Source: an optimization exercise on an open RTL-to-GDS flow (aim: small area and a short achievable clock period). Production flows keep margins and buffers that such runs may drop.
RTL that was checked went through simulation tests only; none was proved equivalent to the original.
The series may have gaps, and a smaller design here may also do less where the tests do not look.
The RTL of runs 1 to 5 and 10 was laid out without a check of its function.

File: design/flow/flow/run.sh
#!/bin/bash
set -e
bash standard.sh BUFFER_PORTS_ARGS="-buffer_cell sky130_fd_sc_hd__buf_4" \
    SETUP_SLACK_MARGIN=6.7 finish > flow.log 2>&1
File: design/flow/standard.sh
#!/bin/bash
# synth_recipe.tcl (not shown) runs the flow's synth.tcl, then flattens the netlist and writes it again
# the make line also repeats each setting of config.mk as NAME=value (left out here)
make -C /OpenROAD-flow-scripts/flow DESIGN_CONFIG=/design/flow/config.mk WORK_HOME=/design/flow/orfs CLKGATE_MAP_FILE= SYNTH_SCRIPT=/design/flow/synth_recipe.tcl "${@:-finish}"
File: design/flow/config.mk
export PLATFORM = sky130hd
export DESIGN_NAME = dct_core
export DESIGN_NICKNAME = dct_core
export VERILOG_FILES = /design/flow/design.v
export SDC_FILE = /design/flow/constraint.sdc
export NUM_CORES = 8
export LEC_CHECK = 0
export ABC_AREA = 1
export CAP_MARGIN = 20
export CORE_MARGIN = 2
export CORE_UTILIZATION = 60
export CTS_CLUSTER_DIAMETER = 70
export CTS_CLUSTER_SIZE = 30
export PLACE_DENSITY = 0.72
export SLEW_MARGIN = 40
File: design/flow/constraint.sdc
create_clock -name core_clock -period 10.0 [get_ports {clk}]
set_input_delay 2.0000 -clock core_clock [delete_from_list [all_inputs] [get_ports {clk}]]
set_output_delay 2.0000 -clock core_clock [all_outputs]
set_load 0.01 [all_outputs]
File: design/flow/design.v
module f_front (
    input  [30:0] a,
    input  [30:0] b,
    output        comp,
    output [63:0] q
);
    assign comp = a >= b;
    wire [7:0]  dab = a[30:23] - b[30:23];
    wire [7:0]  dba = b[30:23] - a[30:23];
    wire [30:0] l   = comp ? a : b;
    wire [22:0] s   = comp ? b[22:0] : a[22:0];
    wire        hs  = comp ? |b[30:23] : |a[30:23];
    assign q = {l[30:23], |l[30:23], l[22:0], hs, s, comp ? dab : dba};
endmodule
module f_align1 (
    input  [63:0] q,
    input         x,
    output [56:0] r
);
    wire [7:0]  d  = q[7:0];
    wire [23:0] ms = q[31:8];
    wire [23:0] s1 = (|d[7:5] | (&d[4:3])) ? 24'b0 : (ms >> {d[4:1], 1'b0});
    assign r = {q[63:32], s1 ^ {24{x}}, d[0]};
endmodule
module f_align2 (
    input  [56:0] q,
    input         x,
    output [55:0] r
);
    wire [23:0] s1 = q[24:1];
    assign r = {q[56:25], q[0] ? {x, s1[23:1]} : s1};
endmodule
module f_lzc (
    input  [24:0] m,
    output [4:0]  k
);
    wire [31:0] x = {m, 7'b0};
    genvar i;
    wire [15:0] z1, p1;
    for (i = 0; i < 16; i = i + 1) begin : l1
        assign z1[i] = ~(x[2*i+1] | x[2*i]);
        assign p1[i] = ~x[2*i+1];
    end
    wire [7:0] z2; wire [15:0] p2;
    for (i = 0; i < 8; i = i + 1) begin : l2
        assign z2[i] = z1[2*i+1] & z1[2*i];
        assign p2[2*i+1:2*i] = z1[2*i+1] ? {1'b1, p1[2*i]} : {1'b0, p1[2*i+1]};
    end
    wire [3:0] z3; wire [11:0] p3;
    for (i = 0; i < 4; i = i + 1) begin : l3
        assign z3[i] = z2[2*i+1] & z2[2*i];
        assign p3[3*i+2:3*i] = z2[2*i+1] ? {1'b1, p2[4*i+1:4*i]} : {1'b0, p2[4*i+3:4*i+2]};
    end
    wire [1:0] z4; wire [7:0] p4;
    for (i = 0; i < 2; i = i + 1) begin : l4
        assign z4[i] = z3[2*i+1] & z3[2*i];
        assign p4[4*i+3:4*i] = z3[2*i+1] ? {1'b1, p3[6*i+2:6*i]} : {1'b0, p3[6*i+5:6*i+3]};
    end
    assign k = z4[1] ? {1'b1, p4[3:0]} : {1'b0, p4[7:4]};
endmodule
module f_esub (
    input  [7:0] e,
    input  [4:0] k,
    output [7:0] d
);
    wire [5:0] lo  = {1'b1, e[4:0]} - {1'b0, k};
    wire [2:0] hi1 = e[7:5] - 3'd1;
    assign d = {lo[5] ? e[7:5] : hi1, lo[4:0]};
endmodule
module f_norm (
    input         s,
    input  [7:0]  e,
    input  [24:0] m,
    output [31:0] y
);
    wire [4:0]  k;
    f_lzc z (.m(m), .k(k));
    wire [24:0] v    = m << k;
    wire [7:0]  e1   = e + 8'd1;
    wire [7:0]  e2   = e + 8'd2;
    wire [7:0]  en;
    f_esub xn (.e(e1), .k(k), .d(en));
    wire        zero = ~|m;
    wire        fl   = zero | (e2 == {3'b0, k}) | ((e == 8'hff) & (k == 5'd0));
    assign y = fl ? 32'b0 : {s, en, v[23:1]};
endmodule
module fadd1 #(parameter [3:0] C = 4'b1110) (
    input         clk,
    input  [31:0] a,
    input  [31:0] b,
    output [31:0] y
);
    wire        comp;
    wire [63:0] q0, q1;
    wire [56:0] r1, r2;
    f_front f (.a(a[30:0]), .b(b[30:0]), .comp(comp), .q(q0));
    wire        sg1, x1;
    dly #(66, C[0]) c0 (clk, {comp ? a[31] : b[31], a[31] ^ b[31], q0}, {sg1, x1, q1});
    f_align1 a1 (.q(q1), .x(x1), .r(r1));
    wire        sg2, x2;
    dly #(59, C[1]) c1 (clk, {sg1, x1, r1}, {sg2, x2, r2});
    wire [55:0] t2;
    f_align2 a2 (.q(r2), .x(x2), .r(t2));
    wire [25:0] ms = {1'b0, t2[47:24], 1'b1} + {x2, t2[23:0], x2};
    wire [24:0] m  = ms[25:1];
    wire [24:0] m3;
    wire [7:0]  e3;
    wire        sg3;
    dly #(34, C[2]) c2 (clk, {sg2, t2[55:48], m}, {sg3, e3, m3});
    wire [31:0] y0;
    f_norm n (.s(sg3), .e(e3), .m(m3), .y(y0));
    dly #(32, C[3]) c3 (clk, y0, y);
endmodule
module fadd2 #(parameter [3:0] C = 4'b1110) (
    input         clk,
    input  [31:0] a,
    input  [31:0] b,
    output [31:0] ya,
    output [31:0] ys
);
    wire        comp;
    wire [63:0] q0, q1;
    wire [56:0] r1, r2;
    f_front f (.a(a[30:0]), .b(b[30:0]), .comp(comp), .q(q0));
    wire        sa1, ss1, x1;
    dly #(67, C[0]) c0 (clk, {comp ? a[31] : b[31], comp ? a[31] : ~b[31], a[31] ^ b[31], q0},
                             {sa1, ss1, x1, q1});
    f_align1 a1 (.q(q1), .x(x1), .r(r1));
    wire        sa2, ss2, x2;
    dly #(60, C[1]) c1 (clk, {sa1, ss1, x1, r1}, {sa2, ss2, x2, r2});
    wire [55:0] t2;
    f_align2 a2 (.q(r2), .x(x2), .r(t2));
    wire [23:0] ml = t2[47:24], mt = t2[23:0];
    wire [25:0] sa = {1'b0, ml, 1'b1} + {x2, mt, x2};
    wire [25:0] sz = {1'b0, ml, 1'b1} + {~x2, ~mt, ~x2};
    wire [24:0] ma = sa[25:1];
    wire [24:0] mz = sz[25:1];
    wire [24:0] ma3, ms3;
    wire [7:0]  e3;
    wire        sa3, ss3;
    dly #(60, C[2]) c2 (clk, {sa2, ss2, t2[55:48], ma, mz}, {sa3, ss3, e3, ma3, ms3});
    wire [31:0] ya0, ys0;
    f_norm na (.s(sa3), .e(e3), .m(ma3), .y(ya0));
    f_norm ns (.s(ss3), .e(e3), .m(ms3), .y(ys0));
    dly #(64, C[3]) c3 (clk, {ya0, ys0}, {ya, ys});
endmodule
module dly #(parameter W = 32, parameter N = 1) (
    input              clk,
    input  [W-1:0]     d,
    output [W-1:0]     q
);
generate
    if (N == 0) begin : g_wire
        assign q = d;
    end else begin : g_regs
        genvar i;
        for (i = 0; i < N; i = i + 1) begin : s
            reg [W-1:0] r;
            if (i == 0) begin : g0
                always @(posedge clk) r <= d;
            end else begin : gn
                always @(posedge clk) r <= s[i-1].r;
            end
        end
        assign q = s[N-1].r;
    end
endgenerate
endmodule
module fmulc #(parameter [23:0] KM = 24'h800000, parameter [7:0] EA = 8'd127,
               parameter [23:0] THR = 24'h800000, parameter TZ = 0,
               parameter [2:0] C = 3'b101) (
    input         clk,
    input  [31:0] b,
    output [31:0] y
);
    wire [23:0] mb  = {1'b1, b[22:0]};
    wire [8:0]  es  = {1'b0, EA} + {1'b0, b[30:23]};    
    wire        p47 = mb >= THR;
    wire        den = es < 9'd127;                      
    wire        inj = p47 & ~den;
    wire        tie = (TZ == 0) ? ~|b[22:0] : (b[21] & ~|b[20:0]);
    wire [48:0] s, c;
    generate
        if (KM == 24'hb50481)      begin : g1 csa_m1 u (b[22:0], inj, s, c); end
        else if (KM == 24'hc3f141) begin : g2 csa_m2 u (b[22:0], inj, s, c); end
        else if (KM == 24'h8a8c15) begin : g3 csa_m3 u (b[22:0], inj, s, c); end
        else                       begin : g4 csa_m4 u (b[22:0], inj, s, c); end
    endgenerate
    wire [47:0] s1, c1;
    wire [8:0]  es1;
    wire        p1, d1, t1, sg1;
    dly #(109, C[0]) k1 (clk, {s[47:0], c[47:0], es, p47, den, tie, b[31]},
                              {s1, c1, es1, p1, d1, t1, sg1});
    wire [47:0] rf = s1 + c1;
    wire [24:0] r1 = rf[47:23];
    wire [24:0] r;
    wire [8:0]  es2;
    wire        p2, d2, t2, sg2;
    dly #(38, C[1]) k2 (clk, {r1, es1, p1, d1, t1, sg1}, {r, es2, p2, d2, t2, sg2});
    wire [7:0]  ex_n = es2[7:0] - 8'd127;
    wire [8:0]  ex_p = es2 - 9'd126;
    wire        inf  = &ex_p[7:0];
    wire [23:0] top  = r[24:1];                          
    wire [23:0] dsh  = es2[0] ? top >> 2 : top >> 1;     
    wire [22:0] mant = d2 ? dsh[22:0] :
                       ~p2 ? r[22:0] :
                       inf ? 23'b0 : {r[23:2], r[1] & ~t2};
    wire [7:0]  ex   = d2 ? 8'h00 : ~p2 ? ex_n : inf ? 8'hFF : ex_p[7:0];
    dly #(32, C[2]) k3 (clk, {sg2, ex, mant}, y);
endmodule
module csa_m1 (
    input  [22:0] b,
    input         inj,
    output [48:0] s,
    output [48:0] c
);
    wire [23:0] mb = {1'b1, b};
    wire w1 = 1'b1 ^ mb[20];
    wire w2 = 1'b1 & mb[20];
    wire w3 = mb[21] ^ mb[14];
    wire w4 = mb[21] & mb[14];
    wire w5 = 1'b1 ^ mb[22] ^ mb[15];
    wire w6 = (1'b1 & mb[22]) | (1'b1 & mb[15]) | (mb[22] & mb[15]);
    wire w7 = mb[12] ^ mb[6];
    wire w8 = mb[12] & mb[6];
    wire w9 = 1'b1 ^ mb[16] ^ mb[13];
    wire w10 = (1'b1 & mb[16]) | (1'b1 & mb[13]) | (mb[16] & mb[13]);
    wire w11 = mb[7] ^ mb[5] ^ ~mb[3];
    wire w12 = (mb[7] & mb[5]) | (mb[7] & ~mb[3]) | (mb[5] & ~mb[3]);
    wire w13 = mb[17] ^ mb[14] ^ mb[8];
    wire w14 = (mb[17] & mb[14]) | (mb[17] & mb[8]) | (mb[14] & mb[8]);
    wire w15 = mb[6] ^ ~mb[4];
    wire w16 = mb[6] & ~mb[4];
    wire w17 = mb[18] ^ mb[15] ^ mb[9];
    wire w18 = (mb[18] & mb[15]) | (mb[18] & mb[9]) | (mb[15] & mb[9]);
    wire w19 = mb[7] ^ ~mb[5];
    wire w20 = mb[7] & ~mb[5];
    wire w21 = mb[19] ^ mb[16] ^ mb[10];
    wire w22 = (mb[19] & mb[16]) | (mb[19] & mb[10]) | (mb[16] & mb[10]);
    wire w23 = mb[8] ^ ~mb[6];
    wire w24 = mb[8] & ~mb[6];
    wire w25 = mb[20] ^ mb[17] ^ mb[11];
    wire w26 = (mb[20] & mb[17]) | (mb[20] & mb[11]) | (mb[17] & mb[11]);
    wire w27 = mb[9] ^ ~mb[7];
    wire w28 = mb[9] & ~mb[7];
    wire w29 = mb[21] ^ mb[18] ^ mb[12];
    wire w30 = (mb[21] & mb[18]) | (mb[21] & mb[12]) | (mb[18] & mb[12]);
    wire w31 = mb[10] ^ ~mb[8];
    wire w32 = mb[10] & ~mb[8];
    wire w33 = mb[22] ^ mb[19] ^ mb[13];
    wire w34 = (mb[22] & mb[19]) | (mb[22] & mb[13]) | (mb[19] & mb[13]);
    wire w35 = mb[11] ^ ~mb[9];
    wire w36 = mb[11] & ~mb[9];
    wire w37 = 1'b1 ^ mb[20] ^ mb[14];
    wire w38 = (1'b1 & mb[20]) | (1'b1 & mb[14]) | (mb[20] & mb[14]);
    wire w39 = mb[12] ^ ~mb[10];
    wire w40 = mb[12] & ~mb[10];
    wire w41 = mb[21] ^ mb[15] ^ mb[13];
    wire w42 = (mb[21] & mb[15]) | (mb[21] & mb[13]) | (mb[15] & mb[13]);
    wire w43 = mb[22] ^ mb[16];
    wire w44 = mb[22] & mb[16];
    wire w45 = 1'b1 ^ mb[17];
    wire w46 = 1'b1 & mb[17];
    wire w47 = mb[18] ^ mb[11];
    wire w48 = mb[18] & mb[11];
    wire w49 = mb[19] ^ mb[12] ^ mb[9];
    wire w50 = (mb[19] & mb[12]) | (mb[19] & mb[9]) | (mb[12] & mb[9]);
    wire w51 = mb[13] ^ mb[10] ^ mb[4];
    wire w52 = (mb[13] & mb[10]) | (mb[13] & mb[4]) | (mb[10] & mb[4]);
    wire w53 = mb[2] ^ ~mb[0];
    wire w54 = mb[2] & ~mb[0];
    wire w55 = mb[11] ^ mb[5] ^ mb[3];
    wire w56 = (mb[11] & mb[5]) | (mb[11] & mb[3]) | (mb[5] & mb[3]);
    wire w57 = ~mb[1] ^ w2 ^ w3;
    wire w58 = (~mb[1] & w2) | (~mb[1] & w3) | (w2 & w3);
    wire w59 = mb[4] ^ ~mb[2] ^ ~mb[0];
    wire w60 = (mb[4] & ~mb[2]) | (mb[4] & ~mb[0]) | (~mb[2] & ~mb[0]);
    wire w61 = w4 ^ w7 ^ w5;
    wire w62 = (w4 & w7) | (w4 & w5) | (w7 & w5);
    wire w63 = ~mb[1] ^ w8 ^ w6;
    wire w64 = (~mb[1] & w8) | (~mb[1] & w6) | (w8 & w6);
    wire w65 = w9 ^ w11 ^ inj;
    wire w66 = (w9 & w11) | (w9 & inj) | (w11 & inj);
    wire w67 = ~mb[2] ^ mb[0] ^ w15;
    wire w68 = (~mb[2] & mb[0]) | (~mb[2] & w15) | (mb[0] & w15);
    wire w69 = w10 ^ w12 ^ w13;
    wire w70 = (w10 & w12) | (w10 & w13) | (w12 & w13);
    wire w71 = ~mb[3] ^ mb[1] ^ w16;
    wire w72 = (~mb[3] & mb[1]) | (~mb[3] & w16) | (mb[1] & w16);
    wire w73 = w19 ^ w14 ^ w17;
    wire w74 = (w19 & w14) | (w19 & w17) | (w14 & w17);
    wire w75 = ~mb[4] ^ mb[2] ^ w20;
    wire w76 = (~mb[4] & mb[2]) | (~mb[4] & w20) | (mb[2] & w20);
    wire w77 = w23 ^ w18 ^ w21;
    wire w78 = (w23 & w18) | (w23 & w21) | (w18 & w21);
    wire w79 = ~mb[5] ^ mb[3] ^ w24;
    wire w80 = (~mb[5] & mb[3]) | (~mb[5] & w24) | (mb[3] & w24);
    wire w81 = w27 ^ w22 ^ w25;
    wire w82 = (w27 & w22) | (w27 & w25) | (w22 & w25);
    wire w83 = ~mb[6] ^ mb[4] ^ w28;
    wire w84 = (~mb[6] & mb[4]) | (~mb[6] & w28) | (mb[4] & w28);
    wire w85 = w31 ^ w26 ^ w29;
    wire w86 = (w31 & w26) | (w31 & w29) | (w26 & w29);
    wire w87 = ~mb[7] ^ mb[5] ^ w32;
    wire w88 = (~mb[7] & mb[5]) | (~mb[7] & w32) | (mb[5] & w32);
    wire w89 = w35 ^ w30 ^ w33;
    wire w90 = (w35 & w30) | (w35 & w33) | (w30 & w33);
    wire w91 = ~mb[8] ^ mb[6] ^ w36;
    wire w92 = (~mb[8] & mb[6]) | (~mb[8] & w36) | (mb[6] & w36);
    wire w93 = w39 ^ w34 ^ w37;
    wire w94 = (w39 & w34) | (w39 & w37) | (w34 & w37);
    wire w95 = ~mb[11] ^ ~mb[9] ^ mb[7];
    wire w96 = (~mb[11] & ~mb[9]) | (~mb[11] & mb[7]) | (~mb[9] & mb[7]);
    wire w97 = w40 ^ w38 ^ w41;
    wire w98 = (w40 & w38) | (w40 & w41) | (w38 & w41);
    wire w99 = mb[14] ^ ~mb[12] ^ ~mb[10];
    wire w100 = (mb[14] & ~mb[12]) | (mb[14] & ~mb[10]) | (~mb[12] & ~mb[10]);
    wire w101 = mb[8] ^ w43 ^ w42;
    wire w102 = (mb[8] & w43) | (mb[8] & w42) | (w43 & w42);
    wire w103 = mb[15] ^ ~mb[13] ^ ~mb[11];
    wire w104 = (mb[15] & ~mb[13]) | (mb[15] & ~mb[11]) | (~mb[13] & ~mb[11]);
    wire w105 = mb[9] ^ w44 ^ w45;
    wire w106 = (mb[9] & w44) | (mb[9] & w45) | (w44 & w45);
    wire w107 = mb[18] ^ mb[16] ^ ~mb[14];
    wire w108 = (mb[18] & mb[16]) | (mb[18] & ~mb[14]) | (mb[16] & ~mb[14]);
    wire w109 = ~mb[12] ^ mb[10] ^ w46;
    wire w110 = (~mb[12] & mb[10]) | (~mb[12] & w46) | (mb[10] & w46);
    wire w111 = mb[19] ^ mb[17] ^ ~mb[15];
    wire w112 = (mb[19] & mb[17]) | (mb[19] & ~mb[15]) | (mb[17] & ~mb[15]);
    wire w113 = ~mb[13] ^ mb[11];
    wire w114 = ~mb[13] & mb[11];
    wire w115 = mb[20] ^ mb[18] ^ ~mb[16];
    wire w116 = (mb[20] & mb[18]) | (mb[20] & ~mb[16]) | (mb[18] & ~mb[16]);
    wire w117 = ~mb[14] ^ mb[12];
    wire w118 = ~mb[14] & mb[12];
    wire w119 = mb[21] ^ mb[19] ^ ~mb[17];
    wire w120 = (mb[21] & mb[19]) | (mb[21] & ~mb[17]) | (mb[19] & ~mb[17]);
    wire w121 = ~mb[15] ^ mb[13];
    wire w122 = ~mb[15] & mb[13];
    wire w123 = mb[22] ^ mb[20] ^ ~mb[18];
    wire w124 = (mb[22] & mb[20]) | (mb[22] & ~mb[18]) | (mb[20] & ~mb[18]);
    wire w125 = ~mb[16] ^ mb[14];
    wire w126 = ~mb[16] & mb[14];
    wire w127 = 1'b1 ^ mb[21] ^ ~mb[19];
    wire w128 = (1'b1 & mb[21]) | (1'b1 & ~mb[19]) | (mb[21] & ~mb[19]);
    wire w129 = ~mb[17] ^ mb[15];
    wire w130 = ~mb[17] & mb[15];
    wire w131 = mb[22] ^ ~mb[20] ^ ~mb[18];
    wire w132 = (mb[22] & ~mb[20]) | (mb[22] & ~mb[18]) | (~mb[20] & ~mb[18]);
    wire w133 = 1'b1 ^ ~mb[21];
    wire w134 = 1'b1 & ~mb[21];
    wire w135 = mb[16] ^ mb[9];
    wire w136 = mb[16] & mb[9];
    wire w137 = mb[17] ^ mb[10] ^ mb[7];
    wire w138 = (mb[17] & mb[10]) | (mb[17] & mb[7]) | (mb[10] & mb[7]);
    wire w139 = mb[8] ^ mb[2] ^ mb[0];
    wire w140 = (mb[8] & mb[2]) | (mb[8] & mb[0]) | (mb[2] & mb[0]);
    wire w141 = mb[3] ^ mb[1] ^ w48;
    wire w142 = (mb[3] & mb[1]) | (mb[3] & w48) | (mb[1] & w48);
    wire w143 = w1 ^ w53 ^ w50;
    wire w144 = (w1 & w53) | (w1 & w50) | (w53 & w50);
    wire w145 = w54 ^ w52 ^ w55;
    wire w146 = (w54 & w52) | (w54 & w55) | (w52 & w55);
    wire w147 = w56 ^ w59 ^ w58;
    wire w148 = (w56 & w59) | (w56 & w58) | (w59 & w58);
    wire w149 = w60 ^ w62 ^ w63;
    wire w150 = (w60 & w62) | (w60 & w63) | (w62 & w63);
    wire w151 = w67 ^ w64 ^ w69;
    wire w152 = (w67 & w64) | (w67 & w69) | (w64 & w69);
    wire w153 = w71 ^ w68 ^ w70;
    wire w154 = (w71 & w68) | (w71 & w70) | (w68 & w70);
    wire w155 = w72 ^ w75 ^ w74;
    wire w156 = (w72 & w75) | (w72 & w74) | (w75 & w74);
    wire w157 = w76 ^ w79 ^ w78;
    wire w158 = (w76 & w79) | (w76 & w78) | (w79 & w78);
    wire w159 = w80 ^ w83 ^ w82;
    wire w160 = (w80 & w83) | (w80 & w82) | (w83 & w82);
    wire w161 = w84 ^ w87 ^ w86;
    wire w162 = (w84 & w87) | (w84 & w86) | (w87 & w86);
    wire w163 = w88 ^ w91 ^ w90;
    wire w164 = (w88 & w91) | (w88 & w90) | (w91 & w90);
    wire w165 = w95 ^ w92 ^ w94;
    wire w166 = (w95 & w92) | (w95 & w94) | (w92 & w94);
    wire w167 = w96 ^ w99 ^ w98;
    wire w168 = (w96 & w99) | (w96 & w98) | (w99 & w98);
    wire w169 = w100 ^ w103 ^ w105;
    wire w170 = (w100 & w103) | (w100 & w105) | (w103 & w105);
    wire w171 = w104 ^ w107 ^ w109;
    wire w172 = (w104 & w107) | (w104 & w109) | (w107 & w109);
    wire w173 = w113 ^ w108 ^ w111;
    wire w174 = (w113 & w108) | (w113 & w111) | (w108 & w111);
    wire w175 = w114 ^ w117 ^ w112;
    wire w176 = (w114 & w117) | (w114 & w112) | (w117 & w112);
    wire w177 = w118 ^ w121 ^ w116;
    wire w178 = (w118 & w121) | (w118 & w116) | (w121 & w116);
    wire w179 = w122 ^ w125 ^ w120;
    wire w180 = (w122 & w125) | (w122 & w120) | (w125 & w120);
    wire w181 = w126 ^ w129 ^ w124;
    wire w182 = (w126 & w129) | (w126 & w124) | (w129 & w124);
    wire w183 = mb[16] ^ w130 ^ w128;
    wire w184 = (mb[16] & w130) | (mb[16] & w128) | (w130 & w128);
    wire w185 = ~mb[19] ^ mb[17] ^ w133;
    wire w186 = (~mb[19] & mb[17]) | (~mb[19] & w133) | (mb[17] & w133);
    wire w187 = ~mb[22] ^ ~mb[20] ^ mb[18];
    wire w188 = (~mb[22] & ~mb[20]) | (~mb[22] & mb[18]) | (~mb[20] & mb[18]);
    wire w189 = mb[10] ^ mb[3];
    wire w190 = mb[10] & mb[3];
    wire w191 = mb[11] ^ mb[4] ^ mb[1];
    wire w192 = (mb[11] & mb[4]) | (mb[11] & mb[1]) | (mb[4] & mb[1]);
    wire w193 = mb[12] ^ mb[5] ^ mb[2];
    wire w194 = (mb[12] & mb[5]) | (mb[12] & mb[2]) | (mb[5] & mb[2]);
    wire w195 = mb[13] ^ mb[6] ^ mb[3];
    wire w196 = (mb[13] & mb[6]) | (mb[13] & mb[3]) | (mb[6] & mb[3]);
    wire w197 = mb[14] ^ mb[7] ^ mb[4];
    wire w198 = (mb[14] & mb[7]) | (mb[14] & mb[4]) | (mb[7] & mb[4]);
    wire w199 = mb[15] ^ mb[8] ^ mb[5];
    wire w200 = (mb[15] & mb[8]) | (mb[15] & mb[5]) | (mb[8] & mb[5]);
    wire w201 = mb[6] ^ mb[0] ^ w135;
    wire w202 = (mb[6] & mb[0]) | (mb[6] & w135) | (mb[0] & w135);
    wire w203 = mb[1] ^ w136 ^ w137;
    wire w204 = (mb[1] & w136) | (mb[1] & w137) | (w136 & w137);
    wire w205 = w47 ^ w138 ^ w139;
    wire w206 = (w47 & w138) | (w47 & w139) | (w138 & w139);
    wire w207 = w140 ^ w49 ^ w141;
    wire w208 = (w140 & w49) | (w140 & w141) | (w49 & w141);
    wire w209 = w51 ^ w142 ^ w143;
    wire w210 = (w51 & w142) | (w51 & w143) | (w142 & w143);
    wire w211 = w57 ^ w144 ^ w145;
    wire w212 = (w57 & w144) | (w57 & w145) | (w144 & w145);
    wire w213 = w146 ^ w61 ^ w147;
    wire w214 = (w146 & w61) | (w146 & w147) | (w61 & w147);
    wire w215 = w148 ^ w65 ^ w149;
    wire w216 = (w148 & w65) | (w148 & w149) | (w65 & w149);
    wire w217 = w66 ^ w150 ^ w151;
    wire w218 = (w66 & w150) | (w66 & w151) | (w150 & w151);
    wire w219 = w73 ^ w152 ^ w153;
    wire w220 = (w73 & w152) | (w73 & w153) | (w152 & w153);
    wire w221 = w77 ^ w154 ^ w155;
    wire w222 = (w77 & w154) | (w77 & w155) | (w154 & w155);
    wire w223 = w81 ^ w156 ^ w157;
    wire w224 = (w81 & w156) | (w81 & w157) | (w156 & w157);
    wire w225 = w85 ^ w158 ^ w159;
    wire w226 = (w85 & w158) | (w85 & w159) | (w158 & w159);
    wire w227 = w89 ^ w160 ^ w161;
    wire w228 = (w89 & w160) | (w89 & w161) | (w160 & w161);
    wire w229 = w93 ^ w162 ^ w163;
    wire w230 = (w93 & w162) | (w93 & w163) | (w162 & w163);
    wire w231 = w97 ^ w164 ^ w165;
    wire w232 = (w97 & w164) | (w97 & w165) | (w164 & w165);
    wire w233 = w101 ^ w166 ^ w167;
    wire w234 = (w101 & w166) | (w101 & w167) | (w166 & w167);
    wire w235 = w102 ^ w169 ^ w168;
    wire w236 = (w102 & w169) | (w102 & w168) | (w169 & w168);
    wire w237 = w106 ^ w171 ^ w170;
    wire w238 = (w106 & w171) | (w106 & w170) | (w171 & w170);
    wire w239 = w110 ^ w173 ^ w172;
    wire w240 = (w110 & w173) | (w110 & w172) | (w173 & w172);
    wire w241 = w115 ^ w174 ^ w175;
    wire w242 = (w115 & w174) | (w115 & w175) | (w174 & w175);
    wire w243 = w119 ^ w176 ^ w177;
    wire w244 = (w119 & w176) | (w119 & w177) | (w176 & w177);
    wire w245 = w123 ^ w178 ^ w179;
    wire w246 = (w123 & w178) | (w123 & w179) | (w178 & w179);
    wire w247 = w127 ^ w180 ^ w181;
    wire w248 = (w127 & w180) | (w127 & w181) | (w180 & w181);
    wire w249 = w131 ^ w182 ^ w183;
    wire w250 = (w131 & w182) | (w131 & w183) | (w182 & w183);
    wire w251 = w132 ^ w185 ^ w184;
    wire w252 = (w132 & w185) | (w132 & w184) | (w185 & w184);
    wire w253 = w134 ^ w187 ^ w186;
    wire w254 = (w134 & w187) | (w134 & w186) | (w187 & w186);
    wire w255 = ~mb[21] ^ mb[19] ^ w188;
    wire w256 = (~mb[21] & mb[19]) | (~mb[21] & w188) | (mb[19] & w188);
    wire w257 = 1'b1 ^ ~mb[22] ^ mb[20];
    wire w258 = (1'b1 & ~mb[22]) | (1'b1 & mb[20]) | (~mb[22] & mb[20]);
    wire w259 = 1'b1 ^ mb[21];
    wire w260 = 1'b1 & mb[21];
    assign s = {1'b0, 1'b0, mb[22], w259, w257, w255, w253, w250, w248, w246, w244, w242, w241, w239, w237, w235, w232, w230, w228, w226, w224, w222, w220, w218, w216, w214, w212, w210, w208, w206, w204, w202, w200, w198, w196, w194, w192, w190, mb[0], mb[9], mb[8], mb[7], mb[6], mb[5], mb[4], mb[3], mb[2], mb[1], mb[0]};
    assign c = {1'b0, 1'b0, w260, w258, w256, w254, w252, w251, w249, w247, w245, w243, w240, w238, w236, w234, w233, w231, w229, w227, w225, w223, w221, w219, w217, w215, w213, w211, w209, w207, w205, w203, w201, w199, w197, w195, w193, w191, w189, mb[2], mb[1], mb[0], 1'b0, 1'b0, 1'b0, 1'b0, 1'b0, 1'b0, 1'b0};
endmodule
module csa_m2 (
    input  [22:0] b,
    input         inj,
    output [48:0] s,
    output [48:0] c
);
    wire [23:0] mb = {1'b1, b};
    wire w1 = 1'b1 ^ mb[22];
    wire w2 = 1'b1 & mb[22];
    wire w3 = 1'b1 ^ mb[17] ^ mb[15];
    wire w4 = (1'b1 & mb[17]) | (1'b1 & mb[15]) | (mb[17] & mb[15]);
    wire w5 = mb[18] ^ mb[16];
    wire w6 = mb[18] & mb[16];
    wire w7 = mb[19] ^ mb[17];
    wire w8 = mb[19] & mb[17];
    wire w9 = mb[20] ^ mb[18];
    wire w10 = mb[20] & mb[18];
    wire w11 = mb[21] ^ mb[19];
    wire w12 = mb[21] & mb[19];
    wire w13 = mb[22] ^ mb[20];
    wire w14 = mb[22] & mb[20];
    wire w15 = 1'b1 ^ mb[21];
    wire w16 = 1'b1 & mb[21];
    wire w17 = 1'b1 ^ mb[12];
    wire w18 = 1'b1 & mb[12];
    wire w19 = mb[13] ^ mb[7];
    wire w20 = mb[13] & mb[7];
    wire w21 = mb[14] ^ mb[8];
    wire w22 = mb[14] & mb[8];
    wire w23 = mb[15] ^ mb[9];
    wire w24 = mb[15] & mb[9];
    wire w25 = mb[16] ^ mb[10];
    wire w26 = mb[16] & mb[10];
    wire w27 = mb[17] ^ mb[11];
    wire w28 = mb[17] & mb[11];
    wire w29 = mb[18] ^ mb[12] ^ mb[10];
    wire w30 = (mb[18] & mb[12]) | (mb[18] & mb[10]) | (mb[12] & mb[10]);
    wire w31 = mb[19] ^ mb[13] ^ mb[11];
    wire w32 = (mb[19] & mb[13]) | (mb[19] & mb[11]) | (mb[13] & mb[11]);
    wire w33 = mb[20] ^ mb[14] ^ mb[12];
    wire w34 = (mb[20] & mb[14]) | (mb[20] & mb[12]) | (mb[14] & mb[12]);
    wire w35 = mb[21] ^ mb[15] ^ mb[13];
    wire w36 = (mb[21] & mb[15]) | (mb[21] & mb[13]) | (mb[15] & mb[13]);
    wire w37 = mb[16] ^ mb[14] ^ ~mb[10];
    wire w38 = (mb[16] & mb[14]) | (mb[16] & ~mb[10]) | (mb[14] & ~mb[10]);
    wire w39 = mb[4] ^ ~mb[0];
    wire w40 = mb[4] & ~mb[0];
    wire w41 = ~mb[11] ^ mb[5] ^ ~mb[1];
    wire w42 = (~mb[11] & mb[5]) | (~mb[11] & ~mb[1]) | (mb[5] & ~mb[1]);
    wire w43 = w2 ^ w3 ^ inj;
    wire w44 = (w2 & w3) | (w2 & inj) | (w3 & inj);
    wire w45 = ~mb[12] ^ mb[6] ^ ~mb[2];
    wire w46 = (~mb[12] & mb[6]) | (~mb[12] & ~mb[2]) | (mb[6] & ~mb[2]);
    wire w47 = mb[0] ^ w5 ^ w4;
    wire w48 = (mb[0] & w5) | (mb[0] & w4) | (w5 & w4);
    wire w49 = ~mb[13] ^ mb[7] ^ ~mb[3];
    wire w50 = (~mb[13] & mb[7]) | (~mb[13] & ~mb[3]) | (mb[7] & ~mb[3]);
    wire w51 = mb[1] ^ w6 ^ w7;
    wire w52 = (mb[1] & w6) | (mb[1] & w7) | (w6 & w7);
    wire w53 = ~mb[14] ^ mb[8] ^ ~mb[4];
    wire w54 = (~mb[14] & mb[8]) | (~mb[14] & ~mb[4]) | (mb[8] & ~mb[4]);
    wire w55 = mb[2] ^ w8 ^ w9;
    wire w56 = (mb[2] & w8) | (mb[2] & w9) | (w8 & w9);
    wire w57 = ~mb[15] ^ mb[9] ^ ~mb[5];
    wire w58 = (~mb[15] & mb[9]) | (~mb[15] & ~mb[5]) | (mb[9] & ~mb[5]);
    wire w59 = mb[3] ^ w10 ^ w11;
    wire w60 = (mb[3] & w10) | (mb[3] & w11) | (w10 & w11);
    wire w61 = ~mb[16] ^ mb[10] ^ ~mb[6];
    wire w62 = (~mb[16] & mb[10]) | (~mb[16] & ~mb[6]) | (mb[10] & ~mb[6]);
    wire w63 = mb[4] ^ w12 ^ w13;
    wire w64 = (mb[4] & w12) | (mb[4] & w13) | (w12 & w13);
    wire w65 = ~mb[17] ^ mb[11] ^ ~mb[7];
    wire w66 = (~mb[17] & mb[11]) | (~mb[17] & ~mb[7]) | (mb[11] & ~mb[7]);
    wire w67 = mb[5] ^ w14 ^ w15;
    wire w68 = (mb[5] & w14) | (mb[5] & w15) | (w14 & w15);
    wire w69 = mb[22] ^ ~mb[18] ^ mb[12];
    wire w70 = (mb[22] & ~mb[18]) | (mb[22] & mb[12]) | (~mb[18] & mb[12]);
    wire w71 = ~mb[8] ^ mb[6] ^ w16;
    wire w72 = (~mb[8] & mb[6]) | (~mb[8] & w16) | (mb[6] & w16);
    wire w73 = 1'b1 ^ ~mb[19] ^ mb[13];
    wire w74 = (1'b1 & ~mb[19]) | (1'b1 & mb[13]) | (~mb[19] & mb[13]);
    wire w75 = ~mb[9] ^ mb[7];
    wire w76 = ~mb[9] & mb[7];
    wire w77 = ~mb[20] ^ mb[14] ^ ~mb[10];
    wire w78 = (~mb[20] & mb[14]) | (~mb[20] & ~mb[10]) | (mb[14] & ~mb[10]);
    wire w79 = ~mb[21] ^ mb[15];
    wire w80 = ~mb[21] & mb[15];
    wire w81 = ~mb[22] ^ mb[16];
    wire w82 = ~mb[22] & mb[16];
    wire w83 = mb[6] ^ mb[4];
    wire w84 = mb[6] & mb[4];
    wire w85 = mb[5] ^ ~mb[1] ^ w18;
    wire w86 = (mb[5] & ~mb[1]) | (mb[5] & w18) | (~mb[1] & w18);
    wire w87 = mb[6] ^ ~mb[2] ^ w20;
    wire w88 = (mb[6] & ~mb[2]) | (mb[6] & w20) | (~mb[2] & w20);
    wire w89 = mb[7] ^ ~mb[3] ^ w22;
    wire w90 = (mb[7] & ~mb[3]) | (mb[7] & w22) | (~mb[3] & w22);
    wire w91 = mb[8] ^ ~mb[4] ^ w24;
    wire w92 = (mb[8] & ~mb[4]) | (mb[8] & w24) | (~mb[4] & w24);
    wire w93 = mb[9] ^ ~mb[5] ^ w26;
    wire w94 = (mb[9] & ~mb[5]) | (mb[9] & w26) | (~mb[5] & w26);
    wire w95 = ~mb[6] ^ mb[0] ^ w28;
    wire w96 = (~mb[6] & mb[0]) | (~mb[6] & w28) | (mb[0] & w28);
    wire w97 = ~mb[7] ^ mb[1] ^ w30;
    wire w98 = (~mb[7] & mb[1]) | (~mb[7] & w30) | (mb[1] & w30);
    wire w99 = ~mb[8] ^ mb[2] ^ w32;
    wire w100 = (~mb[8] & mb[2]) | (~mb[8] & w32) | (mb[2] & w32);
    wire w101 = ~mb[9] ^ mb[3] ^ w34;
    wire w102 = (~mb[9] & mb[3]) | (~mb[9] & w34) | (mb[3] & w34);
    wire w103 = w1 ^ w39 ^ w36;
    wire w104 = (w1 & w39) | (w1 & w36) | (w39 & w36);
    wire w105 = w40 ^ w38 ^ w41;
    wire w106 = (w40 & w38) | (w40 & w41) | (w38 & w41);
    wire w107 = w42 ^ w45 ^ w47;
    wire w108 = (w42 & w45) | (w42 & w47) | (w45 & w47);
    wire w109 = w46 ^ w49 ^ w51;
    wire w110 = (w46 & w49) | (w46 & w51) | (w49 & w51);
    wire w111 = w50 ^ w53 ^ w52;
    wire w112 = (w50 & w53) | (w50 & w52) | (w53 & w52);
    wire w113 = w54 ^ w57 ^ w56;
    wire w114 = (w54 & w57) | (w54 & w56) | (w57 & w56);
    wire w115 = w58 ^ w61 ^ w60;
    wire w116 = (w58 & w61) | (w58 & w60) | (w61 & w60);
    wire w117 = w62 ^ w65 ^ w64;
    wire w118 = (w62 & w65) | (w62 & w64) | (w65 & w64);
    wire w119 = w66 ^ w69 ^ w71;
    wire w120 = (w66 & w69) | (w66 & w71) | (w69 & w71);
    wire w121 = w75 ^ w70 ^ w73;
    wire w122 = (w75 & w70) | (w75 & w73) | (w70 & w73);
    wire w123 = mb[8] ^ w76 ^ w74;
    wire w124 = (mb[8] & w76) | (mb[8] & w74) | (w76 & w74);
    wire w125 = ~mb[11] ^ mb[9] ^ w79;
    wire w126 = (~mb[11] & mb[9]) | (~mb[11] & w79) | (mb[9] & w79);
    wire w127 = ~mb[12] ^ mb[10] ^ w80;
    wire w128 = (~mb[12] & mb[10]) | (~mb[12] & w80) | (mb[10] & w80);
    wire w129 = mb[17] ^ ~mb[13] ^ mb[11];
    wire w130 = (mb[17] & ~mb[13]) | (mb[17] & mb[11]) | (~mb[13] & mb[11]);
    wire w131 = 1'b1 ^ mb[18] ^ ~mb[14];
    wire w132 = (1'b1 & mb[18]) | (1'b1 & ~mb[14]) | (mb[18] & ~mb[14]);
    wire w133 = 1'b1 ^ mb[19] ^ ~mb[15];
    wire w134 = (1'b1 & mb[19]) | (1'b1 & ~mb[15]) | (mb[19] & ~mb[15]);
    wire w135 = 1'b1 ^ mb[20] ^ ~mb[16];
    wire w136 = (1'b1 & mb[20]) | (1'b1 & ~mb[16]) | (mb[20] & ~mb[16]);
    wire w137 = 1'b1 ^ mb[21] ^ ~mb[17];
    wire w138 = (1'b1 & mb[21]) | (1'b1 & ~mb[17]) | (mb[21] & ~mb[17]);
    wire w139 = 1'b1 ^ mb[22] ^ ~mb[18];
    wire w140 = (1'b1 & mb[22]) | (1'b1 & ~mb[18]) | (mb[22] & ~mb[18]);
    wire w141 = mb[8] ^ mb[2];
    wire w142 = mb[8] & mb[2];
    wire w143 = mb[9] ^ mb[3] ^ mb[1];
    wire w144 = (mb[9] & mb[3]) | (mb[9] & mb[1]) | (mb[3] & mb[1]);
    wire w145 = mb[10] ^ mb[4] ^ mb[2];
    wire w146 = (mb[10] & mb[4]) | (mb[10] & mb[2]) | (mb[4] & mb[2]);
    wire w147 = mb[11] ^ mb[5] ^ mb[3];
    wire w148 = (mb[11] & mb[5]) | (mb[11] & mb[3]) | (mb[5] & mb[3]);
    wire w149 = ~mb[0] ^ w17 ^ w83;
    wire w150 = (~mb[0] & w17) | (~mb[0] & w83) | (w17 & w83);
    wire w151 = w84 ^ w19 ^ w85;
    wire w152 = (w84 & w19) | (w84 & w85) | (w19 & w85);
    wire w153 = w21 ^ w86 ^ w87;
    wire w154 = (w21 & w86) | (w21 & w87) | (w86 & w87);
    wire w155 = w23 ^ w88 ^ w89;
    wire w156 = (w23 & w88) | (w23 & w89) | (w88 & w89);
    wire w157 = w25 ^ w90 ^ w91;
    wire w158 = (w25 & w90) | (w25 & w91) | (w90 & w91);
    wire w159 = w27 ^ w92 ^ w93;
    wire w160 = (w27 & w92) | (w27 & w93) | (w92 & w93);
    wire w161 = w29 ^ w94 ^ w95;
    wire w162 = (w29 & w94) | (w29 & w95) | (w94 & w95);
    wire w163 = w31 ^ w96 ^ w97;
    wire w164 = (w31 & w96) | (w31 & w97) | (w96 & w97);
    wire w165 = w33 ^ w98 ^ w99;
    wire w166 = (w33 & w98) | (w33 & w99) | (w98 & w99);
    wire w167 = w35 ^ w100 ^ w101;
    wire w168 = (w35 & w100) | (w35 & w101) | (w100 & w101);
    wire w169 = w37 ^ w102 ^ w103;
    wire w170 = (w37 & w102) | (w37 & w103) | (w102 & w103);
    wire w171 = w104 ^ w105 ^ w43;
    wire w172 = (w104 & w105) | (w104 & w43) | (w105 & w43);
    wire w173 = w106 ^ w44 ^ w107;
    wire w174 = (w106 & w44) | (w106 & w107) | (w44 & w107);
    wire w175 = w48 ^ w109 ^ w108;
    wire w176 = (w48 & w109) | (w48 & w108) | (w109 & w108);
    wire w177 = w55 ^ w110 ^ w111;
    wire w178 = (w55 & w110) | (w55 & w111) | (w110 & w111);
    wire w179 = w59 ^ w112 ^ w113;
    wire w180 = (w59 & w112) | (w59 & w113) | (w112 & w113);
    wire w181 = w63 ^ w114 ^ w115;
    wire w182 = (w63 & w114) | (w63 & w115) | (w114 & w115);
    wire w183 = w67 ^ w116 ^ w117;
    wire w184 = (w67 & w116) | (w67 & w117) | (w116 & w117);
    wire w185 = w68 ^ w118 ^ w119;
    wire w186 = (w68 & w118) | (w68 & w119) | (w118 & w119);
    wire w187 = w72 ^ w121 ^ w120;
    wire w188 = (w72 & w121) | (w72 & w120) | (w121 & w120);
    wire w189 = w77 ^ w122 ^ w123;
    wire w190 = (w77 & w122) | (w77 & w123) | (w122 & w123);
    wire w191 = w78 ^ w125 ^ w124;
    wire w192 = (w78 & w125) | (w78 & w124) | (w125 & w124);
    wire w193 = w81 ^ w127 ^ w126;
    wire w194 = (w81 & w127) | (w81 & w126) | (w127 & w126);
    wire w195 = w82 ^ w129 ^ w128;
    wire w196 = (w82 & w129) | (w82 & w128) | (w129 & w128);
    wire w197 = mb[12] ^ w130 ^ w131;
    wire w198 = (mb[12] & w130) | (mb[12] & w131) | (w130 & w131);
    wire w199 = mb[13] ^ w132 ^ w133;
    wire w200 = (mb[13] & w132) | (mb[13] & w133) | (w132 & w133);
    wire w201 = mb[14] ^ w134 ^ w135;
    wire w202 = (mb[14] & w134) | (mb[14] & w135) | (w134 & w135);
    wire w203 = mb[15] ^ w136 ^ w137;
    wire w204 = (mb[15] & w136) | (mb[15] & w137) | (w136 & w137);
    wire w205 = mb[16] ^ w138 ^ w139;
    wire w206 = (mb[16] & w138) | (mb[16] & w139) | (w138 & w139);
    wire w207 = ~mb[19] ^ mb[17] ^ w140;
    wire w208 = (~mb[19] & mb[17]) | (~mb[19] & w140) | (mb[17] & w140);
    wire w209 = ~mb[20] ^ mb[18];
    wire w210 = ~mb[20] & mb[18];
    wire w211 = ~mb[21] ^ mb[19];
    wire w212 = ~mb[21] & mb[19];
    wire w213 = ~mb[22] ^ mb[20];
    wire w214 = ~mb[22] & mb[20];
    assign s = {1'b0, 1'b0, 1'b1, mb[21], w212, w210, w209, w206, w204, w202, w200, w198, w197, w195, w193, w190, w189, w186, w184, w182, w180, w178, w177, w175, w172, w170, w168, w166, w164, w162, w160, w158, w156, w154, w152, w150, w148, w146, w144, w142, mb[0], mb[7], mb[6], mb[5], mb[4], mb[3], mb[2], mb[1], mb[0]};
    assign c = {1'b0, 1'b0, mb[22], w214, w213, w211, w208, w207, w205, w203, w201, w199, w196, w194, w192, w191, w188, w187, w185, w183, w181, w179, w176, w174, w173, w171, w169, w167, w165, w163, w161, w159, w157, w155, w153, w151, w149, w147, w145, w143, w141, mb[1], mb[0], 1'b0, 1'b0, 1'b0, 1'b0, 1'b0, 1'b0};
endmodule
module csa_m3 (
    input  [22:0] b,
    input         inj,
    output [48:0] s,
    output [48:0] c
);
    wire [23:0] mb = {1'b1, b};
    wire w1 = 1'b1 ^ mb[21];
    wire w2 = 1'b1 & mb[21];
    wire w3 = mb[17] ^ mb[15];
    wire w4 = mb[17] & mb[15];
    wire w5 = mb[18] ^ mb[16] ^ mb[14];
    wire w6 = (mb[18] & mb[16]) | (mb[18] & mb[14]) | (mb[16] & mb[14]);
    wire w7 = mb[19] ^ mb[17] ^ mb[15];
    wire w8 = (mb[19] & mb[17]) | (mb[19] & mb[15]) | (mb[17] & mb[15]);
    wire w9 = ~mb[9] ^ mb[7];
    wire w10 = ~mb[9] & mb[7];
    wire w11 = mb[20] ^ mb[18] ^ mb[16];
    wire w12 = (mb[20] & mb[18]) | (mb[20] & mb[16]) | (mb[18] & mb[16]);
    wire w13 = ~mb[10] ^ mb[8] ^ mb[5];
    wire w14 = (~mb[10] & mb[8]) | (~mb[10] & mb[5]) | (mb[8] & mb[5]);
    wire w15 = mb[21] ^ mb[19] ^ mb[17];
    wire w16 = (mb[21] & mb[19]) | (mb[21] & mb[17]) | (mb[19] & mb[17]);
    wire w17 = ~mb[11] ^ mb[9] ^ mb[6];
    wire w18 = (~mb[11] & mb[9]) | (~mb[11] & mb[6]) | (mb[9] & mb[6]);
    wire w19 = mb[22] ^ mb[20] ^ mb[18];
    wire w20 = (mb[22] & mb[20]) | (mb[22] & mb[18]) | (mb[20] & mb[18]);
    wire w21 = ~mb[12] ^ mb[10] ^ mb[7];
    wire w22 = (~mb[12] & mb[10]) | (~mb[12] & mb[7]) | (mb[10] & mb[7]);
    wire w23 = mb[19] ^ ~mb[13] ^ mb[11];
    wire w24 = (mb[19] & ~mb[13]) | (mb[19] & mb[11]) | (~mb[13] & mb[11]);
    wire w25 = mb[8] ^ mb[6] ^ mb[4];
    wire w26 = (mb[8] & mb[6]) | (mb[8] & mb[4]) | (mb[6] & mb[4]);
    wire w27 = mb[0] ^ w1;
    wire w28 = mb[0] & w1;
    wire w29 = mb[22] ^ mb[20] ^ ~mb[14];
    wire w30 = (mb[22] & mb[20]) | (mb[22] & ~mb[14]) | (mb[20] & ~mb[14]);
    wire w31 = mb[12] ^ mb[9] ^ mb[7];
    wire w32 = (mb[12] & mb[9]) | (mb[12] & mb[7]) | (mb[9] & mb[7]);
    wire w33 = mb[5] ^ mb[1] ^ w2;
    wire w34 = (mb[5] & mb[1]) | (mb[5] & w2) | (mb[1] & w2);
    wire w35 = 1'b1 ^ mb[21] ^ ~mb[15];
    wire w36 = (1'b1 & mb[21]) | (1'b1 & ~mb[15]) | (mb[21] & ~mb[15]);
    wire w37 = mb[13] ^ mb[10] ^ mb[8];
    wire w38 = (mb[13] & mb[10]) | (mb[13] & mb[8]) | (mb[10] & mb[8]);
    wire w39 = mb[6] ^ mb[2];
    wire w40 = mb[6] & mb[2];
    wire w41 = mb[22] ^ ~mb[16] ^ mb[14];
    wire w42 = (mb[22] & ~mb[16]) | (mb[22] & mb[14]) | (~mb[16] & mb[14]);
    wire w43 = mb[11] ^ mb[9] ^ mb[7];
    wire w44 = (mb[11] & mb[9]) | (mb[11] & mb[7]) | (mb[9] & mb[7]);
    wire w45 = 1'b1 ^ ~mb[17] ^ mb[15];
    wire w46 = (1'b1 & ~mb[17]) | (1'b1 & mb[15]) | (~mb[17] & mb[15]);
    wire w47 = mb[12] ^ mb[10];
    wire w48 = mb[12] & mb[10];
    wire w49 = ~mb[18] ^ mb[16] ^ mb[13];
    wire w50 = (~mb[18] & mb[16]) | (~mb[18] & mb[13]) | (mb[16] & mb[13]);
    wire w51 = ~mb[19] ^ mb[17];
    wire w52 = ~mb[19] & mb[17];
    wire w53 = ~mb[20] ^ mb[18];
    wire w54 = ~mb[20] & mb[18];
    wire w55 = ~mb[21] ^ mb[19];
    wire w56 = ~mb[21] & mb[19];
    wire w57 = ~mb[22] ^ mb[20];
    wire w58 = ~mb[22] & mb[20];
    wire w59 = 1'b1 ^ mb[10];
    wire w60 = 1'b1 & mb[10];
    wire w61 = mb[11] ^ mb[9];
    wire w62 = mb[11] & mb[9];
    wire w63 = mb[12] ^ mb[10] ^ mb[8];
    wire w64 = (mb[12] & mb[10]) | (mb[12] & mb[8]) | (mb[10] & mb[8]);
    wire w65 = mb[13] ^ mb[11] ^ mb[9];
    wire w66 = (mb[13] & mb[11]) | (mb[13] & mb[9]) | (mb[11] & mb[9]);
    wire w67 = mb[14] ^ mb[12] ^ mb[10];
    wire w68 = (mb[14] & mb[12]) | (mb[14] & mb[10]) | (mb[12] & mb[10]);
    wire w69 = mb[15] ^ mb[13] ^ mb[11];
    wire w70 = (mb[15] & mb[13]) | (mb[15] & mb[11]) | (mb[13] & mb[11]);
    wire w71 = ~mb[5] ^ mb[3];
    wire w72 = ~mb[5] & mb[3];
    wire w73 = mb[16] ^ mb[14] ^ mb[12];
    wire w74 = (mb[16] & mb[14]) | (mb[16] & mb[12]) | (mb[14] & mb[12]);
    wire w75 = ~mb[6] ^ mb[4] ^ mb[1];
    wire w76 = (~mb[6] & mb[4]) | (~mb[6] & mb[1]) | (mb[4] & mb[1]);
    wire w77 = mb[13] ^ ~mb[7] ^ mb[5];
    wire w78 = (mb[13] & ~mb[7]) | (mb[13] & mb[5]) | (~mb[7] & mb[5]);
    wire w79 = mb[2] ^ mb[0] ^ w3;
    wire w80 = (mb[2] & mb[0]) | (mb[2] & w3) | (mb[0] & w3);
    wire w81 = ~mb[8] ^ mb[6] ^ mb[3];
    wire w82 = (~mb[8] & mb[6]) | (~mb[8] & mb[3]) | (mb[6] & mb[3]);
    wire w83 = mb[1] ^ w4 ^ w5;
    wire w84 = (mb[1] & w4) | (mb[1] & w5) | (w4 & w5);
    wire w85 = mb[4] ^ mb[2] ^ mb[0];
    wire w86 = (mb[4] & mb[2]) | (mb[4] & mb[0]) | (mb[2] & mb[0]);
    wire w87 = w9 ^ w6 ^ w7;
    wire w88 = (w9 & w6) | (w9 & w7) | (w6 & w7);
    wire w89 = mb[3] ^ mb[1] ^ w10;
    wire w90 = (mb[3] & mb[1]) | (mb[3] & w10) | (mb[1] & w10);
    wire w91 = w8 ^ w11 ^ w13;
    wire w92 = (w8 & w11) | (w8 & w13) | (w11 & w13);
    wire w93 = mb[4] ^ mb[2] ^ w12;
    wire w94 = (mb[4] & mb[2]) | (mb[4] & w12) | (mb[2] & w12);
    wire w95 = w14 ^ w15 ^ w17;
    wire w96 = (w14 & w15) | (w14 & w17) | (w15 & w17);
    wire w97 = mb[5] ^ mb[3] ^ w16;
    wire w98 = (mb[5] & mb[3]) | (mb[5] & w16) | (mb[3] & w16);
    wire w99 = w18 ^ w19 ^ w21;
    wire w100 = (w18 & w19) | (w18 & w21) | (w19 & w21);
    wire w101 = w20 ^ w22 ^ w23;
    wire w102 = (w20 & w22) | (w20 & w23) | (w22 & w23);
    wire w103 = w25 ^ w27 ^ inj;
    wire w104 = (w25 & w27) | (w25 & inj) | (w27 & inj);
    wire w105 = w24 ^ w26 ^ w29;
    wire w106 = (w24 & w26) | (w24 & w29) | (w26 & w29);
    wire w107 = w31 ^ w28 ^ w33;
    wire w108 = (w31 & w28) | (w31 & w33) | (w28 & w33);
    wire w109 = w39 ^ w30 ^ w32;
    wire w110 = (w39 & w30) | (w39 & w32) | (w30 & w32);
    wire w111 = w35 ^ w37 ^ w34;
    wire w112 = (w35 & w37) | (w35 & w34) | (w37 & w34);
    wire w113 = mb[3] ^ w40 ^ w36;
    wire w114 = (mb[3] & w40) | (mb[3] & w36) | (w40 & w36);
    wire w115 = w38 ^ w41 ^ w43;
    wire w116 = (w38 & w41) | (w38 & w43) | (w41 & w43);
    wire w117 = mb[8] ^ mb[4] ^ w47;
    wire w118 = (mb[8] & mb[4]) | (mb[8] & w47) | (mb[4] & w47);
    wire w119 = w42 ^ w44 ^ w45;
    wire w120 = (w42 & w44) | (w42 & w45) | (w44 & w45);
    wire w121 = mb[11] ^ mb[9] ^ mb[5];
    wire w122 = (mb[11] & mb[9]) | (mb[11] & mb[5]) | (mb[9] & mb[5]);
    wire w123 = w48 ^ w46 ^ w49;
    wire w124 = (w48 & w46) | (w48 & w49) | (w46 & w49);
    wire w125 = mb[14] ^ mb[12] ^ mb[10];
    wire w126 = (mb[14] & mb[12]) | (mb[14] & mb[10]) | (mb[12] & mb[10]);
    wire w127 = mb[6] ^ w51 ^ w50;
    wire w128 = (mb[6] & w51) | (mb[6] & w50) | (w51 & w50);
    wire w129 = mb[15] ^ mb[13] ^ mb[11];
    wire w130 = (mb[15] & mb[13]) | (mb[15] & mb[11]) | (mb[13] & mb[11]);
    wire w131 = mb[7] ^ w52 ^ w53;
    wire w132 = (mb[7] & w52) | (mb[7] & w53) | (w52 & w53);
    wire w133 = mb[16] ^ mb[14] ^ mb[12];
    wire w134 = (mb[16] & mb[14]) | (mb[16] & mb[12]) | (mb[14] & mb[12]);
    wire w135 = mb[8] ^ w54 ^ w55;
    wire w136 = (mb[8] & w54) | (mb[8] & w55) | (w54 & w55);
    wire w137 = mb[17] ^ mb[15] ^ mb[13];
    wire w138 = (mb[17] & mb[15]) | (mb[17] & mb[13]) | (mb[15] & mb[13]);
    wire w139 = mb[9] ^ w56 ^ w57;
    wire w140 = (mb[9] & w56) | (mb[9] & w57) | (w56 & w57);
    wire w141 = mb[21] ^ mb[18] ^ mb[16];
    wire w142 = (mb[21] & mb[18]) | (mb[21] & mb[16]) | (mb[18] & mb[16]);
    wire w143 = mb[14] ^ mb[10] ^ w58;
    wire w144 = (mb[14] & mb[10]) | (mb[14] & w58) | (mb[10] & w58);
    wire w145 = 1'b1 ^ mb[22] ^ mb[19];
    wire w146 = (1'b1 & mb[22]) | (1'b1 & mb[19]) | (mb[22] & mb[19]);
    wire w147 = mb[17] ^ mb[15] ^ mb[11];
    wire w148 = (mb[17] & mb[15]) | (mb[17] & mb[11]) | (mb[15] & mb[11]);
    wire w149 = mb[20] ^ mb[18] ^ mb[16];
    wire w150 = (mb[20] & mb[18]) | (mb[20] & mb[16]) | (mb[18] & mb[16]);
    wire w151 = mb[21] ^ mb[19];
    wire w152 = mb[21] & mb[19];
    wire w153 = mb[22] ^ mb[20];
    wire w154 = mb[22] & mb[20];
    wire w155 = 1'b1 ^ mb[21];
    wire w156 = 1'b1 & mb[21];
    wire w157 = mb[8] ^ mb[6];
    wire w158 = mb[8] & mb[6];
    wire w159 = mb[7] ^ ~mb[1] ^ w60;
    wire w160 = (mb[7] & ~mb[1]) | (mb[7] & w60) | (~mb[1] & w60);
    wire w161 = ~mb[2] ^ mb[0] ^ w62;
    wire w162 = (~mb[2] & mb[0]) | (~mb[2] & w62) | (mb[0] & w62);
    wire w163 = ~mb[3] ^ mb[1] ^ w64;
    wire w164 = (~mb[3] & mb[1]) | (~mb[3] & w64) | (mb[1] & w64);
    wire w165 = ~mb[4] ^ mb[2] ^ w66;
    wire w166 = (~mb[4] & mb[2]) | (~mb[4] & w66) | (mb[2] & w66);
    wire w167 = mb[0] ^ w71 ^ w68;
    wire w168 = (mb[0] & w71) | (mb[0] & w68) | (w71 & w68);
    wire w169 = w72 ^ w70 ^ w73;
    wire w170 = (w72 & w70) | (w72 & w73) | (w70 & w73);
    wire w171 = w74 ^ w76 ^ w77;
    wire w172 = (w74 & w76) | (w74 & w77) | (w76 & w77);
    wire w173 = w78 ^ w81 ^ w80;
    wire w174 = (w78 & w81) | (w78 & w80) | (w81 & w80);
    wire w175 = w82 ^ w85 ^ w84;
    wire w176 = (w82 & w85) | (w82 & w84) | (w85 & w84);
    wire w177 = w86 ^ w89 ^ w88;
    wire w178 = (w86 & w89) | (w86 & w88) | (w89 & w88);
    wire w179 = w90 ^ w92 ^ w93;
    wire w180 = (w90 & w92) | (w90 & w93) | (w92 & w93);
    wire w181 = w94 ^ w96 ^ w97;
    wire w182 = (w94 & w96) | (w94 & w97) | (w96 & w97);
    wire w183 = w98 ^ w100 ^ w101;
    wire w184 = (w98 & w100) | (w98 & w101) | (w100 & w101);
    wire w185 = w102 ^ w105 ^ w107;
    wire w186 = (w102 & w105) | (w102 & w107) | (w105 & w107);
    wire w187 = w106 ^ w109 ^ w108;
    wire w188 = (w106 & w109) | (w106 & w108) | (w109 & w108);
    wire w189 = w110 ^ w113 ^ w115;
    wire w190 = (w110 & w113) | (w110 & w115) | (w113 & w115);
    wire w191 = w117 ^ w114 ^ w116;
    wire w192 = (w117 & w114) | (w117 & w116) | (w114 & w116);
    wire w193 = w121 ^ w118 ^ w120;
    wire w194 = (w121 & w118) | (w121 & w120) | (w118 & w120);
    wire w195 = w122 ^ w125 ^ w124;
    wire w196 = (w122 & w125) | (w122 & w124) | (w125 & w124);
    wire w197 = w126 ^ w129 ^ w131;
    wire w198 = (w126 & w129) | (w126 & w131) | (w129 & w131);
    wire w199 = w130 ^ w133 ^ w132;
    wire w200 = (w130 & w133) | (w130 & w132) | (w133 & w132);
    wire w201 = w134 ^ w137 ^ w136;
    wire w202 = (w134 & w137) | (w134 & w136) | (w137 & w136);
    wire w203 = w138 ^ w141 ^ w143;
    wire w204 = (w138 & w141) | (w138 & w143) | (w141 & w143);
    wire w205 = w142 ^ w145 ^ w147;
    wire w206 = (w142 & w145) | (w142 & w147) | (w145 & w147);
    wire w207 = mb[12] ^ w146 ^ w148;
    wire w208 = (mb[12] & w146) | (mb[12] & w148) | (w146 & w148);
    wire w209 = mb[17] ^ mb[13] ^ w151;
    wire w210 = (mb[17] & mb[13]) | (mb[17] & w151) | (mb[13] & w151);
    wire w211 = mb[18] ^ mb[14] ^ w152;
    wire w212 = (mb[18] & mb[14]) | (mb[18] & w152) | (mb[14] & w152);
    wire w213 = mb[19] ^ mb[15] ^ w154;
    wire w214 = (mb[19] & mb[15]) | (mb[19] & w154) | (mb[15] & w154);
    wire w215 = mb[22] ^ mb[20] ^ mb[16];
    wire w216 = (mb[22] & mb[20]) | (mb[22] & mb[16]) | (mb[20] & mb[16]);
    wire w217 = 1'b1 ^ mb[21];
    wire w218 = 1'b1 & mb[21];
    wire w219 = mb[4] ^ mb[2];
    wire w220 = mb[4] & mb[2];
    wire w221 = mb[5] ^ mb[3] ^ mb[1];
    wire w222 = (mb[5] & mb[3]) | (mb[5] & mb[1]) | (mb[3] & mb[1]);
    wire w223 = mb[6] ^ mb[4] ^ mb[2];
    wire w224 = (mb[6] & mb[4]) | (mb[6] & mb[2]) | (mb[4] & mb[2]);
    wire w225 = mb[7] ^ mb[5] ^ mb[3];
    wire w226 = (mb[7] & mb[5]) | (mb[7] & mb[3]) | (mb[5] & mb[3]);
    wire w227 = mb[8] ^ mb[6] ^ mb[4];
    wire w228 = (mb[8] & mb[6]) | (mb[8] & mb[4]) | (mb[6] & mb[4]);
    wire w229 = mb[9] ^ mb[7] ^ mb[5];
    wire w230 = (mb[9] & mb[7]) | (mb[9] & mb[5]) | (mb[7] & mb[5]);
    wire w231 = ~mb[0] ^ w59 ^ w157;
    wire w232 = (~mb[0] & w59) | (~mb[0] & w157) | (w59 & w157);
    wire w233 = w158 ^ w61 ^ w159;
    wire w234 = (w158 & w61) | (w158 & w159) | (w61 & w159);
    wire w235 = w63 ^ w160 ^ w161;
    wire w236 = (w63 & w160) | (w63 & w161) | (w160 & w161);
    wire w237 = w65 ^ w162 ^ w163;
    wire w238 = (w65 & w162) | (w65 & w163) | (w162 & w163);
    wire w239 = w67 ^ w164 ^ w165;
    wire w240 = (w67 & w164) | (w67 & w165) | (w164 & w165);
    wire w241 = w69 ^ w166 ^ w167;
    wire w242 = (w69 & w166) | (w69 & w167) | (w166 & w167);
    wire w243 = w75 ^ w168 ^ w169;
    wire w244 = (w75 & w168) | (w75 & w169) | (w168 & w169);
    wire w245 = w79 ^ w170 ^ w171;
    wire w246 = (w79 & w170) | (w79 & w171) | (w170 & w171);
    wire w247 = w172 ^ w83 ^ w173;
    wire w248 = (w172 & w83) | (w172 & w173) | (w83 & w173);
    wire w249 = w87 ^ w174 ^ w175;
    wire w250 = (w87 & w174) | (w87 & w175) | (w174 & w175);
    wire w251 = w91 ^ w176 ^ w177;
    wire w252 = (w91 & w176) | (w91 & w177) | (w176 & w177);
    wire w253 = w95 ^ w178 ^ w179;
    wire w254 = (w95 & w178) | (w95 & w179) | (w178 & w179);
    wire w255 = w99 ^ w180 ^ w181;
    wire w256 = (w99 & w180) | (w99 & w181) | (w180 & w181);
    wire w257 = w103 ^ w182 ^ w183;
    wire w258 = (w103 & w182) | (w103 & w183) | (w182 & w183);
    wire w259 = w104 ^ w184 ^ w185;
    wire w260 = (w104 & w184) | (w104 & w185) | (w184 & w185);
    wire w261 = w111 ^ w186 ^ w187;
    wire w262 = (w111 & w186) | (w111 & w187) | (w186 & w187);
    wire w263 = w112 ^ w189 ^ w188;
    wire w264 = (w112 & w189) | (w112 & w188) | (w189 & w188);
    wire w265 = w119 ^ w190 ^ w191;
    wire w266 = (w119 & w190) | (w119 & w191) | (w190 & w191);
    wire w267 = w123 ^ w192 ^ w193;
    wire w268 = (w123 & w192) | (w123 & w193) | (w192 & w193);
    wire w269 = w127 ^ w194 ^ w195;
    wire w270 = (w127 & w194) | (w127 & w195) | (w194 & w195);
    wire w271 = w128 ^ w197 ^ w196;
    wire w272 = (w128 & w197) | (w128 & w196) | (w197 & w196);
    wire w273 = w135 ^ w198 ^ w199;
    wire w274 = (w135 & w198) | (w135 & w199) | (w198 & w199);
    wire w275 = w139 ^ w200 ^ w201;
    wire w276 = (w139 & w200) | (w139 & w201) | (w200 & w201);
    wire w277 = w140 ^ w202 ^ w203;
    wire w278 = (w140 & w202) | (w140 & w203) | (w202 & w203);
    wire w279 = w144 ^ w205 ^ w204;
    wire w280 = (w144 & w205) | (w144 & w204) | (w205 & w204);
    wire w281 = w149 ^ w206 ^ w207;
    wire w282 = (w149 & w206) | (w149 & w207) | (w206 & w207);
    wire w283 = w150 ^ w209 ^ w208;
    wire w284 = (w150 & w209) | (w150 & w208) | (w209 & w208);
    wire w285 = w153 ^ w211 ^ w210;
    wire w286 = (w153 & w211) | (w153 & w210) | (w211 & w210);
    wire w287 = w155 ^ w212 ^ w213;
    wire w288 = (w155 & w212) | (w155 & w213) | (w212 & w213);
    wire w289 = w156 ^ w215 ^ w214;
    wire w290 = (w156 & w215) | (w156 & w214) | (w215 & w214);
    wire w291 = mb[17] ^ w217 ^ w216;
    wire w292 = (mb[17] & w217) | (mb[17] & w216) | (w217 & w216);
    wire w293 = mb[22] ^ mb[18] ^ w218;
    wire w294 = (mb[22] & mb[18]) | (mb[22] & w218) | (mb[18] & w218);
    wire w295 = 1'b1 ^ mb[19];
    wire w296 = 1'b1 & mb[19];
    assign s = {1'b0, 1'b0, 1'b1, mb[22], mb[21], mb[20], w295, w293, w291, w288, w286, w285, w282, w281, w278, w276, w274, w273, w271, w268, w266, w265, w262, w261, w258, w256, w254, w252, w250, w248, w246, w244, w242, w240, w238, w236, w234, w232, w230, w228, w226, w224, w222, w220, mb[0], mb[3], mb[2], mb[1], mb[0]};
    assign c = {1'b0, 1'b0, 1'b0, 1'b0, 1'b0, w296, w294, w292, w290, w289, w287, w284, w283, w280, w279, w277, w275, w272, w270, w269, w267, w264, w263, w260, w259, w257, w255, w253, w251, w249, w247, w245, w243, w241, w239, w237, w235, w233, w231, w229, w227, w225, w223, w221, w219, mb[1], mb[0], 1'b0, 1'b0};
endmodule
module csa_m4 (
    input  [22:0] b,
    input         inj,
    output [48:0] s,
    output [48:0] c
);
    wire [23:0] mb = {1'b1, b};
    wire w1 = mb[21] ^ ~mb[18];
    wire w2 = mb[21] & ~mb[18];
    wire w3 = mb[22] ^ ~mb[19];
    wire w4 = mb[22] & ~mb[19];
    wire w5 = 1'b1 ^ ~mb[20];
    wire w6 = 1'b1 & ~mb[20];
    wire w7 = 1'b1 ^ mb[14];
    wire w8 = 1'b1 & mb[14];
    wire w9 = mb[15] ^ ~mb[12];
    wire w10 = mb[15] & ~mb[12];
    wire w11 = mb[16] ^ ~mb[13];
    wire w12 = mb[16] & ~mb[13];
    wire w13 = mb[17] ^ ~mb[14] ^ ~mb[12];
    wire w14 = (mb[17] & ~mb[14]) | (mb[17] & ~mb[12]) | (~mb[14] & ~mb[12]);
    wire w15 = mb[18] ^ ~mb[15] ^ ~mb[13];
    wire w16 = (mb[18] & ~mb[15]) | (mb[18] & ~mb[13]) | (~mb[15] & ~mb[13]);
    wire w17 = mb[19] ^ ~mb[16] ^ ~mb[14];
    wire w18 = (mb[19] & ~mb[16]) | (mb[19] & ~mb[14]) | (~mb[16] & ~mb[14]);
    wire w19 = ~mb[11] ^ mb[7];
    wire w20 = ~mb[11] & mb[7];
    wire w21 = mb[20] ^ ~mb[17] ^ ~mb[15];
    wire w22 = (mb[20] & ~mb[17]) | (mb[20] & ~mb[15]) | (~mb[17] & ~mb[15]);
    wire w23 = ~mb[12] ^ mb[8] ^ ~mb[6];
    wire w24 = (~mb[12] & mb[8]) | (~mb[12] & ~mb[6]) | (mb[8] & ~mb[6]);
    wire w25 = ~mb[16] ^ ~mb[13] ^ mb[9];
    wire w26 = (~mb[16] & ~mb[13]) | (~mb[16] & mb[9]) | (~mb[13] & mb[9]);
    wire w27 = ~mb[7] ^ mb[4] ^ mb[2];
    wire w28 = (~mb[7] & mb[4]) | (~mb[7] & mb[2]) | (mb[4] & mb[2]);
    wire w29 = mb[0] ^ w1;
    wire w30 = mb[0] & w1;
    wire w31 = ~mb[17] ^ ~mb[14] ^ mb[10];
    wire w32 = (~mb[17] & ~mb[14]) | (~mb[17] & mb[10]) | (~mb[14] & mb[10]);
    wire w33 = ~mb[8] ^ mb[5] ^ mb[3];
    wire w34 = (~mb[8] & mb[5]) | (~mb[8] & mb[3]) | (mb[5] & mb[3]);
    wire w35 = mb[1] ^ w2 ^ w3;
    wire w36 = (mb[1] & w2) | (mb[1] & w3) | (w2 & w3);
    wire w37 = ~mb[18] ^ ~mb[15] ^ mb[11];
    wire w38 = (~mb[18] & ~mb[15]) | (~mb[18] & mb[11]) | (~mb[15] & mb[11]);
    wire w39 = ~mb[9] ^ mb[6] ^ mb[4];
    wire w40 = (~mb[9] & mb[6]) | (~mb[9] & mb[4]) | (mb[6] & mb[4]);
    wire w41 = mb[2] ^ w4 ^ w5;
    wire w42 = (mb[2] & w4) | (mb[2] & w5) | (w4 & w5);
    wire w43 = ~mb[21] ^ ~mb[19] ^ ~mb[16];
    wire w44 = (~mb[21] & ~mb[19]) | (~mb[21] & ~mb[16]) | (~mb[19] & ~mb[16]);
    wire w45 = mb[12] ^ ~mb[10] ^ mb[7];
    wire w46 = (mb[12] & ~mb[10]) | (mb[12] & mb[7]) | (~mb[10] & mb[7]);
    wire w47 = mb[5] ^ mb[3] ^ w6;
    wire w48 = (mb[5] & mb[3]) | (mb[5] & w6) | (mb[3] & w6);
    wire w49 = ~mb[22] ^ ~mb[20] ^ ~mb[17];
    wire w50 = (~mb[22] & ~mb[20]) | (~mb[22] & ~mb[17]) | (~mb[20] & ~mb[17]);
    wire w51 = mb[13] ^ ~mb[11] ^ mb[8];
    wire w52 = (mb[13] & ~mb[11]) | (mb[13] & mb[8]) | (~mb[11] & mb[8]);
    wire w53 = mb[6] ^ mb[4];
    wire w54 = mb[6] & mb[4];
    wire w55 = ~mb[21] ^ ~mb[18] ^ mb[14];
    wire w56 = (~mb[21] & ~mb[18]) | (~mb[21] & mb[14]) | (~mb[18] & mb[14]);
    wire w57 = ~mb[12] ^ mb[9] ^ mb[7];
    wire w58 = (~mb[12] & mb[9]) | (~mb[12] & mb[7]) | (mb[9] & mb[7]);
    wire w59 = 1'b1 ^ ~mb[22] ^ ~mb[19];
    wire w60 = (1'b1 & ~mb[22]) | (1'b1 & ~mb[19]) | (~mb[22] & ~mb[19]);
    wire w61 = mb[15] ^ ~mb[13] ^ mb[10];
    wire w62 = (mb[15] & ~mb[13]) | (mb[15] & mb[10]) | (~mb[13] & mb[10]);
    wire w63 = 1'b1 ^ ~mb[20] ^ mb[16];
    wire w64 = (1'b1 & ~mb[20]) | (1'b1 & mb[16]) | (~mb[20] & mb[16]);
    wire w65 = ~mb[14] ^ mb[11];
    wire w66 = ~mb[14] & mb[11];
    wire w67 = ~mb[21] ^ mb[17] ^ ~mb[15];
    wire w68 = (~mb[21] & mb[17]) | (~mb[21] & ~mb[15]) | (mb[17] & ~mb[15]);
    wire w69 = 1'b1 ^ ~mb[22] ^ mb[18];
    wire w70 = (1'b1 & ~mb[22]) | (1'b1 & mb[18]) | (~mb[22] & mb[18]);
    wire w71 = 1'b1 ^ mb[19];
    wire w72 = 1'b1 & mb[19];
    wire w73 = 1'b1 ^ mb[8];
    wire w74 = 1'b1 & mb[8];
    wire w75 = mb[9] ^ ~mb[6];
    wire w76 = mb[9] & ~mb[6];
    wire w77 = mb[10] ^ ~mb[7];
    wire w78 = mb[10] & ~mb[7];
    wire w79 = mb[11] ^ ~mb[8];
    wire w80 = mb[11] & ~mb[8];
    wire w81 = mb[12] ^ ~mb[9] ^ ~mb[7];
    wire w82 = (mb[12] & ~mb[9]) | (mb[12] & ~mb[7]) | (~mb[9] & ~mb[7]);
    wire w83 = mb[13] ^ ~mb[10] ^ ~mb[8];
    wire w84 = (mb[13] & ~mb[10]) | (mb[13] & ~mb[8]) | (~mb[10] & ~mb[8]);
    wire w85 = ~mb[11] ^ ~mb[9] ^ ~mb[6];
    wire w86 = (~mb[11] & ~mb[9]) | (~mb[11] & ~mb[6]) | (~mb[9] & ~mb[6]);
    wire w87 = mb[2] ^ ~mb[0];
    wire w88 = mb[2] & ~mb[0];
    wire w89 = ~mb[10] ^ ~mb[7] ^ mb[3];
    wire w90 = (~mb[10] & ~mb[7]) | (~mb[10] & mb[3]) | (~mb[7] & mb[3]);
    wire w91 = ~mb[1] ^ w8 ^ w9;
    wire w92 = (~mb[1] & w8) | (~mb[1] & w9) | (w8 & w9);
    wire w93 = ~mb[11] ^ ~mb[8] ^ mb[4];
    wire w94 = (~mb[11] & ~mb[8]) | (~mb[11] & mb[4]) | (~mb[8] & mb[4]);
    wire w95 = ~mb[2] ^ w10 ^ w11;
    wire w96 = (~mb[2] & w10) | (~mb[2] & w11) | (w10 & w11);
    wire w97 = ~mb[9] ^ mb[5] ^ ~mb[3];
    wire w98 = (~mb[9] & mb[5]) | (~mb[9] & ~mb[3]) | (mb[5] & ~mb[3]);
    wire w99 = mb[0] ^ w12 ^ w13;
    wire w100 = (mb[0] & w12) | (mb[0] & w13) | (w12 & w13);
    wire w101 = ~mb[10] ^ mb[6] ^ ~mb[4];
    wire w102 = (~mb[10] & mb[6]) | (~mb[10] & ~mb[4]) | (mb[6] & ~mb[4]);
    wire w103 = mb[1] ^ w14 ^ w15;
    wire w104 = (mb[1] & w14) | (mb[1] & w15) | (w14 & w15);
    wire w105 = ~mb[5] ^ mb[2] ^ mb[0];
    wire w106 = (~mb[5] & mb[2]) | (~mb[5] & mb[0]) | (mb[2] & mb[0]);
    wire w107 = w19 ^ w16 ^ w17;
    wire w108 = (w19 & w16) | (w19 & w17) | (w16 & w17);
    wire w109 = mb[3] ^ mb[1] ^ w20;
    wire w110 = (mb[3] & mb[1]) | (mb[3] & w20) | (mb[1] & w20);
    wire w111 = w18 ^ w21 ^ w23;
    wire w112 = (w18 & w21) | (w18 & w23) | (w21 & w23);
    wire w113 = w22 ^ w24 ^ w25;
    wire w114 = (w22 & w24) | (w22 & w25) | (w24 & w25);
    wire w115 = w27 ^ w29 ^ inj;
    wire w116 = (w27 & w29) | (w27 & inj) | (w29 & inj);
    wire w117 = w26 ^ w28 ^ w31;
    wire w118 = (w26 & w28) | (w26 & w31) | (w28 & w31);
    wire w119 = w33 ^ w30 ^ w35;
    wire w120 = (w33 & w30) | (w33 & w35) | (w30 & w35);
    wire w121 = w32 ^ w34 ^ w37;
    wire w122 = (w32 & w34) | (w32 & w37) | (w34 & w37);
    wire w123 = w39 ^ w36 ^ w41;
    wire w124 = (w39 & w36) | (w39 & w41) | (w36 & w41);
    wire w125 = w38 ^ w40 ^ w43;
    wire w126 = (w38 & w40) | (w38 & w43) | (w40 & w43);
    wire w127 = w45 ^ w47 ^ w42;
    wire w128 = (w45 & w47) | (w45 & w42) | (w47 & w42);
    wire w129 = w53 ^ w44 ^ w46;
    wire w130 = (w53 & w44) | (w53 & w46) | (w44 & w46);
    wire w131 = w49 ^ w51 ^ w48;
    wire w132 = (w49 & w51) | (w49 & w48) | (w51 & w48);
    wire w133 = mb[5] ^ w54 ^ w50;
    wire w134 = (mb[5] & w54) | (mb[5] & w50) | (w54 & w50);
    wire w135 = w52 ^ w55 ^ w57;
    wire w136 = (w52 & w55) | (w52 & w57) | (w55 & w57);
    wire w137 = mb[8] ^ mb[6] ^ w56;
    wire w138 = (mb[8] & mb[6]) | (mb[8] & w56) | (mb[6] & w56);
    wire w139 = w58 ^ w59 ^ w61;
    wire w140 = (w58 & w59) | (w58 & w61) | (w59 & w61);
    wire w141 = mb[9] ^ mb[7] ^ w65;
    wire w142 = (mb[9] & mb[7]) | (mb[9] & w65) | (mb[7] & w65);
    wire w143 = w60 ^ w62 ^ w63;
    wire w144 = (w60 & w62) | (w60 & w63) | (w62 & w63);
    wire w145 = mb[12] ^ mb[10] ^ mb[8];
    wire w146 = (mb[12] & mb[10]) | (mb[12] & mb[8]) | (mb[10] & mb[8]);
    wire w147 = w66 ^ w64 ^ w67;
    wire w148 = (w66 & w64) | (w66 & w67) | (w64 & w67);
    wire w149 = ~mb[16] ^ mb[13] ^ mb[11];
    wire w150 = (~mb[16] & mb[13]) | (~mb[16] & mb[11]) | (mb[13] & mb[11]);
    wire w151 = mb[9] ^ w68 ^ w69;
    wire w152 = (mb[9] & w68) | (mb[9] & w69) | (w68 & w69);
    wire w153 = ~mb[17] ^ mb[14] ^ mb[12];
    wire w154 = (~mb[17] & mb[14]) | (~mb[17] & mb[12]) | (mb[14] & mb[12]);
    wire w155 = mb[10] ^ w71 ^ w70;
    wire w156 = (mb[10] & w71) | (mb[10] & w70) | (w71 & w70);
    wire w157 = mb[20] ^ ~mb[18] ^ mb[15];
    wire w158 = (mb[20] & ~mb[18]) | (mb[20] & mb[15]) | (~mb[18] & mb[15]);
    wire w159 = mb[13] ^ mb[11] ^ w72;
    wire w160 = (mb[13] & mb[11]) | (mb[13] & w72) | (mb[11] & w72);
    wire w161 = 1'b1 ^ mb[21] ^ ~mb[19];
    wire w162 = (1'b1 & mb[21]) | (1'b1 & ~mb[19]) | (mb[21] & ~mb[19]);
    wire w163 = mb[16] ^ mb[14] ^ mb[12];
    wire w164 = (mb[16] & mb[14]) | (mb[16] & mb[12]) | (mb[14] & mb[12]);
    wire w165 = 1'b1 ^ mb[22] ^ ~mb[20];
    wire w166 = (1'b1 & mb[22]) | (1'b1 & ~mb[20]) | (mb[22] & ~mb[20]);
    wire w167 = mb[17] ^ mb[15] ^ mb[13];
    wire w168 = (mb[17] & mb[15]) | (mb[17] & mb[13]) | (mb[15] & mb[13]);
    wire w169 = ~mb[21] ^ mb[18] ^ mb[16];
    wire w170 = (~mb[21] & mb[18]) | (~mb[21] & mb[16]) | (mb[18] & mb[16]);
    wire w171 = ~mb[22] ^ mb[19];
    wire w172 = ~mb[22] & mb[19];
    wire w173 = 1'b1 ^ mb[5];
    wire w174 = 1'b1 & mb[5];
    wire w175 = mb[6] ^ ~mb[3];
    wire w176 = mb[6] & ~mb[3];
    wire w177 = mb[7] ^ ~mb[4];
    wire w178 = mb[7] & ~mb[4];
    wire w179 = ~mb[5] ^ ~mb[3] ^ ~mb[0];
    wire w180 = (~mb[5] & ~mb[3]) | (~mb[5] & ~mb[0]) | (~mb[3] & ~mb[0]);
    wire w181 = ~mb[4] ^ ~mb[1] ^ w74;
    wire w182 = (~mb[4] & ~mb[1]) | (~mb[4] & w74) | (~mb[1] & w74);
    wire w183 = ~mb[5] ^ ~mb[2] ^ w76;
    wire w184 = (~mb[5] & ~mb[2]) | (~mb[5] & w76) | (~mb[2] & w76);
    wire w185 = ~mb[6] ^ ~mb[3] ^ w78;
    wire w186 = (~mb[6] & ~mb[3]) | (~mb[6] & w78) | (~mb[3] & w78);
    wire w187 = ~mb[4] ^ mb[0] ^ w80;
    wire w188 = (~mb[4] & mb[0]) | (~mb[4] & w80) | (mb[0] & w80);
    wire w189 = ~mb[5] ^ mb[1] ^ w82;
    wire w190 = (~mb[5] & mb[1]) | (~mb[5] & w82) | (mb[1] & w82);
    wire w191 = w7 ^ w87 ^ w84;
    wire w192 = (w7 & w87) | (w7 & w84) | (w87 & w84);
    wire w193 = w88 ^ w86 ^ w89;
    wire w194 = (w88 & w86) | (w88 & w89) | (w86 & w89);
    wire w195 = w90 ^ w93 ^ w92;
    wire w196 = (w90 & w93) | (w90 & w92) | (w93 & w92);
    wire w197 = w94 ^ w97 ^ w96;
    wire w198 = (w94 & w97) | (w94 & w96) | (w97 & w96);
    wire w199 = w98 ^ w101 ^ w100;
    wire w200 = (w98 & w101) | (w98 & w100) | (w101 & w100);
    wire w201 = w102 ^ w105 ^ w104;
    wire w202 = (w102 & w105) | (w102 & w104) | (w105 & w104);
    wire w203 = w106 ^ w109 ^ w108;
    wire w204 = (w106 & w109) | (w106 & w108) | (w109 & w108);
    wire w205 = w110 ^ w112 ^ w113;
    wire w206 = (w110 & w112) | (w110 & w113) | (w112 & w113);
    wire w207 = w114 ^ w117 ^ w119;
    wire w208 = (w114 & w117) | (w114 & w119) | (w117 & w119);
    wire w209 = w118 ^ w121 ^ w120;
    wire w210 = (w118 & w121) | (w118 & w120) | (w121 & w120);
    wire w211 = w122 ^ w125 ^ w124;
    wire w212 = (w122 & w125) | (w122 & w124) | (w125 & w124);
    wire w213 = w126 ^ w129 ^ w131;
    wire w214 = (w126 & w129) | (w126 & w131) | (w129 & w131);
    wire w215 = w130 ^ w133 ^ w135;
    wire w216 = (w130 & w133) | (w130 & w135) | (w133 & w135);
    wire w217 = w134 ^ w136 ^ w137;
    wire w218 = (w134 & w136) | (w134 & w137) | (w136 & w137);
    wire w219 = w141 ^ w138 ^ w140;
    wire w220 = (w141 & w138) | (w141 & w140) | (w138 & w140);
    wire w221 = w145 ^ w142 ^ w144;
    wire w222 = (w145 & w142) | (w145 & w144) | (w142 & w144);
    wire w223 = w146 ^ w149 ^ w148;
    wire w224 = (w146 & w149) | (w146 & w148) | (w149 & w148);
    wire w225 = w150 ^ w153 ^ w152;
    wire w226 = (w150 & w153) | (w150 & w152) | (w153 & w152);
    wire w227 = w154 ^ w157 ^ w159;
    wire w228 = (w154 & w157) | (w154 & w159) | (w157 & w159);
    wire w229 = w158 ^ w161 ^ w163;
    wire w230 = (w158 & w161) | (w158 & w163) | (w161 & w163);
    wire w231 = w162 ^ w164 ^ w165;
    wire w232 = (w162 & w164) | (w162 & w165) | (w164 & w165);
    wire w233 = mb[14] ^ w166 ^ w168;
    wire w234 = (mb[14] & w166) | (mb[14] & w168) | (w166 & w168);
    wire w235 = mb[17] ^ mb[15] ^ w171;
    wire w236 = (mb[17] & mb[15]) | (mb[17] & w171) | (mb[15] & w171);
    wire w237 = mb[20] ^ mb[18] ^ mb[16];
    wire w238 = (mb[20] & mb[18]) | (mb[20] & mb[16]) | (mb[18] & mb[16]);
    wire w239 = 1'b1 ^ mb[21] ^ mb[19];
    wire w240 = (1'b1 & mb[21]) | (1'b1 & mb[19]) | (mb[21] & mb[19]);
    wire w241 = 1'b1 ^ mb[22] ^ mb[20];
    wire w242 = (1'b1 & mb[22]) | (1'b1 & mb[20]) | (mb[22] & mb[20]);
    wire w243 = 1'b1 ^ mb[3];
    wire w244 = 1'b1 & mb[3];
    wire w245 = mb[4] ^ ~mb[1];
    wire w246 = mb[4] & ~mb[1];
    wire w247 = ~mb[2] ^ ~mb[0] ^ w173;
    wire w248 = (~mb[2] & ~mb[0]) | (~mb[2] & w173) | (~mb[0] & w173);
    wire w249 = ~mb[1] ^ w174 ^ w175;
    wire w250 = (~mb[1] & w174) | (~mb[1] & w175) | (w174 & w175);
    wire w251 = ~mb[2] ^ w176 ^ w177;
    wire w252 = (~mb[2] & w176) | (~mb[2] & w177) | (w176 & w177);
    wire w253 = w178 ^ w73 ^ w179;
    wire w254 = (w178 & w73) | (w178 & w179) | (w73 & w179);
    wire w255 = w75 ^ w180 ^ w181;
    wire w256 = (w75 & w180) | (w75 & w181) | (w180 & w181);
    wire w257 = w77 ^ w182 ^ w183;
    wire w258 = (w77 & w182) | (w77 & w183) | (w182 & w183);
    wire w259 = w79 ^ w184 ^ w185;
    wire w260 = (w79 & w184) | (w79 & w185) | (w184 & w185);
    wire w261 = w81 ^ w186 ^ w187;
    wire w262 = (w81 & w186) | (w81 & w187) | (w186 & w187);
    wire w263 = w83 ^ w188 ^ w189;
    wire w264 = (w83 & w188) | (w83 & w189) | (w188 & w189);
    wire w265 = w85 ^ w190 ^ w191;
    wire w266 = (w85 & w190) | (w85 & w191) | (w190 & w191);
    wire w267 = w91 ^ w192 ^ w193;
    wire w268 = (w91 & w192) | (w91 & w193) | (w192 & w193);
    wire w269 = w95 ^ w194 ^ w195;
    wire w270 = (w95 & w194) | (w95 & w195) | (w194 & w195);
    wire w271 = w99 ^ w196 ^ w197;
    wire w272 = (w99 & w196) | (w99 & w197) | (w196 & w197);
    wire w273 = w103 ^ w198 ^ w199;
    wire w274 = (w103 & w198) | (w103 & w199) | (w198 & w199);
    wire w275 = w107 ^ w200 ^ w201;
    wire w276 = (w107 & w200) | (w107 & w201) | (w200 & w201);
    wire w277 = w111 ^ w202 ^ w203;
    wire w278 = (w111 & w202) | (w111 & w203) | (w202 & w203);
    wire w279 = w115 ^ w204 ^ w205;
    wire w280 = (w115 & w204) | (w115 & w205) | (w204 & w205);
    wire w281 = w116 ^ w206 ^ w207;
    wire w282 = (w116 & w206) | (w116 & w207) | (w206 & w207);
    wire w283 = w123 ^ w209 ^ w208;
    wire w284 = (w123 & w209) | (w123 & w208) | (w209 & w208);
    wire w285 = w127 ^ w210 ^ w211;
    wire w286 = (w127 & w210) | (w127 & w211) | (w210 & w211);
    wire w287 = w128 ^ w213 ^ w212;
    wire w288 = (w128 & w213) | (w128 & w212) | (w213 & w212);
    wire w289 = w132 ^ w215 ^ w214;
    wire w290 = (w132 & w215) | (w132 & w214) | (w215 & w214);
    wire w291 = w139 ^ w216 ^ w217;
    wire w292 = (w139 & w216) | (w139 & w217) | (w216 & w217);
    wire w293 = w143 ^ w218 ^ w219;
    wire w294 = (w143 & w218) | (w143 & w219) | (w218 & w219);
    wire w295 = w147 ^ w220 ^ w221;
    wire w296 = (w147 & w220) | (w147 & w221) | (w220 & w221);
    wire w297 = w151 ^ w222 ^ w223;
    wire w298 = (w151 & w222) | (w151 & w223) | (w222 & w223);
    wire w299 = w155 ^ w224 ^ w225;
    wire w300 = (w155 & w224) | (w155 & w225) | (w224 & w225);
    wire w301 = w156 ^ w227 ^ w226;
    wire w302 = (w156 & w227) | (w156 & w226) | (w227 & w226);
    wire w303 = w160 ^ w229 ^ w228;
    wire w304 = (w160 & w229) | (w160 & w228) | (w229 & w228);
    wire w305 = w167 ^ w230 ^ w231;
    wire w306 = (w167 & w230) | (w167 & w231) | (w230 & w231);
    wire w307 = w169 ^ w232 ^ w233;
    wire w308 = (w169 & w232) | (w169 & w233) | (w232 & w233);
    wire w309 = w170 ^ w235 ^ w234;
    wire w310 = (w170 & w235) | (w170 & w234) | (w235 & w234);
    wire w311 = w172 ^ w237 ^ w236;
    wire w312 = (w172 & w237) | (w172 & w236) | (w237 & w236);
    wire w313 = mb[17] ^ w238 ^ w239;
    wire w314 = (mb[17] & w238) | (mb[17] & w239) | (w238 & w239);
    wire w315 = mb[18] ^ w240 ^ w241;
    wire w316 = (mb[18] & w240) | (mb[18] & w241) | (w240 & w241);
    wire w317 = mb[21] ^ mb[19] ^ w242;
    wire w318 = (mb[21] & mb[19]) | (mb[21] & w242) | (mb[19] & w242);
    wire w319 = mb[22] ^ mb[20];
    wire w320 = mb[22] & mb[20];
    wire w321 = 1'b1 ^ mb[21];
    wire w322 = 1'b1 & mb[21];
    assign s = {1'b0, 1'b0, 1'b1, mb[22], w320, w319, w316, w314, w313, w311, w308, w306, w305, w303, w301, w298, w296, w294, w292, w291, w289, w287, w284, w282, w280, w278, w276, w274, w272, w270, w268, w266, w264, w262, w260, w258, w256, w254, w252, w250, w248, w246, w244, ~mb[0], mb[2], mb[1], mb[0], 1'b0, 1'b0};
    assign c = {1'b0, 1'b0, 1'b0, w322, w321, w318, w317, w315, w312, w310, w309, w307, w304, w302, w300, w299, w297, w295, w293, w290, w288, w286, w285, w283, w281, w279, w277, w275, w273, w271, w269, w267, w265, w263, w261, w259, w257, w255, w253, w251, w249, w247, w245, w243, 1'b0, 1'b0, 1'b0, 1'b0, 1'b0};
endmodule
module dct_core (
    input                clk,
    input                rst_n,
    input                start,
    input signed [255:0] a1,
    output               done,
    output       [255:0] final_output
);
localparam [3:0] CF = 4'b1111;
localparam [3:0] CA = 4'b1110;
localparam [2:0] CM = 3'b101;
function integer ones(input [3:0] c);
    ones = c[0] + c[1] + c[2] + c[3];
endfunction
localparam LF = ones(CF);
localparam LA = ones(CA);
localparam LM = ones({1'b0, CM});
localparam T1 = LF;           
localparam T2 = T1 + LA;      
localparam T3 = T2 + LA;      
localparam T4 = T3 + LM;      
localparam T5 = T4 + LA;      
localparam T6 = T5 + LA;      
localparam NEG = 32'h80000000;
wire [31:0] x0 = a1[255:224], x1 = a1[223:192], x2 = a1[191:160], x3 = a1[159:128];
wire [31:0] x4 = a1[127:96],  x5 = a1[95:64],   x6 = a1[63:32],   x7 = a1[31:0];
wire [31:0] b0, b1, b2, b3, b4, b5, b6, b7;
fadd2 #(CF) u_b07 (clk, x0, x7, b0, b7);
fadd2 #(CF) u_b13 (clk, x1, x6, b1, b3);
fadd2 #(CF) u_b46 (clk, x2, x5, b4, b6);
fadd2 #(CF) u_b52 (clk, x3, x4, b5, b2);
wire [31:0] c0, c1, c2, c3, c4, c5, c6;
fadd2 #(CA) u_c04 (clk, b0, b5, c0, c4);
fadd2 #(CA) u_c31 (clk, b1, b4, c3, c1);
fadd1 #(CA) u_c2  (clk, b2, b6, c2);
fadd1 #(CA) u_c5  (clk, b3, b7, c5);
fadd1 #(CA) u_c6  (clk, b3, b6, c6);
wire [31:0] d0, d1, d3, d4;
fadd2 #(CA) u_d01 (clk, c0, c3, d0, d1);
fadd1 #(CA) u_d3  (clk, c1, c4, d3);
fadd1 #(CA) u_d4  (clk, c2, c5 ^ NEG, d4);
wire [31:0] e2, e3, e4, e6, e7, e2i, e3i, e4i;
fmulc #(24'h8a8c15, 8'd126, 24'hec82f0, 0, CM) u_e2 (clk, c2, e2i);
fmulc #(24'hb50481, 8'd126, 24'hb50566, 0, CM) u_e3 (clk, c6, e3i);
fmulc #(24'ha73b64, 8'd127, 24'hc3f181, 2, CM) u_e4 (clk, c5, e4i);
fmulc #(24'hb50481, 8'd126, 24'hb50566, 0, CM) u_e6 (clk, d3, e6);
fmulc #(24'hc3f141, 8'd125, 24'ha73b9b, 0, CM) u_e7 (clk, d4, e7);
dly #(96, T4 - T2 - LM) dl_e (clk, {e2i, e3i, e4i}, {e2, e3, e4});
wire [31:0] b7d, c4d;
dly #(32, T4 - T1) dl_b7 (clk, b7, b7d);
dly #(32, T4 - T2) dl_c4 (clk, c4, c4d);
wire [31:0] f2, f3, f4, f5, f6, f7;
fadd2 #(CA) u_f23 (clk, c4d, e6, f2, f3);
fadd2 #(CA) u_f45 (clk, b7d, e3, f4, f5);
fadd1 #(CA) u_f6  (clk, e2, e7, f6);
fadd1 #(CA) u_f7  (clk, e4, e7, f7);
wire [31:0] y0, y1, y2, y3, y4, y5, y6, y7;
fadd2 #(CA) u_y17 (clk, f4, f7, y1, y7);
fadd2 #(CA) u_y53 (clk, f5, f6, y5, y3);
dly #(64, T6 - T3) dl_d (clk, {d0, d1}, {y0, y4});
dly #(64, T6 - T5) dl_f (clk, {f2, f3}, {y2, y6});
assign final_output = {y0, y1, y2, y3, y4, y5, y6, y7};
reg [T6-1:0] vld;
always @(posedge clk) begin
    if (rst_n) vld <= {T6{1'b0}};
    else       vld <= {vld[T6-2:0], start};
end
assign done = vld[T6-1];
endmodule
run_1/congestion_map.png
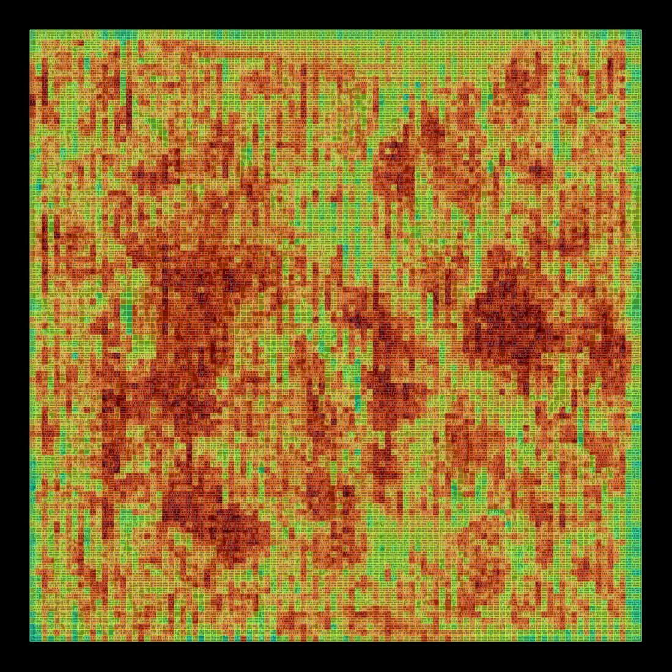
met2 Track Usage GR: 0.603
wire per inst: 20.2 µm
post-layout util: 0.683

run_1/top_view.png
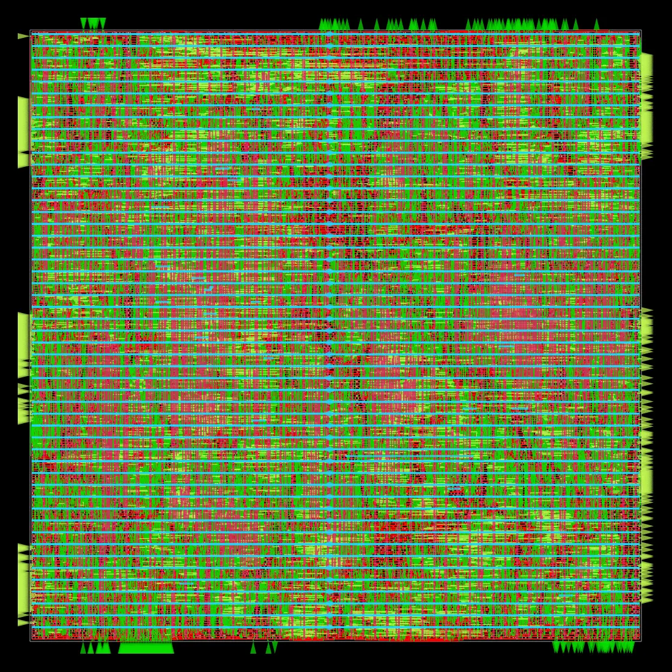
total die area: 491,000 µm²
final std cells w/o fill: 47,400
IO Count: 516
row cnt: 256

==> out/qor.csv, run 1 <==
stage,metric,value,unit
sta,worst-margin pin slew,1.03,ns
grt,largest net degree at the start of global routing,96,
final_layout,multi-input combinational area share,0.517,
floorplan,Die Ht,701,µm
final_layout,"most common cell after layout, fill and taps aside",nand2_1,
yosys,asr flop ratio synth,0,
setup_path,worst path required time,8.00,ns
final_layout,dominant class by area,multi-input combinational cells,
final_layout,clock buffer count,354,
final_layout,Clock-cell share,0.0390,
floorplan,DIE WIDTH,701,µm
detailed_routing,First-pass DRT Iterations,17,
final_layout,inverter count,4939,
yosys,Synth area leader,dfxtp_1,
final_layout,Layout fillers,40700,
floorplan,Well Taps,6450,
yosys,synthesis-stage register bit count,5218,
final_layout,area of the multi-input gates,171000,µm²
yosys,top post-synthesis cells by count,"nand2_1 (10,000), dfxtp_1 (5,218), inv_1 (4,705), nand3_1 (3,976), nor2_1 (2,812)",
final_layout,Area growth syn-to-layout,13.7,%
detailed_routing,Routed Antenna Nets,0,
setup_path,CP bufs+invs,1,
sta,Final Slew Violations,0,
cts,cts hold-fix bufs,0,
cts,CTS H-tree lvls,5,
yosys,Post-synth top flop,dfxtp_1,
floorplan,core area,485000,µm²
yosys,Synth Area in Compound Gates,0.115,
setup_path,CP Cell Sequence,buf_6,
detailed_routing,total number of vias,271000,
final_layout,ANT cells,57,
floorplan,Initial Util,0.601,
sta,Clock Skews,0.0779,ns
yosys,post-synth top area share,0.358,
detailed_routing,Remaining DRCs,0,
detailed_routing,Iter 0 DRT Violations,27900,
final_layout,seq_cells,5218,
yosys,main combinational cell family by area after synthesis,simple AND/OR/NAND/NOR gates,
run_status,outcome,timing/DRC/antenna clean,
cts,worst-skew pair later-pin latency,1.04,ns
setup_path,Setup CP Type,flop to primary output,
setup_path,max incr delay on CP,0.38,ns
place,placed cell areas,299000,µm²
place,DPL Wire Length,729000,µm
setup_path,"slowest stage cell, crit path",dfxtp_2,
yosys,Post-Synth XOR/XNOR Area,0.0443,
sta,Setup TNS,0,ns
grt,GRT Overall Usage,0.367,
grt,Overflow after GRT,0,
setup_path,CP endpoint kind,primary output,
sta,RSZ-0062 raised after global routing,true,
setup_path,Crit path arrival time,1.53,ns
final_layout,Finished Cell Area,331000,µm²
yosys,number of synthesized flops with an enable pin,0,
final_layout,nets,43500,
setup_path,CP max FO,1,
yosys,Synth warnings,13,
place,IO Port Bufs,515,
setup_path,CP startpoint kind,flop,
sta,Max Fclk,283,MHz
yosys,Cell variety after synth,87,
final_layout,Non-clock buffers,1488,
yosys,multiplexer share of the synthesized area,0.00232,
cts,clk root buf,clkbuf_16,
grt,first-pass GRT wire length,1430000,µm
yosys,Post-Synthesis Cells,40100,
sta,Setup Viol. Count Final,0,
final_layout,most frequent cells in the layout,"nand2_1 (9,814), dfxtp_1 (4,792), inv_1 (4,538)",
setup_path,cell depth of the worst setup path,1,
run_1/ff_map.png
Other sequential cells in the stronger grey, the rest of the logic in the fainter grey.
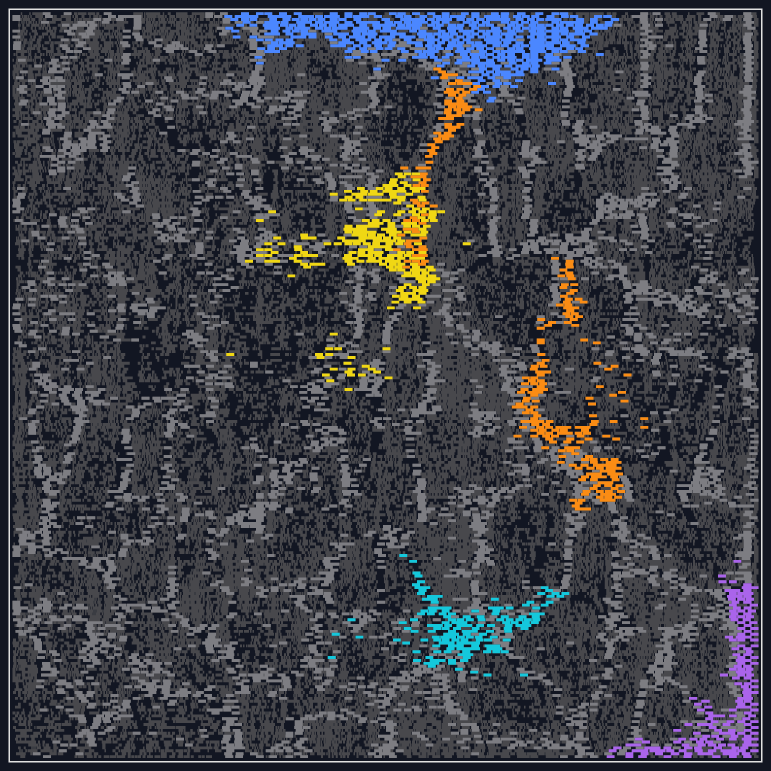
| signal | colour | sequential cells |
|---|---|---|
| `dl_f.g_regs.s.r` | purple | 192 |
| `dl_d.g_regs.s.r` | blue | 512 |
| `dl_b7.g_regs.s.r` | yellow | 256 |
| `dl_c4.g_regs.s.r` | cyan | 160 |
| `dl_e.g_regs.s.r` | orange | 288 |
not coloured: 3,810
sequential share of cell area: 0.317
register area: 105,000 µm²

run_1/m3.png
Bar = 200 µm.
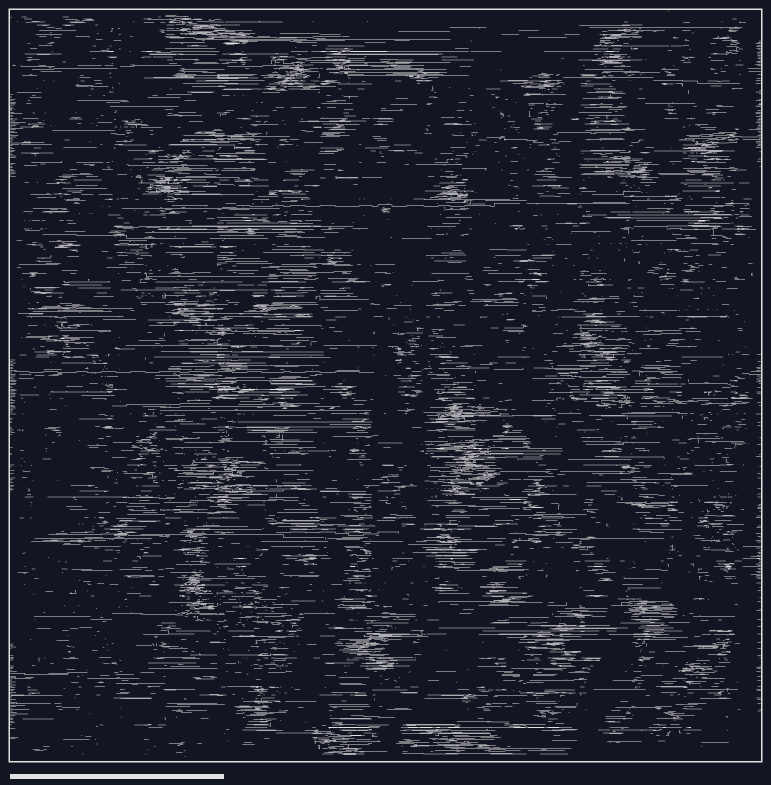
share of all routed wire: 7.6%
wire length on this layer: 73.1 mm
nets with wire on the layer: 4,953

run 1: registers in the layout (all words and copies together) (netlist names), 91 cells and up:
| name | count |
|---|---|
| u_e2.k1.g_regs.s.r | 97 |
| u_e7.k1.g_regs.s.r | 92 |
| u_e3.k1.g_regs.s.r | 91 |
| dl_d.g_regs.s.r | 512 |
| dl_c4.g_regs.s.r | 160 |
| dl_e.g_regs.s.r | 288 |
| u_e6.k1.g_regs.s.r | 91 |
| dl_f.g_regs.s.r | 192 |
| u_e4.k1.g_regs.s.r | 94 |
| dl_b7.g_regs.s.r | 256 |
run 1: path summary, 6_finish.rpt:
| check | startpoint | end | slack (ns) |
|---|---|---|---|
| max reg2reg | u_f23.c2.g_regs.s[0].r[21] | u_f23.c3.g_regs.s[0].r[30] | 6.66 |
| min reg2reg | u_d3.c1.g_regs.s[0].r[51] | u_d3.c2.g_regs.s[0].r[27] | 0.28 |
| min | u_d3.c1.g_regs.s[0].r[51] | u_d3.c2.g_regs.s[0].r[27] | 0.28 |
| max | dl_d.g_regs.s[7].r[49] | final_output[241] | 6.47 |
run 1: per-stage QoR:
| stage | worst slack (ns) | hold slack [ns] | utilization | cells |
|---|---|---|---|---|
| 2_1_floorplan | 6.22 | 0.310 | - | 40100 |
| 3_3_place_gp | 4.47 | 0.310 | 0.616 | 45700 |
| 3_5_place_dp | 4.61 | 0.312 | 0.617 | 45700 |
| 4_1_cts | 6.40 | 0.276 | 0.663 | 46800 |
| 5_1_grt | 6.42 | 0.289 | 0.683 | 47400 |
| 6_report | 6.47 | 0.278 | 0.683 | 47400 |
run 1: routing by layer:
layer  share of wire  track usage  vias to the layer above  routed length, µm
met5         0.00042            0                        -                406
li1                -            -                   131000                  -
met3           0.076       0.0532                     2926              73100
met2            0.45        0.603                    12600             434000
met4           0.076        0.227                       42              73000
met1            0.40        0.456                   125000             379000
run 1: timing repair:
item / in CTS / in global routing
pin swaps: 176 / 310
gates resized for setup: 1539 / 1385
buffers inserted: 298 / 474
endpoints found under the hold margin: 0 / 0
cloned: 157 / 90
setup endpoints to repair: 2009 / 1650
run_1/pinout.png
Pins as bars across the die edge, other pins in grey.
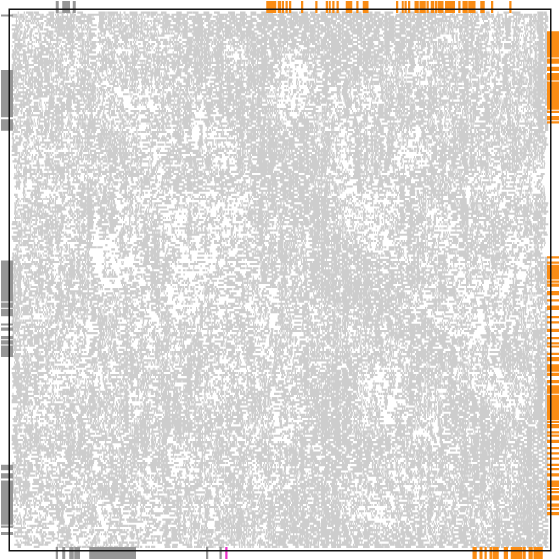

==> inputs of run 2 (changes only) <==
==> design/flow/flow/run.sh (replaced) <==
#!/bin/bash
set -e
bash standard.sh BUFFER_PORTS_ARGS="-buffer_cell sky130_fd_sc_hd__buf_4" \
    SETUP_SLACK_MARGIN=6.6 finish > flow.log 2>&1
--- a/design/flow/config.mk
+++ b/design/flow/config.mk
@@ -8,8 +8,8 @@
 export ABC_AREA = 1
 export CAP_MARGIN = 20
 export CORE_MARGIN = 2
-export CORE_UTILIZATION = 60
+export CORE_UTILIZATION = 65
 export CTS_CLUSTER_DIAMETER = 70
 export CTS_CLUSTER_SIZE = 30
-export PLACE_DENSITY = 0.72
+export PLACE_DENSITY = 0.75
 export SLEW_MARGIN = 40
run_2/pinout.png
Pins as bars across the die edge, other pins in grey.
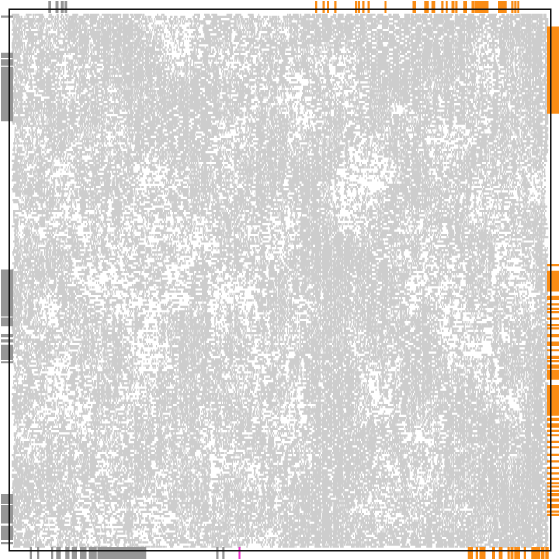
| port | colour | pins | direction | edge |
|---|---|---|---|---|
| `final_output` | orange | 256 | output | 171 right, 49 top, 36 bottom |
| `done` | magenta | 1 | output | bottom |

run_2/ff_map.png
Other sequential cells in the stronger grey, the rest of the logic in the fainter grey.
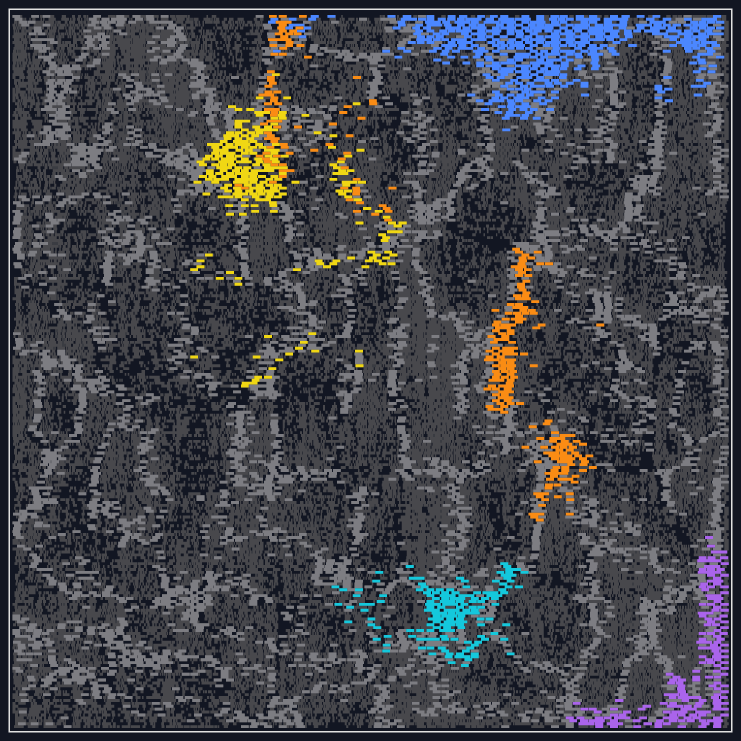
| signal | colour | sequential cells |
|---|---|---|
| `dl_b7.g_regs.s.r` | yellow | 256 |
| `dl_f.g_regs.s.r` | purple | 192 |
| `dl_d.g_regs.s.r` | blue | 512 |
| `dl_e.g_regs.s.r` | orange | 288 |
| `dl_c4.g_regs.s.r` | cyan | 160 |
not coloured: 3,810

==> run 2 against run 1 <==
Effect of this change: setup slack got worse by 0.26 ns; synthesized area unchanged; non-clock buffer count decreased by 263; sequential cell count unchanged; first-iteration DRC count increased by 19%; cell count decreased by 1.8%; fmax decreased by 6.8%; core utilization increased by 4.5 points; die area decreased by 7.7%.
==> out/qor.csv, run 2 <==
stage,metric,value,unit,change
sta,Final Slew Violations,0,,unchanged
detailed_routing,First-pass DRT Iterations,12,,was 17
cts,clk root buf,clkbuf_16,,unchanged
place,DPL Wire Length,719000,µm,"was 729,000 µm"
grt,Overflow after GRT,0,,unchanged
yosys,number of synthesized flops with an enable pin,0,,unchanged
final_layout,clock buffer count,334,,was 354
grt,GRT Overall Usage,0.400,,was 0.367
run_status,outcome,timing/DRC/antenna clean,,unchanged
final_layout,seq_cells,5218,,unchanged
final_layout,Layout fillers,34900,,"was 40,700"
yosys,asr flop ratio synth,0,,unchanged
detailed_routing,total number of vias,276000,,"was 271,000"
setup_path,Crit Reg-Reg Endpoint,u_e4.k1.g_regs.s[0].r[36],,was u_f23.c3.g_regs.s[0].r[30]
sta,Setup TNS,0,ns,unchanged
setup_path,CP endpoint kind,flop,,was primary output
floorplan,Well Taps,5928,,"was 6,450"
yosys,Post-synth top flop,dfxtp_1,,unchanged
final_layout,inverter count,4933,,"was 4,939"
detailed_routing,Remaining DRCs,0,,unchanged
sta,Max Fclk,264,MHz,was 283 MHz
sta,Setup Viol. Count Final,0,,unchanged
final_layout,Clock-cell share,0.0378,,was 0.0390
detailed_routing,wire per inst,20.7,µm,was 20.2 µm
final_layout,register area,105000,µm²,about the same
final_layout,ANT cells,22,,was 57
final_layout,multi-input combinational area share,0.521,,was 0.517
final_layout,most frequent cells in the layout,"nand2_1 (9,882), dfxtp_1 (4,832), inv_1 (4,573)",,"was nand2_1 (9,814), dfxtp_1 (4,792), inv_1 (4,538)"
cts,worst-skew pair later-pin latency,1.07,ns,was 1.04 ns
floorplan,Initial Util,0.654,,was 0.601
setup_path,CP startpoint kind,flop,,unchanged
final_layout,area of the multi-input gates,169000,µm²,"was 171,000 µm²"
yosys,synthesis-stage register bit count,5218,,unchanged
yosys,Post-Synthesis Cells,40100,,unchanged
final_layout,top flop regs,"dl_d.g_regs.s.r: 512 flops, dl_e.g_regs.s.r: 288 flops, dl_b7.g_regs.s.r: 256 flops",,unchanged
setup_path,reg-to-reg startpoint,u_c5.c3.g_regs.s[0].r[0],,was u_f23.c2.g_regs.s[0].r[21]
final_layout,Largest Register,dl_d.g_regs.s.r,,unchanged
final_layout,Area growth syn-to-layout,11.4,%,was 13.7%
setup_path,reg-to-reg setup timing slack,6.21,ns,was 6.66 ns
final_layout,Finished Cell Area,325000,µm²,"was 331,000 µm²"
place,placed cell areas,298000,µm²,"was 299,000 µm²"
final_layout,"most common cell after layout, fill and taps aside",nand2_1,,unchanged
final_layout,max reg flops,512,,unchanged
grt,first-pass GRT wire length,1440000,µm,"was 1,430,000 µm"
sta,worst-margin pin slew,1.07,ns,was 1.03 ns
setup_path,Setup CP Type,flop to flop,,was flop to primary output
grt,largest net degree at the start of global routing,88,,was 96
run_2/m3.png
Bar = 200 µm.
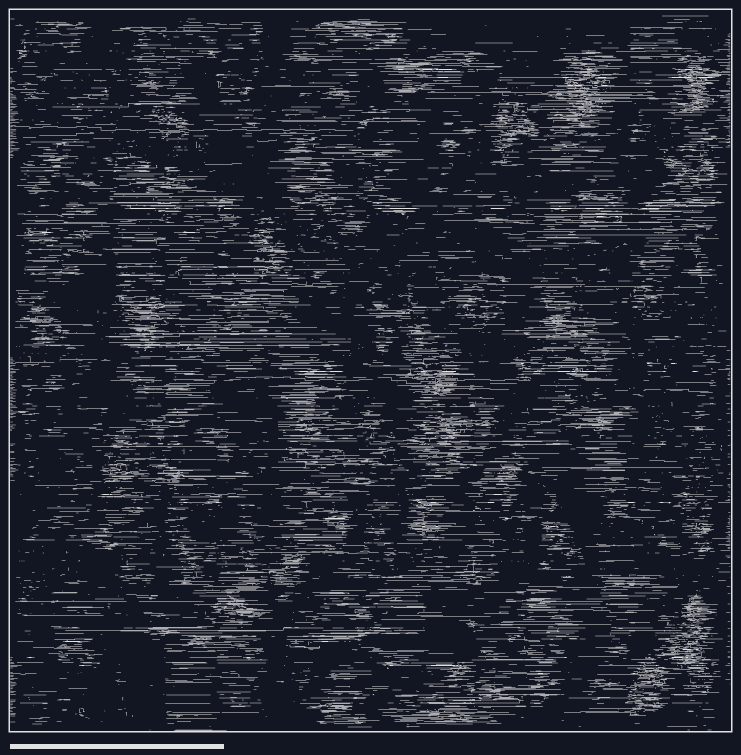
wire length on this layer: 85.1 mm
nets with wire on the layer: 5,897
main direction: horizontal
share of all routed wire: 8.8%

run_2/port_trees.png
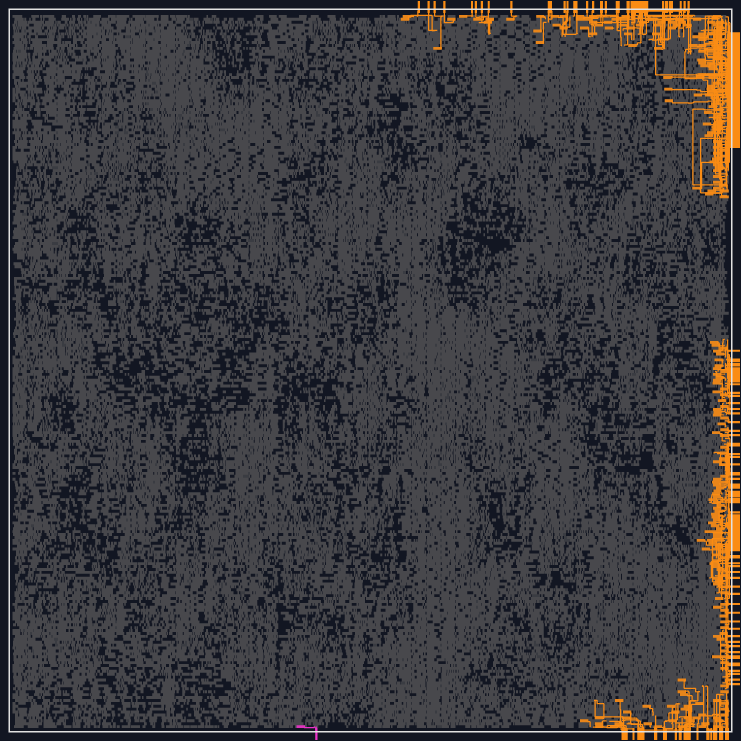
| port | colour | bits | direction | edge | end cells | buffers | wire |
|---|---|---|---|---|---|---|---|
| `done` | magenta | 1 | output | bottom | 1 | 1 | 14.5 µm |
| `final_output` | orange | 256 | output | 171 right, 49 top, 36 bottom | 256 | 256 | 9,070 µm |

-- run 2: cell counts after synthesis --
Identical to the previous run, type by type.
-- run 2: how the worst min path moves through the flow --
stage	startpoint	to	slack, ns	cells past startpoint
after CTS	u_c6.c1.g_regs.s[0].r[58]	u_c6.c2.g_regs.s[0].r[33]	0.30	0
after floorplan	dl_b7.g_regs.s[0].r[0]	dl_b7.g_regs.s[1].r[0]	0.31	0
after global placement	dl_f.g_regs.s[1].r[49]	dl_f.g_regs.s[2].r[49]	0.31	0
after detailed placement	dl_b7.g_regs.s[1].r[23]	dl_b7.g_regs.s[2].r[23]	0.31	0
final	dl_f.g_regs.s[1].r[7]	dl_f.g_regs.s[2].r[7]	0.30	0
after global routing	dl_f.g_regs.s[1].r[7]	dl_f.g_regs.s[2].r[7]	0.31	0
-- run 2: worst max-delay path: stages, from the launching register on --
cell     delay (ns)
dfxtp_1        0.55
nor4_1         0.91
nand4_1        0.29
a31o_2         0.30
nand4_1        0.07
a41oi_1        0.18
o21ai_0        0.27
fa_1           0.52
inv_1          0.18
fa_1           0.42
-- run 2: layer usage --
metal | global-route usage | share of wire | vias up
met3 | 0.0589 | 0.088 | 3842
met4 | 0.276 | 0.084 | 38
met5 | 0 | 0.00030 | -
li1 | - | - | 130000
met2 | 0.644 | 0.45 | 15200
met1 | 0.496 | 0.38 | 127000
-- run 2: logic make-up after synthesis --
kind of cell | share of synthesized area
AO/OA/AOI/OAI | 0.115
XOR/XNOR | 0.0443
adder cells (fa/ha/maj) | 0.128
buffers and inverters | 0.0858
flip-flops | 0.358
multiplexers | 0.00232
AND/OR/NAND/NOR | 0.266
-- run 2: repair_timing --
item / CTS / global route
endpoints found under the setup margin: 1885 / 1537
hold buffers: 0 / 0
gates resized for setup: 1264 / 1015
cloned: 126 / 78
pin swaps: 130 / 205
setup buffers: 225 / 330
-- run 2: per-stage QoR --
stage	worst slack, ns	instances	util
finish	6.21	46500	0.728
global route	6.19	46500	0.728
CTS	6.38	46100	0.712
detailed placement	4.59	45200	0.669
global placement	4.58	45200	0.668
floorplan	6.22	40100	-
==> inputs of run 3 (changes only) <==
--- a/design/flow/design.v
+++ b/design/flow/design.v
@@ -4,13 +4,14 @@
     output        comp,
     output [63:0] q
 );
-    assign comp = a >= b;
-    wire [7:0]  dab = a[30:23] - b[30:23];
+    wire [8:0]  dab = {1'b0, a[30:23]} - {1'b0, b[30:23]};
     wire [7:0]  dba = b[30:23] - a[30:23];
+    wire        eq  = a[30:23] == b[30:23];
+    assign comp = ~dab[8] & (~eq | (a[22:0] >= b[22:0]));
     wire [30:0] l   = comp ? a : b;
     wire [22:0] s   = comp ? b[22:0] : a[22:0];
     wire        hs  = comp ? |b[30:23] : |a[30:23];
-    assign q = {l[30:23], |l[30:23], l[22:0], hs, s, comp ? dab : dba};
+    assign q = {l[30:23], |l[30:23], l[22:0], hs, s, dab[8] ? dba : dab[7:0]};
 endmodule
 module f_align1 (
     input  [63:0] q,
@@ -19,7 +20,7 @@
 );
     wire [7:0]  d  = q[7:0];
     wire [23:0] ms = q[31:8];
-    wire [23:0] s1 = (|d[7:5] | (&d[4:3])) ? 24'b0 : (ms >> {d[4:1], 1'b0});
+    wire [23:0] s1 = (|d[7:5]) ? 24'b0 : (ms >> {d[4:1], 1'b0});
     assign r = {q[63:32], s1 ^ {24{x}}, d[0]};
 endmodule
 module f_align2 (
--- a/design/flow/config.mk
+++ b/design/flow/config.mk
@@ -8,8 +8,8 @@
 export ABC_AREA = 1
 export CAP_MARGIN = 20
 export CORE_MARGIN = 2
-export CORE_UTILIZATION = 65
+export CORE_UTILIZATION = 60
 export CTS_CLUSTER_DIAMETER = 70
 export CTS_CLUSTER_SIZE = 30
-export PLACE_DENSITY = 0.75
+export PLACE_DENSITY = 0.72
 export SLEW_MARGIN = 40
==> run 3 against run 2 <==
Effect of this change: still clean on timing, DRC and antenna; fmax is 6.4% higher; register-to-register slack improved by 0.36 ns; final area fell by 0.75%; clock skew is 0.0016 ns higher; global-route usage down 4.9 points; core utilization is 5.3 points lower; highest routed layer unchanged.
==> out/qor.csv, run 3 <==
stage,metric,value,unit,change
run_status,outcome,timing/DRC/antenna clean,,unchanged
sta,Tcrit/Tclk final,0.356,,was 0.379
yosys,dominant cell by count in the synthesized netlist,nand2_1,,unchanged
yosys,number of synthesized flops with an enable pin,0,,unchanged
detailed_routing,Via density,5.65,,was 5.93
yosys,synthesized cell area,287000,µm²,"was 292,000 µm²"
floorplan,total die area,484000,µm²,"was 454,000 µm²"
setup_path,max incr delay on CP,0.38,ns,was 0.91 ns
final_layout,Area growth syn-to-layout,12.3,%,was 11.4%
yosys,asr flop ratio synth,0,,unchanged
cts,clk root buf,clkbuf_16,,unchanged
final_layout,nets,42300,,"was 43,200"
yosys,largest cells by area after synthesis,"dfxtp_1 (36%), nand2_1 (12%), ha_1 (8.5%)",,"was dfxtp_1 (36%), nand2_1 (13%), ha_1 (8.5%)"
detailed_routing,top layer in use,met5,,unchanged
yosys,post-synth top area share,0.364,,was 0.358
setup_path,Setup CP Type,flop to primary output,,was flop to flop
cts,CTS H-tree lvls,5,,unchanged
setup_path,worst path required time,8.00,ns,was 10.93 ns
final_layout,"most common cell after layout, fill and taps aside",nand2_1,,unchanged
cts,clk buf depth,4,,unchanged
yosys,Synth area leader,dfxtp_1,,unchanged
yosys,Post-synth top flop,dfxtp_1,,unchanged
final_layout,max reg flops,512,,unchanged
worst_hold_path,HP Class,flop to flop,,unchanged
setup_path,CP endpoint kind,primary output,,was flop
setup_path,CP Cell Sequence,buf_6,,was nor4_1 -> nand4_1 -> a31o_2 -> nand4_1 -> a41oi_1 -> o21ai_0 -> fa_1 -> inv_1 -> fa_1
detailed_routing,Routed Antenna Nets,0,,unchanged
sta,Final Slew Violations,0,,unchanged
final_layout,most frequent cells in the layout,"nand2_1 (8,754), dfxtp_1 (4,811), inv_1 (4,657)",,"was nand2_1 (9,882), dfxtp_1 (4,832), inv_1 (4,573)"
place,placer congestion estimate,1.04,,was 1.07
detailed_routing,First-pass DRT Iterations,9,,was 12
cts,CTS tree,built,,unchanged
place,DPL Wire Length,693000,µm,"was 719,000 µm"
yosys,Adder-Cell Fraction of Synth Area,0.129,,was 0.128
floorplan,core area,478000,µm²,"was 446,000 µm²"
setup_path,CP bufs+invs,1,,unchanged
grt,first-pass GRT wire length,1350000,µm,"was 1,440,000 µm"
detailed_routing,Remaining DRCs,0,,unchanged
yosys,synthesis-stage register bit count,5218,,unchanged
yosys,Synth Area in Compound Gates,0.129,,was 0.115
setup_path,Crit path arrival time,1.56,ns,was 4.72 ns
detailed_routing,met2 wire len,405000,µm,"was 429,000 µm"
sta,Max Fclk,281,MHz,was 264 MHz
yosys,Synth warnings,13,,unchanged
yosys,sequential element share of the synthesized area,0.364,,was 0.358
sta,min Tclk post-route,3.56,ns,was 3.79 ns
job,Max-cap violations,0,,unchanged
setup_path,CP max FO,1,,was 6
grt,Overflow after GRT,0,,unchanged
setup_path,reg-to-reg setup timing slack,6.57,ns,was 6.21 ns
grt,initial antenna violation count,60,,was 61
setup_path,"slowest stage cell, crit path",dfxtp_4,,was nor4_1
yosys,Post-Synth XOR/XNOR Area,0.0467,,was 0.0443
grt,vias in the first global route,240000,,"was 256,000"
grt,GRT Overall Usage,0.351,,was 0.400
yosys,syn_nets,41900,,"was 42,900"
sta,RSZ-0062 raised after global routing,true,,unchanged
detailed_routing,WL met1,367000,µm,"was 369,000 µm"
sta,Setup Viol. Count Final,0,,unchanged
sta,Final Hold Viols,0,,unchanged
yosys,"Avg Cell Area, Syn",7.35,µm²,was 7.28 µm²
sta,worst-margin pin slew,0.967,ns,was 1.07 ns
yosys,Cell variety after synth,83,,was 87
yosys,main combinational cell family by area after synthesis,simple AND/OR/NAND/NOR gates,,unchanged
floorplan,DIE WIDTH,696,µm,was 674 µm
setup_path,crit-path leading delay family,flip-flops,,was simple AND/OR/NAND/NOR gates
cts,Sink Count,5218,,unchanged
final_layout,top flop regs,"dl_d.g_regs.s.r: 512 flops, dl_e.g_regs.s.r: 288 flops, dl_b7.g_regs.s.r: 256 flops",,unchanged
final_layout,Largest Register,dl_d.g_regs.s.r,,unchanged
cts,Num CTS Buffers,333,,was 320
sta,Clock Skews,0.0550,ns,was 0.0534 ns
sta,Setup TNS,0,ns,unchanged
yosys,Post-Synthesis Cells,39000,,"was 40,100"
setup_path,CP startpoint kind,flop,,unchanged
yosys,multiplexer share of the synthesized area,0.00454,,was 0.00232
final_layout,share of cells above drive strength 1,0.0970,,was 0.0975
grt,largest net degree at the start of global routing,82,,was 88
cts,cts hold-fix bufs,0,,unchanged
detailed_routing,routed wl met3,66300,µm,"was 85,100 µm"
yosys,Synth Area in Simple Gates,0.241,,was 0.266
cts,Clock transition at path regs,0.10,ns,about the same
sta,Rel. slew slack,0.351,,was 0.279
detailed_routing,wire per inst,19.6,µm,was 20.7 µm
yosys,top post-synthesis cells by count,"nand2_1 (8,883), dfxtp_1 (5,218), inv_1 (4,852), nand3_1 (3,502), o21ai_0 (3,068)",,"was nand2_1 (10,000), dfxtp_1 (5,218), inv_1 (4,705), nand3_1 (3,976), nor2_1 (2,812)"
floorplan,Initial Util,0.601,,was 0.654
detailed_routing,Iter 0 DRT Violations,27100,,"was 33,100"
cts,worst-skew pair later-pin latency,1.05,ns,was 1.07 ns
floorplan,IO Count,516,,unchanged
## run 3: layout make-up
| type | count | area (µm²) |
|---|---|---|
| flip-flops and latches | 5218 | 105000 |
| inverters | 4994 | 19600 |
| clock buffers | 348 | 8500 |
| repair inverters | 67 | 395 |
| multi-input cells | 27500 | 164000 |
| repair buffers | 1308 | 12500 |
| fillers | 40600 | 155000 |
| clock inverters | 244 | 4330 |
| well taps | 6400 | 8010 |
| diodes | 98 | 245 |
## run 3: worst paths after layout
kind,start,to,depth (start not counted)
setup / recovery,dl_d.g_regs.s[7].r[42],final_output[234],1
hold / removal,u_d01.c3.g_regs.s[0].r[15],dl_d.g_regs.s[0].r[15],0
setup reg to reg,u_y17.c2.g_regs.s[0].r[32],u_y17.c3.g_regs.s[0].r[61],17
hold reg to reg,u_d01.c3.g_regs.s[0].r[15],dl_d.g_regs.s[0].r[15],0
## run 3: stage by stage
stage                     setup slack [ns]  hold slack, ns  cell area [µm²]  cells  utilization
after floorplan                       6.24           0.310           288000  39000            -
after global placement                4.53           0.310           295000  44700        0.618
after detailed placement              4.90           0.312           296000  44700        0.619
after CTS                             6.36           0.307           315000  45600        0.659
after global routing                  6.40           0.307           322000  46100        0.675
final                                 6.44           0.307           322000  46200        0.675
## run 3: timing repair
item	CTS	global route
resized for setup	1311	981
setup buffers	214	354
cloned	95	81
pin swaps	66	172
setup endpoints to repair	2020	1627
## run 3: kinds of logic after synthesis
logic type,after synthesis
compound gates,6744
buf+inv,6411
xor+xnor,1510
simple gates,16500
fa+ha+maj,2584
mux,128
flops,5218
## run 3: worst reg2reg max path, stage by stage, from the launching register on
cell and delay (ns):
dfxtp_1 0.38, inv_1 0.07, nand2_1 0.09, nor3_1 0.06, nand2_1 0.15, nor2_2 0.07, o21ai_0 0.51, nand2_4 0.34
ha_1 0.45, a21oi_1 0.13, and2_1 0.16, nor2_1 0.06, nor2_1 0.09, inv_1 0.04, a21oi_1 0.35, inv_1 0.13
o21ai_0 0.19, nor2_1 0.06
## run 3: metal layers
metal	vias to the layer above	GRT usage
met4	26	0.212
li1	127000	-
met3	2428	0.0495
met5	-	0
met2	11300	0.567
met1	120000	0.447
run_3/port_trees.png
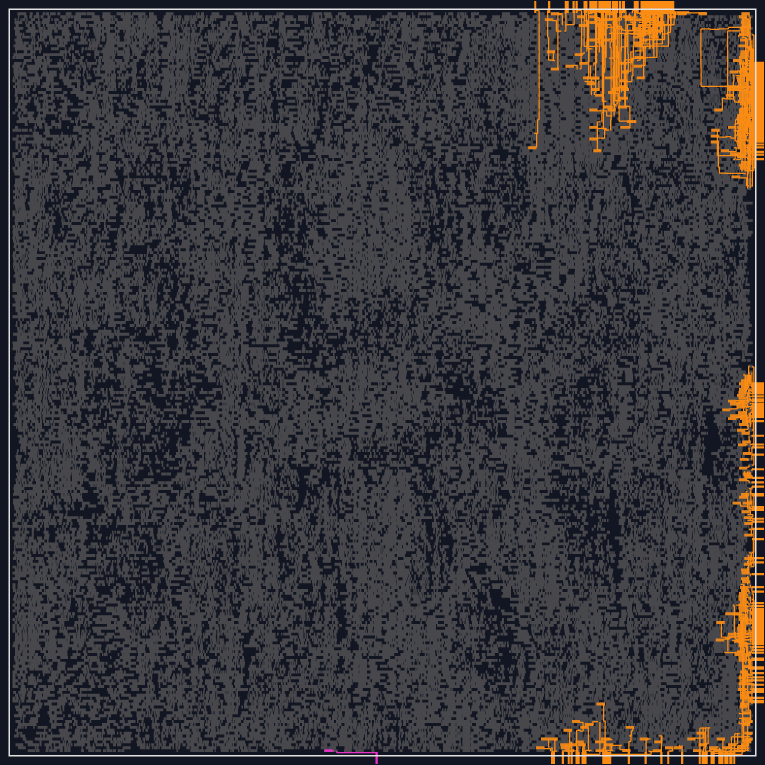
IO Port Bufs: 515

run_3/m3.png
Bar = 200 µm.
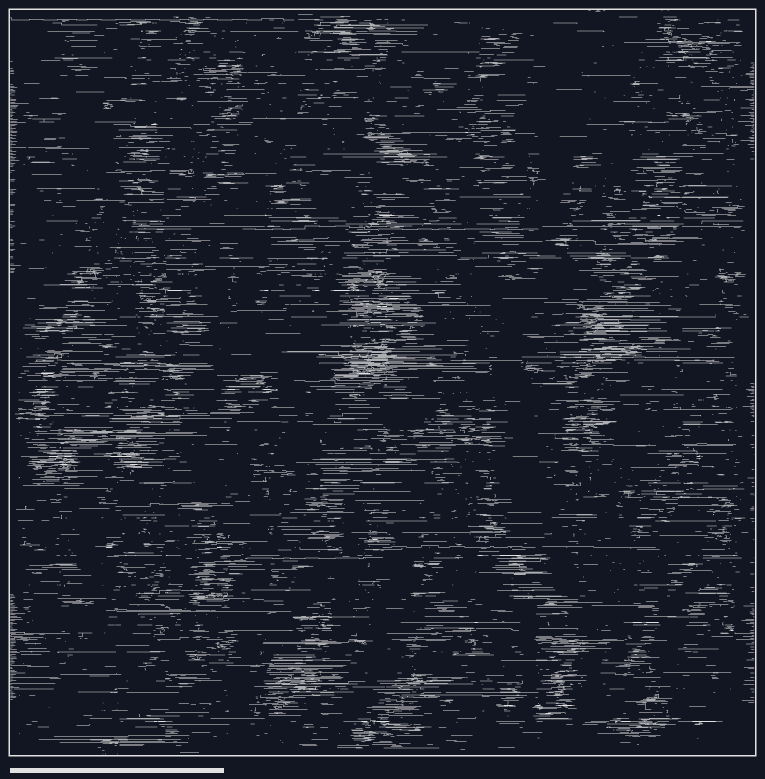
nets with wire on the layer: 4,435
main direction: horizontal
wire length on this layer: 66.3 mm
Post-Route WL: 903,000 µm
total number of vias: 261,000
met3 Use GR: 0.0495

run_3/ff_map.png
Other sequential cells in the stronger grey, the rest of the logic in the fainter grey.
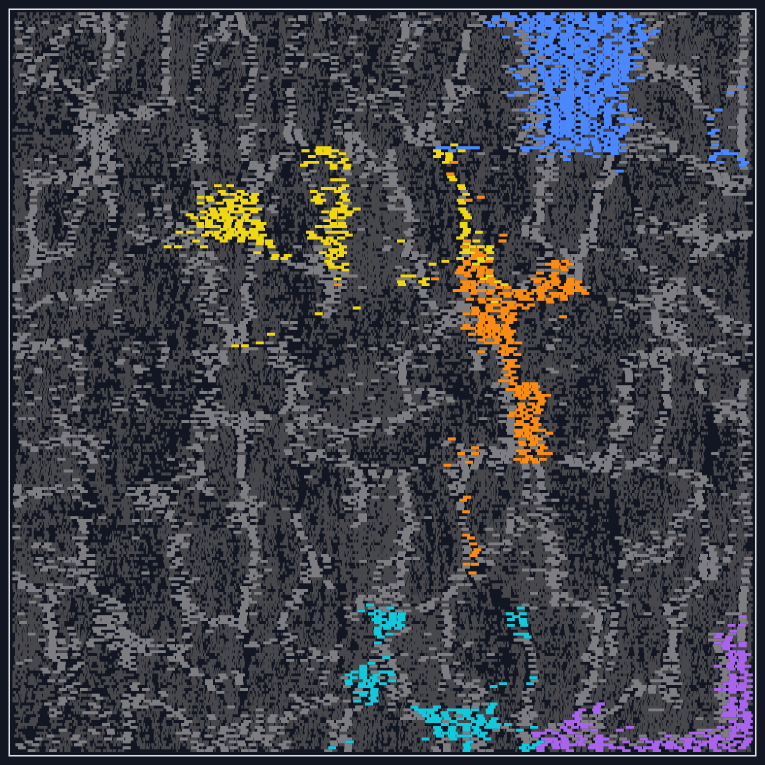
| signal | colour | sequential cells |
|---|---|---|
| `dl_f.g_regs.s.r` | purple | 192 |
| `dl_b7.g_regs.s.r` | yellow | 256 |
| `dl_e.g_regs.s.r` | orange | 288 |
| `dl_d.g_regs.s.r` | blue | 512 |
| `dl_c4.g_regs.s.r` | cyan | 160 |

run_3/top_view.png
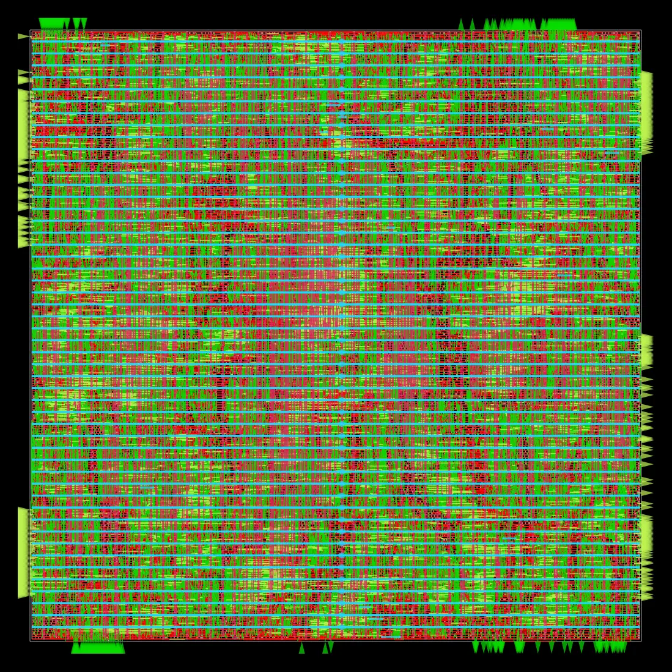
Die Ht: 696 µm
post-layout util: 0.675
Finished Cell Area: 322,000 µm²
row cnt: 254

run_3/congestion_map.png
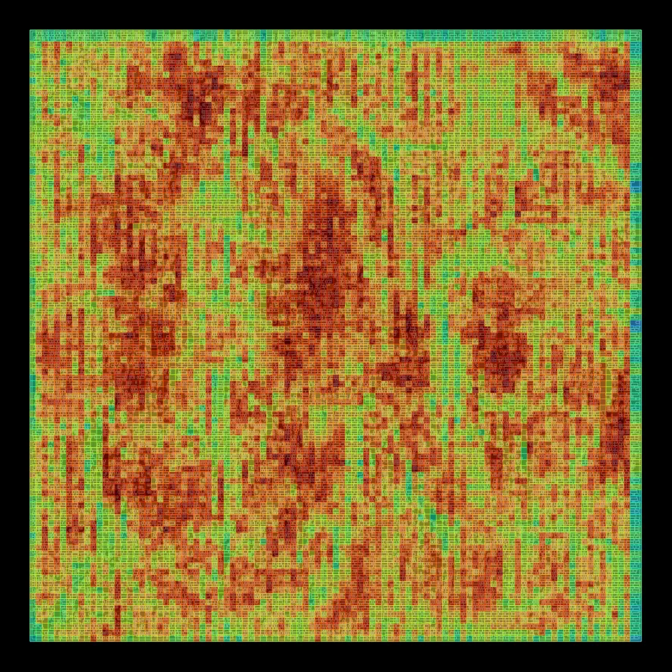

==> inputs of run 4 (changes only) <==
--- a/design/flow/config.mk
+++ b/design/flow/config.mk
@@ -8,8 +8,8 @@
 export ABC_AREA = 1
 export CAP_MARGIN = 20
 export CORE_MARGIN = 2
-export CORE_UTILIZATION = 60
+export CORE_UTILIZATION = 50
 export CTS_CLUSTER_DIAMETER = 70
 export CTS_CLUSTER_SIZE = 30
-export PLACE_DENSITY = 0.72
+export PLACE_DENSITY = 0.62
 export SLEW_MARGIN = 40
run_4/congestion_map.png
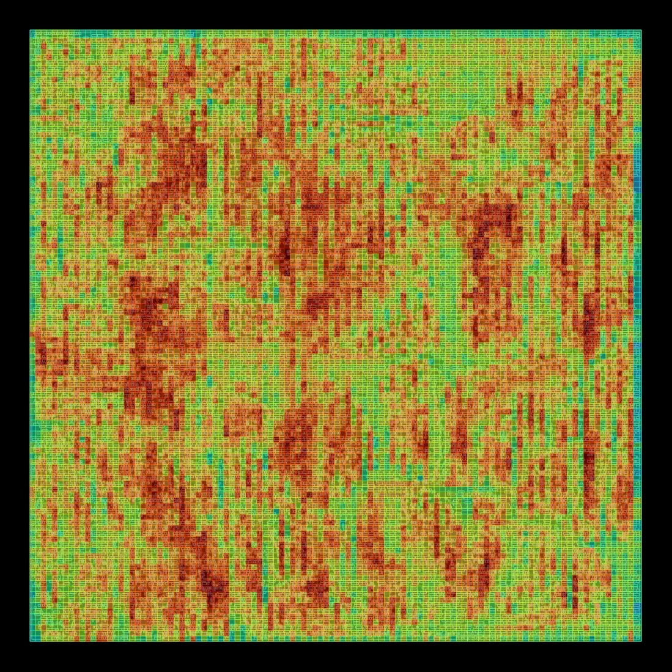
met2 Track Usage GR: 0.501
GRT busiest layer: met2
GRT Overall Usage: 0.304
met1 Resource Use GR: 0.394
post-layout util: 0.569

run_4/port_trees.png
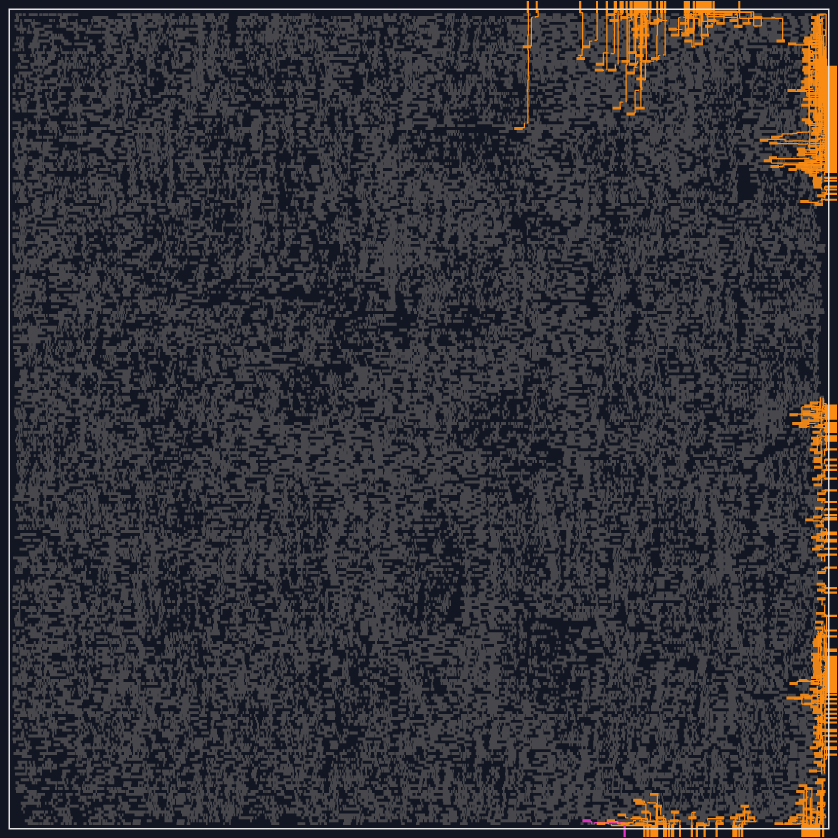

==> run 4 against run 3 <==
Effect of this change: worst hold slack lost 0.013 ns; sequential cell count did not move; via count fell by 1.7%; register-to-register slack got worse by 0.12 ns; non-clock buffer count is 47 higher; critical endpoint is now u_f7.c1.g_regs.s[0].r[3]; first-iteration DRC count is 16% lower; core utilization decreased by 11 points; fmax is 0.32% higher; die area is 20% higher.
==> out/qor.csv, run 4 <==
stage,metric,value,unit,change
sta,Max Fclk,282,MHz,was 281 MHz
detailed_routing,First-pass DRT Iterations,12,,was 9
cts,Sink Count,5218,,unchanged
grt,first-pass GRT wire length,1400000,µm,"was 1,350,000 µm"
floorplan,total die area,580000,µm²,"was 484,000 µm²"
yosys,largest cells by area after synthesis,"dfxtp_1 (36%), nand2_1 (12%), ha_1 (8.5%)",,unchanged
grt,Overflow after GRT,0,,unchanged
yosys,Synth Area in Compound Gates,0.129,,unchanged
detailed_routing,Routed Antenna Nets,0,,unchanged
yosys,asr flop ratio synth,0,,unchanged
sta,Clock Skews,0.0919,ns,was 0.0550 ns
floorplan,Initial Util,0.502,,was 0.601
yosys,syn_nets,41900,,unchanged
yosys,multiplexer share of the synthesized area,0.00454,,unchanged
detailed_routing,Via density,5.40,,was 5.65
grt,initial antenna violation count,70,,was 60
final_layout,nets,42300,,about the same
final_layout,top flop regs,"dl_d.g_regs.s.r: 512 flops, dl_e.g_regs.s.r: 288 flops, dl_b7.g_regs.s.r: 256 flops",,unchanged
yosys,Synth Area in Simple Gates,0.241,,unchanged
detailed_routing,Remaining DRCs,0,,unchanged
yosys,Post-Synth XOR/XNOR Area,0.0467,,unchanged
yosys,synthesis-stage register bit count,5218,,unchanged
yosys,sequential element share of the synthesized area,0.364,,unchanged
yosys,Post-synth top flop,dfxtp_1,,unchanged
yosys,top post-synthesis cells by count,"nand2_1 (8,883), dfxtp_1 (5,218), inv_1 (4,852), nand3_1 (3,502), o21ai_0 (3,068)",,unchanged
final_layout,Area growth syn-to-layout,13.4,%,was 12.3%
sta,worst-margin pin slew,1.07,ns,was 0.967 ns
final_layout,Largest Register,dl_d.g_regs.s.r,,unchanged
final_layout,most frequent cells in the layout,"nand2_1 (8,753), dfxtp_1 (4,812), inv_1 (4,645)",,"was nand2_1 (8,754), dfxtp_1 (4,811), inv_1 (4,657)"
sta,Final Slew Violations,0,,unchanged
detailed_routing,Iter 0 DRT Violations,22800,,"was 27,100"
yosys,Synth warnings,13,,unchanged
job,Max-cap violations,0,,unchanged
cts,clk buf depth,4,,unchanged
yosys,main combinational cell family by area after synthesis,simple AND/OR/NAND/NOR gates,,unchanged
final_layout,final std cells w/o fill,47500,,"was 46,200"
yosys,post-synth top area share,0.364,,unchanged
yosys,Cell variety after synth,83,,unchanged
sta,min Tclk post-route,3.55,ns,was 3.56 ns
floorplan,IO Count,516,,unchanged
detailed_routing,wire per inst,19.7,µm,was 19.6 µm
run_status,outcome,timing/DRC/antenna clean,,unchanged
yosys,Post-Synthesis Cells,39000,,unchanged
final_layout,share of cells above drive strength 1,0.100,,was 0.0970
place,IO Port Bufs,515,,unchanged
yosys,synthesized cell area,287000,µm²,unchanged
sta,Setup TNS,0,ns,unchanged
sta,Final Hold Viols,0,,unchanged
sta,Rel. slew slack,0.281,,was 0.351
yosys,"Avg Cell Area, Syn",7.35,µm²,unchanged
place,DPL Wire Length,731000,µm,"was 693,000 µm"
yosys,dominant cell by count in the synthesized netlist,nand2_1,,unchanged
setup_path,Crit path arrival time,4.45,ns,was 1.56 ns
sta,Tcrit/Tclk final,0.355,,was 0.356
place,placer congestion estimate,0.993,,was 1.04
final_layout,Layout fillers,54500,,"was 40,600"
cts,clk root buf,clkbuf_16,,unchanged
yosys,number of synthesized flops with an enable pin,0,,unchanged
setup_path,worst path required time,10.89,ns,was 8.00 ns
floorplan,core area,573000,µm²,"was 478,000 µm²"
yosys,Adder-Cell Fraction of Synth Area,0.129,,unchanged
yosys,Synth area leader,dfxtp_1,,unchanged
cts,Num CTS Buffers,352,,was 333
sta,Setup Viol. Count Final,0,,unchanged
cts,CTS H-tree lvls,5,,unchanged
cts,CTS tree,built,,unchanged
worst_hold_path,HP Class,flop to flop,,unchanged
grt,vias in the first global route,240000,,about the same
grt,largest net degree at the start of global routing,90,,was 82
setup_path,CP startpoint kind,flop,,unchanged
final_layout,max reg flops,512,,unchanged
place,Post-Place Cells,45900,,"was 44,700"
setup_path,CP max FO,14,,was 1
setup_path,Setup CP Type,flop to flop,,was flop to primary output
sta,RSZ-0062 raised after global routing,true,,unchanged
setup_path,CP endpoint kind,flop,,was primary output
final_layout,"most common cell after layout, fill and taps aside",nand2_1,,unchanged
floorplan,row cnt,278,,was 254
cts,Clock transition at path regs,0.11,ns,was 0.10 ns
cts,worst-skew pair later-pin latency,1.07,ns,was 1.05 ns
run_4/pinout.png
Pins as bars across the die edge, other pins in grey.
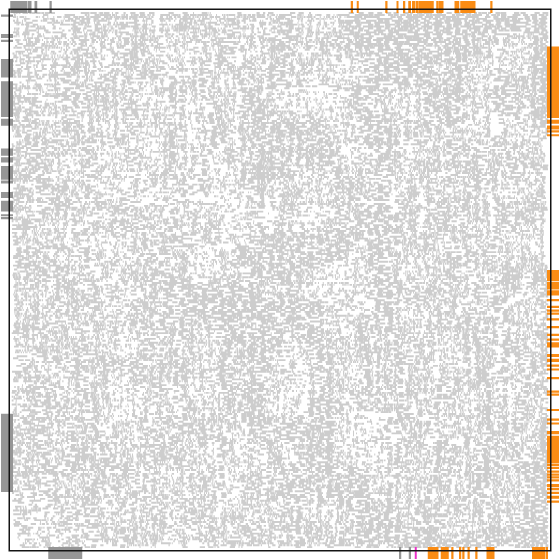
| port | colour | pins | direction | edge |
|---|---|---|---|---|
| `done` | magenta | 1 | output | bottom |
| `final_output` | orange | 256 | output | 164 right, 49 top, 43 bottom |
DIE WIDTH: 762 µm
Die Ht: 762 µm

run_4/m3.png
Bar = 200 µm.
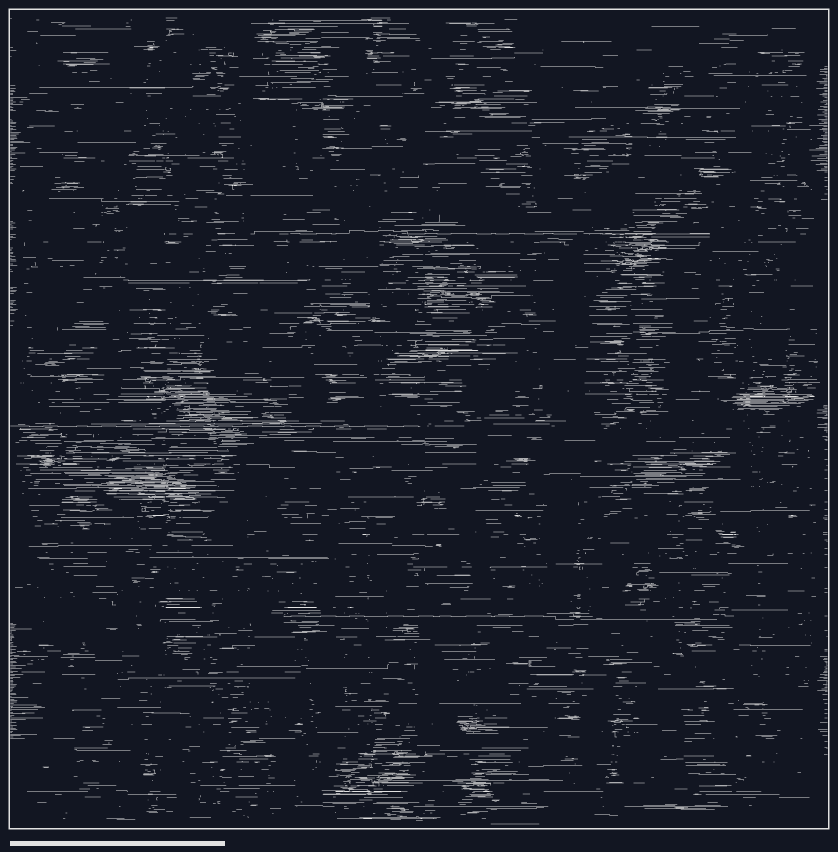
wire length on this layer: 53.5 mm
main direction: horizontal
share of all routed wire: 5.7%
nets with wire on the layer: 3,481
Post-Route WL: 935,000 µm
total number of vias: 257,000

[run 4: cell counts after synthesis]
Identical to the previous run, type by type.
[run 4: timing repair]
action                                   CTS  global route
setup buffers                            266           317
hold buffers                               0             0
pin swaps                                 94           161
cloned                                    99            80
gates resized for setup                 1375          1008
endpoints found under the setup margin  2035          1646
[run 4: worst paths after layout]
check / from / cells past startpoint / slack [ns] / endpoint
setup / recovery: u_e7.k3.g_regs.s[0].r[23] / 13 / 6.45 / u_f7.c1.g_regs.s[0].r[3]
hold reg to reg: dl_b7.g_regs.s[0].r[23] / 0 / 0.29 / dl_b7.g_regs.s[1].r[23]
setup reg to reg: u_e7.k3.g_regs.s[0].r[23] / 13 / 6.45 / u_f7.c1.g_regs.s[0].r[3]
hold / removal: dl_b7.g_regs.s[0].r[23] / 0 / 0.29 / dl_b7.g_regs.s[1].r[23]
[run 4: final cells by class]
cell class | instances | area [µm²] | share of cell area
Tap cell | 7560 | 9460 | 0.0291
Sequential cell | 5218 | 105000 | 0.323
Antenna cell | 233 | 583 | 0.00179
Timing Repair Buffer | 1355 | 13100 | 0.0403
Multi-Input combinational cell | 27500 | 164000 | 0.503
Inverter | 4994 | 19700 | 0.0604
Timing Repair inverter | 66 | 394 | 0.00121
Clock buffer | 368 | 9020 | 0.0277
Clock inverter | 258 | 4370 | 0.0134
[run 4: through the flow]
step / util / area, µm² / setup WS [ns] / hold slack (ns)
2_1_floorplan: - / 288000 / 6.24 / 0.310
3_3_place_gp: 0.519 / 297000 / 4.46 / 0.310
6_report: 0.569 / 326000 / 6.45 / 0.293
5_1_grt: 0.569 / 326000 / 6.40 / 0.278
4_1_cts: 0.555 / 318000 / 6.37 / 0.277
3_5_place_dp: 0.519 / 297000 / 4.86 / 0.312
[run 4: critical path, cell delays in order (launching register included)]
cell and delay, ns:
dfxtp_2 0.41, inv_1 0.11, ha_1 0.27, fa_1 0.46, inv_1 0.08, nor2_1 0.04, o21ai_0 0.83, nand2_2 0.45
nand3_1 0.23, nand3_1 0.12, a21oi_1 0.18, nand2_1 0.07, nand2_1 0.07, nand2_1 0.05
[run 4: per-layer routing]
layer / global-route usage / up-vias / routed length [µm]
met5: 0 / - / 103
met1: 0.394 / 119000 / 399000
met4: 0.155 / 14 / 57300
met2: 0.501 / 8599 / 424000
li1: - / 128000 / -
met3: 0.0329 / 1865 / 53500
==> inputs of run 5 (changes only) <==
--- a/design/flow/design.v
+++ b/design/flow/design.v
@@ -1,3 +1,39 @@
+module f_padd #(parameter W = 26) (
+    input  [W-1:0] a,
+    input  [W-1:0] b,
+    output [W-1:0] s
+);
+    localparam L = $clog2(W);
+    wire [W-1:0] g [0:L];
+    wire [W-1:0] p [0:L];
+    assign g[0] = a & b;
+    assign p[0] = a ^ b;
+    genvar l, i;
+    generate
+        for (l = 0; l < L; l = l + 1) begin : lv
+            for (i = 0; i < W; i = i + 1) begin : bt
+                if ((i >> l) & 1) begin : cmb
+                    localparam J = ((i >> l) << l) - 1;
+                    assign g[l+1][i] = g[l][i] | (p[l][i] & g[l][J]);
+                    assign p[l+1][i] = p[l][i] & p[l][J];
+                end else begin : pas
+                    assign g[l+1][i] = g[l][i];
+                    assign p[l+1][i] = p[l][i];
+                end
+            end
+        end
+    endgenerate
+    assign s = p[0] ^ {g[L][W-2:0], 1'b0};
+endmodule
+module f_pge #(parameter W = 23) (
+    input  [W-1:0] a,
+    input  [W-1:0] b,
+    output         ge
+);
+    wire [W+1:0] s;
+    f_padd #(W + 2) u (.a({1'b0, a, 1'b1}), .b({1'b0, ~b, 1'b1}), .s(s));
+    assign ge = s[W+1];
+endmodule
 module f_front (
     input  [30:0] a,
     input  [30:0] b,
@@ -7,29 +43,23 @@
     wire [8:0]  dab = {1'b0, a[30:23]} - {1'b0, b[30:23]};
     wire [7:0]  dba = b[30:23] - a[30:23];
     wire        eq  = a[30:23] == b[30:23];
-    assign comp = ~dab[8] & (~eq | (a[22:0] >= b[22:0]));
+    wire        mge;
+    f_pge #(23) cm (.a(a[22:0]), .b(b[22:0]), .ge(mge));
+    assign comp = ~dab[8] & (~eq | mge);
     wire [30:0] l   = comp ? a : b;
     wire [22:0] s   = comp ? b[22:0] : a[22:0];
     wire        hs  = comp ? |b[30:23] : |a[30:23];
     assign q = {l[30:23], |l[30:23], l[22:0], hs, s, dab[8] ? dba : dab[7:0]};
 endmodule
-module f_align1 (
+module f_align (
     input  [63:0] q,
     input         x,
-    output [56:0] r
+    output [55:0] r
 );
     wire [7:0]  d  = q[7:0];
     wire [23:0] ms = q[31:8];
-    wire [23:0] s1 = (|d[7:5]) ? 24'b0 : (ms >> {d[4:1], 1'b0});
-    assign r = {q[63:32], s1 ^ {24{x}}, d[0]};
-endmodule
-module f_align2 (
-    input  [56:0] q,
-    input         x,
-    output [55:0] r
-);
-    wire [23:0] s1 = q[24:1];
-    assign r = {q[56:25], q[0] ? {x, s1[23:1]} : s1};
+    wire [23:0] sh = (|d[7:5]) ? 24'b0 : (ms >> d[4:0]);
+    assign r = {q[63:32], sh ^ {24{x}}};
 endmodule
 module f_lzc (
     input  [24:0] m,
@@ -93,21 +123,19 @@
 );
     wire        comp;
     wire [63:0] q0, q1;
-    wire [56:0] r1, r2;
+    wire [55:0] r1, r2;
     f_front f (.a(a[30:0]), .b(b[30:0]), .comp(comp), .q(q0));
     wire        sg1, x1;
     dly #(66, C[0]) c0 (clk, {comp ? a[31] : b[31], a[31] ^ b[31], q0}, {sg1, x1, q1});
-    f_align1 a1 (.q(q1), .x(x1), .r(r1));
+    f_align al (.q(q1), .x(x1), .r(r1));
     wire        sg2, x2;
-    dly #(59, C[1]) c1 (clk, {sg1, x1, r1}, {sg2, x2, r2});
-    wire [55:0] t2;
-    f_align2 a2 (.q(r2), .x(x2), .r(t2));
-    wire [25:0] ms = {1'b0, t2[47:24], 1'b1} + {x2, t2[23:0], x2};
-    wire [24:0] m  = ms[25:1];
+    dly #(58, C[1]) c1 (clk, {sg1, x1, r1}, {sg2, x2, r2});
+    wire [25:0] sm;
+    f_padd #(26) ad (.a({1'b0, r2[47:24], 1'b1}), .b({x2, r2[23:0], x2}), .s(sm));
     wire [24:0] m3;
     wire [7:0]  e3;
     wire        sg3;
-    dly #(34, C[2]) c2 (clk, {sg2, t2[55:48], m}, {sg3, e3, m3});
+    dly #(34, C[2]) c2 (clk, {sg2, r2[55:48], sm[25:1]}, {sg3, e3, m3});
     wire [31:0] y0;
     f_norm n (.s(sg3), .e(e3), .m(m3), .y(y0));
     dly #(32, C[3]) c3 (clk, y0, y);
@@ -121,25 +149,22 @@
 );
     wire        comp;
     wire [63:0] q0, q1;
-    wire [56:0] r1, r2;
+    wire [55:0] r1, r2;
     f_front f (.a(a[30:0]), .b(b[30:0]), .comp(comp), .q(q0));
     wire        sa1, ss1, x1;
     dly #(67, C[0]) c0 (clk, {comp ? a[31] : b[31], comp ? a[31] : ~b[31], a[31] ^ b[31], q0},
                              {sa1, ss1, x1, q1});
-    f_align1 a1 (.q(q1), .x(x1), .r(r1));
+    f_align al (.q(q1), .x(x1), .r(r1));
     wire        sa2, ss2, x2;
-    dly #(60, C[1]) c1 (clk, {sa1, ss1, x1, r1}, {sa2, ss2, x2, r2});
-    wire [55:0] t2;
-    f_align2 a2 (.q(r2), .x(x2), .r(t2));
-    wire [23:0] ml = t2[47:24], mt = t2[23:0];
-    wire [25:0] sa = {1'b0, ml, 1'b1} + {x2, mt, x2};
-    wire [25:0] sz = {1'b0, ml, 1'b1} + {~x2, ~mt, ~x2};
-    wire [24:0] ma = sa[25:1];
-    wire [24:0] mz = sz[25:1];
+    dly #(59, C[1]) c1 (clk, {sa1, ss1, x1, r1}, {sa2, ss2, x2, r2});
+    wire [23:0] ml = r2[47:24], mt = r2[23:0];
+    wire [25:0] sa, sz;
+    f_padd #(26) aa (.a({1'b0, ml, 1'b1}), .b({x2, mt, x2}), .s(sa));
+    f_padd #(26) az (.a({1'b0, ml, 1'b1}), .b({~x2, ~mt, ~x2}), .s(sz));
     wire [24:0] ma3, ms3;
     wire [7:0]  e3;
     wire        sa3, ss3;
-    dly #(60, C[2]) c2 (clk, {sa2, ss2, t2[55:48], ma, mz}, {sa3, ss3, e3, ma3, ms3});
+    dly #(60, C[2]) c2 (clk, {sa2, ss2, r2[55:48], sa[25:1], sz[25:1]}, {sa3, ss3, e3, ma3, ms3});
     wire [31:0] ya0, ys0;
     f_norm na (.s(sa3), .e(e3), .m(ma3), .y(ya0));
     f_norm ns (.s(ss3), .e(e3), .m(ms3), .y(ys0));
@@ -192,7 +217,8 @@
     wire        p1, d1, t1, sg1;
     dly #(109, C[0]) k1 (clk, {s[47:0], c[47:0], es, p47, den, tie, b[31]},
                               {s1, c1, es1, p1, d1, t1, sg1});
-    wire [47:0] rf = s1 + c1;
+    wire [47:0] rf;
+    f_padd #(48) cp (.a(s1), .b(c1), .s(rf));
     wire [24:0] r1 = rf[47:23];
     wire [24:0] r;
     wire [8:0]  es2;
--- a/design/flow/config.mk
+++ b/design/flow/config.mk
@@ -8,8 +8,8 @@
 export ABC_AREA = 1
 export CAP_MARGIN = 20
 export CORE_MARGIN = 2
-export CORE_UTILIZATION = 50
+export CORE_UTILIZATION = 60
 export CTS_CLUSTER_DIAMETER = 70
 export CTS_CLUSTER_SIZE = 30
-export PLACE_DENSITY = 0.62
+export PLACE_DENSITY = 0.72
 export SLEW_MARGIN = 40
==> run 5 against run 4 <==
Effect of this change: count of clock-buffer cells in the layout decreased by 47; critical path depth decreased by 12; setup slack got worse by 0.0032 ns; clock skew decreased by 0.033 ns.
==> out/qor.csv, run 5 <==
stage,metric,value,unit,change
run_status,outcome,timing/DRC/antenna clean,,unchanged
setup_path,CP endpoint kind,primary output,,was flop
cts,clk root buf,clkbuf_16,,unchanged
yosys,Synth area leader,dfxtp_1,,unchanged
yosys,Synth warnings,17,,was 13
grt,first-pass GRT wire length,1290000,µm,"was 1,400,000 µm"
sta,Clock Skews,0.0588,ns,was 0.0919 ns
floorplan,row cnt,249,,was 278
yosys,sequential element share of the synthesized area,0.377,,was 0.364
final_layout,Finished Cell Area,310000,µm²,"was 326,000 µm²"
floorplan,total die area,466000,µm²,"was 580,000 µm²"
sta,Tcrit/Tclk final,0.356,,was 0.355
worst_hold_path,Hold Crit Depth,0,,unchanged
cts,Clock transition at path regs,0.10,ns,was 0.11 ns
setup_path,CP startpoint kind,flop,,unchanged
sta,Final Hold Viols,0,,unchanged
final_layout,"most common cell after layout, fill and taps aside",nand2_1,,unchanged
floorplan,IO Count,516,,unchanged
yosys,Cell variety after synth,89,,was 83
setup_path,CP Cell Sequence,buf_6,,was inv_1 -> ha_1 -> fa_1 -> inv_1 -> nor2_1 -> o21ai_0 -> nand2_2 -> nand3_1 -> nand3_1 -> a21oi_1 -> nand2_1 -> nand2_1 -> nand2_1
place,placer congestion estimate,1.08,,was 0.993
setup_path,"slowest stage cell, crit path",dfxtp_4,,was o21ai_0
grt,largest net degree at the start of global routing,67,,was 90
detailed_routing,Routed Antenna Nets,0,,unchanged
setup_path,CP max FO,1,,was 14
yosys,Post-Synthesis Cells,36200,,"was 39,000"
final_layout,share of cells above drive strength 1,0.107,,was 0.100
setup_path,reg-to-reg startpoint,u_b46.c2.g_regs.s[0].r[40],,was u_e7.k3.g_regs.s[0].r[23]
yosys,syn_nets,39200,,"was 41,900"
job,Max-cap violations,0,,unchanged
floorplan,Initial Util,0.601,,was 0.502
place,placed cell areas,284000,µm²,"was 297,000 µm²"
worst_hold_path,sink of the worst hold path,dl_b7.g_regs.s[3].r[4],,was dl_b7.g_regs.s[1].r[23]
sta,Final Slew Violations,0,,unchanged
cts,worst-skew pair later-pin latency,1.04,ns,was 1.07 ns
detailed_routing,Remaining DRCs,0,,unchanged
setup_path,Setup CP Type,flop to primary output,,was flop to flop
final_layout,most frequent cells in the layout,"nand2_1 (8,584), dfxtp_1 (4,790), inv_1 (4,049)",,"was nand2_1 (8,753), dfxtp_1 (4,812), inv_1 (4,645)"
floorplan,core area,459000,µm²,"was 573,000 µm²"
detailed_routing,Iter 0 DRT Violations,23200,,"was 22,800"
place,DPL Wire Length,663000,µm,"was 731,000 µm"
cts,Num CTS Buffers,307,,was 352
yosys,number of synthesized flops with an enable pin,0,,unchanged
setup_path,CP bufs+invs,1,,was 2
setup_path,reg-to-reg setup timing slack,6.55,ns,was 6.45 ns
sta,final hold slack,0.307,ns,was 0.293 ns
final_layout,final std cells w/o fill,43200,,"was 47,500"
sta,worst-margin pin slew,1.01,ns,was 1.07 ns
grt,initial antenna violation count,62,,was 70
cts,# Post-CTS Setup Buffers,148,,was 266
yosys,synthesized cell area,276000,µm²,"was 287,000 µm²"
setup_path,Crit Reg-Reg Endpoint,u_b46.c3.g_regs.s[0].r[53],,was u_f7.c1.g_regs.s[0].r[3]
sta,Setup TNS,0,ns,unchanged
sta,Setup Viol. Count Final,0,,unchanged
place,Post-Place Cells,41900,,"was 45,900"
grt,Overflow after GRT,0,,unchanged
final_layout,Largest Register,dl_d.g_regs.s.r,,unchanged
setup_path,crit-path leading delay family,flip-flops,,was simple AND/OR/NAND/NOR gates
final_layout,nets,39700,,"was 42,300"
run 5: cell types whose count changed after synthesis, moves of 106 or more:
cell      previous run  this run
a21oi_1           2310      1642
o21ai_1             83       377
nor2_1            2802      2186
o21ai_0           3068      2426
o211ai_1           309       203
inv_1             4852      4212
xor2_1            1317      1121
nand3_1           3502      3657
clkbuf_1           868       522
fa_1               622       743
nand2_1           8883      8718
run 5: worst reg2reg max path, stage by stage (launching register included):
cell        delay [ns]
dfxtp_1           0.36
nor2_2            0.18
nand3_1           0.22
nor2_4            0.22
nand2_8           0.15
inv_8             0.17
o31ai_4           0.11
nand2_4           0.16
clkinvlp_4        0.16
buf_4             0.17
o21ai_0           0.54
o21ai_1           0.30
a21oi_1           0.22
nand2_1           0.12
nor2_1            0.16
nor2_2            0.11
run 5: worst max path at each step:
stage                                     startpoint                    endpoint  slack, ns  cells after the start
after global routing          dl_d.g_regs.s[7].r[49]           final_output[241]       6.42                      1
after floorplan                              a1[151]   u_b52.c0.g_regs.s[0].r[5]       6.28                     10
after detailed placement                      a1[88]  u_b46.c0.g_regs.s[0].r[53]       4.77                     11
after global placement    u_c04.c2.g_regs.s[0].r[15]  u_c04.c3.g_regs.s[0].r[28]       4.44                     17
final                         dl_d.g_regs.s[7].r[49]           final_output[241]       6.44                      1
after CTS                     dl_d.g_regs.s[7].r[49]           final_output[241]       6.39                      1
run 5: kinds of logic (layout without fill, tap and decap cells):
group | count (synthesis) | in the layout | share of synthesized area
AO/OA/AOI/OAI | 5395 | 5404 | 0.108
XOR/XNOR | 1361 | 1361 | 0.0434
adder cells (fa/ha/maj) | 2656 | 2656 | 0.141
buffers and inverters | 5676 | 6291 | 0.0818
flip-flops | 5200 | 5200 | 0.377
multiplexers | 145 | 145 | 0.00532
other | 0 | 36 | 0
AND/OR/NAND/NOR | 15800 | 15900 | 0.244
run 5: final cells by class:
type,count,area (µm²),area share
clock buffers,321,7820,0.0252
repair buffers,1263,11600,0.0374
multi-input cells,25500,156000,0.504
repair inverters,46,293,0.000946
inverters,4452,17700,0.0571
well taps,6149,7690,0.0248
diodes,36,90.1,0.000291
clock inverters,209,3670,0.0118
flip-flops and latches,5200,105000,0.338
run 5: per-layer routing:
metal  global-route usage  share of wire
met1                0.436           0.39
met3               0.0557          0.077
met4                0.223          0.078
met5                    0        0.00028
met2                0.574           0.45
run_5/m3.png
Bar = 200 µm.
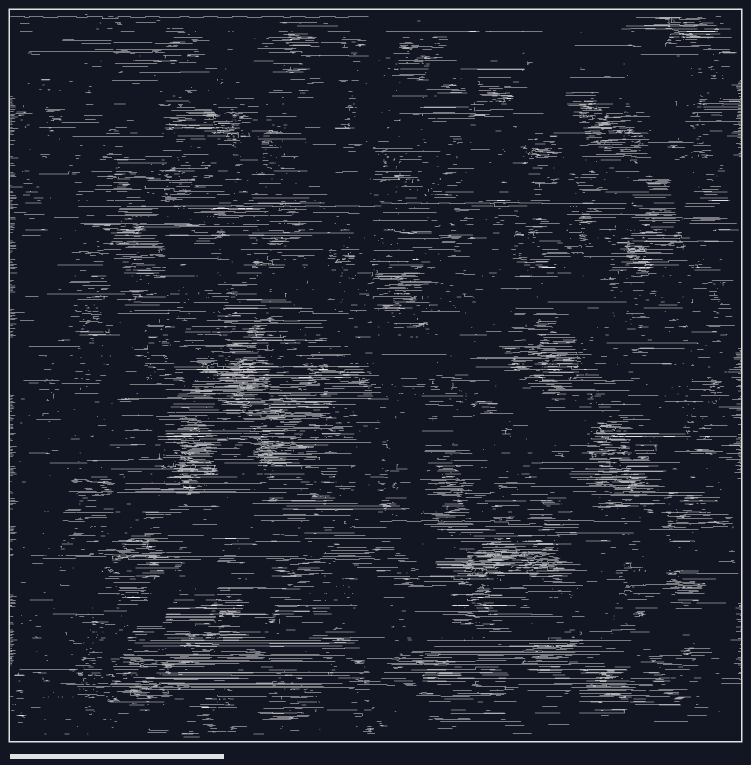
met3 Use GR: 0.0557
Post-Route WL: 867,000 µm
total number of vias: 244,000

run_5/pinout.png
Pins as bars across the die edge, other pins in grey.
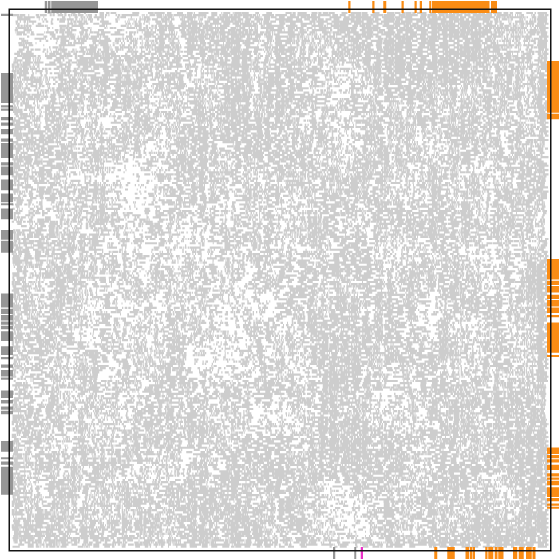
DIE WIDTH: 682 µm
Die Ht: 682 µm

run_5/congestion_map.png
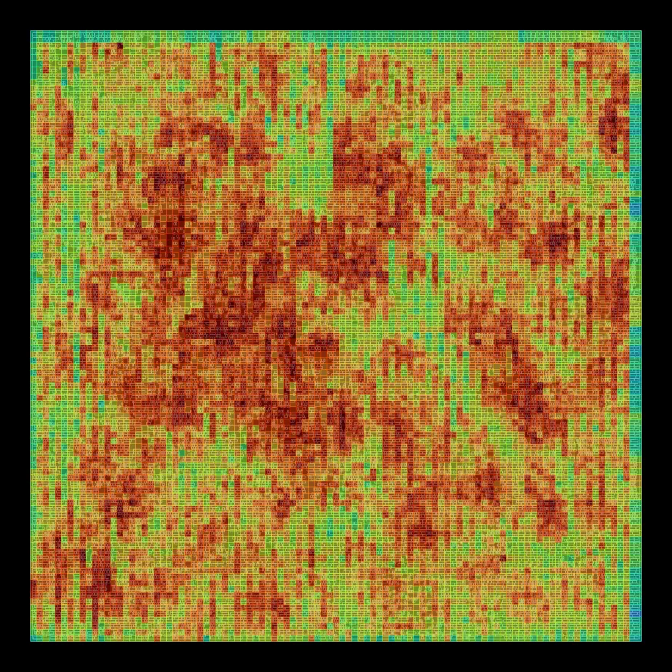
wire per inst: 20.1 µm
GRT Overall Usage: 0.352
post-layout util: 0.674
met1 Resource Use GR: 0.436
met2 Track Usage GR: 0.574

run_5/port_trees.png
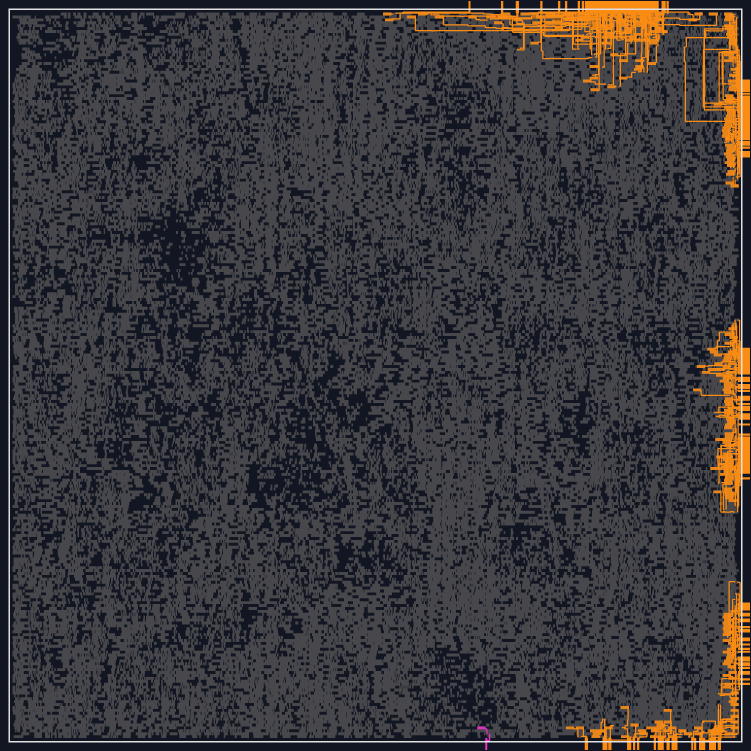

==> inputs of run 6 (changes only) <==
--- a/design/flow/design.v
+++ b/design/flow/design.v
@@ -3,7 +3,14 @@
     input  [W-1:0] b,
     output [W-1:0] s
 );
-    localparam L = $clog2(W);
+    function integer lg2(input integer n);
+        integer t;
+        begin
+            lg2 = 0;
+            for (t = 1; t < n; t = t * 2) lg2 = lg2 + 1;
+        end
+    endfunction
+    localparam L = lg2(W);
     wire [W-1:0] g [0:L];
     wire [W-1:0] p [0:L];
     assign g[0] = a & b;
run_6/pinout.png
Pins as bars across the die edge, other pins in grey.
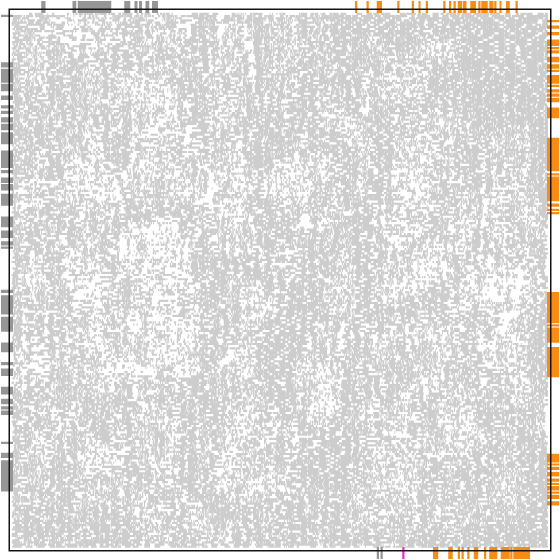
| port | colour | pins | direction | edge |
|---|---|---|---|---|
| `final_output` | orange | 256 | output | 180 right, 41 bottom, 35 top |
| `done` | magenta | 1 | output | bottom |
all pins by edge: 189 left, 180 right, 103 top, 44 bottom

run_6/congestion_map.png
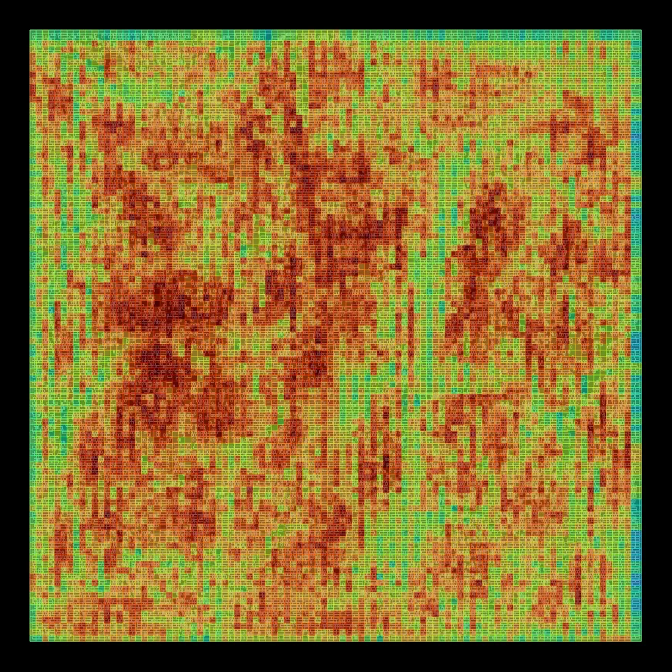
wire per inst: 19.7 µm
GRT Overall Usage: 0.349

run_6/port_trees.png
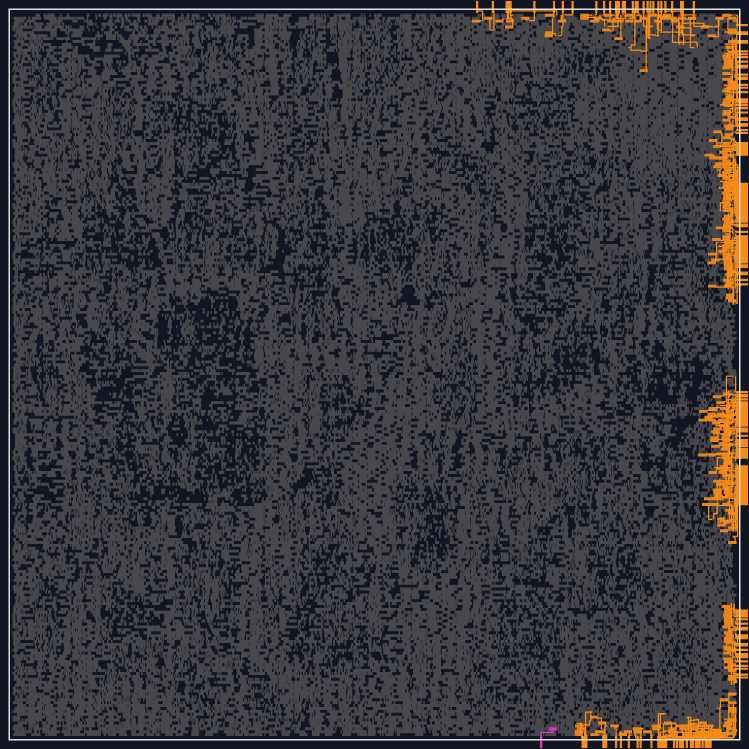
| port | colour | bits | direction | edge | end cells | buffers | wire |
|---|---|---|---|---|---|---|---|
| `final_output` | orange | 256 | output | 180 right, 41 bottom, 35 top | 256 | 256 | 6,800 µm |
| `done` | magenta | 1 | output | bottom | 1 | 1 | 23.6 µm |

run_6/m3.png
Bar = 200 µm.
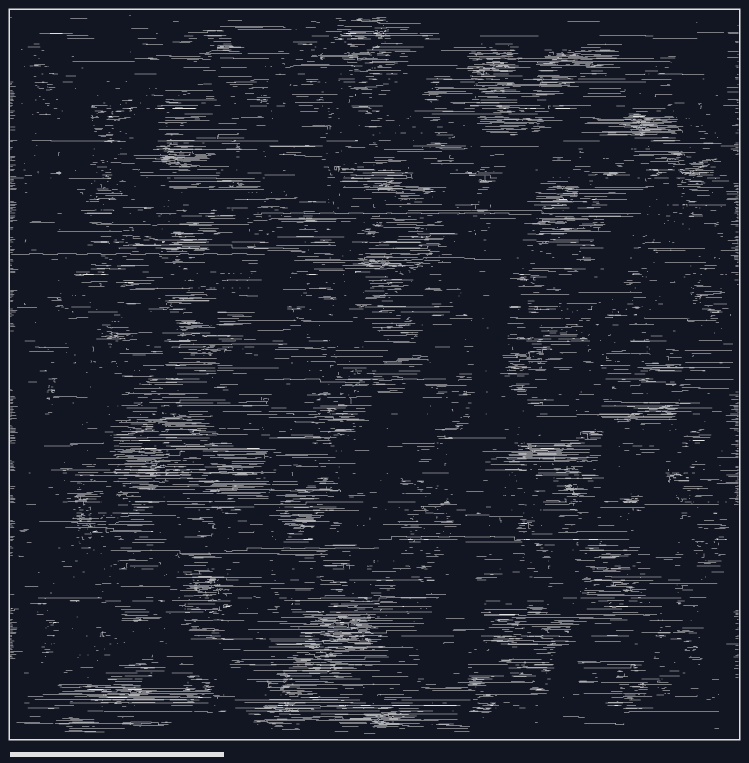
wire length on this layer: 64.7 mm
longest straight run: 142 µm
share of all routed wire: 7.6%
total number of vias: 244,000
met3 Use GR: 0.0517
Post-Route WL: 856,000 µm

==> run 6 against run 5 <==
Effect of this change: routed wire length down 1.2%; critical path depth did not move; critical endpoint is now final_output[102]; setup slack better by 0.013 ns; worst hold slack improved by 0.0013 ns.
==> out/qor.csv, run 6 <==
stage,metric,value,unit,change
run_status,outcome,timing/DRC/antenna clean,,unchanged
final_layout,seq_cells,5200,,unchanged
final_layout,#MultiIn Comb,25500,,about the same
final_layout,Largest Register,dl_d.g_regs.s.r,,unchanged
final_layout,Clock-cell share,0.0395,,was 0.0371
final_layout,clock buffer count,338,,was 321
final_layout,Finished Cell Area,310000,µm²,about the same
cts,CTS tree,built,,unchanged
cts,Clock transition at path regs,0.11,ns,was 0.10 ns
yosys,synthesis-stage register bit count,5200,,unchanged
setup_path,reg-to-reg startpoint,u_b46.c3.g_regs.s[0].r[14],,was u_b46.c2.g_regs.s[0].r[40]
grt,largest net degree at the start of global routing,67,,unchanged
job,Max-cap violations,0,,unchanged
worst_hold_path,Hold Crit Depth,0,,unchanged
setup_path,max incr delay on CP,0.37,ns,was 0.41 ns
sta,worst-margin pin slew,0.993,ns,was 1.01 ns
yosys,asr flop ratio synth,0,,unchanged
final_layout,max reg flops,512,,unchanged
setup_path,CP Cell Sequence,buf_6,,unchanged
floorplan,Well Taps,6000,,"was 6,149"
worst_hold_path,sink of the worst hold path,dl_b7.g_regs.s[4].r[11],,was dl_b7.g_regs.s[3].r[4]
worst_hold_path,hold wc startpoint,dl_b7.g_regs.s[3].r[11],,was dl_b7.g_regs.s[2].r[4]
sta,Max Fclk,282,MHz,was 281 MHz
place,IO Port Bufs,515,,unchanged
cts,Num CTS Buffers,321,,was 307
sta,Setup Viol. Count Final,0,,unchanged
grt,initial antenna violation count,77,,was 62
final_layout,multi-input combinational area share,0.498,,was 0.504
final_layout,inverter count,4597,,"was 4,498"
yosys,"Avg Cell Area, Syn",7.56,µm²,was 7.62 µm²
floorplan,Initial Util,0.603,,was 0.601
cts,# Post-CTS Setup Buffers,168,,was 148
cts,worst-skew pair later-pin latency,1.07,ns,was 1.04 ns
cts,cts hold-fix bufs,0,,unchanged
grt,first-pass GRT wire length,1280000,µm,"was 1,290,000 µm"
sta,RSZ-0062 raised after global routing,true,,unchanged
yosys,Post-Synthesis Cells,36400,,"was 36,200"
setup_path,worst path required time,8.00,ns,about the same
final_layout,share of cells above drive strength 1,0.103,,was 0.107
detailed_routing,Remaining DRCs,0,,unchanged
floorplan,total die area,464000,µm²,"was 466,000 µm²"
yosys,top post-synthesis cells by count,"nand2_1 (8,834), dfxtp_1 (5,200), inv_1 (4,346), nand3_1 (3,744), o21ai_0 (2,573)",,"was nand2_1 (8,718), dfxtp_1 (5,200), inv_1 (4,212), nand3_1 (3,657), o21ai_0 (2,426)"
yosys,post-synth top area share,0.379,,was 0.377
yosys,largest cells by area after synthesis,"dfxtp_1 (38%), nand2_1 (12%), ha_1 (8.7%)",,unchanged
detailed_routing,Iter 0 DRT Violations,24900,,"was 23,200"
grt,vias in the first global route,224000,,"was 225,000"
setup_path,Crit Reg-Reg Endpoint,u_c6.c1.g_regs.s[0].r[3],,was u_b46.c3.g_regs.s[0].r[53]
setup_path,CP startpoint kind,flop,,unchanged
final_layout,nets,39800,,"was 39,700"
detailed_routing,Routed Antenna Nets,0,,unchanged
yosys,Synth warnings,17,,unchanged
setup_path,CP bufs+invs,1,,unchanged
sta,Rel. slew slack,0.331,,was 0.320
cts,PostCTS Resize Cnt,1300,,"was 1,173"
yosys,sequential element share of the synthesized area,0.379,,was 0.377
floorplan,Die Ht,681,µm,was 682 µm
final_layout,area of the multi-input gates,155000,µm²,"was 156,000 µm²"
yosys,synthesized cell area,275000,µm²,"was 276,000 µm²"
place,DPL Wire Length,650000,µm,"was 663,000 µm"
yosys,number of synthesized flops with an enable pin,0,,unchanged
cts,CTS H-tree lvls,5,,unchanged
final_layout,ANT cells,259,,was 36
final_layout,top flop regs,"dl_d.g_regs.s.r: 512 flops, dl_e.g_regs.s.r: 288 flops, dl_b7.g_regs.s.r: 256 flops",,unchanged
yosys,Synth area leader,dfxtp_1,,unchanged
final_layout,Area growth syn-to-layout,12.9,%,was 12.1%
setup_path,CP max FO,1,,unchanged
floorplan,DIE WIDTH,681,µm,was 682 µm
setup_path,crit-path leading delay family,flip-flops,,unchanged
setup_path,CP endpoint kind,primary output,,unchanged
cts,Sink Count,5200,,unchanged
setup_path,worst r2r path cells,23,,was 15
floorplan,core area,456000,µm²,"was 459,000 µm²"
sta,Tcrit/Tclk final,0.354,,was 0.356
detailed_routing,Via density,5.63,,was 5.65
sta,min Tclk post-route,3.54,ns,was 3.56 ns
yosys,dominant cell by count in the synthesized netlist,nand2_1,,unchanged
setup_path,Crit path arrival time,1.54,ns,was 1.56 ns
floorplan,IO Count,516,,unchanged
sta,Final Slew Violations,0,,unchanged
[run 6: cell types whose count changed in the layout (fill, tap and decap cells not counted), moves of 32 or more]
| cell | before | now |
|---|---|---|
| nor2_1 | 2065 | 2097 |
| inv_2 | 156 | 121 |
| dfxtp_1 | 4790 | 4756 |
| o21ai_0 | 2169 | 2292 |
| inv_1 | 4049 | 4158 |
| nand3_1 | 3611 | 3701 |
| o21ai_1 | 583 | 453 |
| nand2_4 | 170 | 112 |
| diode_2 | 36 | 259 |
| nand2_1 | 8584 | 8697 |
[run 6: metal layers]
layer,track usage,vias up,wire (µm)
met3,0.0517,2240,64700
met2,0.558,10600,383000
met4,0.221,22,64500
li1,-,119000,-
met1,0.443,113000,344000
met5,0,-,161
[run 6: logic make-up (layout without fill, tap and decap cells)]
kind of cell | count (synthesis) | in the layout | share of synthesized area
buf+inv | 5778 | 6448 | 0.0819
xor+xnor | 1342 | 1342 | 0.0429
simple gates | 15900 | 16000 | 0.244
flops | 5200 | 5200 | 0.379
fa+ha+maj | 2656 | 2656 | 0.141
mux | 116 | 116 | 0.00428
other cells | 0 | 259 | 0
compound gates | 5374 | 5385 | 0.107
[run 6: worst max path at each step]
stage | slack [ns] | cells past startpoint | startpoint | endpoint
global placement | 4.36 | 18 | u_f45.c3.g_regs.s[0].r[23] | u_y53.c1.g_regs.s[0].r[0]
floorplan | 6.31 | 10 | a1[247] | u_b07.c0.g_regs.s[0].r[6]
CTS | 6.39 | 1 | dl_d.g_regs.s[7].r[8] | final_output[104]
detailed placement | 4.72 | 18 | u_f45.c3.g_regs.s[0].r[23] | u_y53.c1.g_regs.s[0].r[0]
global route | 6.40 | 1 | dl_d.g_regs.s[7].r[6] | final_output[102]
finish | 6.46 | 1 | dl_d.g_regs.s[7].r[6] | final_output[102]
[run 6: metrics by stage]
step                worst slack [ns]  cells   util
floorplan                       6.31  36400      -
global placement                4.36  41800  0.621
detailed placement              4.72  41800  0.621
CTS                             6.39  42700  0.663
global route                    6.40  43300  0.680
finish                          6.46  43400  0.681
==> inputs of run 7 (changes only) <==
--- a/design/flow/design.v
+++ b/design/flow/design.v
@@ -113,7 +113,11 @@
 );
     wire [4:0]  k;
     f_lzc z (.m(m), .k(k));
-    wire [24:0] v    = m << k;
+    wire [24:0] v4   = k[4] ? {m[8:0], 16'b0} : m;
+    wire [24:0] v3   = k[3] ? {v4[16:0], 8'b0} : v4;
+    wire [24:0] v2   = k[2] ? {v3[20:0], 4'b0} : v3;
+    wire [24:0] v1   = k[1] ? {v2[22:0], 2'b0} : v2;
+    wire [24:0] v    = k[0] ? {v1[23:0], 1'b0} : v1;
     wire [7:0]  e1   = e + 8'd1;
     wire [7:0]  e2   = e + 8'd2;
     wire [7:0]  en;
--- a/design/flow/config.mk
+++ b/design/flow/config.mk
@@ -11,5 +11,6 @@
 export CORE_UTILIZATION = 60
 export CTS_CLUSTER_DIAMETER = 70
 export CTS_CLUSTER_SIZE = 30
+export GPL_ROUTABILITY_DRIVEN = 0
 export PLACE_DENSITY = 0.72
 export SLEW_MARGIN = 40
==> run 7 against run 6 <==
Effect of this change: the layout now fails its checks (capacitance limit, slew limit); sequential cell count stayed put; routed wire length decreased by 8.4%; global-route usage decreased by 3.2 points.
==> out/qor.csv, run 7 <==
stage,metric,value,unit,change
final_layout,most frequent cells in the layout,"nand2_1 (7,896), dfxtp_1 (4,786), inv_1 (4,310)",,"was nand2_1 (8,697), dfxtp_1 (4,756), inv_1 (4,158)"
grt,initial antenna violation count,34,,was 77
grt,Overflow after GRT,0,,unchanged
setup_path,max incr delay on CP,0.37,ns,about the same
cts,Clock transition at path regs,0.10,ns,was 0.11 ns
place,DPL Wire Length,580000,µm,"was 650,000 µm"
yosys,Synth warnings,17,,unchanged
job,Max-cap violations,1,,was 0
grt,GRT Overall Usage,0.317,,was 0.349
final_layout,Largest Register,dl_d.g_regs.s.r,,unchanged
sta,Clock Skews,0.0451,ns,was 0.0691 ns
setup_path,worst path required time,8.00,ns,about the same
yosys,largest cells by area after synthesis,"dfxtp_1 (38%), nand2_1 (11%), ha_1 (8.7%)",,"was dfxtp_1 (38%), nand2_1 (12%), ha_1 (8.7%)"
cts,CTS tree,built,,unchanged
grt,first-pass GRT wire length,1190000,µm,"was 1,280,000 µm"
sta,Final Hold Viols,0,,unchanged
sta,Setup TNS,0,ns,unchanged
detailed_routing,Via density,5.67,,was 5.63
cts,clk buf depth,4,,unchanged
yosys,Synth area leader,dfxtp_1,,unchanged
setup_path,CP startpoint kind,flop,,unchanged
detailed_routing,Post-Route WL,785000,µm,"was 856,000 µm"
cts,clk root buf,clkbuf_16,,unchanged
yosys,dominant cell by count in the synthesized netlist,nand2_1,,unchanged
grt,largest net degree at the start of global routing,72,,was 67
worst_hold_path,HP Class,flop to flop,,unchanged
final_layout,"most common cell after layout, fill and taps aside",nand2_1,,unchanged
yosys,Post-synth top flop,dfxtp_1,,unchanged
final_layout,area of the multi-input gates,153000,µm²,"was 155,000 µm²"
cts,Num CTS Buffers,315,,was 321
sta,Setup Viol. Count Final,0,,unchanged
detailed_routing,Routed Antenna Nets,0,,unchanged
cts,CTS H-tree lvls,5,,unchanged
grt,GRT busiest layer,met2,,unchanged
sta,RSZ-0062 raised after global routing,true,,unchanged
sta,Rel. slew slack,-0.0244,,was 0.331
final_layout,max reg flops,512,,unchanged
setup_path,reg-to-reg setup timing slack,6.61,ns,was 6.59 ns
final_layout,share of cells above drive strength 1,0.103,,about the same
setup_path,crit-path leading delay family,flip-flops,,unchanged
yosys,sequential element share of the synthesized area,0.380,,was 0.379
detailed_routing,Remaining DRCs,0,,unchanged
detailed_routing,Iter 0 DRT Violations,26300,,"was 24,900"
floorplan,total die area,462000,µm²,"was 464,000 µm²"
yosys,asr flop ratio synth,0,,unchanged
grt,vias in the first global route,221000,,"was 224,000"
yosys,synthesized cell area,274000,µm²,"was 275,000 µm²"
cts,worst-skew pair later-pin latency,1.03,ns,was 1.07 ns
sta,Max Fclk,285,MHz,was 282 MHz
setup_path,CP endpoint kind,primary output,,unchanged
yosys,syn_nets,38500,,"was 39,300"
floorplan,core area,456000,µm²,about the same
yosys,Post-Synthesis Cells,35500,,"was 36,400"
sta,Final Slew Violations,5,,was 0
cts,Sink Count,5200,,unchanged
yosys,post-synth top area share,0.380,,was 0.379
setup_path,CP bufs+invs,1,,unchanged
sta,Tcrit/Tclk final,0.351,,was 0.354
run_status,layout check faults,"capacitance limit, slew limit",,
final_layout,nets,39000,,"was 39,800"
final_layout,Layout fillers,37600,,"was 38,200"
yosys,top post-synthesis cells by count,"nand2_1 (8,023), dfxtp_1 (5,200), inv_1 (4,483), nand3_1 (3,504), o21ai_0 (2,254)",,"was nand2_1 (8,834), dfxtp_1 (5,200), inv_1 (4,346), nand3_1 (3,744), o21ai_0 (2,573)"
final_layout,Area growth syn-to-layout,12.0,%,was 12.9%
setup_path,"slowest stage cell, crit path",dfxtp_4,,was dfxtp_2
setup_path,CP max FO,1,,unchanged
yosys,"Avg Cell Area, Syn",7.71,µm²,was 7.56 µm²
run_status,outcome,"complete, but fails checks",,was timing/DRC/antenna clean
==> run 7: cells by family after synthesis <==
group / count (synthesis) / synth area share
compound gates: 5427 / 0.111
buf+inv: 5848 / 0.0844
simple gates: 14800 / 0.229
xor+xnor: 1294 / 0.0417
mux: 328 / 0.0120
fa+ha+maj: 2655 / 0.142
flops: 5200 / 0.380
==> run 7: area by class of cell <==
type / instances / share of cell area
diodes: 25 / 0.000204
repair inverters: 76 / 0.00150
multi-input cells: 24600 / 0.498
repair buffers: 1189 / 0.0358
well taps: 6000 / 0.0245
flip-flops and latches: 5200 / 0.341
clock buffers: 338 / 0.0271
inverters: 4670 / 0.0599
clock inverters: 209 / 0.0119
==> run 7: worst paths after layout <==
kind                                            startpoint                        end  cells after the start
worst max-delay path                dl_f.g_regs.s[2].r[31]           final_output[63]                      1
worst min-delay path             u_d3.c1.g_regs.s[0].r[55]  u_d3.c2.g_regs.s[0].r[32]                      0
worst max register to register  u_b13.c3.g_regs.s[0].r[26]   u_c5.c1.g_regs.s[0].r[7]                     19
worst min register to register   u_d3.c1.g_regs.s[0].r[55]  u_d3.c2.g_regs.s[0].r[32]                      0
==> run 7: metal layers <==
metal,vias to the layer above,routed length [µm]
met1,109000,308000
met2,11900,346000
met5,-,99
met3,2948,67200
li1,116000,-
met4,16,63600
==> run 7: per-stage QoR <==
step / utilization / setup slack (ns) / hold slack, ns / area (µm²) / cells
after global placement: 0.618 / 4.29 / 0.309 / 281000 / 41000
after detailed placement: 0.618 / 4.89 / 0.312 / 281000 / 41000
final: 0.674 / 6.49 / 0.310 / 307000 / 42300
after floorplan: - / 6.30 / 0.310 / 275000 / 35500
after CTS: 0.658 / 6.41 / 0.313 / 300000 / 41900
after global routing: 0.674 / 6.42 / 0.304 / 307000 / 42300
==> run 7: timing repair <==
item                                     CTS  global route
endpoints found under the setup margin  2008          1754
gates cloned                             134            97
pin swaps                                116           192
setup buffers                            182           351
gates resized for setup                 1082           944
run_7/top_view.png
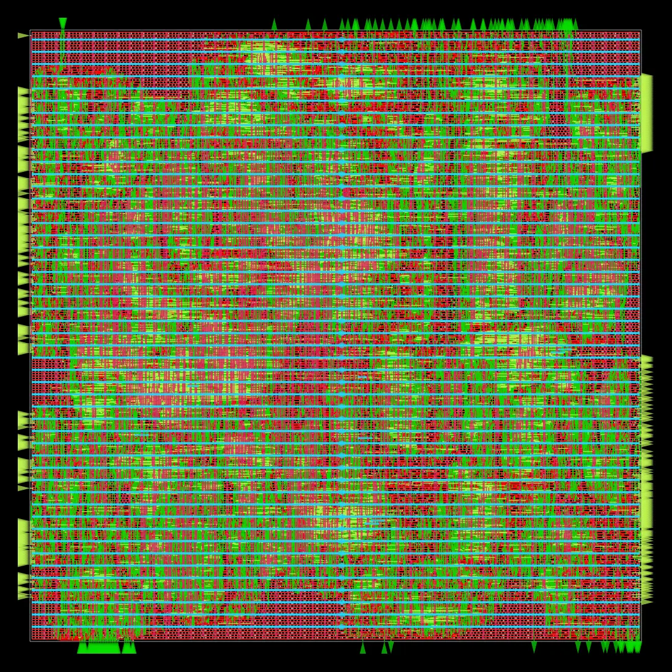
Die Ht: 680 µm
row cnt: 248
Finished Cell Area: 307,000 µm²
DIE WIDTH: 680 µm

run_7/ff_map.png
Other sequential cells in the stronger grey, the rest of the logic in the fainter grey.
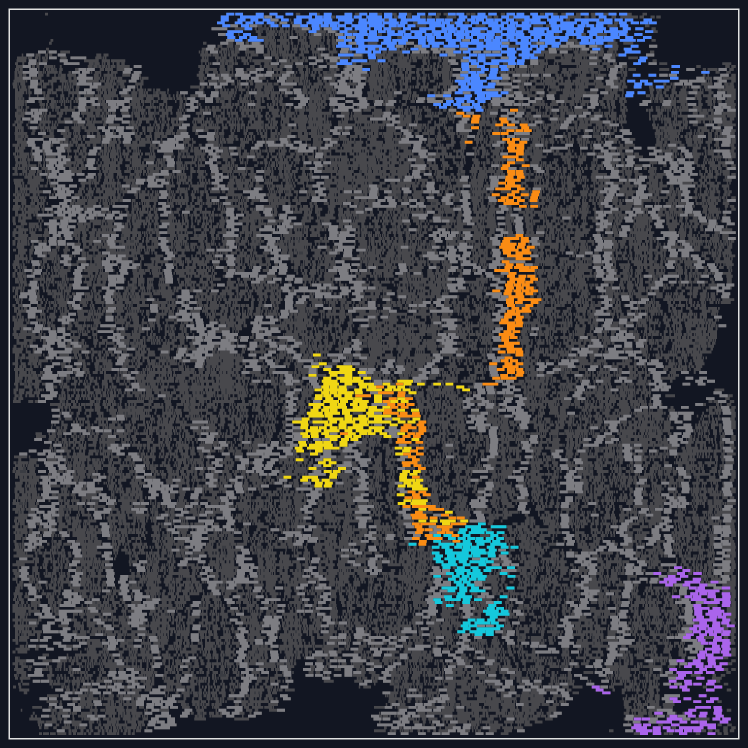
| signal | colour | sequential cells |
|---|---|---|
| `dl_f.g_regs.s.r` | purple | 192 |
| `dl_c4.g_regs.s.r` | cyan | 160 |
| `dl_b7.g_regs.s.r` | yellow | 256 |
| `dl_d.g_regs.s.r` | blue | 512 |
| `dl_e.g_regs.s.r` | orange | 288 |
not coloured: 3,792
post-layout util: 0.674
register area: 105,000 µm²
sequential share of cell area: 0.341

run_7/congestion_map.png
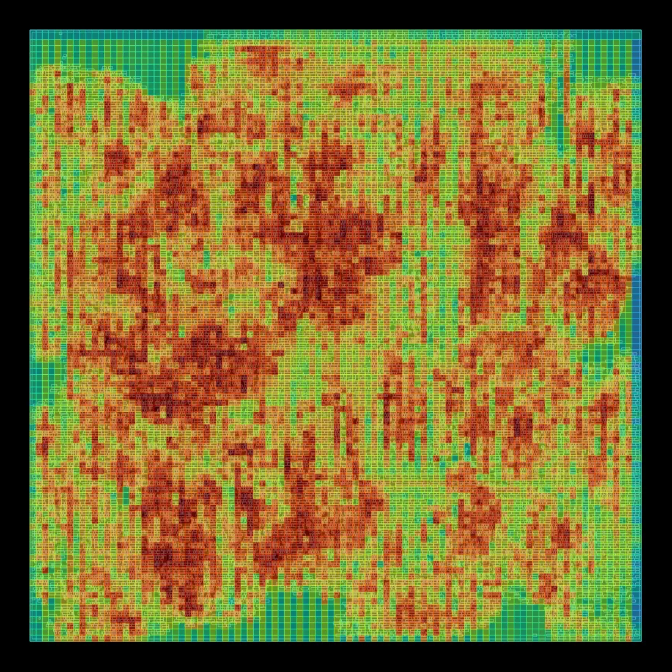
met2 Track Usage GR: 0.509
met3 Use GR: 0.0529

run_7/pinout.png
Pins as bars across the die edge, other pins in grey.
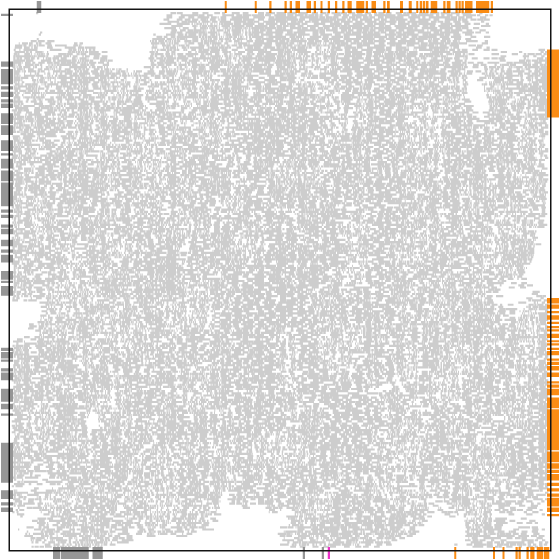

==> inputs of run 8 (changes only) <==
--- a/design/flow/config.mk
+++ b/design/flow/config.mk
@@ -11,6 +11,5 @@
 export CORE_UTILIZATION = 60
 export CTS_CLUSTER_DIAMETER = 70
 export CTS_CLUSTER_SIZE = 30
-export GPL_ROUTABILITY_DRIVEN = 0
 export PLACE_DENSITY = 0.72
 export SLEW_MARGIN = 40
run_8/congestion_map.png
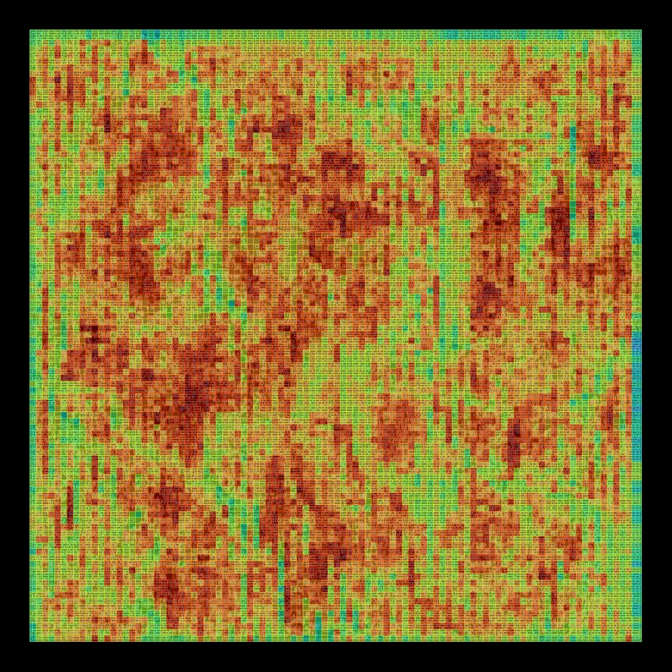
met2 Track Usage GR: 0.559
GRT Overall Usage: 0.341
wire per inst: 19.7 µm
met3 Use GR: 0.0446
met1 Resource Use GR: 0.426

run_8/top_view.png
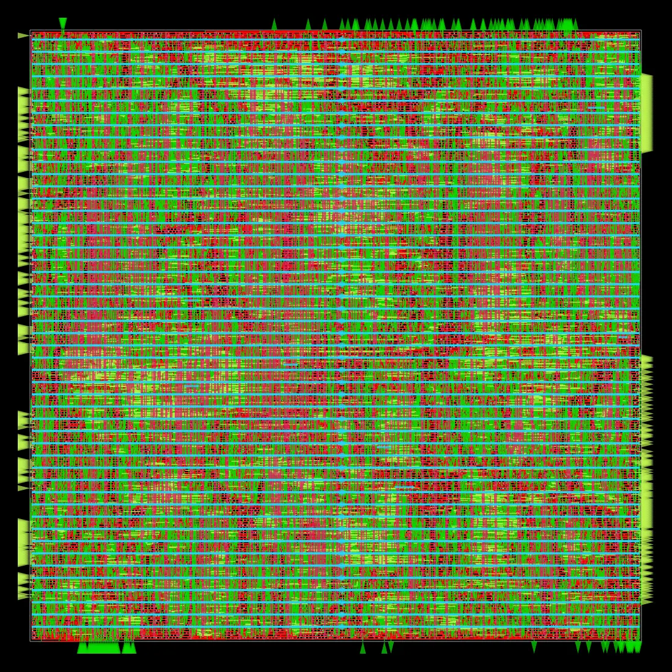
total die area: 462,000 µm²
Finished Cell Area: 307,000 µm²
post-layout util: 0.675
Post-Route WL: 834,000 µm

==> run 8 against run 7 <==
Effect of this change: the run now finishes clean; core utilization increased by 0.10 points; register-to-register slack got worse by 0.06 ns; die area unchanged; clock skew decreased by 0.00054 ns; final area increased by 0.15%; first-iteration DRC count decreased by 15%; critical path type unchanged.
==> out/qor.csv, run 8 <==
stage,metric,value,unit,change
yosys,Synth area leader,dfxtp_1,,unchanged
final_layout,Layout fillers,38100,,"was 37,600"
setup_path,max incr delay on CP,0.38,ns,was 0.37 ns
sta,Tcrit/Tclk final,0.353,,was 0.351
worst_hold_path,Hold Crit Depth,0,,unchanged
sta,final hold slack,0.310,ns,about the same
cts,worst-skew pair later-pin latency,1.02,ns,was 1.03 ns
sta,RSZ-0062 raised after global routing,true,,unchanged
cts,clk buf depth,4,,unchanged
floorplan,DIE WIDTH,680,µm,unchanged
yosys,synthesized cell area,274000,µm²,unchanged
job,Max-cap violations,0,,was 1
worst_hold_path,HP Class,flop to flop,,unchanged
sta,Rel. slew slack,0.186,,was -0.0244
run_status,outcome,timing/DRC/antenna clean,,"was complete, but fails checks"
yosys,asr flop ratio synth,0,,unchanged
setup_path,"slowest stage cell, crit path",dfxtp_4,,unchanged
place,IO Port Bufs,515,,unchanged
yosys,post-synth top area share,0.380,,unchanged
detailed_routing,Remaining DRCs,0,,unchanged
cts,clk root buf,clkbuf_16,,unchanged
grt,first-pass GRT wire length,1260000,µm,"was 1,190,000 µm"
yosys,Cell variety after synth,93,,unchanged
setup_path,CP bufs+invs,1,,unchanged
detailed_routing,Via density,5.66,,was 5.67
place,Post-Place Cells,41000,,about the same
sta,worst-margin pin slew,1.20,ns,was 1.52 ns
final_layout,Largest Register,dl_d.g_regs.s.r,,unchanged
yosys,"Avg Cell Area, Syn",7.71,µm²,unchanged
final_layout,max reg flops,512,,unchanged
grt,Overflow after GRT,0,,unchanged
final_layout,most frequent cells in the layout,"nand2_1 (7,898), dfxtp_1 (4,754), inv_1 (4,308)",,"was nand2_1 (7,896), dfxtp_1 (4,786), inv_1 (4,310)"
setup_path,CP Cell Sequence,buf_6,,unchanged
setup_path,crit-path leading delay family,flip-flops,,unchanged
sta,Final Slew Violations,0,,was 5
setup_path,Crit path arrival time,1.53,ns,was 1.51 ns
place,DPL Wire Length,630000,µm,"was 580,000 µm"
final_layout,"most common cell after layout, fill and taps aside",nand2_1,,unchanged
grt,vias in the first global route,225000,,"was 221,000"
detailed_routing,First-pass DRT Iterations,10,,was 14
floorplan,IO Count,516,,unchanged
cts,Sink Count,5200,,unchanged
run_8/m3.png
Bar = 200 µm.
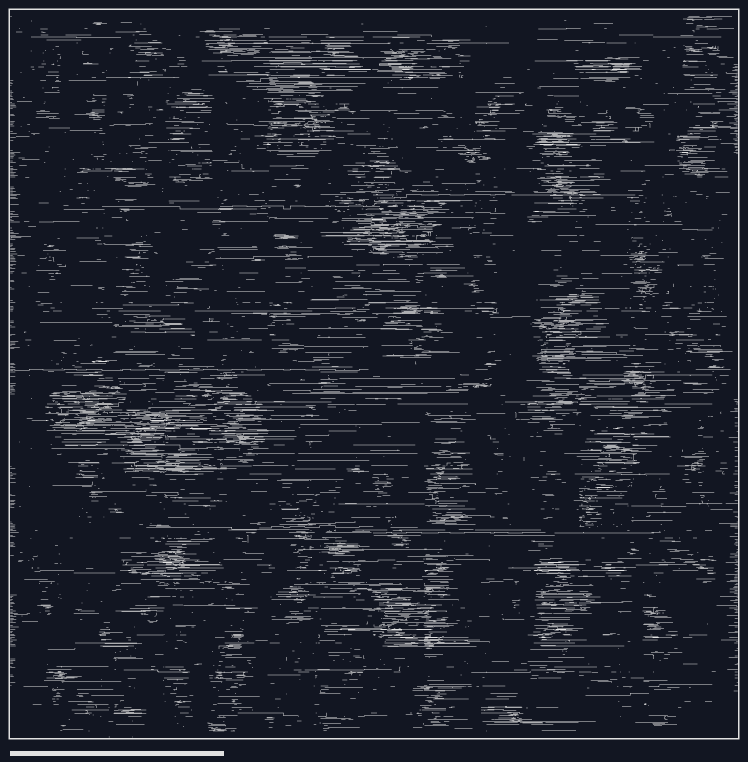
main direction: horizontal
share of all routed wire: 7.2%
nets with wire on the layer: 3,903
longest straight run: 171 µm
wire length on this layer: 60.3 mm

run_8/pinout.png
Pins as bars across the die edge, other pins in grey.
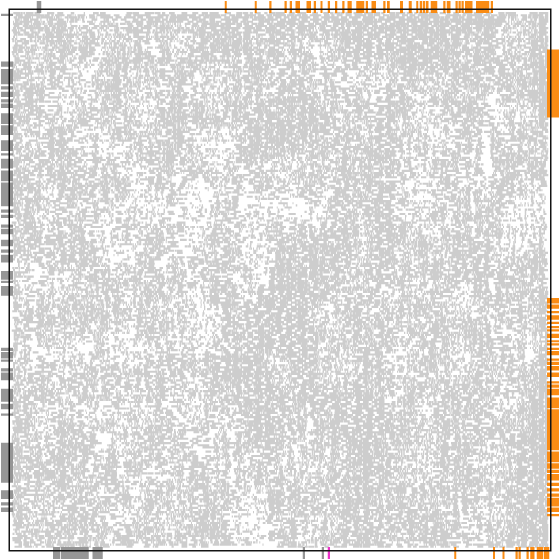
| port | colour | pins | direction | edge |
|---|---|---|---|---|
| `done` | magenta | 1 | output | bottom |
| `final_output` | orange | 256 | output | 169 right, 66 top, 21 bottom |

==> run 8: worst paths after layout <==
| check | startpoint | end | slack [ns] |
|---|---|---|---|
| hold reg to reg | u_b07.c1.g_regs.s[0].r[54] | u_b07.c2.g_regs.s[0].r[56] | 0.31 |
| hold / removal | u_b07.c1.g_regs.s[0].r[54] | u_b07.c2.g_regs.s[0].r[56] | 0.31 |
| setup reg to reg | u_c31.c3.g_regs.s[0].r[47] | u_d01.c1.g_regs.s[0].r[3] | 6.55 |
| setup / recovery | dl_d.g_regs.s[7].r[42] | final_output[234] | 6.47 |
==> run 8: logic make-up (layout without fill, tap and decap cells) <==
| group | after synthesis | after routing | share of synthesized area |
|---|---|---|---|
| simple gates | 14800 | 14900 | 0.229 |
| buf+inv | 5848 | 6492 | 0.0844 |
| compound gates | 5427 | 5432 | 0.111 |
| flops | 5200 | 5200 | 0.380 |
| fa+ha+maj | 2655 | 2655 | 0.142 |
| xor+xnor | 1294 | 1294 | 0.0417 |
| mux | 328 | 328 | 0.0120 |
| other cells | 0 | 29 | 0 |
==> run 8: layout make-up <==
cell class                      count  share of cell area
Antenna cell                       29            0.000236
Multi-Input combinational cell  24600               0.498
Clock inverter                    230              0.0129
Timing Repair inverter             72             0.00138
Timing Repair Buffer             1189              0.0361
Clock buffer                      331              0.0266
Tap cell                         6000              0.0244
Sequential cell                  5200               0.341
Inverter                         4670              0.0600
==> run 8: repair_timing <==
item,in CTS,in global routing
resized for setup,1201,880
cloned,130,93
endpoints found under the hold margin,0,0
setup buffers,222,284
pin swaps,116,171
endpoints found under the setup margin,1964,1802
==> run 8: routing by layer <==
| layer | global-route usage | wire (µm) |
|---|---|---|
| met1 | 0.426 | 333000 |
| met2 | 0.559 | 379000 |
| met3 | 0.0446 | 60300 |
| met4 | 0.210 | 62000 |
| met5 | 0 | 97 |
run_8/port_trees.png
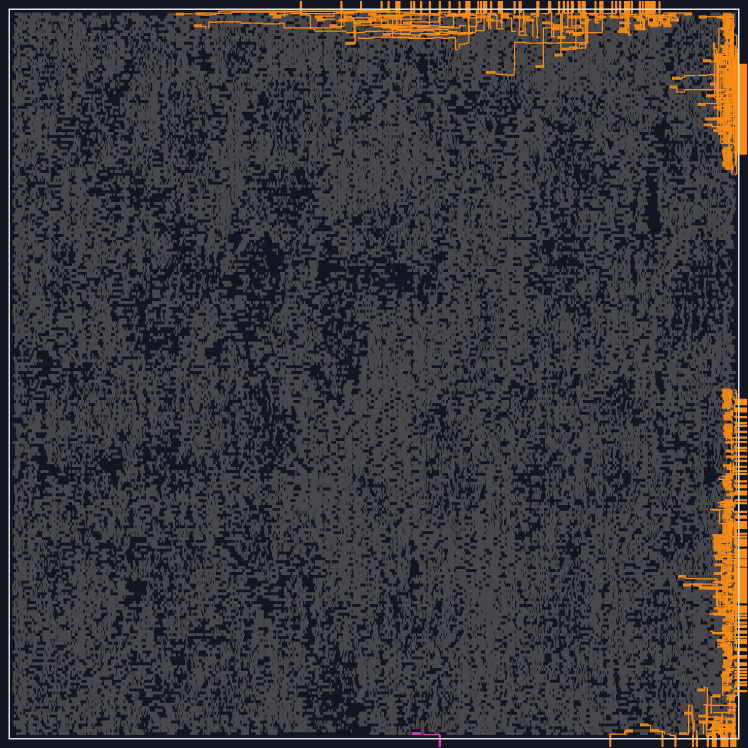

==> inputs of run 9 (changes only) <==
--- a/design/flow/config.mk
+++ b/design/flow/config.mk
@@ -13,3 +13,4 @@
 export CTS_CLUSTER_SIZE = 30
 export PLACE_DENSITY = 0.72
 export SLEW_MARGIN = 40
+export TNS_END_PERCENT = 30
run_9/port_trees.png
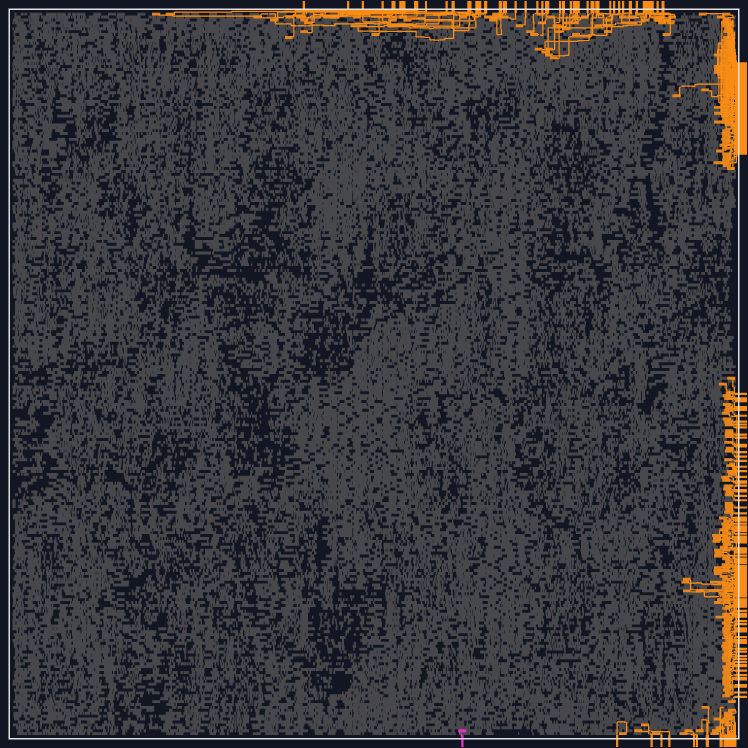
| port | colour | bits | direction | edge | end cells | buffers | wire |
|---|---|---|---|---|---|---|---|
| `done` | magenta | 1 | output | bottom | 1 | 1 | 12.6 µm |
| `final_output` | orange | 256 | output | 172 right, 65 top, 19 bottom | 256 | 256 | 7,810 µm |

run_9/top_view.png
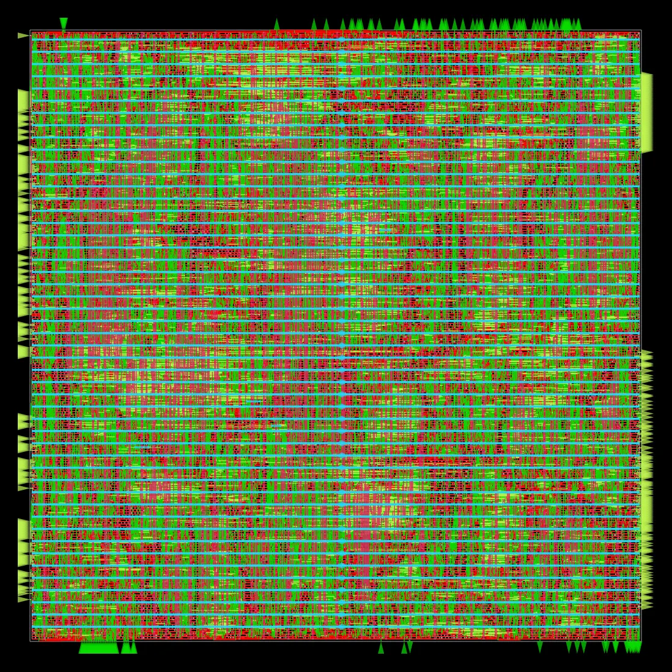
final std cells w/o fill: 42,200
post-layout util: 0.668
Finished Cell Area: 304,000 µm²
Post-Route WL: 825,000 µm

run_9/m3.png
Bar = 200 µm.
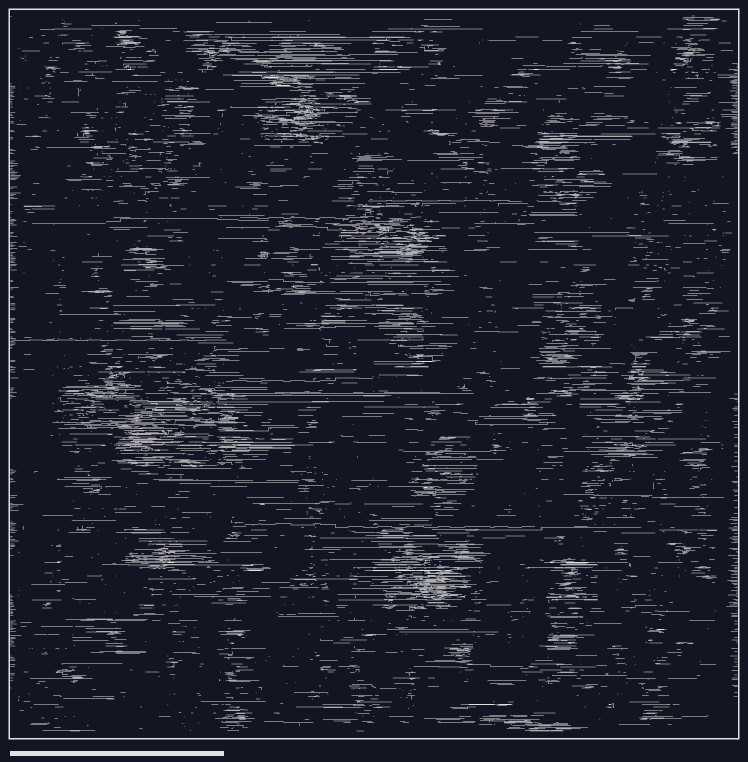
total number of vias: 238,000
met3 Use GR: 0.0461

run_9/congestion_map.png
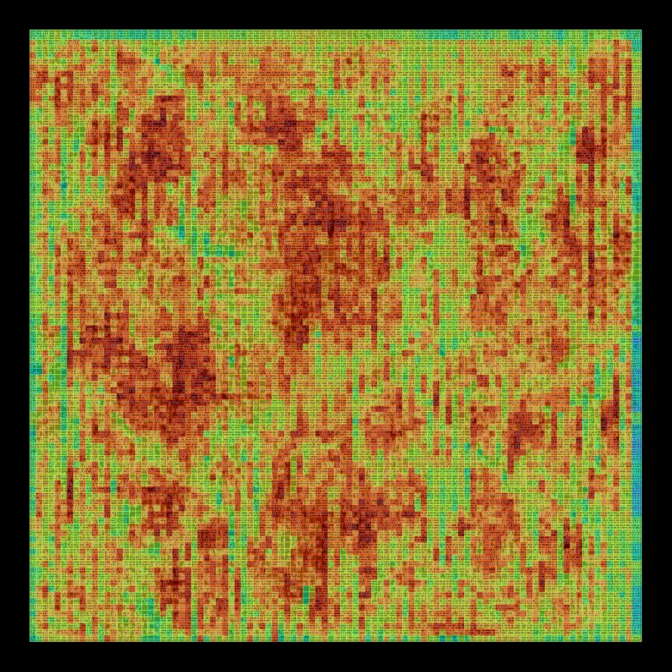
met1 Resource Use GR: 0.423
met2 Track Usage GR: 0.555
GRT Overall Usage: 0.338
wire per inst: 19.5 µm

==> run 9 against run 8 <==
Effect of this change: still clean on timing, DRC and antenna; sequential cell count unchanged; first-iteration DRC count increased by 0.47%; count of clock-buffer cells in the layout increased by 3; critical path depth unchanged; sequential share of layout area increased by 0.26 points; critical path type unchanged; critical endpoint is now final_output[228].
==> out/qor.csv, run 9 <==
stage,metric,value,unit,change
setup_path,reg-to-reg startpoint,u_c5.c3.g_regs.s[0].r[22],,was u_c31.c3.g_regs.s[0].r[47]
yosys,top post-synthesis cells by count,"nand2_1 (8,023), dfxtp_1 (5,200), inv_1 (4,483), nand3_1 (3,504), o21ai_0 (2,254)",,unchanged
setup_path,Setup CP Type,flop to primary output,,unchanged
yosys,syn_nets,38500,,unchanged
final_layout,top flop regs,"dl_d.g_regs.s.r: 512 flops, dl_e.g_regs.s.r: 288 flops, dl_b7.g_regs.s.r: 256 flops",,unchanged
yosys,synthesized cell area,274000,µm²,unchanged
final_layout,share of cells above drive strength 1,0.0909,,was 0.105
detailed_routing,First-pass DRT Iterations,10,,unchanged
grt,vias in the first global route,223000,,"was 225,000"
run_status,outcome,timing/DRC/antenna clean,,unchanged
setup_path,crit-path leading delay family,flip-flops,,unchanged
final_layout,Largest Register,dl_d.g_regs.s.r,,unchanged
final_layout,most frequent cells in the layout,"nand2_1 (7,911), dfxtp_1 (5,009), inv_1 (4,327)",,"was nand2_1 (7,898), dfxtp_1 (4,754), inv_1 (4,308)"
floorplan,row cnt,248,,unchanged
cts,Num CTS Buffers,316,,unchanged
setup_path,cell depth of the worst setup path,1,,unchanged
yosys,"Avg Cell Area, Syn",7.71,µm²,unchanged
setup_path,Crit path arrival time,1.58,ns,was 1.53 ns
detailed_routing,Iter 0 DRT Violations,22400,,"was 22,300"
setup_path,CP bufs+invs,1,,unchanged
cts,worst-skew pair later-pin latency,1.03,ns,was 1.02 ns
floorplan,Initial Util,0.602,,unchanged
yosys,sequential element share of the synthesized area,0.380,,unchanged
sta,setup slack after layout,6.42,ns,was 6.47 ns
floorplan,core area,456000,µm²,unchanged
place,Place WS,4.79,ns,was 4.82 ns
cts,clk buf depth,4,,unchanged
setup_path,max incr delay on CP,0.40,ns,was 0.38 ns
worst_hold_path,HP Class,flop to flop,,unchanged
final_layout,area of the multi-input gates,152000,µm²,"was 153,000 µm²"
yosys,synthesis-stage register bit count,5200,,unchanged
yosys,Synth warnings,17,,unchanged
detailed_routing,Via density,5.63,,was 5.66
job,Max-cap violations,0,,unchanged
sta,Setup TNS,0,ns,unchanged
sta,Rel. slew slack,0.309,,was 0.186
place,DPL Wire Length,629000,µm,"was 630,000 µm"
final_layout,max reg flops,512,,unchanged
place,placer congestion estimate,1.02,,was 1.04
sta,final hold slack,0.301,ns,was 0.310 ns
grt,first-pass GRT wire length,1250000,µm,"was 1,260,000 µm"
yosys,asr flop ratio synth,0,,unchanged
cts,clk root buf,clkbuf_16,,unchanged
place,IO Port Bufs,515,,unchanged
floorplan,IO Count,516,,unchanged
yosys,Synth area leader,dfxtp_1,,unchanged
detailed_routing,Remaining DRCs,0,,unchanged
setup_path,end of the critical path,final_output[228],,was final_output[234]
detailed_routing,Routed Antenna Nets,0,,unchanged
sta,Clock Skews,0.0656,ns,was 0.0445 ns
setup_path,Crit. Startpoint,dl_d.g_regs.s[7].r[36],,was dl_d.g_regs.s[7].r[42]
setup_path,Crit Reg-Reg Endpoint,u_e4.k1.g_regs.s[0].r[37],,was u_d01.c1.g_regs.s[0].r[3]
floorplan,total die area,462000,µm²,unchanged
final_layout,"most common cell after layout, fill and taps aside",nand2_1,,unchanged
yosys,number of synthesized flops with an enable pin,0,,unchanged
setup_path,worst path required time,8.00,ns,about the same
grt,Overflow after GRT,0,,unchanged
sta,Max Fclk,279,MHz,was 283 MHz
cts,CTS tree,built,,unchanged
setup_path,CP max FO,1,,unchanged
cts,Sink Count,5200,,unchanged
floorplan,Die Ht,680,µm,unchanged
sta,Final Hold Viols,0,,unchanged
grt,largest net degree at the start of global routing,67,,unchanged
sta,RSZ-0062 raised after global routing,true,,unchanged
sta,Final Slew Violations,0,,unchanged
setup_path,"slowest stage cell, crit path",dfxtp_1,,was dfxtp_4
==> run 9: cell counts after synthesis <==
No cell type changed its count.
==> run 9: routing by layer <==
metal | global-route usage | vias up | share of wire
li1 | - | 116000 | -
met1 | 0.423 | 110000 | 0.40
met2 | 0.555 | 9779 | 0.45
met3 | 0.0461 | 2361 | 0.072
met4 | 0.206 | 8 | 0.074
met5 | 0 | - | 0.000058
==> run 9: cells by family (layout without fill, tap and decap cells) <==
group / Yosys count / in the layout / share of synthesized area
and+or+nand+nor: 14800 / 14900 / 0.229
buffers and inverters: 5848 / 6411 / 0.0844
AOI/OAI and AO/OA: 5427 / 5431 / 0.111
DFF: 5200 / 5200 / 0.380
adders and majority gates: 2655 / 2655 / 0.142
xor gates and xnor gates: 1294 / 1294 / 0.0417
muxes: 328 / 328 / 0.0120
other: 0 / 16 / 0
==> run 9: per-stage QoR <==
stage          cells  cell area (µm²)
2_1_floorplan  35500           275000
3_3_place_gp   41000           282000
5_1_grt        42200           304000
3_5_place_dp   41000           282000
4_1_cts        41900           299000
6_report       42200           304000
==> run 9: how the worst min path moves through the flow <==
stage | from | to | slack, ns | depth (start not counted)
floorplan | dl_b7.g_regs.s[0].r[0] | dl_b7.g_regs.s[1].r[0] | 0.31 | 0
global placement | dl_f.g_regs.s[1].r[35] | dl_f.g_regs.s[2].r[35] | 0.31 | 0
detailed placement | dl_b7.g_regs.s[0].r[9] | dl_b7.g_regs.s[1].r[9] | 0.31 | 0
CTS | u_e2.k3.g_regs.s[0].r[3] | dl_e.g_regs.s[0].r[67] | 0.30 | 0
global route | u_f23.c3.g_regs.s[0].r[25] | dl_f.g_regs.s[0].r[25] | 0.30 | 0
finish | u_e2.k3.g_regs.s[0].r[3] | dl_e.g_regs.s[0].r[67] | 0.30 | 0
==> run 9: cell type report <==
cell class,count,area share
multi-input cells,24600,0.499
repair inverters,66,0.00131
flip-flops and latches,5200,0.344
clock inverters,223,0.0136
well taps,6000,0.0247
repair buffers,1118,0.0309
inverters,4670,0.0604
diodes,16,0.000132
clock buffers,334,0.0268
==> run 9: what timing repair did <==
action | in CTS | in global routing
setup endpoints to repair | 1980 | 1894
resized for setup | 644 | 708
buffers inserted | 166 | 266
pin swaps | 91 | 131
cloned | 116 | 75
==> inputs of run 10 (changes only) <==
--- a/design/flow/design.v
+++ b/design/flow/design.v
@@ -3,14 +3,7 @@
     input  [W-1:0] b,
     output [W-1:0] s
 );
-    function integer lg2(input integer n);
-        integer t;
-        begin
-            lg2 = 0;
-            for (t = 1; t < n; t = t * 2) lg2 = lg2 + 1;
-        end
-    endfunction
-    localparam L = lg2(W);
+    localparam L = $clog2(W);
     wire [W-1:0] g [0:L];
     wire [W-1:0] p [0:L];
     assign g[0] = a & b;
--- a/design/flow/config.mk
+++ b/design/flow/config.mk
@@ -13,4 +13,3 @@
 export CTS_CLUSTER_SIZE = 30
 export PLACE_DENSITY = 0.72
 export SLEW_MARGIN = 40
-export TNS_END_PERCENT = 30
run_10/port_trees.png
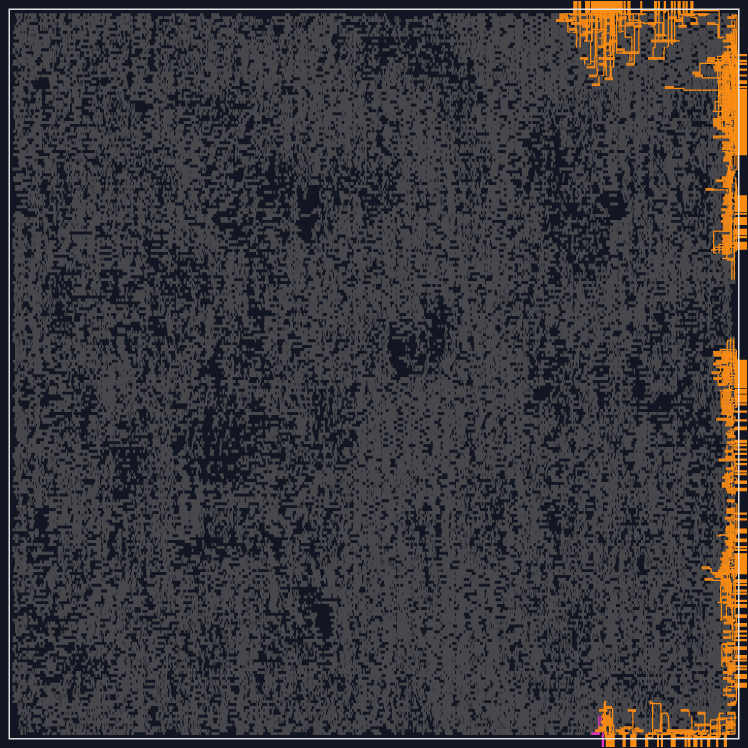
| port | colour | bits | direction | edge | end cells | buffers | wire |
|---|---|---|---|---|---|---|---|
| `final_output` | orange | 256 | output | 176 right, 48 top, 32 bottom | 256 | 256 | 7,870 µm |
| `done` | magenta | 1 | output | bottom | 1 | 1 | 37.6 µm |

run_10/pinout.png
Pins as bars across the die edge, other pins in grey.
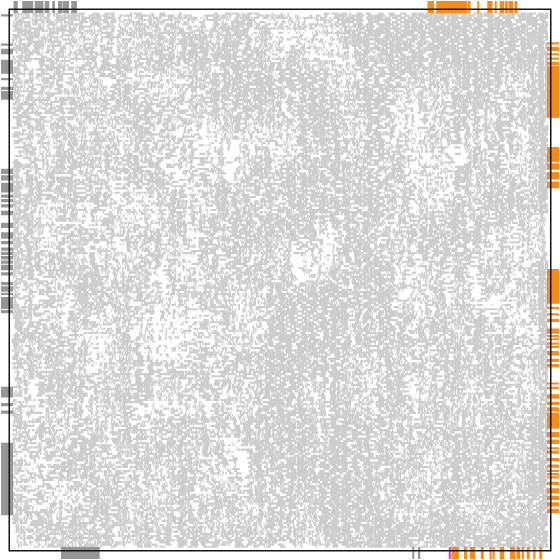
Die Ht: 680 µm
DIE WIDTH: 680 µm

==> run 10 against run 9 <==
Effect of this change: core utilization increased by 0.49 points; highest routed layer unchanged; synthesized area is 0.17% higher; still clean; sequential cell count did not move; critical path type unchanged; non-clock buffer count grew 9; count of clock-buffer cells in the layout down 7; clock skew increased by 0.016 ns; register-to-register slack improved by 0.12 ns.
==> out/qor.csv, run 10 <==
stage,metric,value,unit,change
yosys,sequential element share of the synthesized area,0.379,,was 0.380
yosys,Post-Synthesis Cells,35500,,about the same
yosys,Cell variety after synth,105,,was 93
detailed_routing,Iter 0 DRT Violations,22900,,"was 22,400"
sta,Final Hold Viols,0,,unchanged
final_layout,top flop regs,"dl_d.g_regs.s.r: 512 flops, dl_e.g_regs.s.r: 288 flops, dl_b7.g_regs.s.r: 256 flops",,unchanged
job,Max-cap violations,0,,unchanged
sta,Final Slew Violations,0,,unchanged
final_layout,share of cells above drive strength 1,0.103,,was 0.0909
yosys,number of synthesized flops with an enable pin,0,,unchanged
sta,Max Fclk,284,MHz,was 279 MHz
setup_path,Crit Reg-Reg Endpoint,u_e2.k1.g_regs.s[0].r[36],,was u_e4.k1.g_regs.s[0].r[37]
final_layout,Finished Cell Area,307000,µm²,"was 304,000 µm²"
sta,min Tclk post-route,3.52,ns,was 3.58 ns
sta,setup slack after layout,6.48,ns,was 6.42 ns
grt,GRT Overall Usage,0.346,,was 0.338
sta,Rel. slew slack,0.364,,was 0.309
setup_path,CP max FO,1,,unchanged
setup_path,Setup CP Type,flop to primary output,,unchanged
sta,RSZ-0062 raised after global routing,true,,unchanged
place,placed cell areas,282000,µm²,about the same
cts,Num CTS Buffers,309,,was 316
yosys,synthesis-stage register bit count,5200,,unchanged
setup_path,CP endpoint kind,primary output,,unchanged
yosys,syn_nets,38400,,"was 38,500"
grt,largest net degree at the start of global routing,76,,was 67
setup_path,worst path required time,8.00,ns,about the same
setup_path,crit-path leading delay family,flip-flops,,unchanged
floorplan,core area,456000,µm²,about the same
worst_hold_path,sink of the worst hold path,dl_c4.g_regs.s[1].r[6],,was dl_e.g_regs.s[0].r[67]
cts,Clock transition at path regs,0.11,ns,about the same
final_layout,most frequent cells in the layout,"nand2_1 (7,723), dfxtp_1 (4,756), inv_1 (4,248)",,"was nand2_1 (7,911), dfxtp_1 (5,009), inv_1 (4,327)"
setup_path,Crit. Startpoint,u_y17.c3.g_regs.s[0].r[21],,was dl_d.g_regs.s[7].r[36]
yosys,Post-synth top flop,dfxtp_1,,unchanged
place,Place WS,5.16,ns,was 4.79 ns
detailed_routing,total number of vias,239000,,"was 238,000"
setup_path,reg-to-reg startpoint,u_c2.c3.g_regs.s[0].r[24],,was u_c5.c3.g_regs.s[0].r[22]
cts,worst-skew pair later-pin latency,1.05,ns,was 1.03 ns
worst_hold_path,HP Class,flop to flop,,unchanged
grt,first-pass GRT wire length,1270000,µm,"was 1,250,000 µm"
floorplan,IO Count,516,,unchanged
sta,worst-margin pin slew,0.945,ns,was 1.02 ns
setup_path,CP bufs+invs,1,,unchanged
grt,vias in the first global route,224000,,"was 223,000"
cts,CTS tree,built,,unchanged
yosys,Synth warnings,17,,unchanged
detailed_routing,First-pass DRT Iterations,10,,unchanged
detailed_routing,Routed Antenna Nets,0,,unchanged
grt,initial antenna violation count,32,,was 38
yosys,dominant cell by count in the synthesized netlist,nand2_1,,unchanged
final_layout,final std cells w/o fill,42100,,"was 42,200"
yosys,top post-synthesis cells by count,"nand2_1 (7,834), dfxtp_1 (5,200), inv_1 (4,377), nand3_1 (3,550), nor2_1 (2,273)",,"was nand2_1 (8,023), dfxtp_1 (5,200), inv_1 (4,483), nand3_1 (3,504), o21ai_0 (2,254)"
floorplan,row cnt,248,,unchanged
cts,clk root buf,clkbuf_16,,unchanged
final_layout,max reg flops,512,,unchanged
worst_hold_path,Hold Crit Depth,0,,unchanged
final_layout,Layout fillers,38300,,"was 38,800"
setup_path,max incr delay on CP,0.37,ns,was 0.40 ns
cts,CTS H-tree lvls,5,,unchanged
yosys,largest cells by area after synthesis,"dfxtp_1 (38%), nand2_1 (11%), ha_1 (8.7%)",,unchanged
setup_path,CP Cell Sequence,buf_6,,was buf_4
sta,Clock Skews,0.0812,ns,was 0.0656 ns
cts,Sink Count,5200,,unchanged
sta,Tcrit/Tclk final,0.352,,was 0.358
final_layout,"most common cell after layout, fill and taps aside",nand2_1,,unchanged
cts,clk buf depth,4,,unchanged
grt,Overflow after GRT,0,,unchanged
sta,Setup TNS,0,ns,unchanged
worst_hold_path,hold wc startpoint,dl_c4.g_regs.s[0].r[6],,was u_e2.k3.g_regs.s[0].r[3]
run_status,outcome,timing/DRC/antenna clean,,unchanged
yosys,Synth area leader,dfxtp_1,,unchanged
floorplan,Initial Util,0.602,,about the same
yosys,"Avg Cell Area, Syn",7.74,µm²,was 7.71 µm²
setup_path,"slowest stage cell, crit path",dfxtp_2,,was dfxtp_1
place,placer congestion estimate,1.01,,was 1.02
setup_path,Crit path arrival time,1.52,ns,was 1.58 ns
detailed_routing,Via density,5.67,,was 5.63
place,Post-Place Cells,40900,,"was 41,000"
place,IO Port Bufs,515,,unchanged
detailed_routing,Remaining DRCs,0,,unchanged
final_layout,nets,38800,,"was 38,900"
sta,final hold slack,0.296,ns,was 0.301 ns
setup_path,reg-to-reg setup timing slack,6.60,ns,was 6.48 ns
sta,Setup Viol. Count Final,0,,unchanged
cts,cts hold-fix bufs,0,,unchanged
place,DPL Wire Length,644000,µm,"was 629,000 µm"
final_layout,Largest Register,dl_d.g_regs.s.r,,unchanged
final_layout,Area growth syn-to-layout,11.7,%,was 11.0%
yosys,asr flop ratio synth,0,,unchanged
setup_path,worst r2r path cells,11,,was 10
run_10/top_view.png
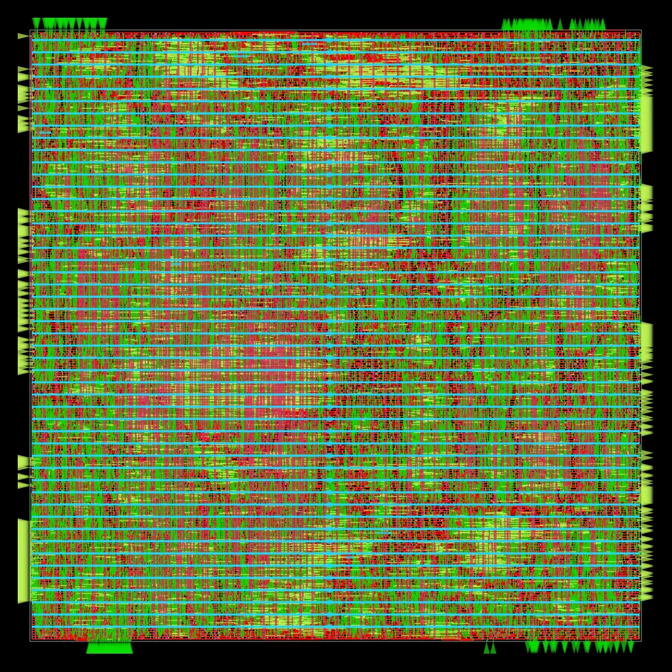
total die area: 463,000 µm²
Post-Route WL: 848,000 µm

run_10/ff_map.png
Other sequential cells in the stronger grey, the rest of the logic in the fainter grey.
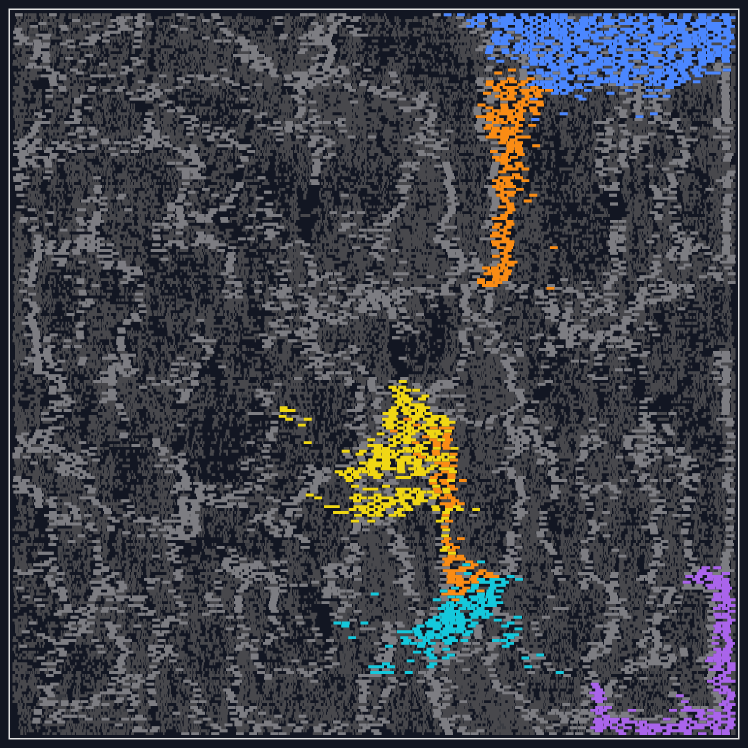
| signal | colour | sequential cells |
|---|---|---|
| `dl_d.g_regs.s.r` | blue | 512 |
| `dl_f.g_regs.s.r` | purple | 192 |
| `dl_c4.g_regs.s.r` | cyan | 160 |
| `dl_b7.g_regs.s.r` | yellow | 256 |
| `dl_e.g_regs.s.r` | orange | 288 |

-- run 10: repair_timing --
item                                    in CTS  in global routing
endpoints found under the setup margin    2020               1772
buffers inserted                           176                256
gates resized for setup                   1089                978
gates cloned                               110                 95
pin swaps                                   92                144
-- run 10: cells by family after synthesis --
| kind of cell | Yosys count | share of synthesized area |
|---|---|---|
| AOI/OAI and AO/OA | 5417 | 0.111 |
| muxes | 341 | 0.0125 |
| DFF | 5200 | 0.379 |
| xor gates and xnor gates | 1331 | 0.0430 |
| and+or+nand+nor | 14700 | 0.229 |
| adders and majority gates | 2655 | 0.141 |
| buffers and inverters | 5767 | 0.0837 |
-- run 10: per-layer routing --
metal | GRT usage | wire [µm] | share of wire | up-vias
met5 | 0 | 68 | 0.000080 | -
met4 | 0.212 | 64400 | 0.076 | 12
met3 | 0.0503 | 62500 | 0.074 | 2336
met2 | 0.574 | 388000 | 0.46 | 10100
met1 | 0.424 | 333000 | 0.39 | 110000
li1 | - | - | - | 116000
-- run 10: final cells by class --
class | count | area [µm²] | share of cell area
multi-input combinational | 24600 | 153000 | 0.500
timing repair inverter | 61 | 355 | 0.00116
sequential | 5200 | 105000 | 0.342
inverter | 4582 | 18000 | 0.0588
clock buffer | 327 | 7990 | 0.0260
antenna | 20 | 50.0 | 0.000163
timing repair buffer | 1127 | 11100 | 0.0362
clock inverter | 209 | 3600 | 0.0117
tap | 6000 | 7510 | 0.0245
-- run 10: worst max path at each step --
stage / endpoint / slack (ns) / cells past startpoint
after floorplan: u_b13.c0.g_regs.s[0].r[5] / 6.31 / 10
after global placement: u_b52.c0.g_regs.s[0].r[65] / 4.76 / 15
after detailed placement: u_b13.c0.g_regs.s[0].r[65] / 5.16 / 16
after CTS: final_output[255] / 6.38 / 1
after global routing: final_output[237] / 6.42 / 1
final: final_output[21] / 6.48 / 1
run_10/congestion_map.png
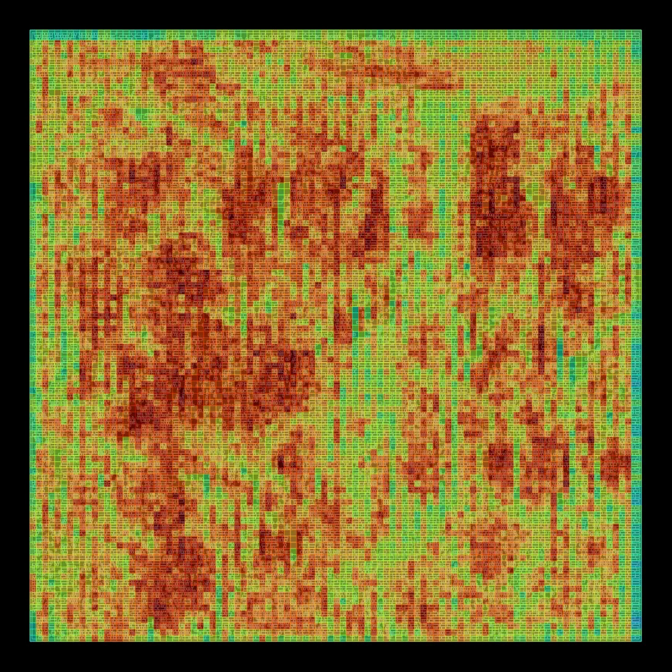

==> inputs of run 11 (changes only) <==
--- a/design/flow/design.v
+++ b/design/flow/design.v
@@ -3,7 +3,14 @@
     input  [W-1:0] b,
     output [W-1:0] s
 );
-    localparam L = $clog2(W);
+    function integer lg2(input integer n);
+        integer t;
+        begin
+            lg2 = 0;
+            for (t = 1; t < n; t = t * 2) lg2 = lg2 + 1;
+        end
+    endfunction
+    localparam L = lg2(W);
     wire [W-1:0] g [0:L];
     wire [W-1:0] p [0:L];
     assign g[0] = a & b;
@@ -144,7 +151,7 @@
     f_norm n (.s(sg3), .e(e3), .m(m3), .y(y0));
     dly #(32, C[3]) c3 (clk, y0, y);
 endmodule
-module fadd2 #(parameter [3:0] C = 4'b1110) (
+module fadd2 #(parameter [3:0] C = 4'b1110, parameter D = 0) (
     input         clk,
     input  [31:0] a,
     input  [31:0] b,
@@ -160,7 +167,7 @@
                              {sa1, ss1, x1, q1});
     f_align al (.q(q1), .x(x1), .r(r1));
     wire        sa2, ss2, x2;
-    dly #(59, C[1]) c1 (clk, {sa1, ss1, x1, r1}, {sa2, ss2, x2, r2});
+    dly #(59, C[1] + D) c1 (clk, {sa1, ss1, x1, r1}, {sa2, ss2, x2, r2});
     wire [23:0] ml = r2[47:24], mt = r2[23:0];
     wire [25:0] sa, sz;
     f_padd #(26) aa (.a({1'b0, ml, 1'b1}), .b({x2, mt, x2}), .s(sa));
@@ -1409,7 +1416,7 @@
 fadd1 #(CA) u_c5  (clk, b3, b7, c5);
 fadd1 #(CA) u_c6  (clk, b3, b6, c6);
 wire [31:0] d0, d1, d3, d4;
-fadd2 #(CA) u_d01 (clk, c0, c3, d0, d1);
+fadd2 #(CA, T6 - T3) u_d01 (clk, c0, c3, d0, d1);     
 fadd1 #(CA) u_d3  (clk, c1, c4, d3);
 fadd1 #(CA) u_d4  (clk, c2, c5 ^ NEG, d4);
 wire [31:0] e2, e3, e4, e6, e7, e2i, e3i, e4i;
@@ -1423,15 +1430,15 @@
 dly #(32, T4 - T1) dl_b7 (clk, b7, b7d);
 dly #(32, T4 - T2) dl_c4 (clk, c4, c4d);
 wire [31:0] f2, f3, f4, f5, f6, f7;
-fadd2 #(CA) u_f23 (clk, c4d, e6, f2, f3);
+fadd2 #(CA, T6 - T5) u_f23 (clk, c4d, e6, f2, f3);     
 fadd2 #(CA) u_f45 (clk, b7d, e3, f4, f5);
 fadd1 #(CA) u_f6  (clk, e2, e7, f6);
 fadd1 #(CA) u_f7  (clk, e4, e7, f7);
 wire [31:0] y0, y1, y2, y3, y4, y5, y6, y7;
 fadd2 #(CA) u_y17 (clk, f4, f7, y1, y7);
 fadd2 #(CA) u_y53 (clk, f5, f6, y5, y3);
-dly #(64, T6 - T3) dl_d (clk, {d0, d1}, {y0, y4});
-dly #(64, T6 - T5) dl_f (clk, {f2, f3}, {y2, y6});
+assign y0 = d0, y4 = d1;
+assign y2 = f2, y6 = f3;
 assign final_output = {y0, y1, y2, y3, y4, y5, y6, y7};
 reg [T6-1:0] vld;
 always @(posedge clk) begin
--- a/design/flow/config.mk
+++ b/design/flow/config.mk
@@ -11,5 +11,5 @@
 export CORE_UTILIZATION = 60
 export CTS_CLUSTER_DIAMETER = 70
 export CTS_CLUSTER_SIZE = 30
-export PLACE_DENSITY = 0.72
+export PLACE_DENSITY = 0.65
 export SLEW_MARGIN = 40
run_11/congestion_map.png
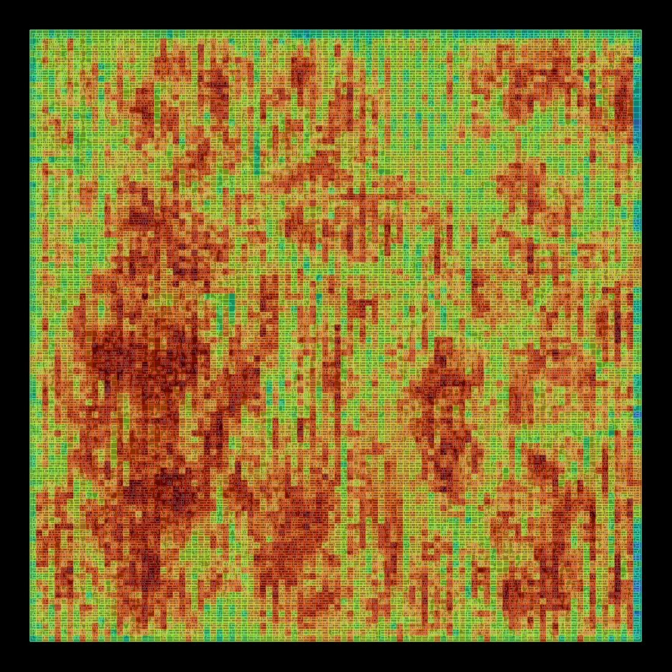
met2 Track Usage GR: 0.563
met1 Resource Use GR: 0.399
GRT Overall Usage: 0.335
wire per inst: 19.2 µm
post-layout util: 0.676

run_11/m3.png
Bar = 200 µm.
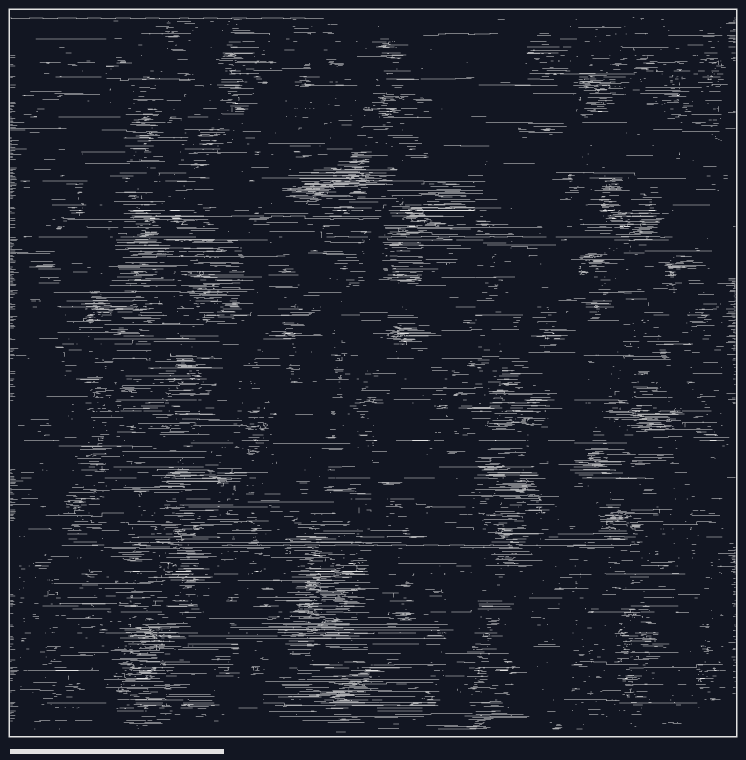
met3 Use GR: 0.0529
total number of vias: 238,000
Post-Route WL: 815,000 µm

run_11/top_view.png
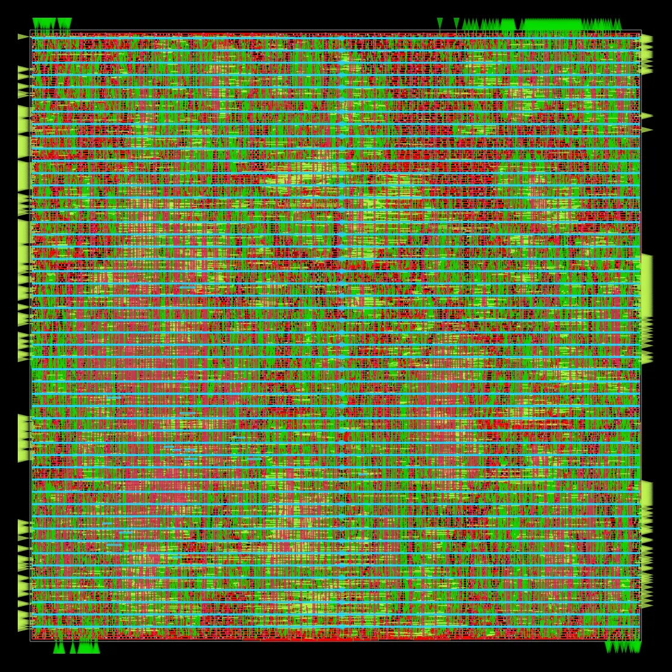
Die Ht: 678 µm
Finished Cell Area: 306,000 µm²
final std cells w/o fill: 42,400
total die area: 460,000 µm²
row cnt: 247

run_11/ff_map.png
Other sequential cells in the stronger grey, the rest of the logic in the fainter grey.
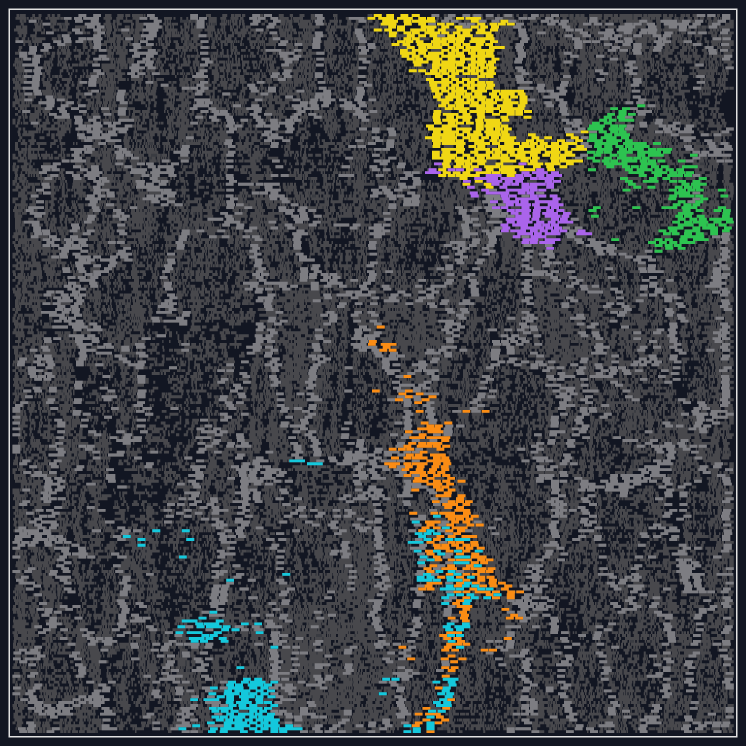
| signal | colour | sequential cells |
|---|---|---|
| `u_d01.c1.g_regs.s.r` | yellow | 531 |
| `dl_e.g_regs.s.r` | orange | 288 |
| `dl_b7.g_regs.s.r` | cyan | 256 |
| `dl_c4.g_regs.s.r` | purple | 160 |
| `u_f23.c1.g_regs.s.r` | green | 236 |
register area: 104,000 µm²
sequential share of cell area: 0.338

==> run 11 against run 10 <==
Effect of this change: clock skew shrank 0.017 ns; final area decreased by 0.18%; still clean on timing, DRC and antenna; sequential cell count shrank 55; count of clock-buffer cells in the layout increased by 14; fmax decreased by 0.59%.
==> out/qor.csv, run 11 <==
stage,metric,value,unit,change
yosys,top post-synthesis cells by count,"nand2_1 (8,035), dfxtp_1 (5,145), inv_1 (4,455), nand3_1 (3,529), nor2_1 (2,266)",,"was nand2_1 (7,834), dfxtp_1 (5,200), inv_1 (4,377), nand3_1 (3,550), nor2_1 (2,273)"
setup_path,reg-to-reg startpoint,u_b07.c2.g_regs.s[0].r[24],,was u_c2.c3.g_regs.s[0].r[24]
yosys,post-synth top area share,0.378,,was 0.379
cts,worst-skew pair later-pin latency,1.04,ns,was 1.05 ns
yosys,syn_nets,38400,,about the same
sta,Rel. slew slack,0.102,,was 0.364
place,DPL Wire Length,617000,µm,"was 644,000 µm"
floorplan,core area,453000,µm²,"was 456,000 µm²"
cts,CTS tree,built,,unchanged
setup_path,end of the critical path,u_b07.c3.g_regs.s[0].r[27],,was final_output[21]
sta,Final Hold Viols,0,,unchanged
run_status,outcome,timing/DRC/antenna clean,,unchanged
setup_path,CP startpoint kind,flop,,unchanged
detailed_routing,Remaining DRCs,0,,unchanged
cts,clk root buf,clkbuf_16,,unchanged
cts,cts hold-fix bufs,0,,unchanged
final_layout,share of cells above drive strength 1,0.101,,was 0.103
setup_path,Crit. Startpoint,u_b07.c2.g_regs.s[0].r[24],,was u_y17.c3.g_regs.s[0].r[21]
setup_path,worst r2r path cells,17,,was 11
final_layout,Largest Register,u_d01.c1.g_regs.s.r,,was dl_d.g_regs.s.r
detailed_routing,Via density,5.61,,was 5.67
final_layout,max reg flops,531,,was 512
yosys,dominant cell by count in the synthesized netlist,nand2_1,,unchanged
yosys,number of synthesized flops with an enable pin,0,,unchanged
yosys,asr flop ratio synth,0,,unchanged
setup_path,worst path required time,10.84,ns,was 8.00 ns
place,IO Port Bufs,515,,unchanged
cts,Clock transition at path regs,0.10,ns,was 0.11 ns
sta,worst-margin pin slew,1.34,ns,was 0.945 ns
setup_path,Crit path arrival time,4.37,ns,was 1.52 ns
setup_path,CP max FO,18,,was 1
yosys,sequential element share of the synthesized area,0.378,,was 0.379
job,Max-cap violations,0,,unchanged
sta,min Tclk post-route,3.54,ns,was 3.52 ns
sta,RSZ-0062 raised after global routing,true,,unchanged
detailed_routing,Iter 0 DRT Violations,19800,,"was 22,900"
grt,largest net degree at the start of global routing,67,,was 76
cts,Sink Count,5145,,"was 5,200"
detailed_routing,Routed Antenna Nets,0,,unchanged
grt,first-pass GRT wire length,1240000,µm,"was 1,270,000 µm"
worst_hold_path,hold wc startpoint,dl_b7.g_regs.s[1].r[29],,was dl_c4.g_regs.s[0].r[6]
final_layout,"most common cell after layout, fill and taps aside",nand2_1,,unchanged
floorplan,IO Count,516,,unchanged
sta,Final Slew Violations,0,,unchanged
grt,Overflow after GRT,0,,unchanged
yosys,synthesis-stage register bit count,5145,,"was 5,200"
sta,Setup TNS,0,ns,unchanged
yosys,Cell variety after synth,93,,was 105
detailed_routing,First-pass DRT Iterations,9,,was 10
final_layout,area of the multi-input gates,153000,µm²,about the same
sta,Clock Skews,0.0640,ns,was 0.0812 ns
final_layout,top flop regs,"u_d01.c1.g_regs.s.r: 531 flops, dl_e.g_regs.s.r: 288 flops, dl_b7.g_regs.s.r: 256 flops",,"was dl_d.g_regs.s.r: 512 flops, dl_e.g_regs.s.r: 288 flops, dl_b7.g_regs.s.r: 256 flops"
yosys,Synth warnings,17,,unchanged
cts,Num CTS Buffers,322,,was 309
final_layout,Area growth syn-to-layout,12.2,%,was 11.7%
sta,Max Fclk,283,MHz,was 284 MHz
floorplan,Initial Util,0.603,,was 0.602
final_layout,most frequent cells in the layout,"nand2_1 (7,915), dfxtp_1 (4,756), inv_1 (4,273)",,"was nand2_1 (7,723), dfxtp_1 (4,756), inv_1 (4,248)"
setup_path,Setup CP Type,flop to flop,,was flop to primary output
grt,vias in the first global route,223000,,"was 224,000"
sta,Setup Viol. Count Final,0,,unchanged
cts,clk buf depth,4,,unchanged
yosys,largest cells by area after synthesis,"dfxtp_1 (38%), nand2_1 (11%), ha_1 (8.8%)",,"was dfxtp_1 (38%), nand2_1 (11%), ha_1 (8.7%)"
final_layout,Layout fillers,38100,,"was 38,300"
setup_path,CP endpoint kind,flop,,was primary output
final_layout,nets,38900,,"was 38,800"
worst_hold_path,Hold Crit Depth,0,,unchanged
yosys,Post-Synthesis Cells,35500,,about the same
worst_hold_path,sink of the worst hold path,dl_b7.g_regs.s[2].r[29],,was dl_c4.g_regs.s[1].r[6]
grt,initial antenna violation count,60,,was 32
yosys,Synth area leader,dfxtp_1,,unchanged
setup_path,Crit Reg-Reg Endpoint,u_b07.c3.g_regs.s[0].r[27],,was u_e2.k1.g_regs.s[0].r[36]
place,placer congestion estimate,1.05,,was 1.01
setup_path,reg-to-reg setup timing slack,6.46,ns,was 6.60 ns
sta,Tcrit/Tclk final,0.354,,was 0.352
yosys,"Avg Cell Area, Syn",7.68,µm²,was 7.74 µm²
yosys,synthesized cell area,273000,µm²,"was 274,000 µm²"
place,Post-Place Cells,41000,,"was 40,900"
-- run 11: cell types whose count changed after synthesis, moves of 15 or more --
cell / delta
a21oi_2: -15
a31oi_1: +21
buf_4: -16
clkbuf_1: +29
dfxtp_1: -55
inv_1: +78
nand2_1: +201
nand3_1: -21
o21a_1: -17
o22ai_1: -20
or2_2: -18
-- run 11: timing repair --
| item | in CTS | in global routing |
|---|---|---|
| resized for setup | 1039 | 937 |
| setup endpoints to repair | 1987 | 1788 |
| cloned | 111 | 82 |
| pin swaps | 99 | 154 |
| buffers inserted | 168 | 292 |
-- run 11: layout make-up --
cell class | count | area share
well taps | 5976 | 0.0244
inverters | 4648 | 0.0599
diodes | 174 | 0.00142
clock buffers | 341 | 0.0271
flip-flops and latches | 5145 | 0.338
multi-input cells | 24600 | 0.499
repair inverters | 62 | 0.00118
repair buffers | 1139 | 0.0352
clock inverters | 233 | 0.0136
-- run 11: critical path, cell delays in order (launching register included) --
cell and delay, ns:
dfxtp_2 0.35, inv_1 0.10, nand2_2 0.11, nor3_4 0.27
nand2_4 0.14, clkinvlp_4 0.15, buf_4 0.13, a21oi_4 0.07
nand2_8 0.11, clkinv_8 0.10, ha_4 0.18, fa_2 0.39
nor2_2 0.15, nor2_1 0.06, nor2_1 0.10, nor2_1 0.06
or2_4 0.23, a21oi_4 0.65
-- run 11: per-stage QoR --
stage                     setup WS (ns)  utilization  area, µm²  hold WS (ns)
final                              6.46        0.676     306000         0.301
after global placement             4.78        0.620     281000         0.310
after CTS                          6.42        0.660     299000         0.276
after global routing               6.36        0.676     306000         0.284
after floorplan                    6.29            -     274000         0.310
after detailed placement           4.95        0.620     281000         0.312
-- run 11: metal layers --
| metal | vias up | wire (µm) | track usage |
|---|---|---|---|
| met3 | 2527 | 56200 | 0.0529 |
| li1 | 116000 | - | - |
| met1 | 109000 | 317000 | 0.399 |
| met4 | 28 | 62400 | 0.218 |
| met2 | 9645 | 379000 | 0.563 |
| met5 | - | 161 | 0 |
-- run 11: cells by family (layout without fill, tap and decap cells) --
family,Yosys count,after routing,share of synthesized area
simple gates,14900,15000,0.231
buf+inv,5827,6423,0.0846
compound gates,5359,5364,0.109
flops,5145,5145,0.378
fa+ha+maj,2656,2656,0.142
xor+xnor,1312,1312,0.0424
mux,352,352,0.0130
other cells,0,174,0
==> inputs of run 12 (changes only) <==
--- a/design/flow/config.mk
+++ b/design/flow/config.mk
@@ -11,5 +11,5 @@
 export CORE_UTILIZATION = 60
 export CTS_CLUSTER_DIAMETER = 70
 export CTS_CLUSTER_SIZE = 30
-export PLACE_DENSITY = 0.65
+export PLACE_DENSITY = 0.72
 export SLEW_MARGIN = 40
run_12/congestion_map.png
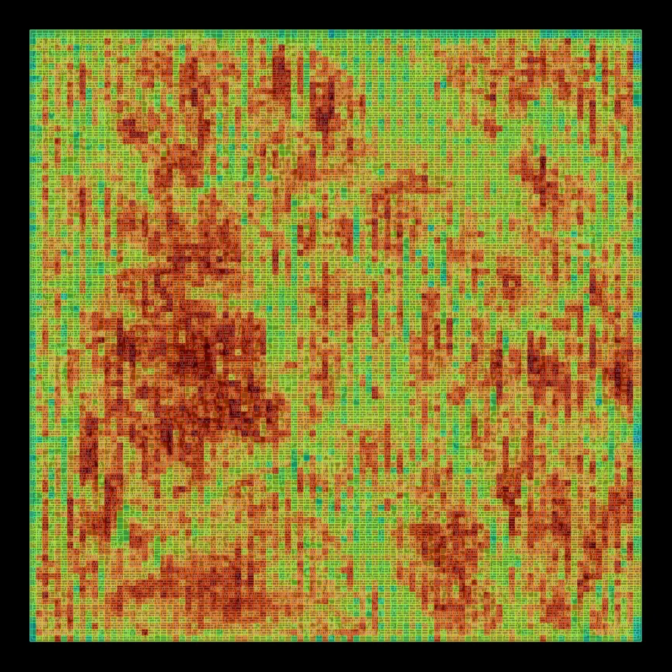
GRT Overall Usage: 0.328
met2 Track Usage GR: 0.533

run_12/m3.png
Bar = 200 µm.
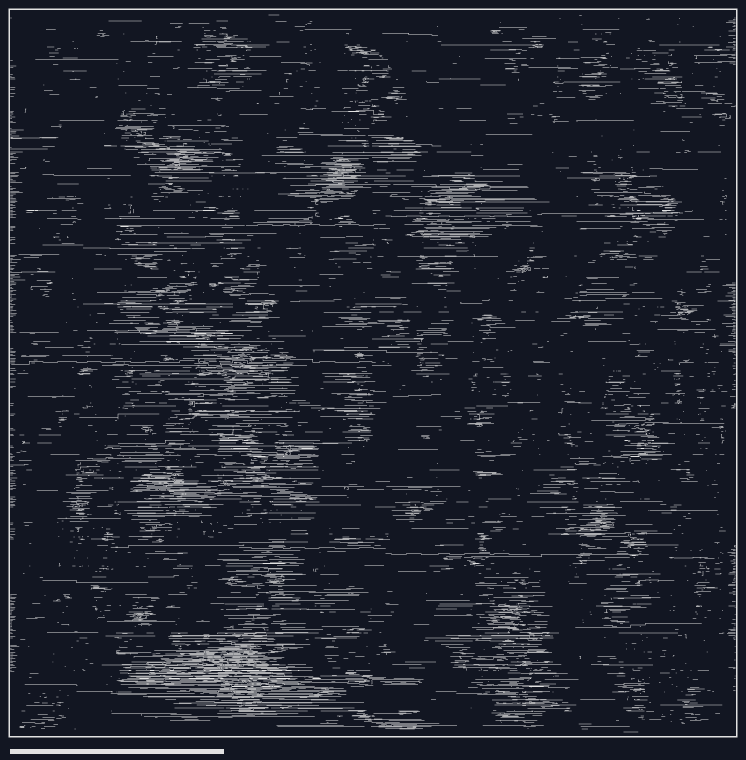
share of all routed wire: 7.9%
nets with wire on the layer: 3,797
main direction: horizontal
Post-Route WL: 800,000 µm
met3 Use GR: 0.0525
total number of vias: 237,000

run_12/ff_map.png
Other sequential cells in the stronger grey, the rest of the logic in the fainter grey.
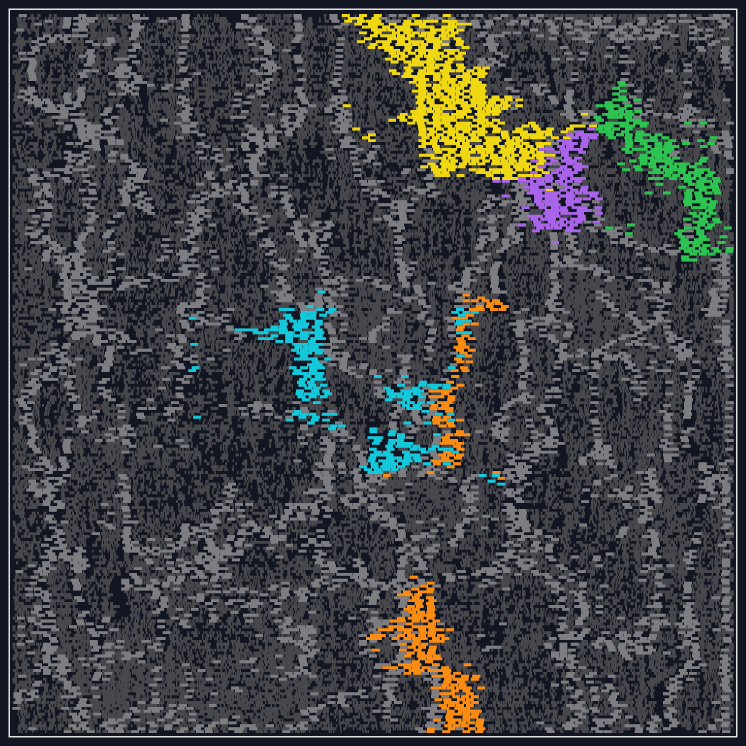
| signal | colour | sequential cells |
|---|---|---|
| `dl_b7.g_regs.s.r` | cyan | 256 |
| `u_d01.c1.g_regs.s.r` | yellow | 531 |
| `dl_c4.g_regs.s.r` | purple | 160 |
| `u_f23.c1.g_regs.s.r` | green | 236 |
| `dl_e.g_regs.s.r` | orange | 288 |
not coloured: 3,674
sequential share of cell area: 0.340
register area: 104,000 µm²
post-layout util: 0.673

run_12/port_trees.png
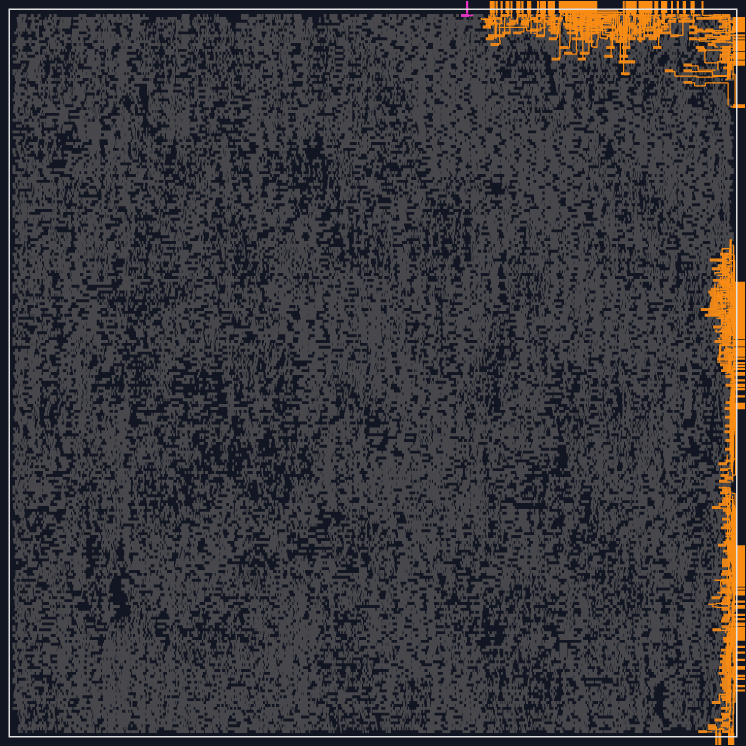
| port | colour | bits | direction | edge | end cells | buffers | wire |
|---|---|---|---|---|---|---|---|
| `done` | magenta | 1 | output | top | 1 | 1 | 13.6 µm |
| `final_output` | orange | 256 | output | 150 right, 99 top, 7 bottom | 256 | 256 | 9,280 µm |

==> run 12 against run 11 <==
Effect of this change: register-to-register slack improved by 0.16 ns; highest routed layer unchanged; via count barely moved; sequential cell count stayed put; largest cell class unchanged; non-clock buffer count down 48; clock skew down 0.0035 ns; first-iteration DRC count grew 16%; final area is 0.43% lower; sequential share of layout area is 0.16 points higher; die area is the same; critical path depth fell by 16.
==> out/qor.csv, run 12 <==
stage,metric,value,unit,change
run_status,outcome,timing/DRC/antenna clean,,unchanged
yosys,number of synthesized flops with an enable pin,0,,unchanged
grt,initial antenna violation count,57,,was 60
sta,Clock Skews,0.0605,ns,was 0.0640 ns
yosys,asr flop ratio synth,0,,unchanged
floorplan,DIE WIDTH,678,µm,unchanged
grt,GRT busiest layer,met2,,unchanged
yosys,dominant cell by count in the synthesized netlist,nand2_1,,unchanged
setup_path,reg-to-reg startpoint,u_c5.c3.g_regs.s[0].r[18],,was u_b07.c2.g_regs.s[0].r[24]
cts,worst-skew pair later-pin latency,1.02,ns,was 1.04 ns
setup_path,max incr delay on CP,0.36,ns,was 0.65 ns
yosys,Post-synth top flop,dfxtp_1,,unchanged
setup_path,worst r2r path cells,10,,was 17
floorplan,core area,453000,µm²,unchanged
setup_path,Crit. Startpoint,u_d01.c3.g_regs.s[0].r[41],,was u_b07.c2.g_regs.s[0].r[24]
place,placer congestion estimate,1.04,,was 1.05
grt,Overflow after GRT,0,,unchanged
sta,Max Fclk,286,MHz,was 283 MHz
final_layout,max reg flops,531,,unchanged
detailed_routing,wire per inst,19.0,µm,was 19.2 µm
final_layout,Finished Cell Area,305000,µm²,"was 306,000 µm²"
yosys,largest cells by area after synthesis,"dfxtp_1 (38%), nand2_1 (11%), ha_1 (8.8%)",,unchanged
sta,Rel. slew slack,0.320,,was 0.102
detailed_routing,Remaining DRCs,0,,unchanged
yosys,post-synth top area share,0.378,,unchanged
detailed_routing,top layer in use,met5,,unchanged
sta,RSZ-0062 raised after global routing,true,,unchanged
worst_hold_path,HP Class,flop to flop,,unchanged
final_layout,top flop regs,"u_d01.c1.g_regs.s.r: 531 flops, dl_e.g_regs.s.r: 288 flops, dl_b7.g_regs.s.r: 256 flops",,unchanged
final_layout,area of the multi-input gates,153000,µm²,about the same
setup_path,"slowest stage cell, crit path",dfxtp_2,,was a21oi_4
cts,Sink Count,5145,,unchanged
cts,Num CTS Buffers,312,,was 322
sta,Setup TNS,0,ns,unchanged
yosys,sequential element share of the synthesized area,0.378,,unchanged
yosys,Synth warnings,17,,unchanged
cts,clk buf depth,4,,unchanged
detailed_routing,WL met1,330000,µm,"was 317,000 µm"
setup_path,cell depth of the worst setup path,1,,was 17
final_layout,"most common cell after layout, fill and taps aside",nand2_1,,unchanged
setup_path,crit-path leading delay family,flip-flops,,was simple AND/OR/NAND/NOR gates
final_layout,Layout fillers,38500,,"was 38,100"
yosys,synthesized cell area,273000,µm²,unchanged
setup_path,Crit path arrival time,1.50,ns,was 4.37 ns
floorplan,IO Count,516,,unchanged
final_layout,Largest Register,u_d01.c1.g_regs.s.r,,unchanged
floorplan,Initial Util,0.603,,unchanged
sta,Final Slew Violations,0,,unchanged
cts,clk root buf,clkbuf_16,,unchanged
detailed_routing,First-pass DRT Iterations,9,,unchanged
run 12: area by class of cell:
cell class                      instances  share of cell area
Inverter                             4648              0.0598
Clock inverter                        220              0.0122
Sequential cell                      5145               0.340
Antenna cell                           30            0.000246
Clock buffer                          328              0.0265
Tap cell                             5976              0.0245
Timing Repair Buffer                 1091              0.0341
Timing Repair inverter                 64             0.00122
Multi-Input combinational cell      24600               0.501
run 12: logic make-up (layout without fill, tap and decap cells):
| kind of cell | Yosys count | after routing | share of synthesized area |
|---|---|---|---|
| other cells | 0 | 30 | 0 |
| buf+inv | 5827 | 6351 | 0.0846 |
| mux | 352 | 352 | 0.0130 |
| simple gates | 14900 | 15000 | 0.231 |
| xor+xnor | 1312 | 1312 | 0.0424 |
| flops | 5145 | 5145 | 0.378 |
| fa+ha+maj | 2656 | 2656 | 0.142 |
| compound gates | 5359 | 5367 | 0.109 |
run 12: timing repair:
item | 4_1_cts | 5_1_grt
pin swaps | 107 | 120
endpoints found under the hold margin | 0 | 0
endpoints found under the setup margin | 2026 | 1821
buffers inserted | 184 | 245
cloned | 112 | 84
resized for setup | 1109 | 885
hold buffers | 0 | 0
run 12: worst min path at each step:
stage | from | end | slack [ns] | cells after the start
6_report | u_c5.c1.g_regs.s[0].r[55] | u_c5.c2.g_regs.s[0].r[32] | 0.31 | 0
5_1_grt | dl_b7.g_regs.s[5].r[13] | dl_b7.g_regs.s[6].r[13] | 0.30 | 0
4_1_cts | dl_b7.g_regs.s[5].r[13] | dl_b7.g_regs.s[6].r[13] | 0.29 | 0
3_5_place_dp | dl_b7.g_regs.s[1].r[5] | dl_b7.g_regs.s[2].r[5] | 0.31 | 0
3_3_place_gp | u_d01.c1.g_regs.s[0].r[25] | u_d01.c1.g_regs.s[1].r[25] | 0.31 | 0
2_1_floorplan | dl_b7.g_regs.s[0].r[0] | dl_b7.g_regs.s[1].r[0] | 0.31 | 0
run 12: worst register-to-register path: cells and delay by family (launching register included):
family	cells	cell delay, ns
buf+inv	6	0.93
fa+ha+maj	4	1.98
flops	1	0.32
run 12: stage by stage:
step                       util  cells  setup WS, ns  hold slack [ns]
final                     0.673  42100          6.50            0.313
after global placement    0.619  40900          4.49            0.309
after detailed placement  0.620  40900          4.92            0.312
after floorplan               -  35500          6.29            0.310
after global routing      0.673  42100          6.45            0.302
after CTS                 0.660  41800          6.41            0.290

## static timing again, ports no longer ideal
How much do the figures lean on ideal ports? The routed layouts below were timed once more, with nothing changed but the port constraints. Step 1 assumes that a clkbuf_16 drives the clock port and a buf_2 every other input. Step 2 times the ports against the registers' clock, not the clock port: input delays grow and output delays shrink by t, the midpoint of the rising clock arrivals with the driver on. Slacks: no drivers / after step 1 / after step 2; pairs: no drivers / after step 1.
run	shift t [ns]	setup WS [ns]	latest minus earliest clock arrival (ns)	worst slew at a driven data input, ns	pins driven straight from the clock port
run 1	1.145	6.468 / 6.327 / 5.707	0.086 / 0.085	0.07	1
run 2	1.188	6.209 / 6.209 / 5.573	0.066 / 0.066	0.08	1
run 3	1.172	6.437 / 6.291 / 5.585	0.075 / 0.075	0.10	1
run 4	1.172	6.448 / 6.324 / 5.634	0.105 / 0.106	0.08	1
run 5	1.149	6.445 / 6.308 / 5.599	0.063 / 0.062	0.10	1
run 6	1.164	6.458 / 6.323 / 5.631	0.082 / 0.082	0.07	1
run 7	1.141	6.485 / 6.356 / 5.597	0.055 / 0.056	0.06	1
run 8	1.146	6.471 / 6.332 / 5.651	0.068 / 0.068	0.07	1
run 9	1.144	6.421 / 6.288 / 5.596	0.091 / 0.091	0.08	1
run 10	1.139	6.483 / 6.355 / 5.644	0.084 / 0.085	0.09	1
run 11	1.147	6.463 / 6.357 / 5.708	0.067 / 0.067	0.06	1
run 12	1.127	6.502 / 6.369 / 5.685	0.064 / 0.065	0.07	1
The setup slack of run 7, which loses most, moves by -0.129 ns with the drivers and by -0.888 ns with both steps.
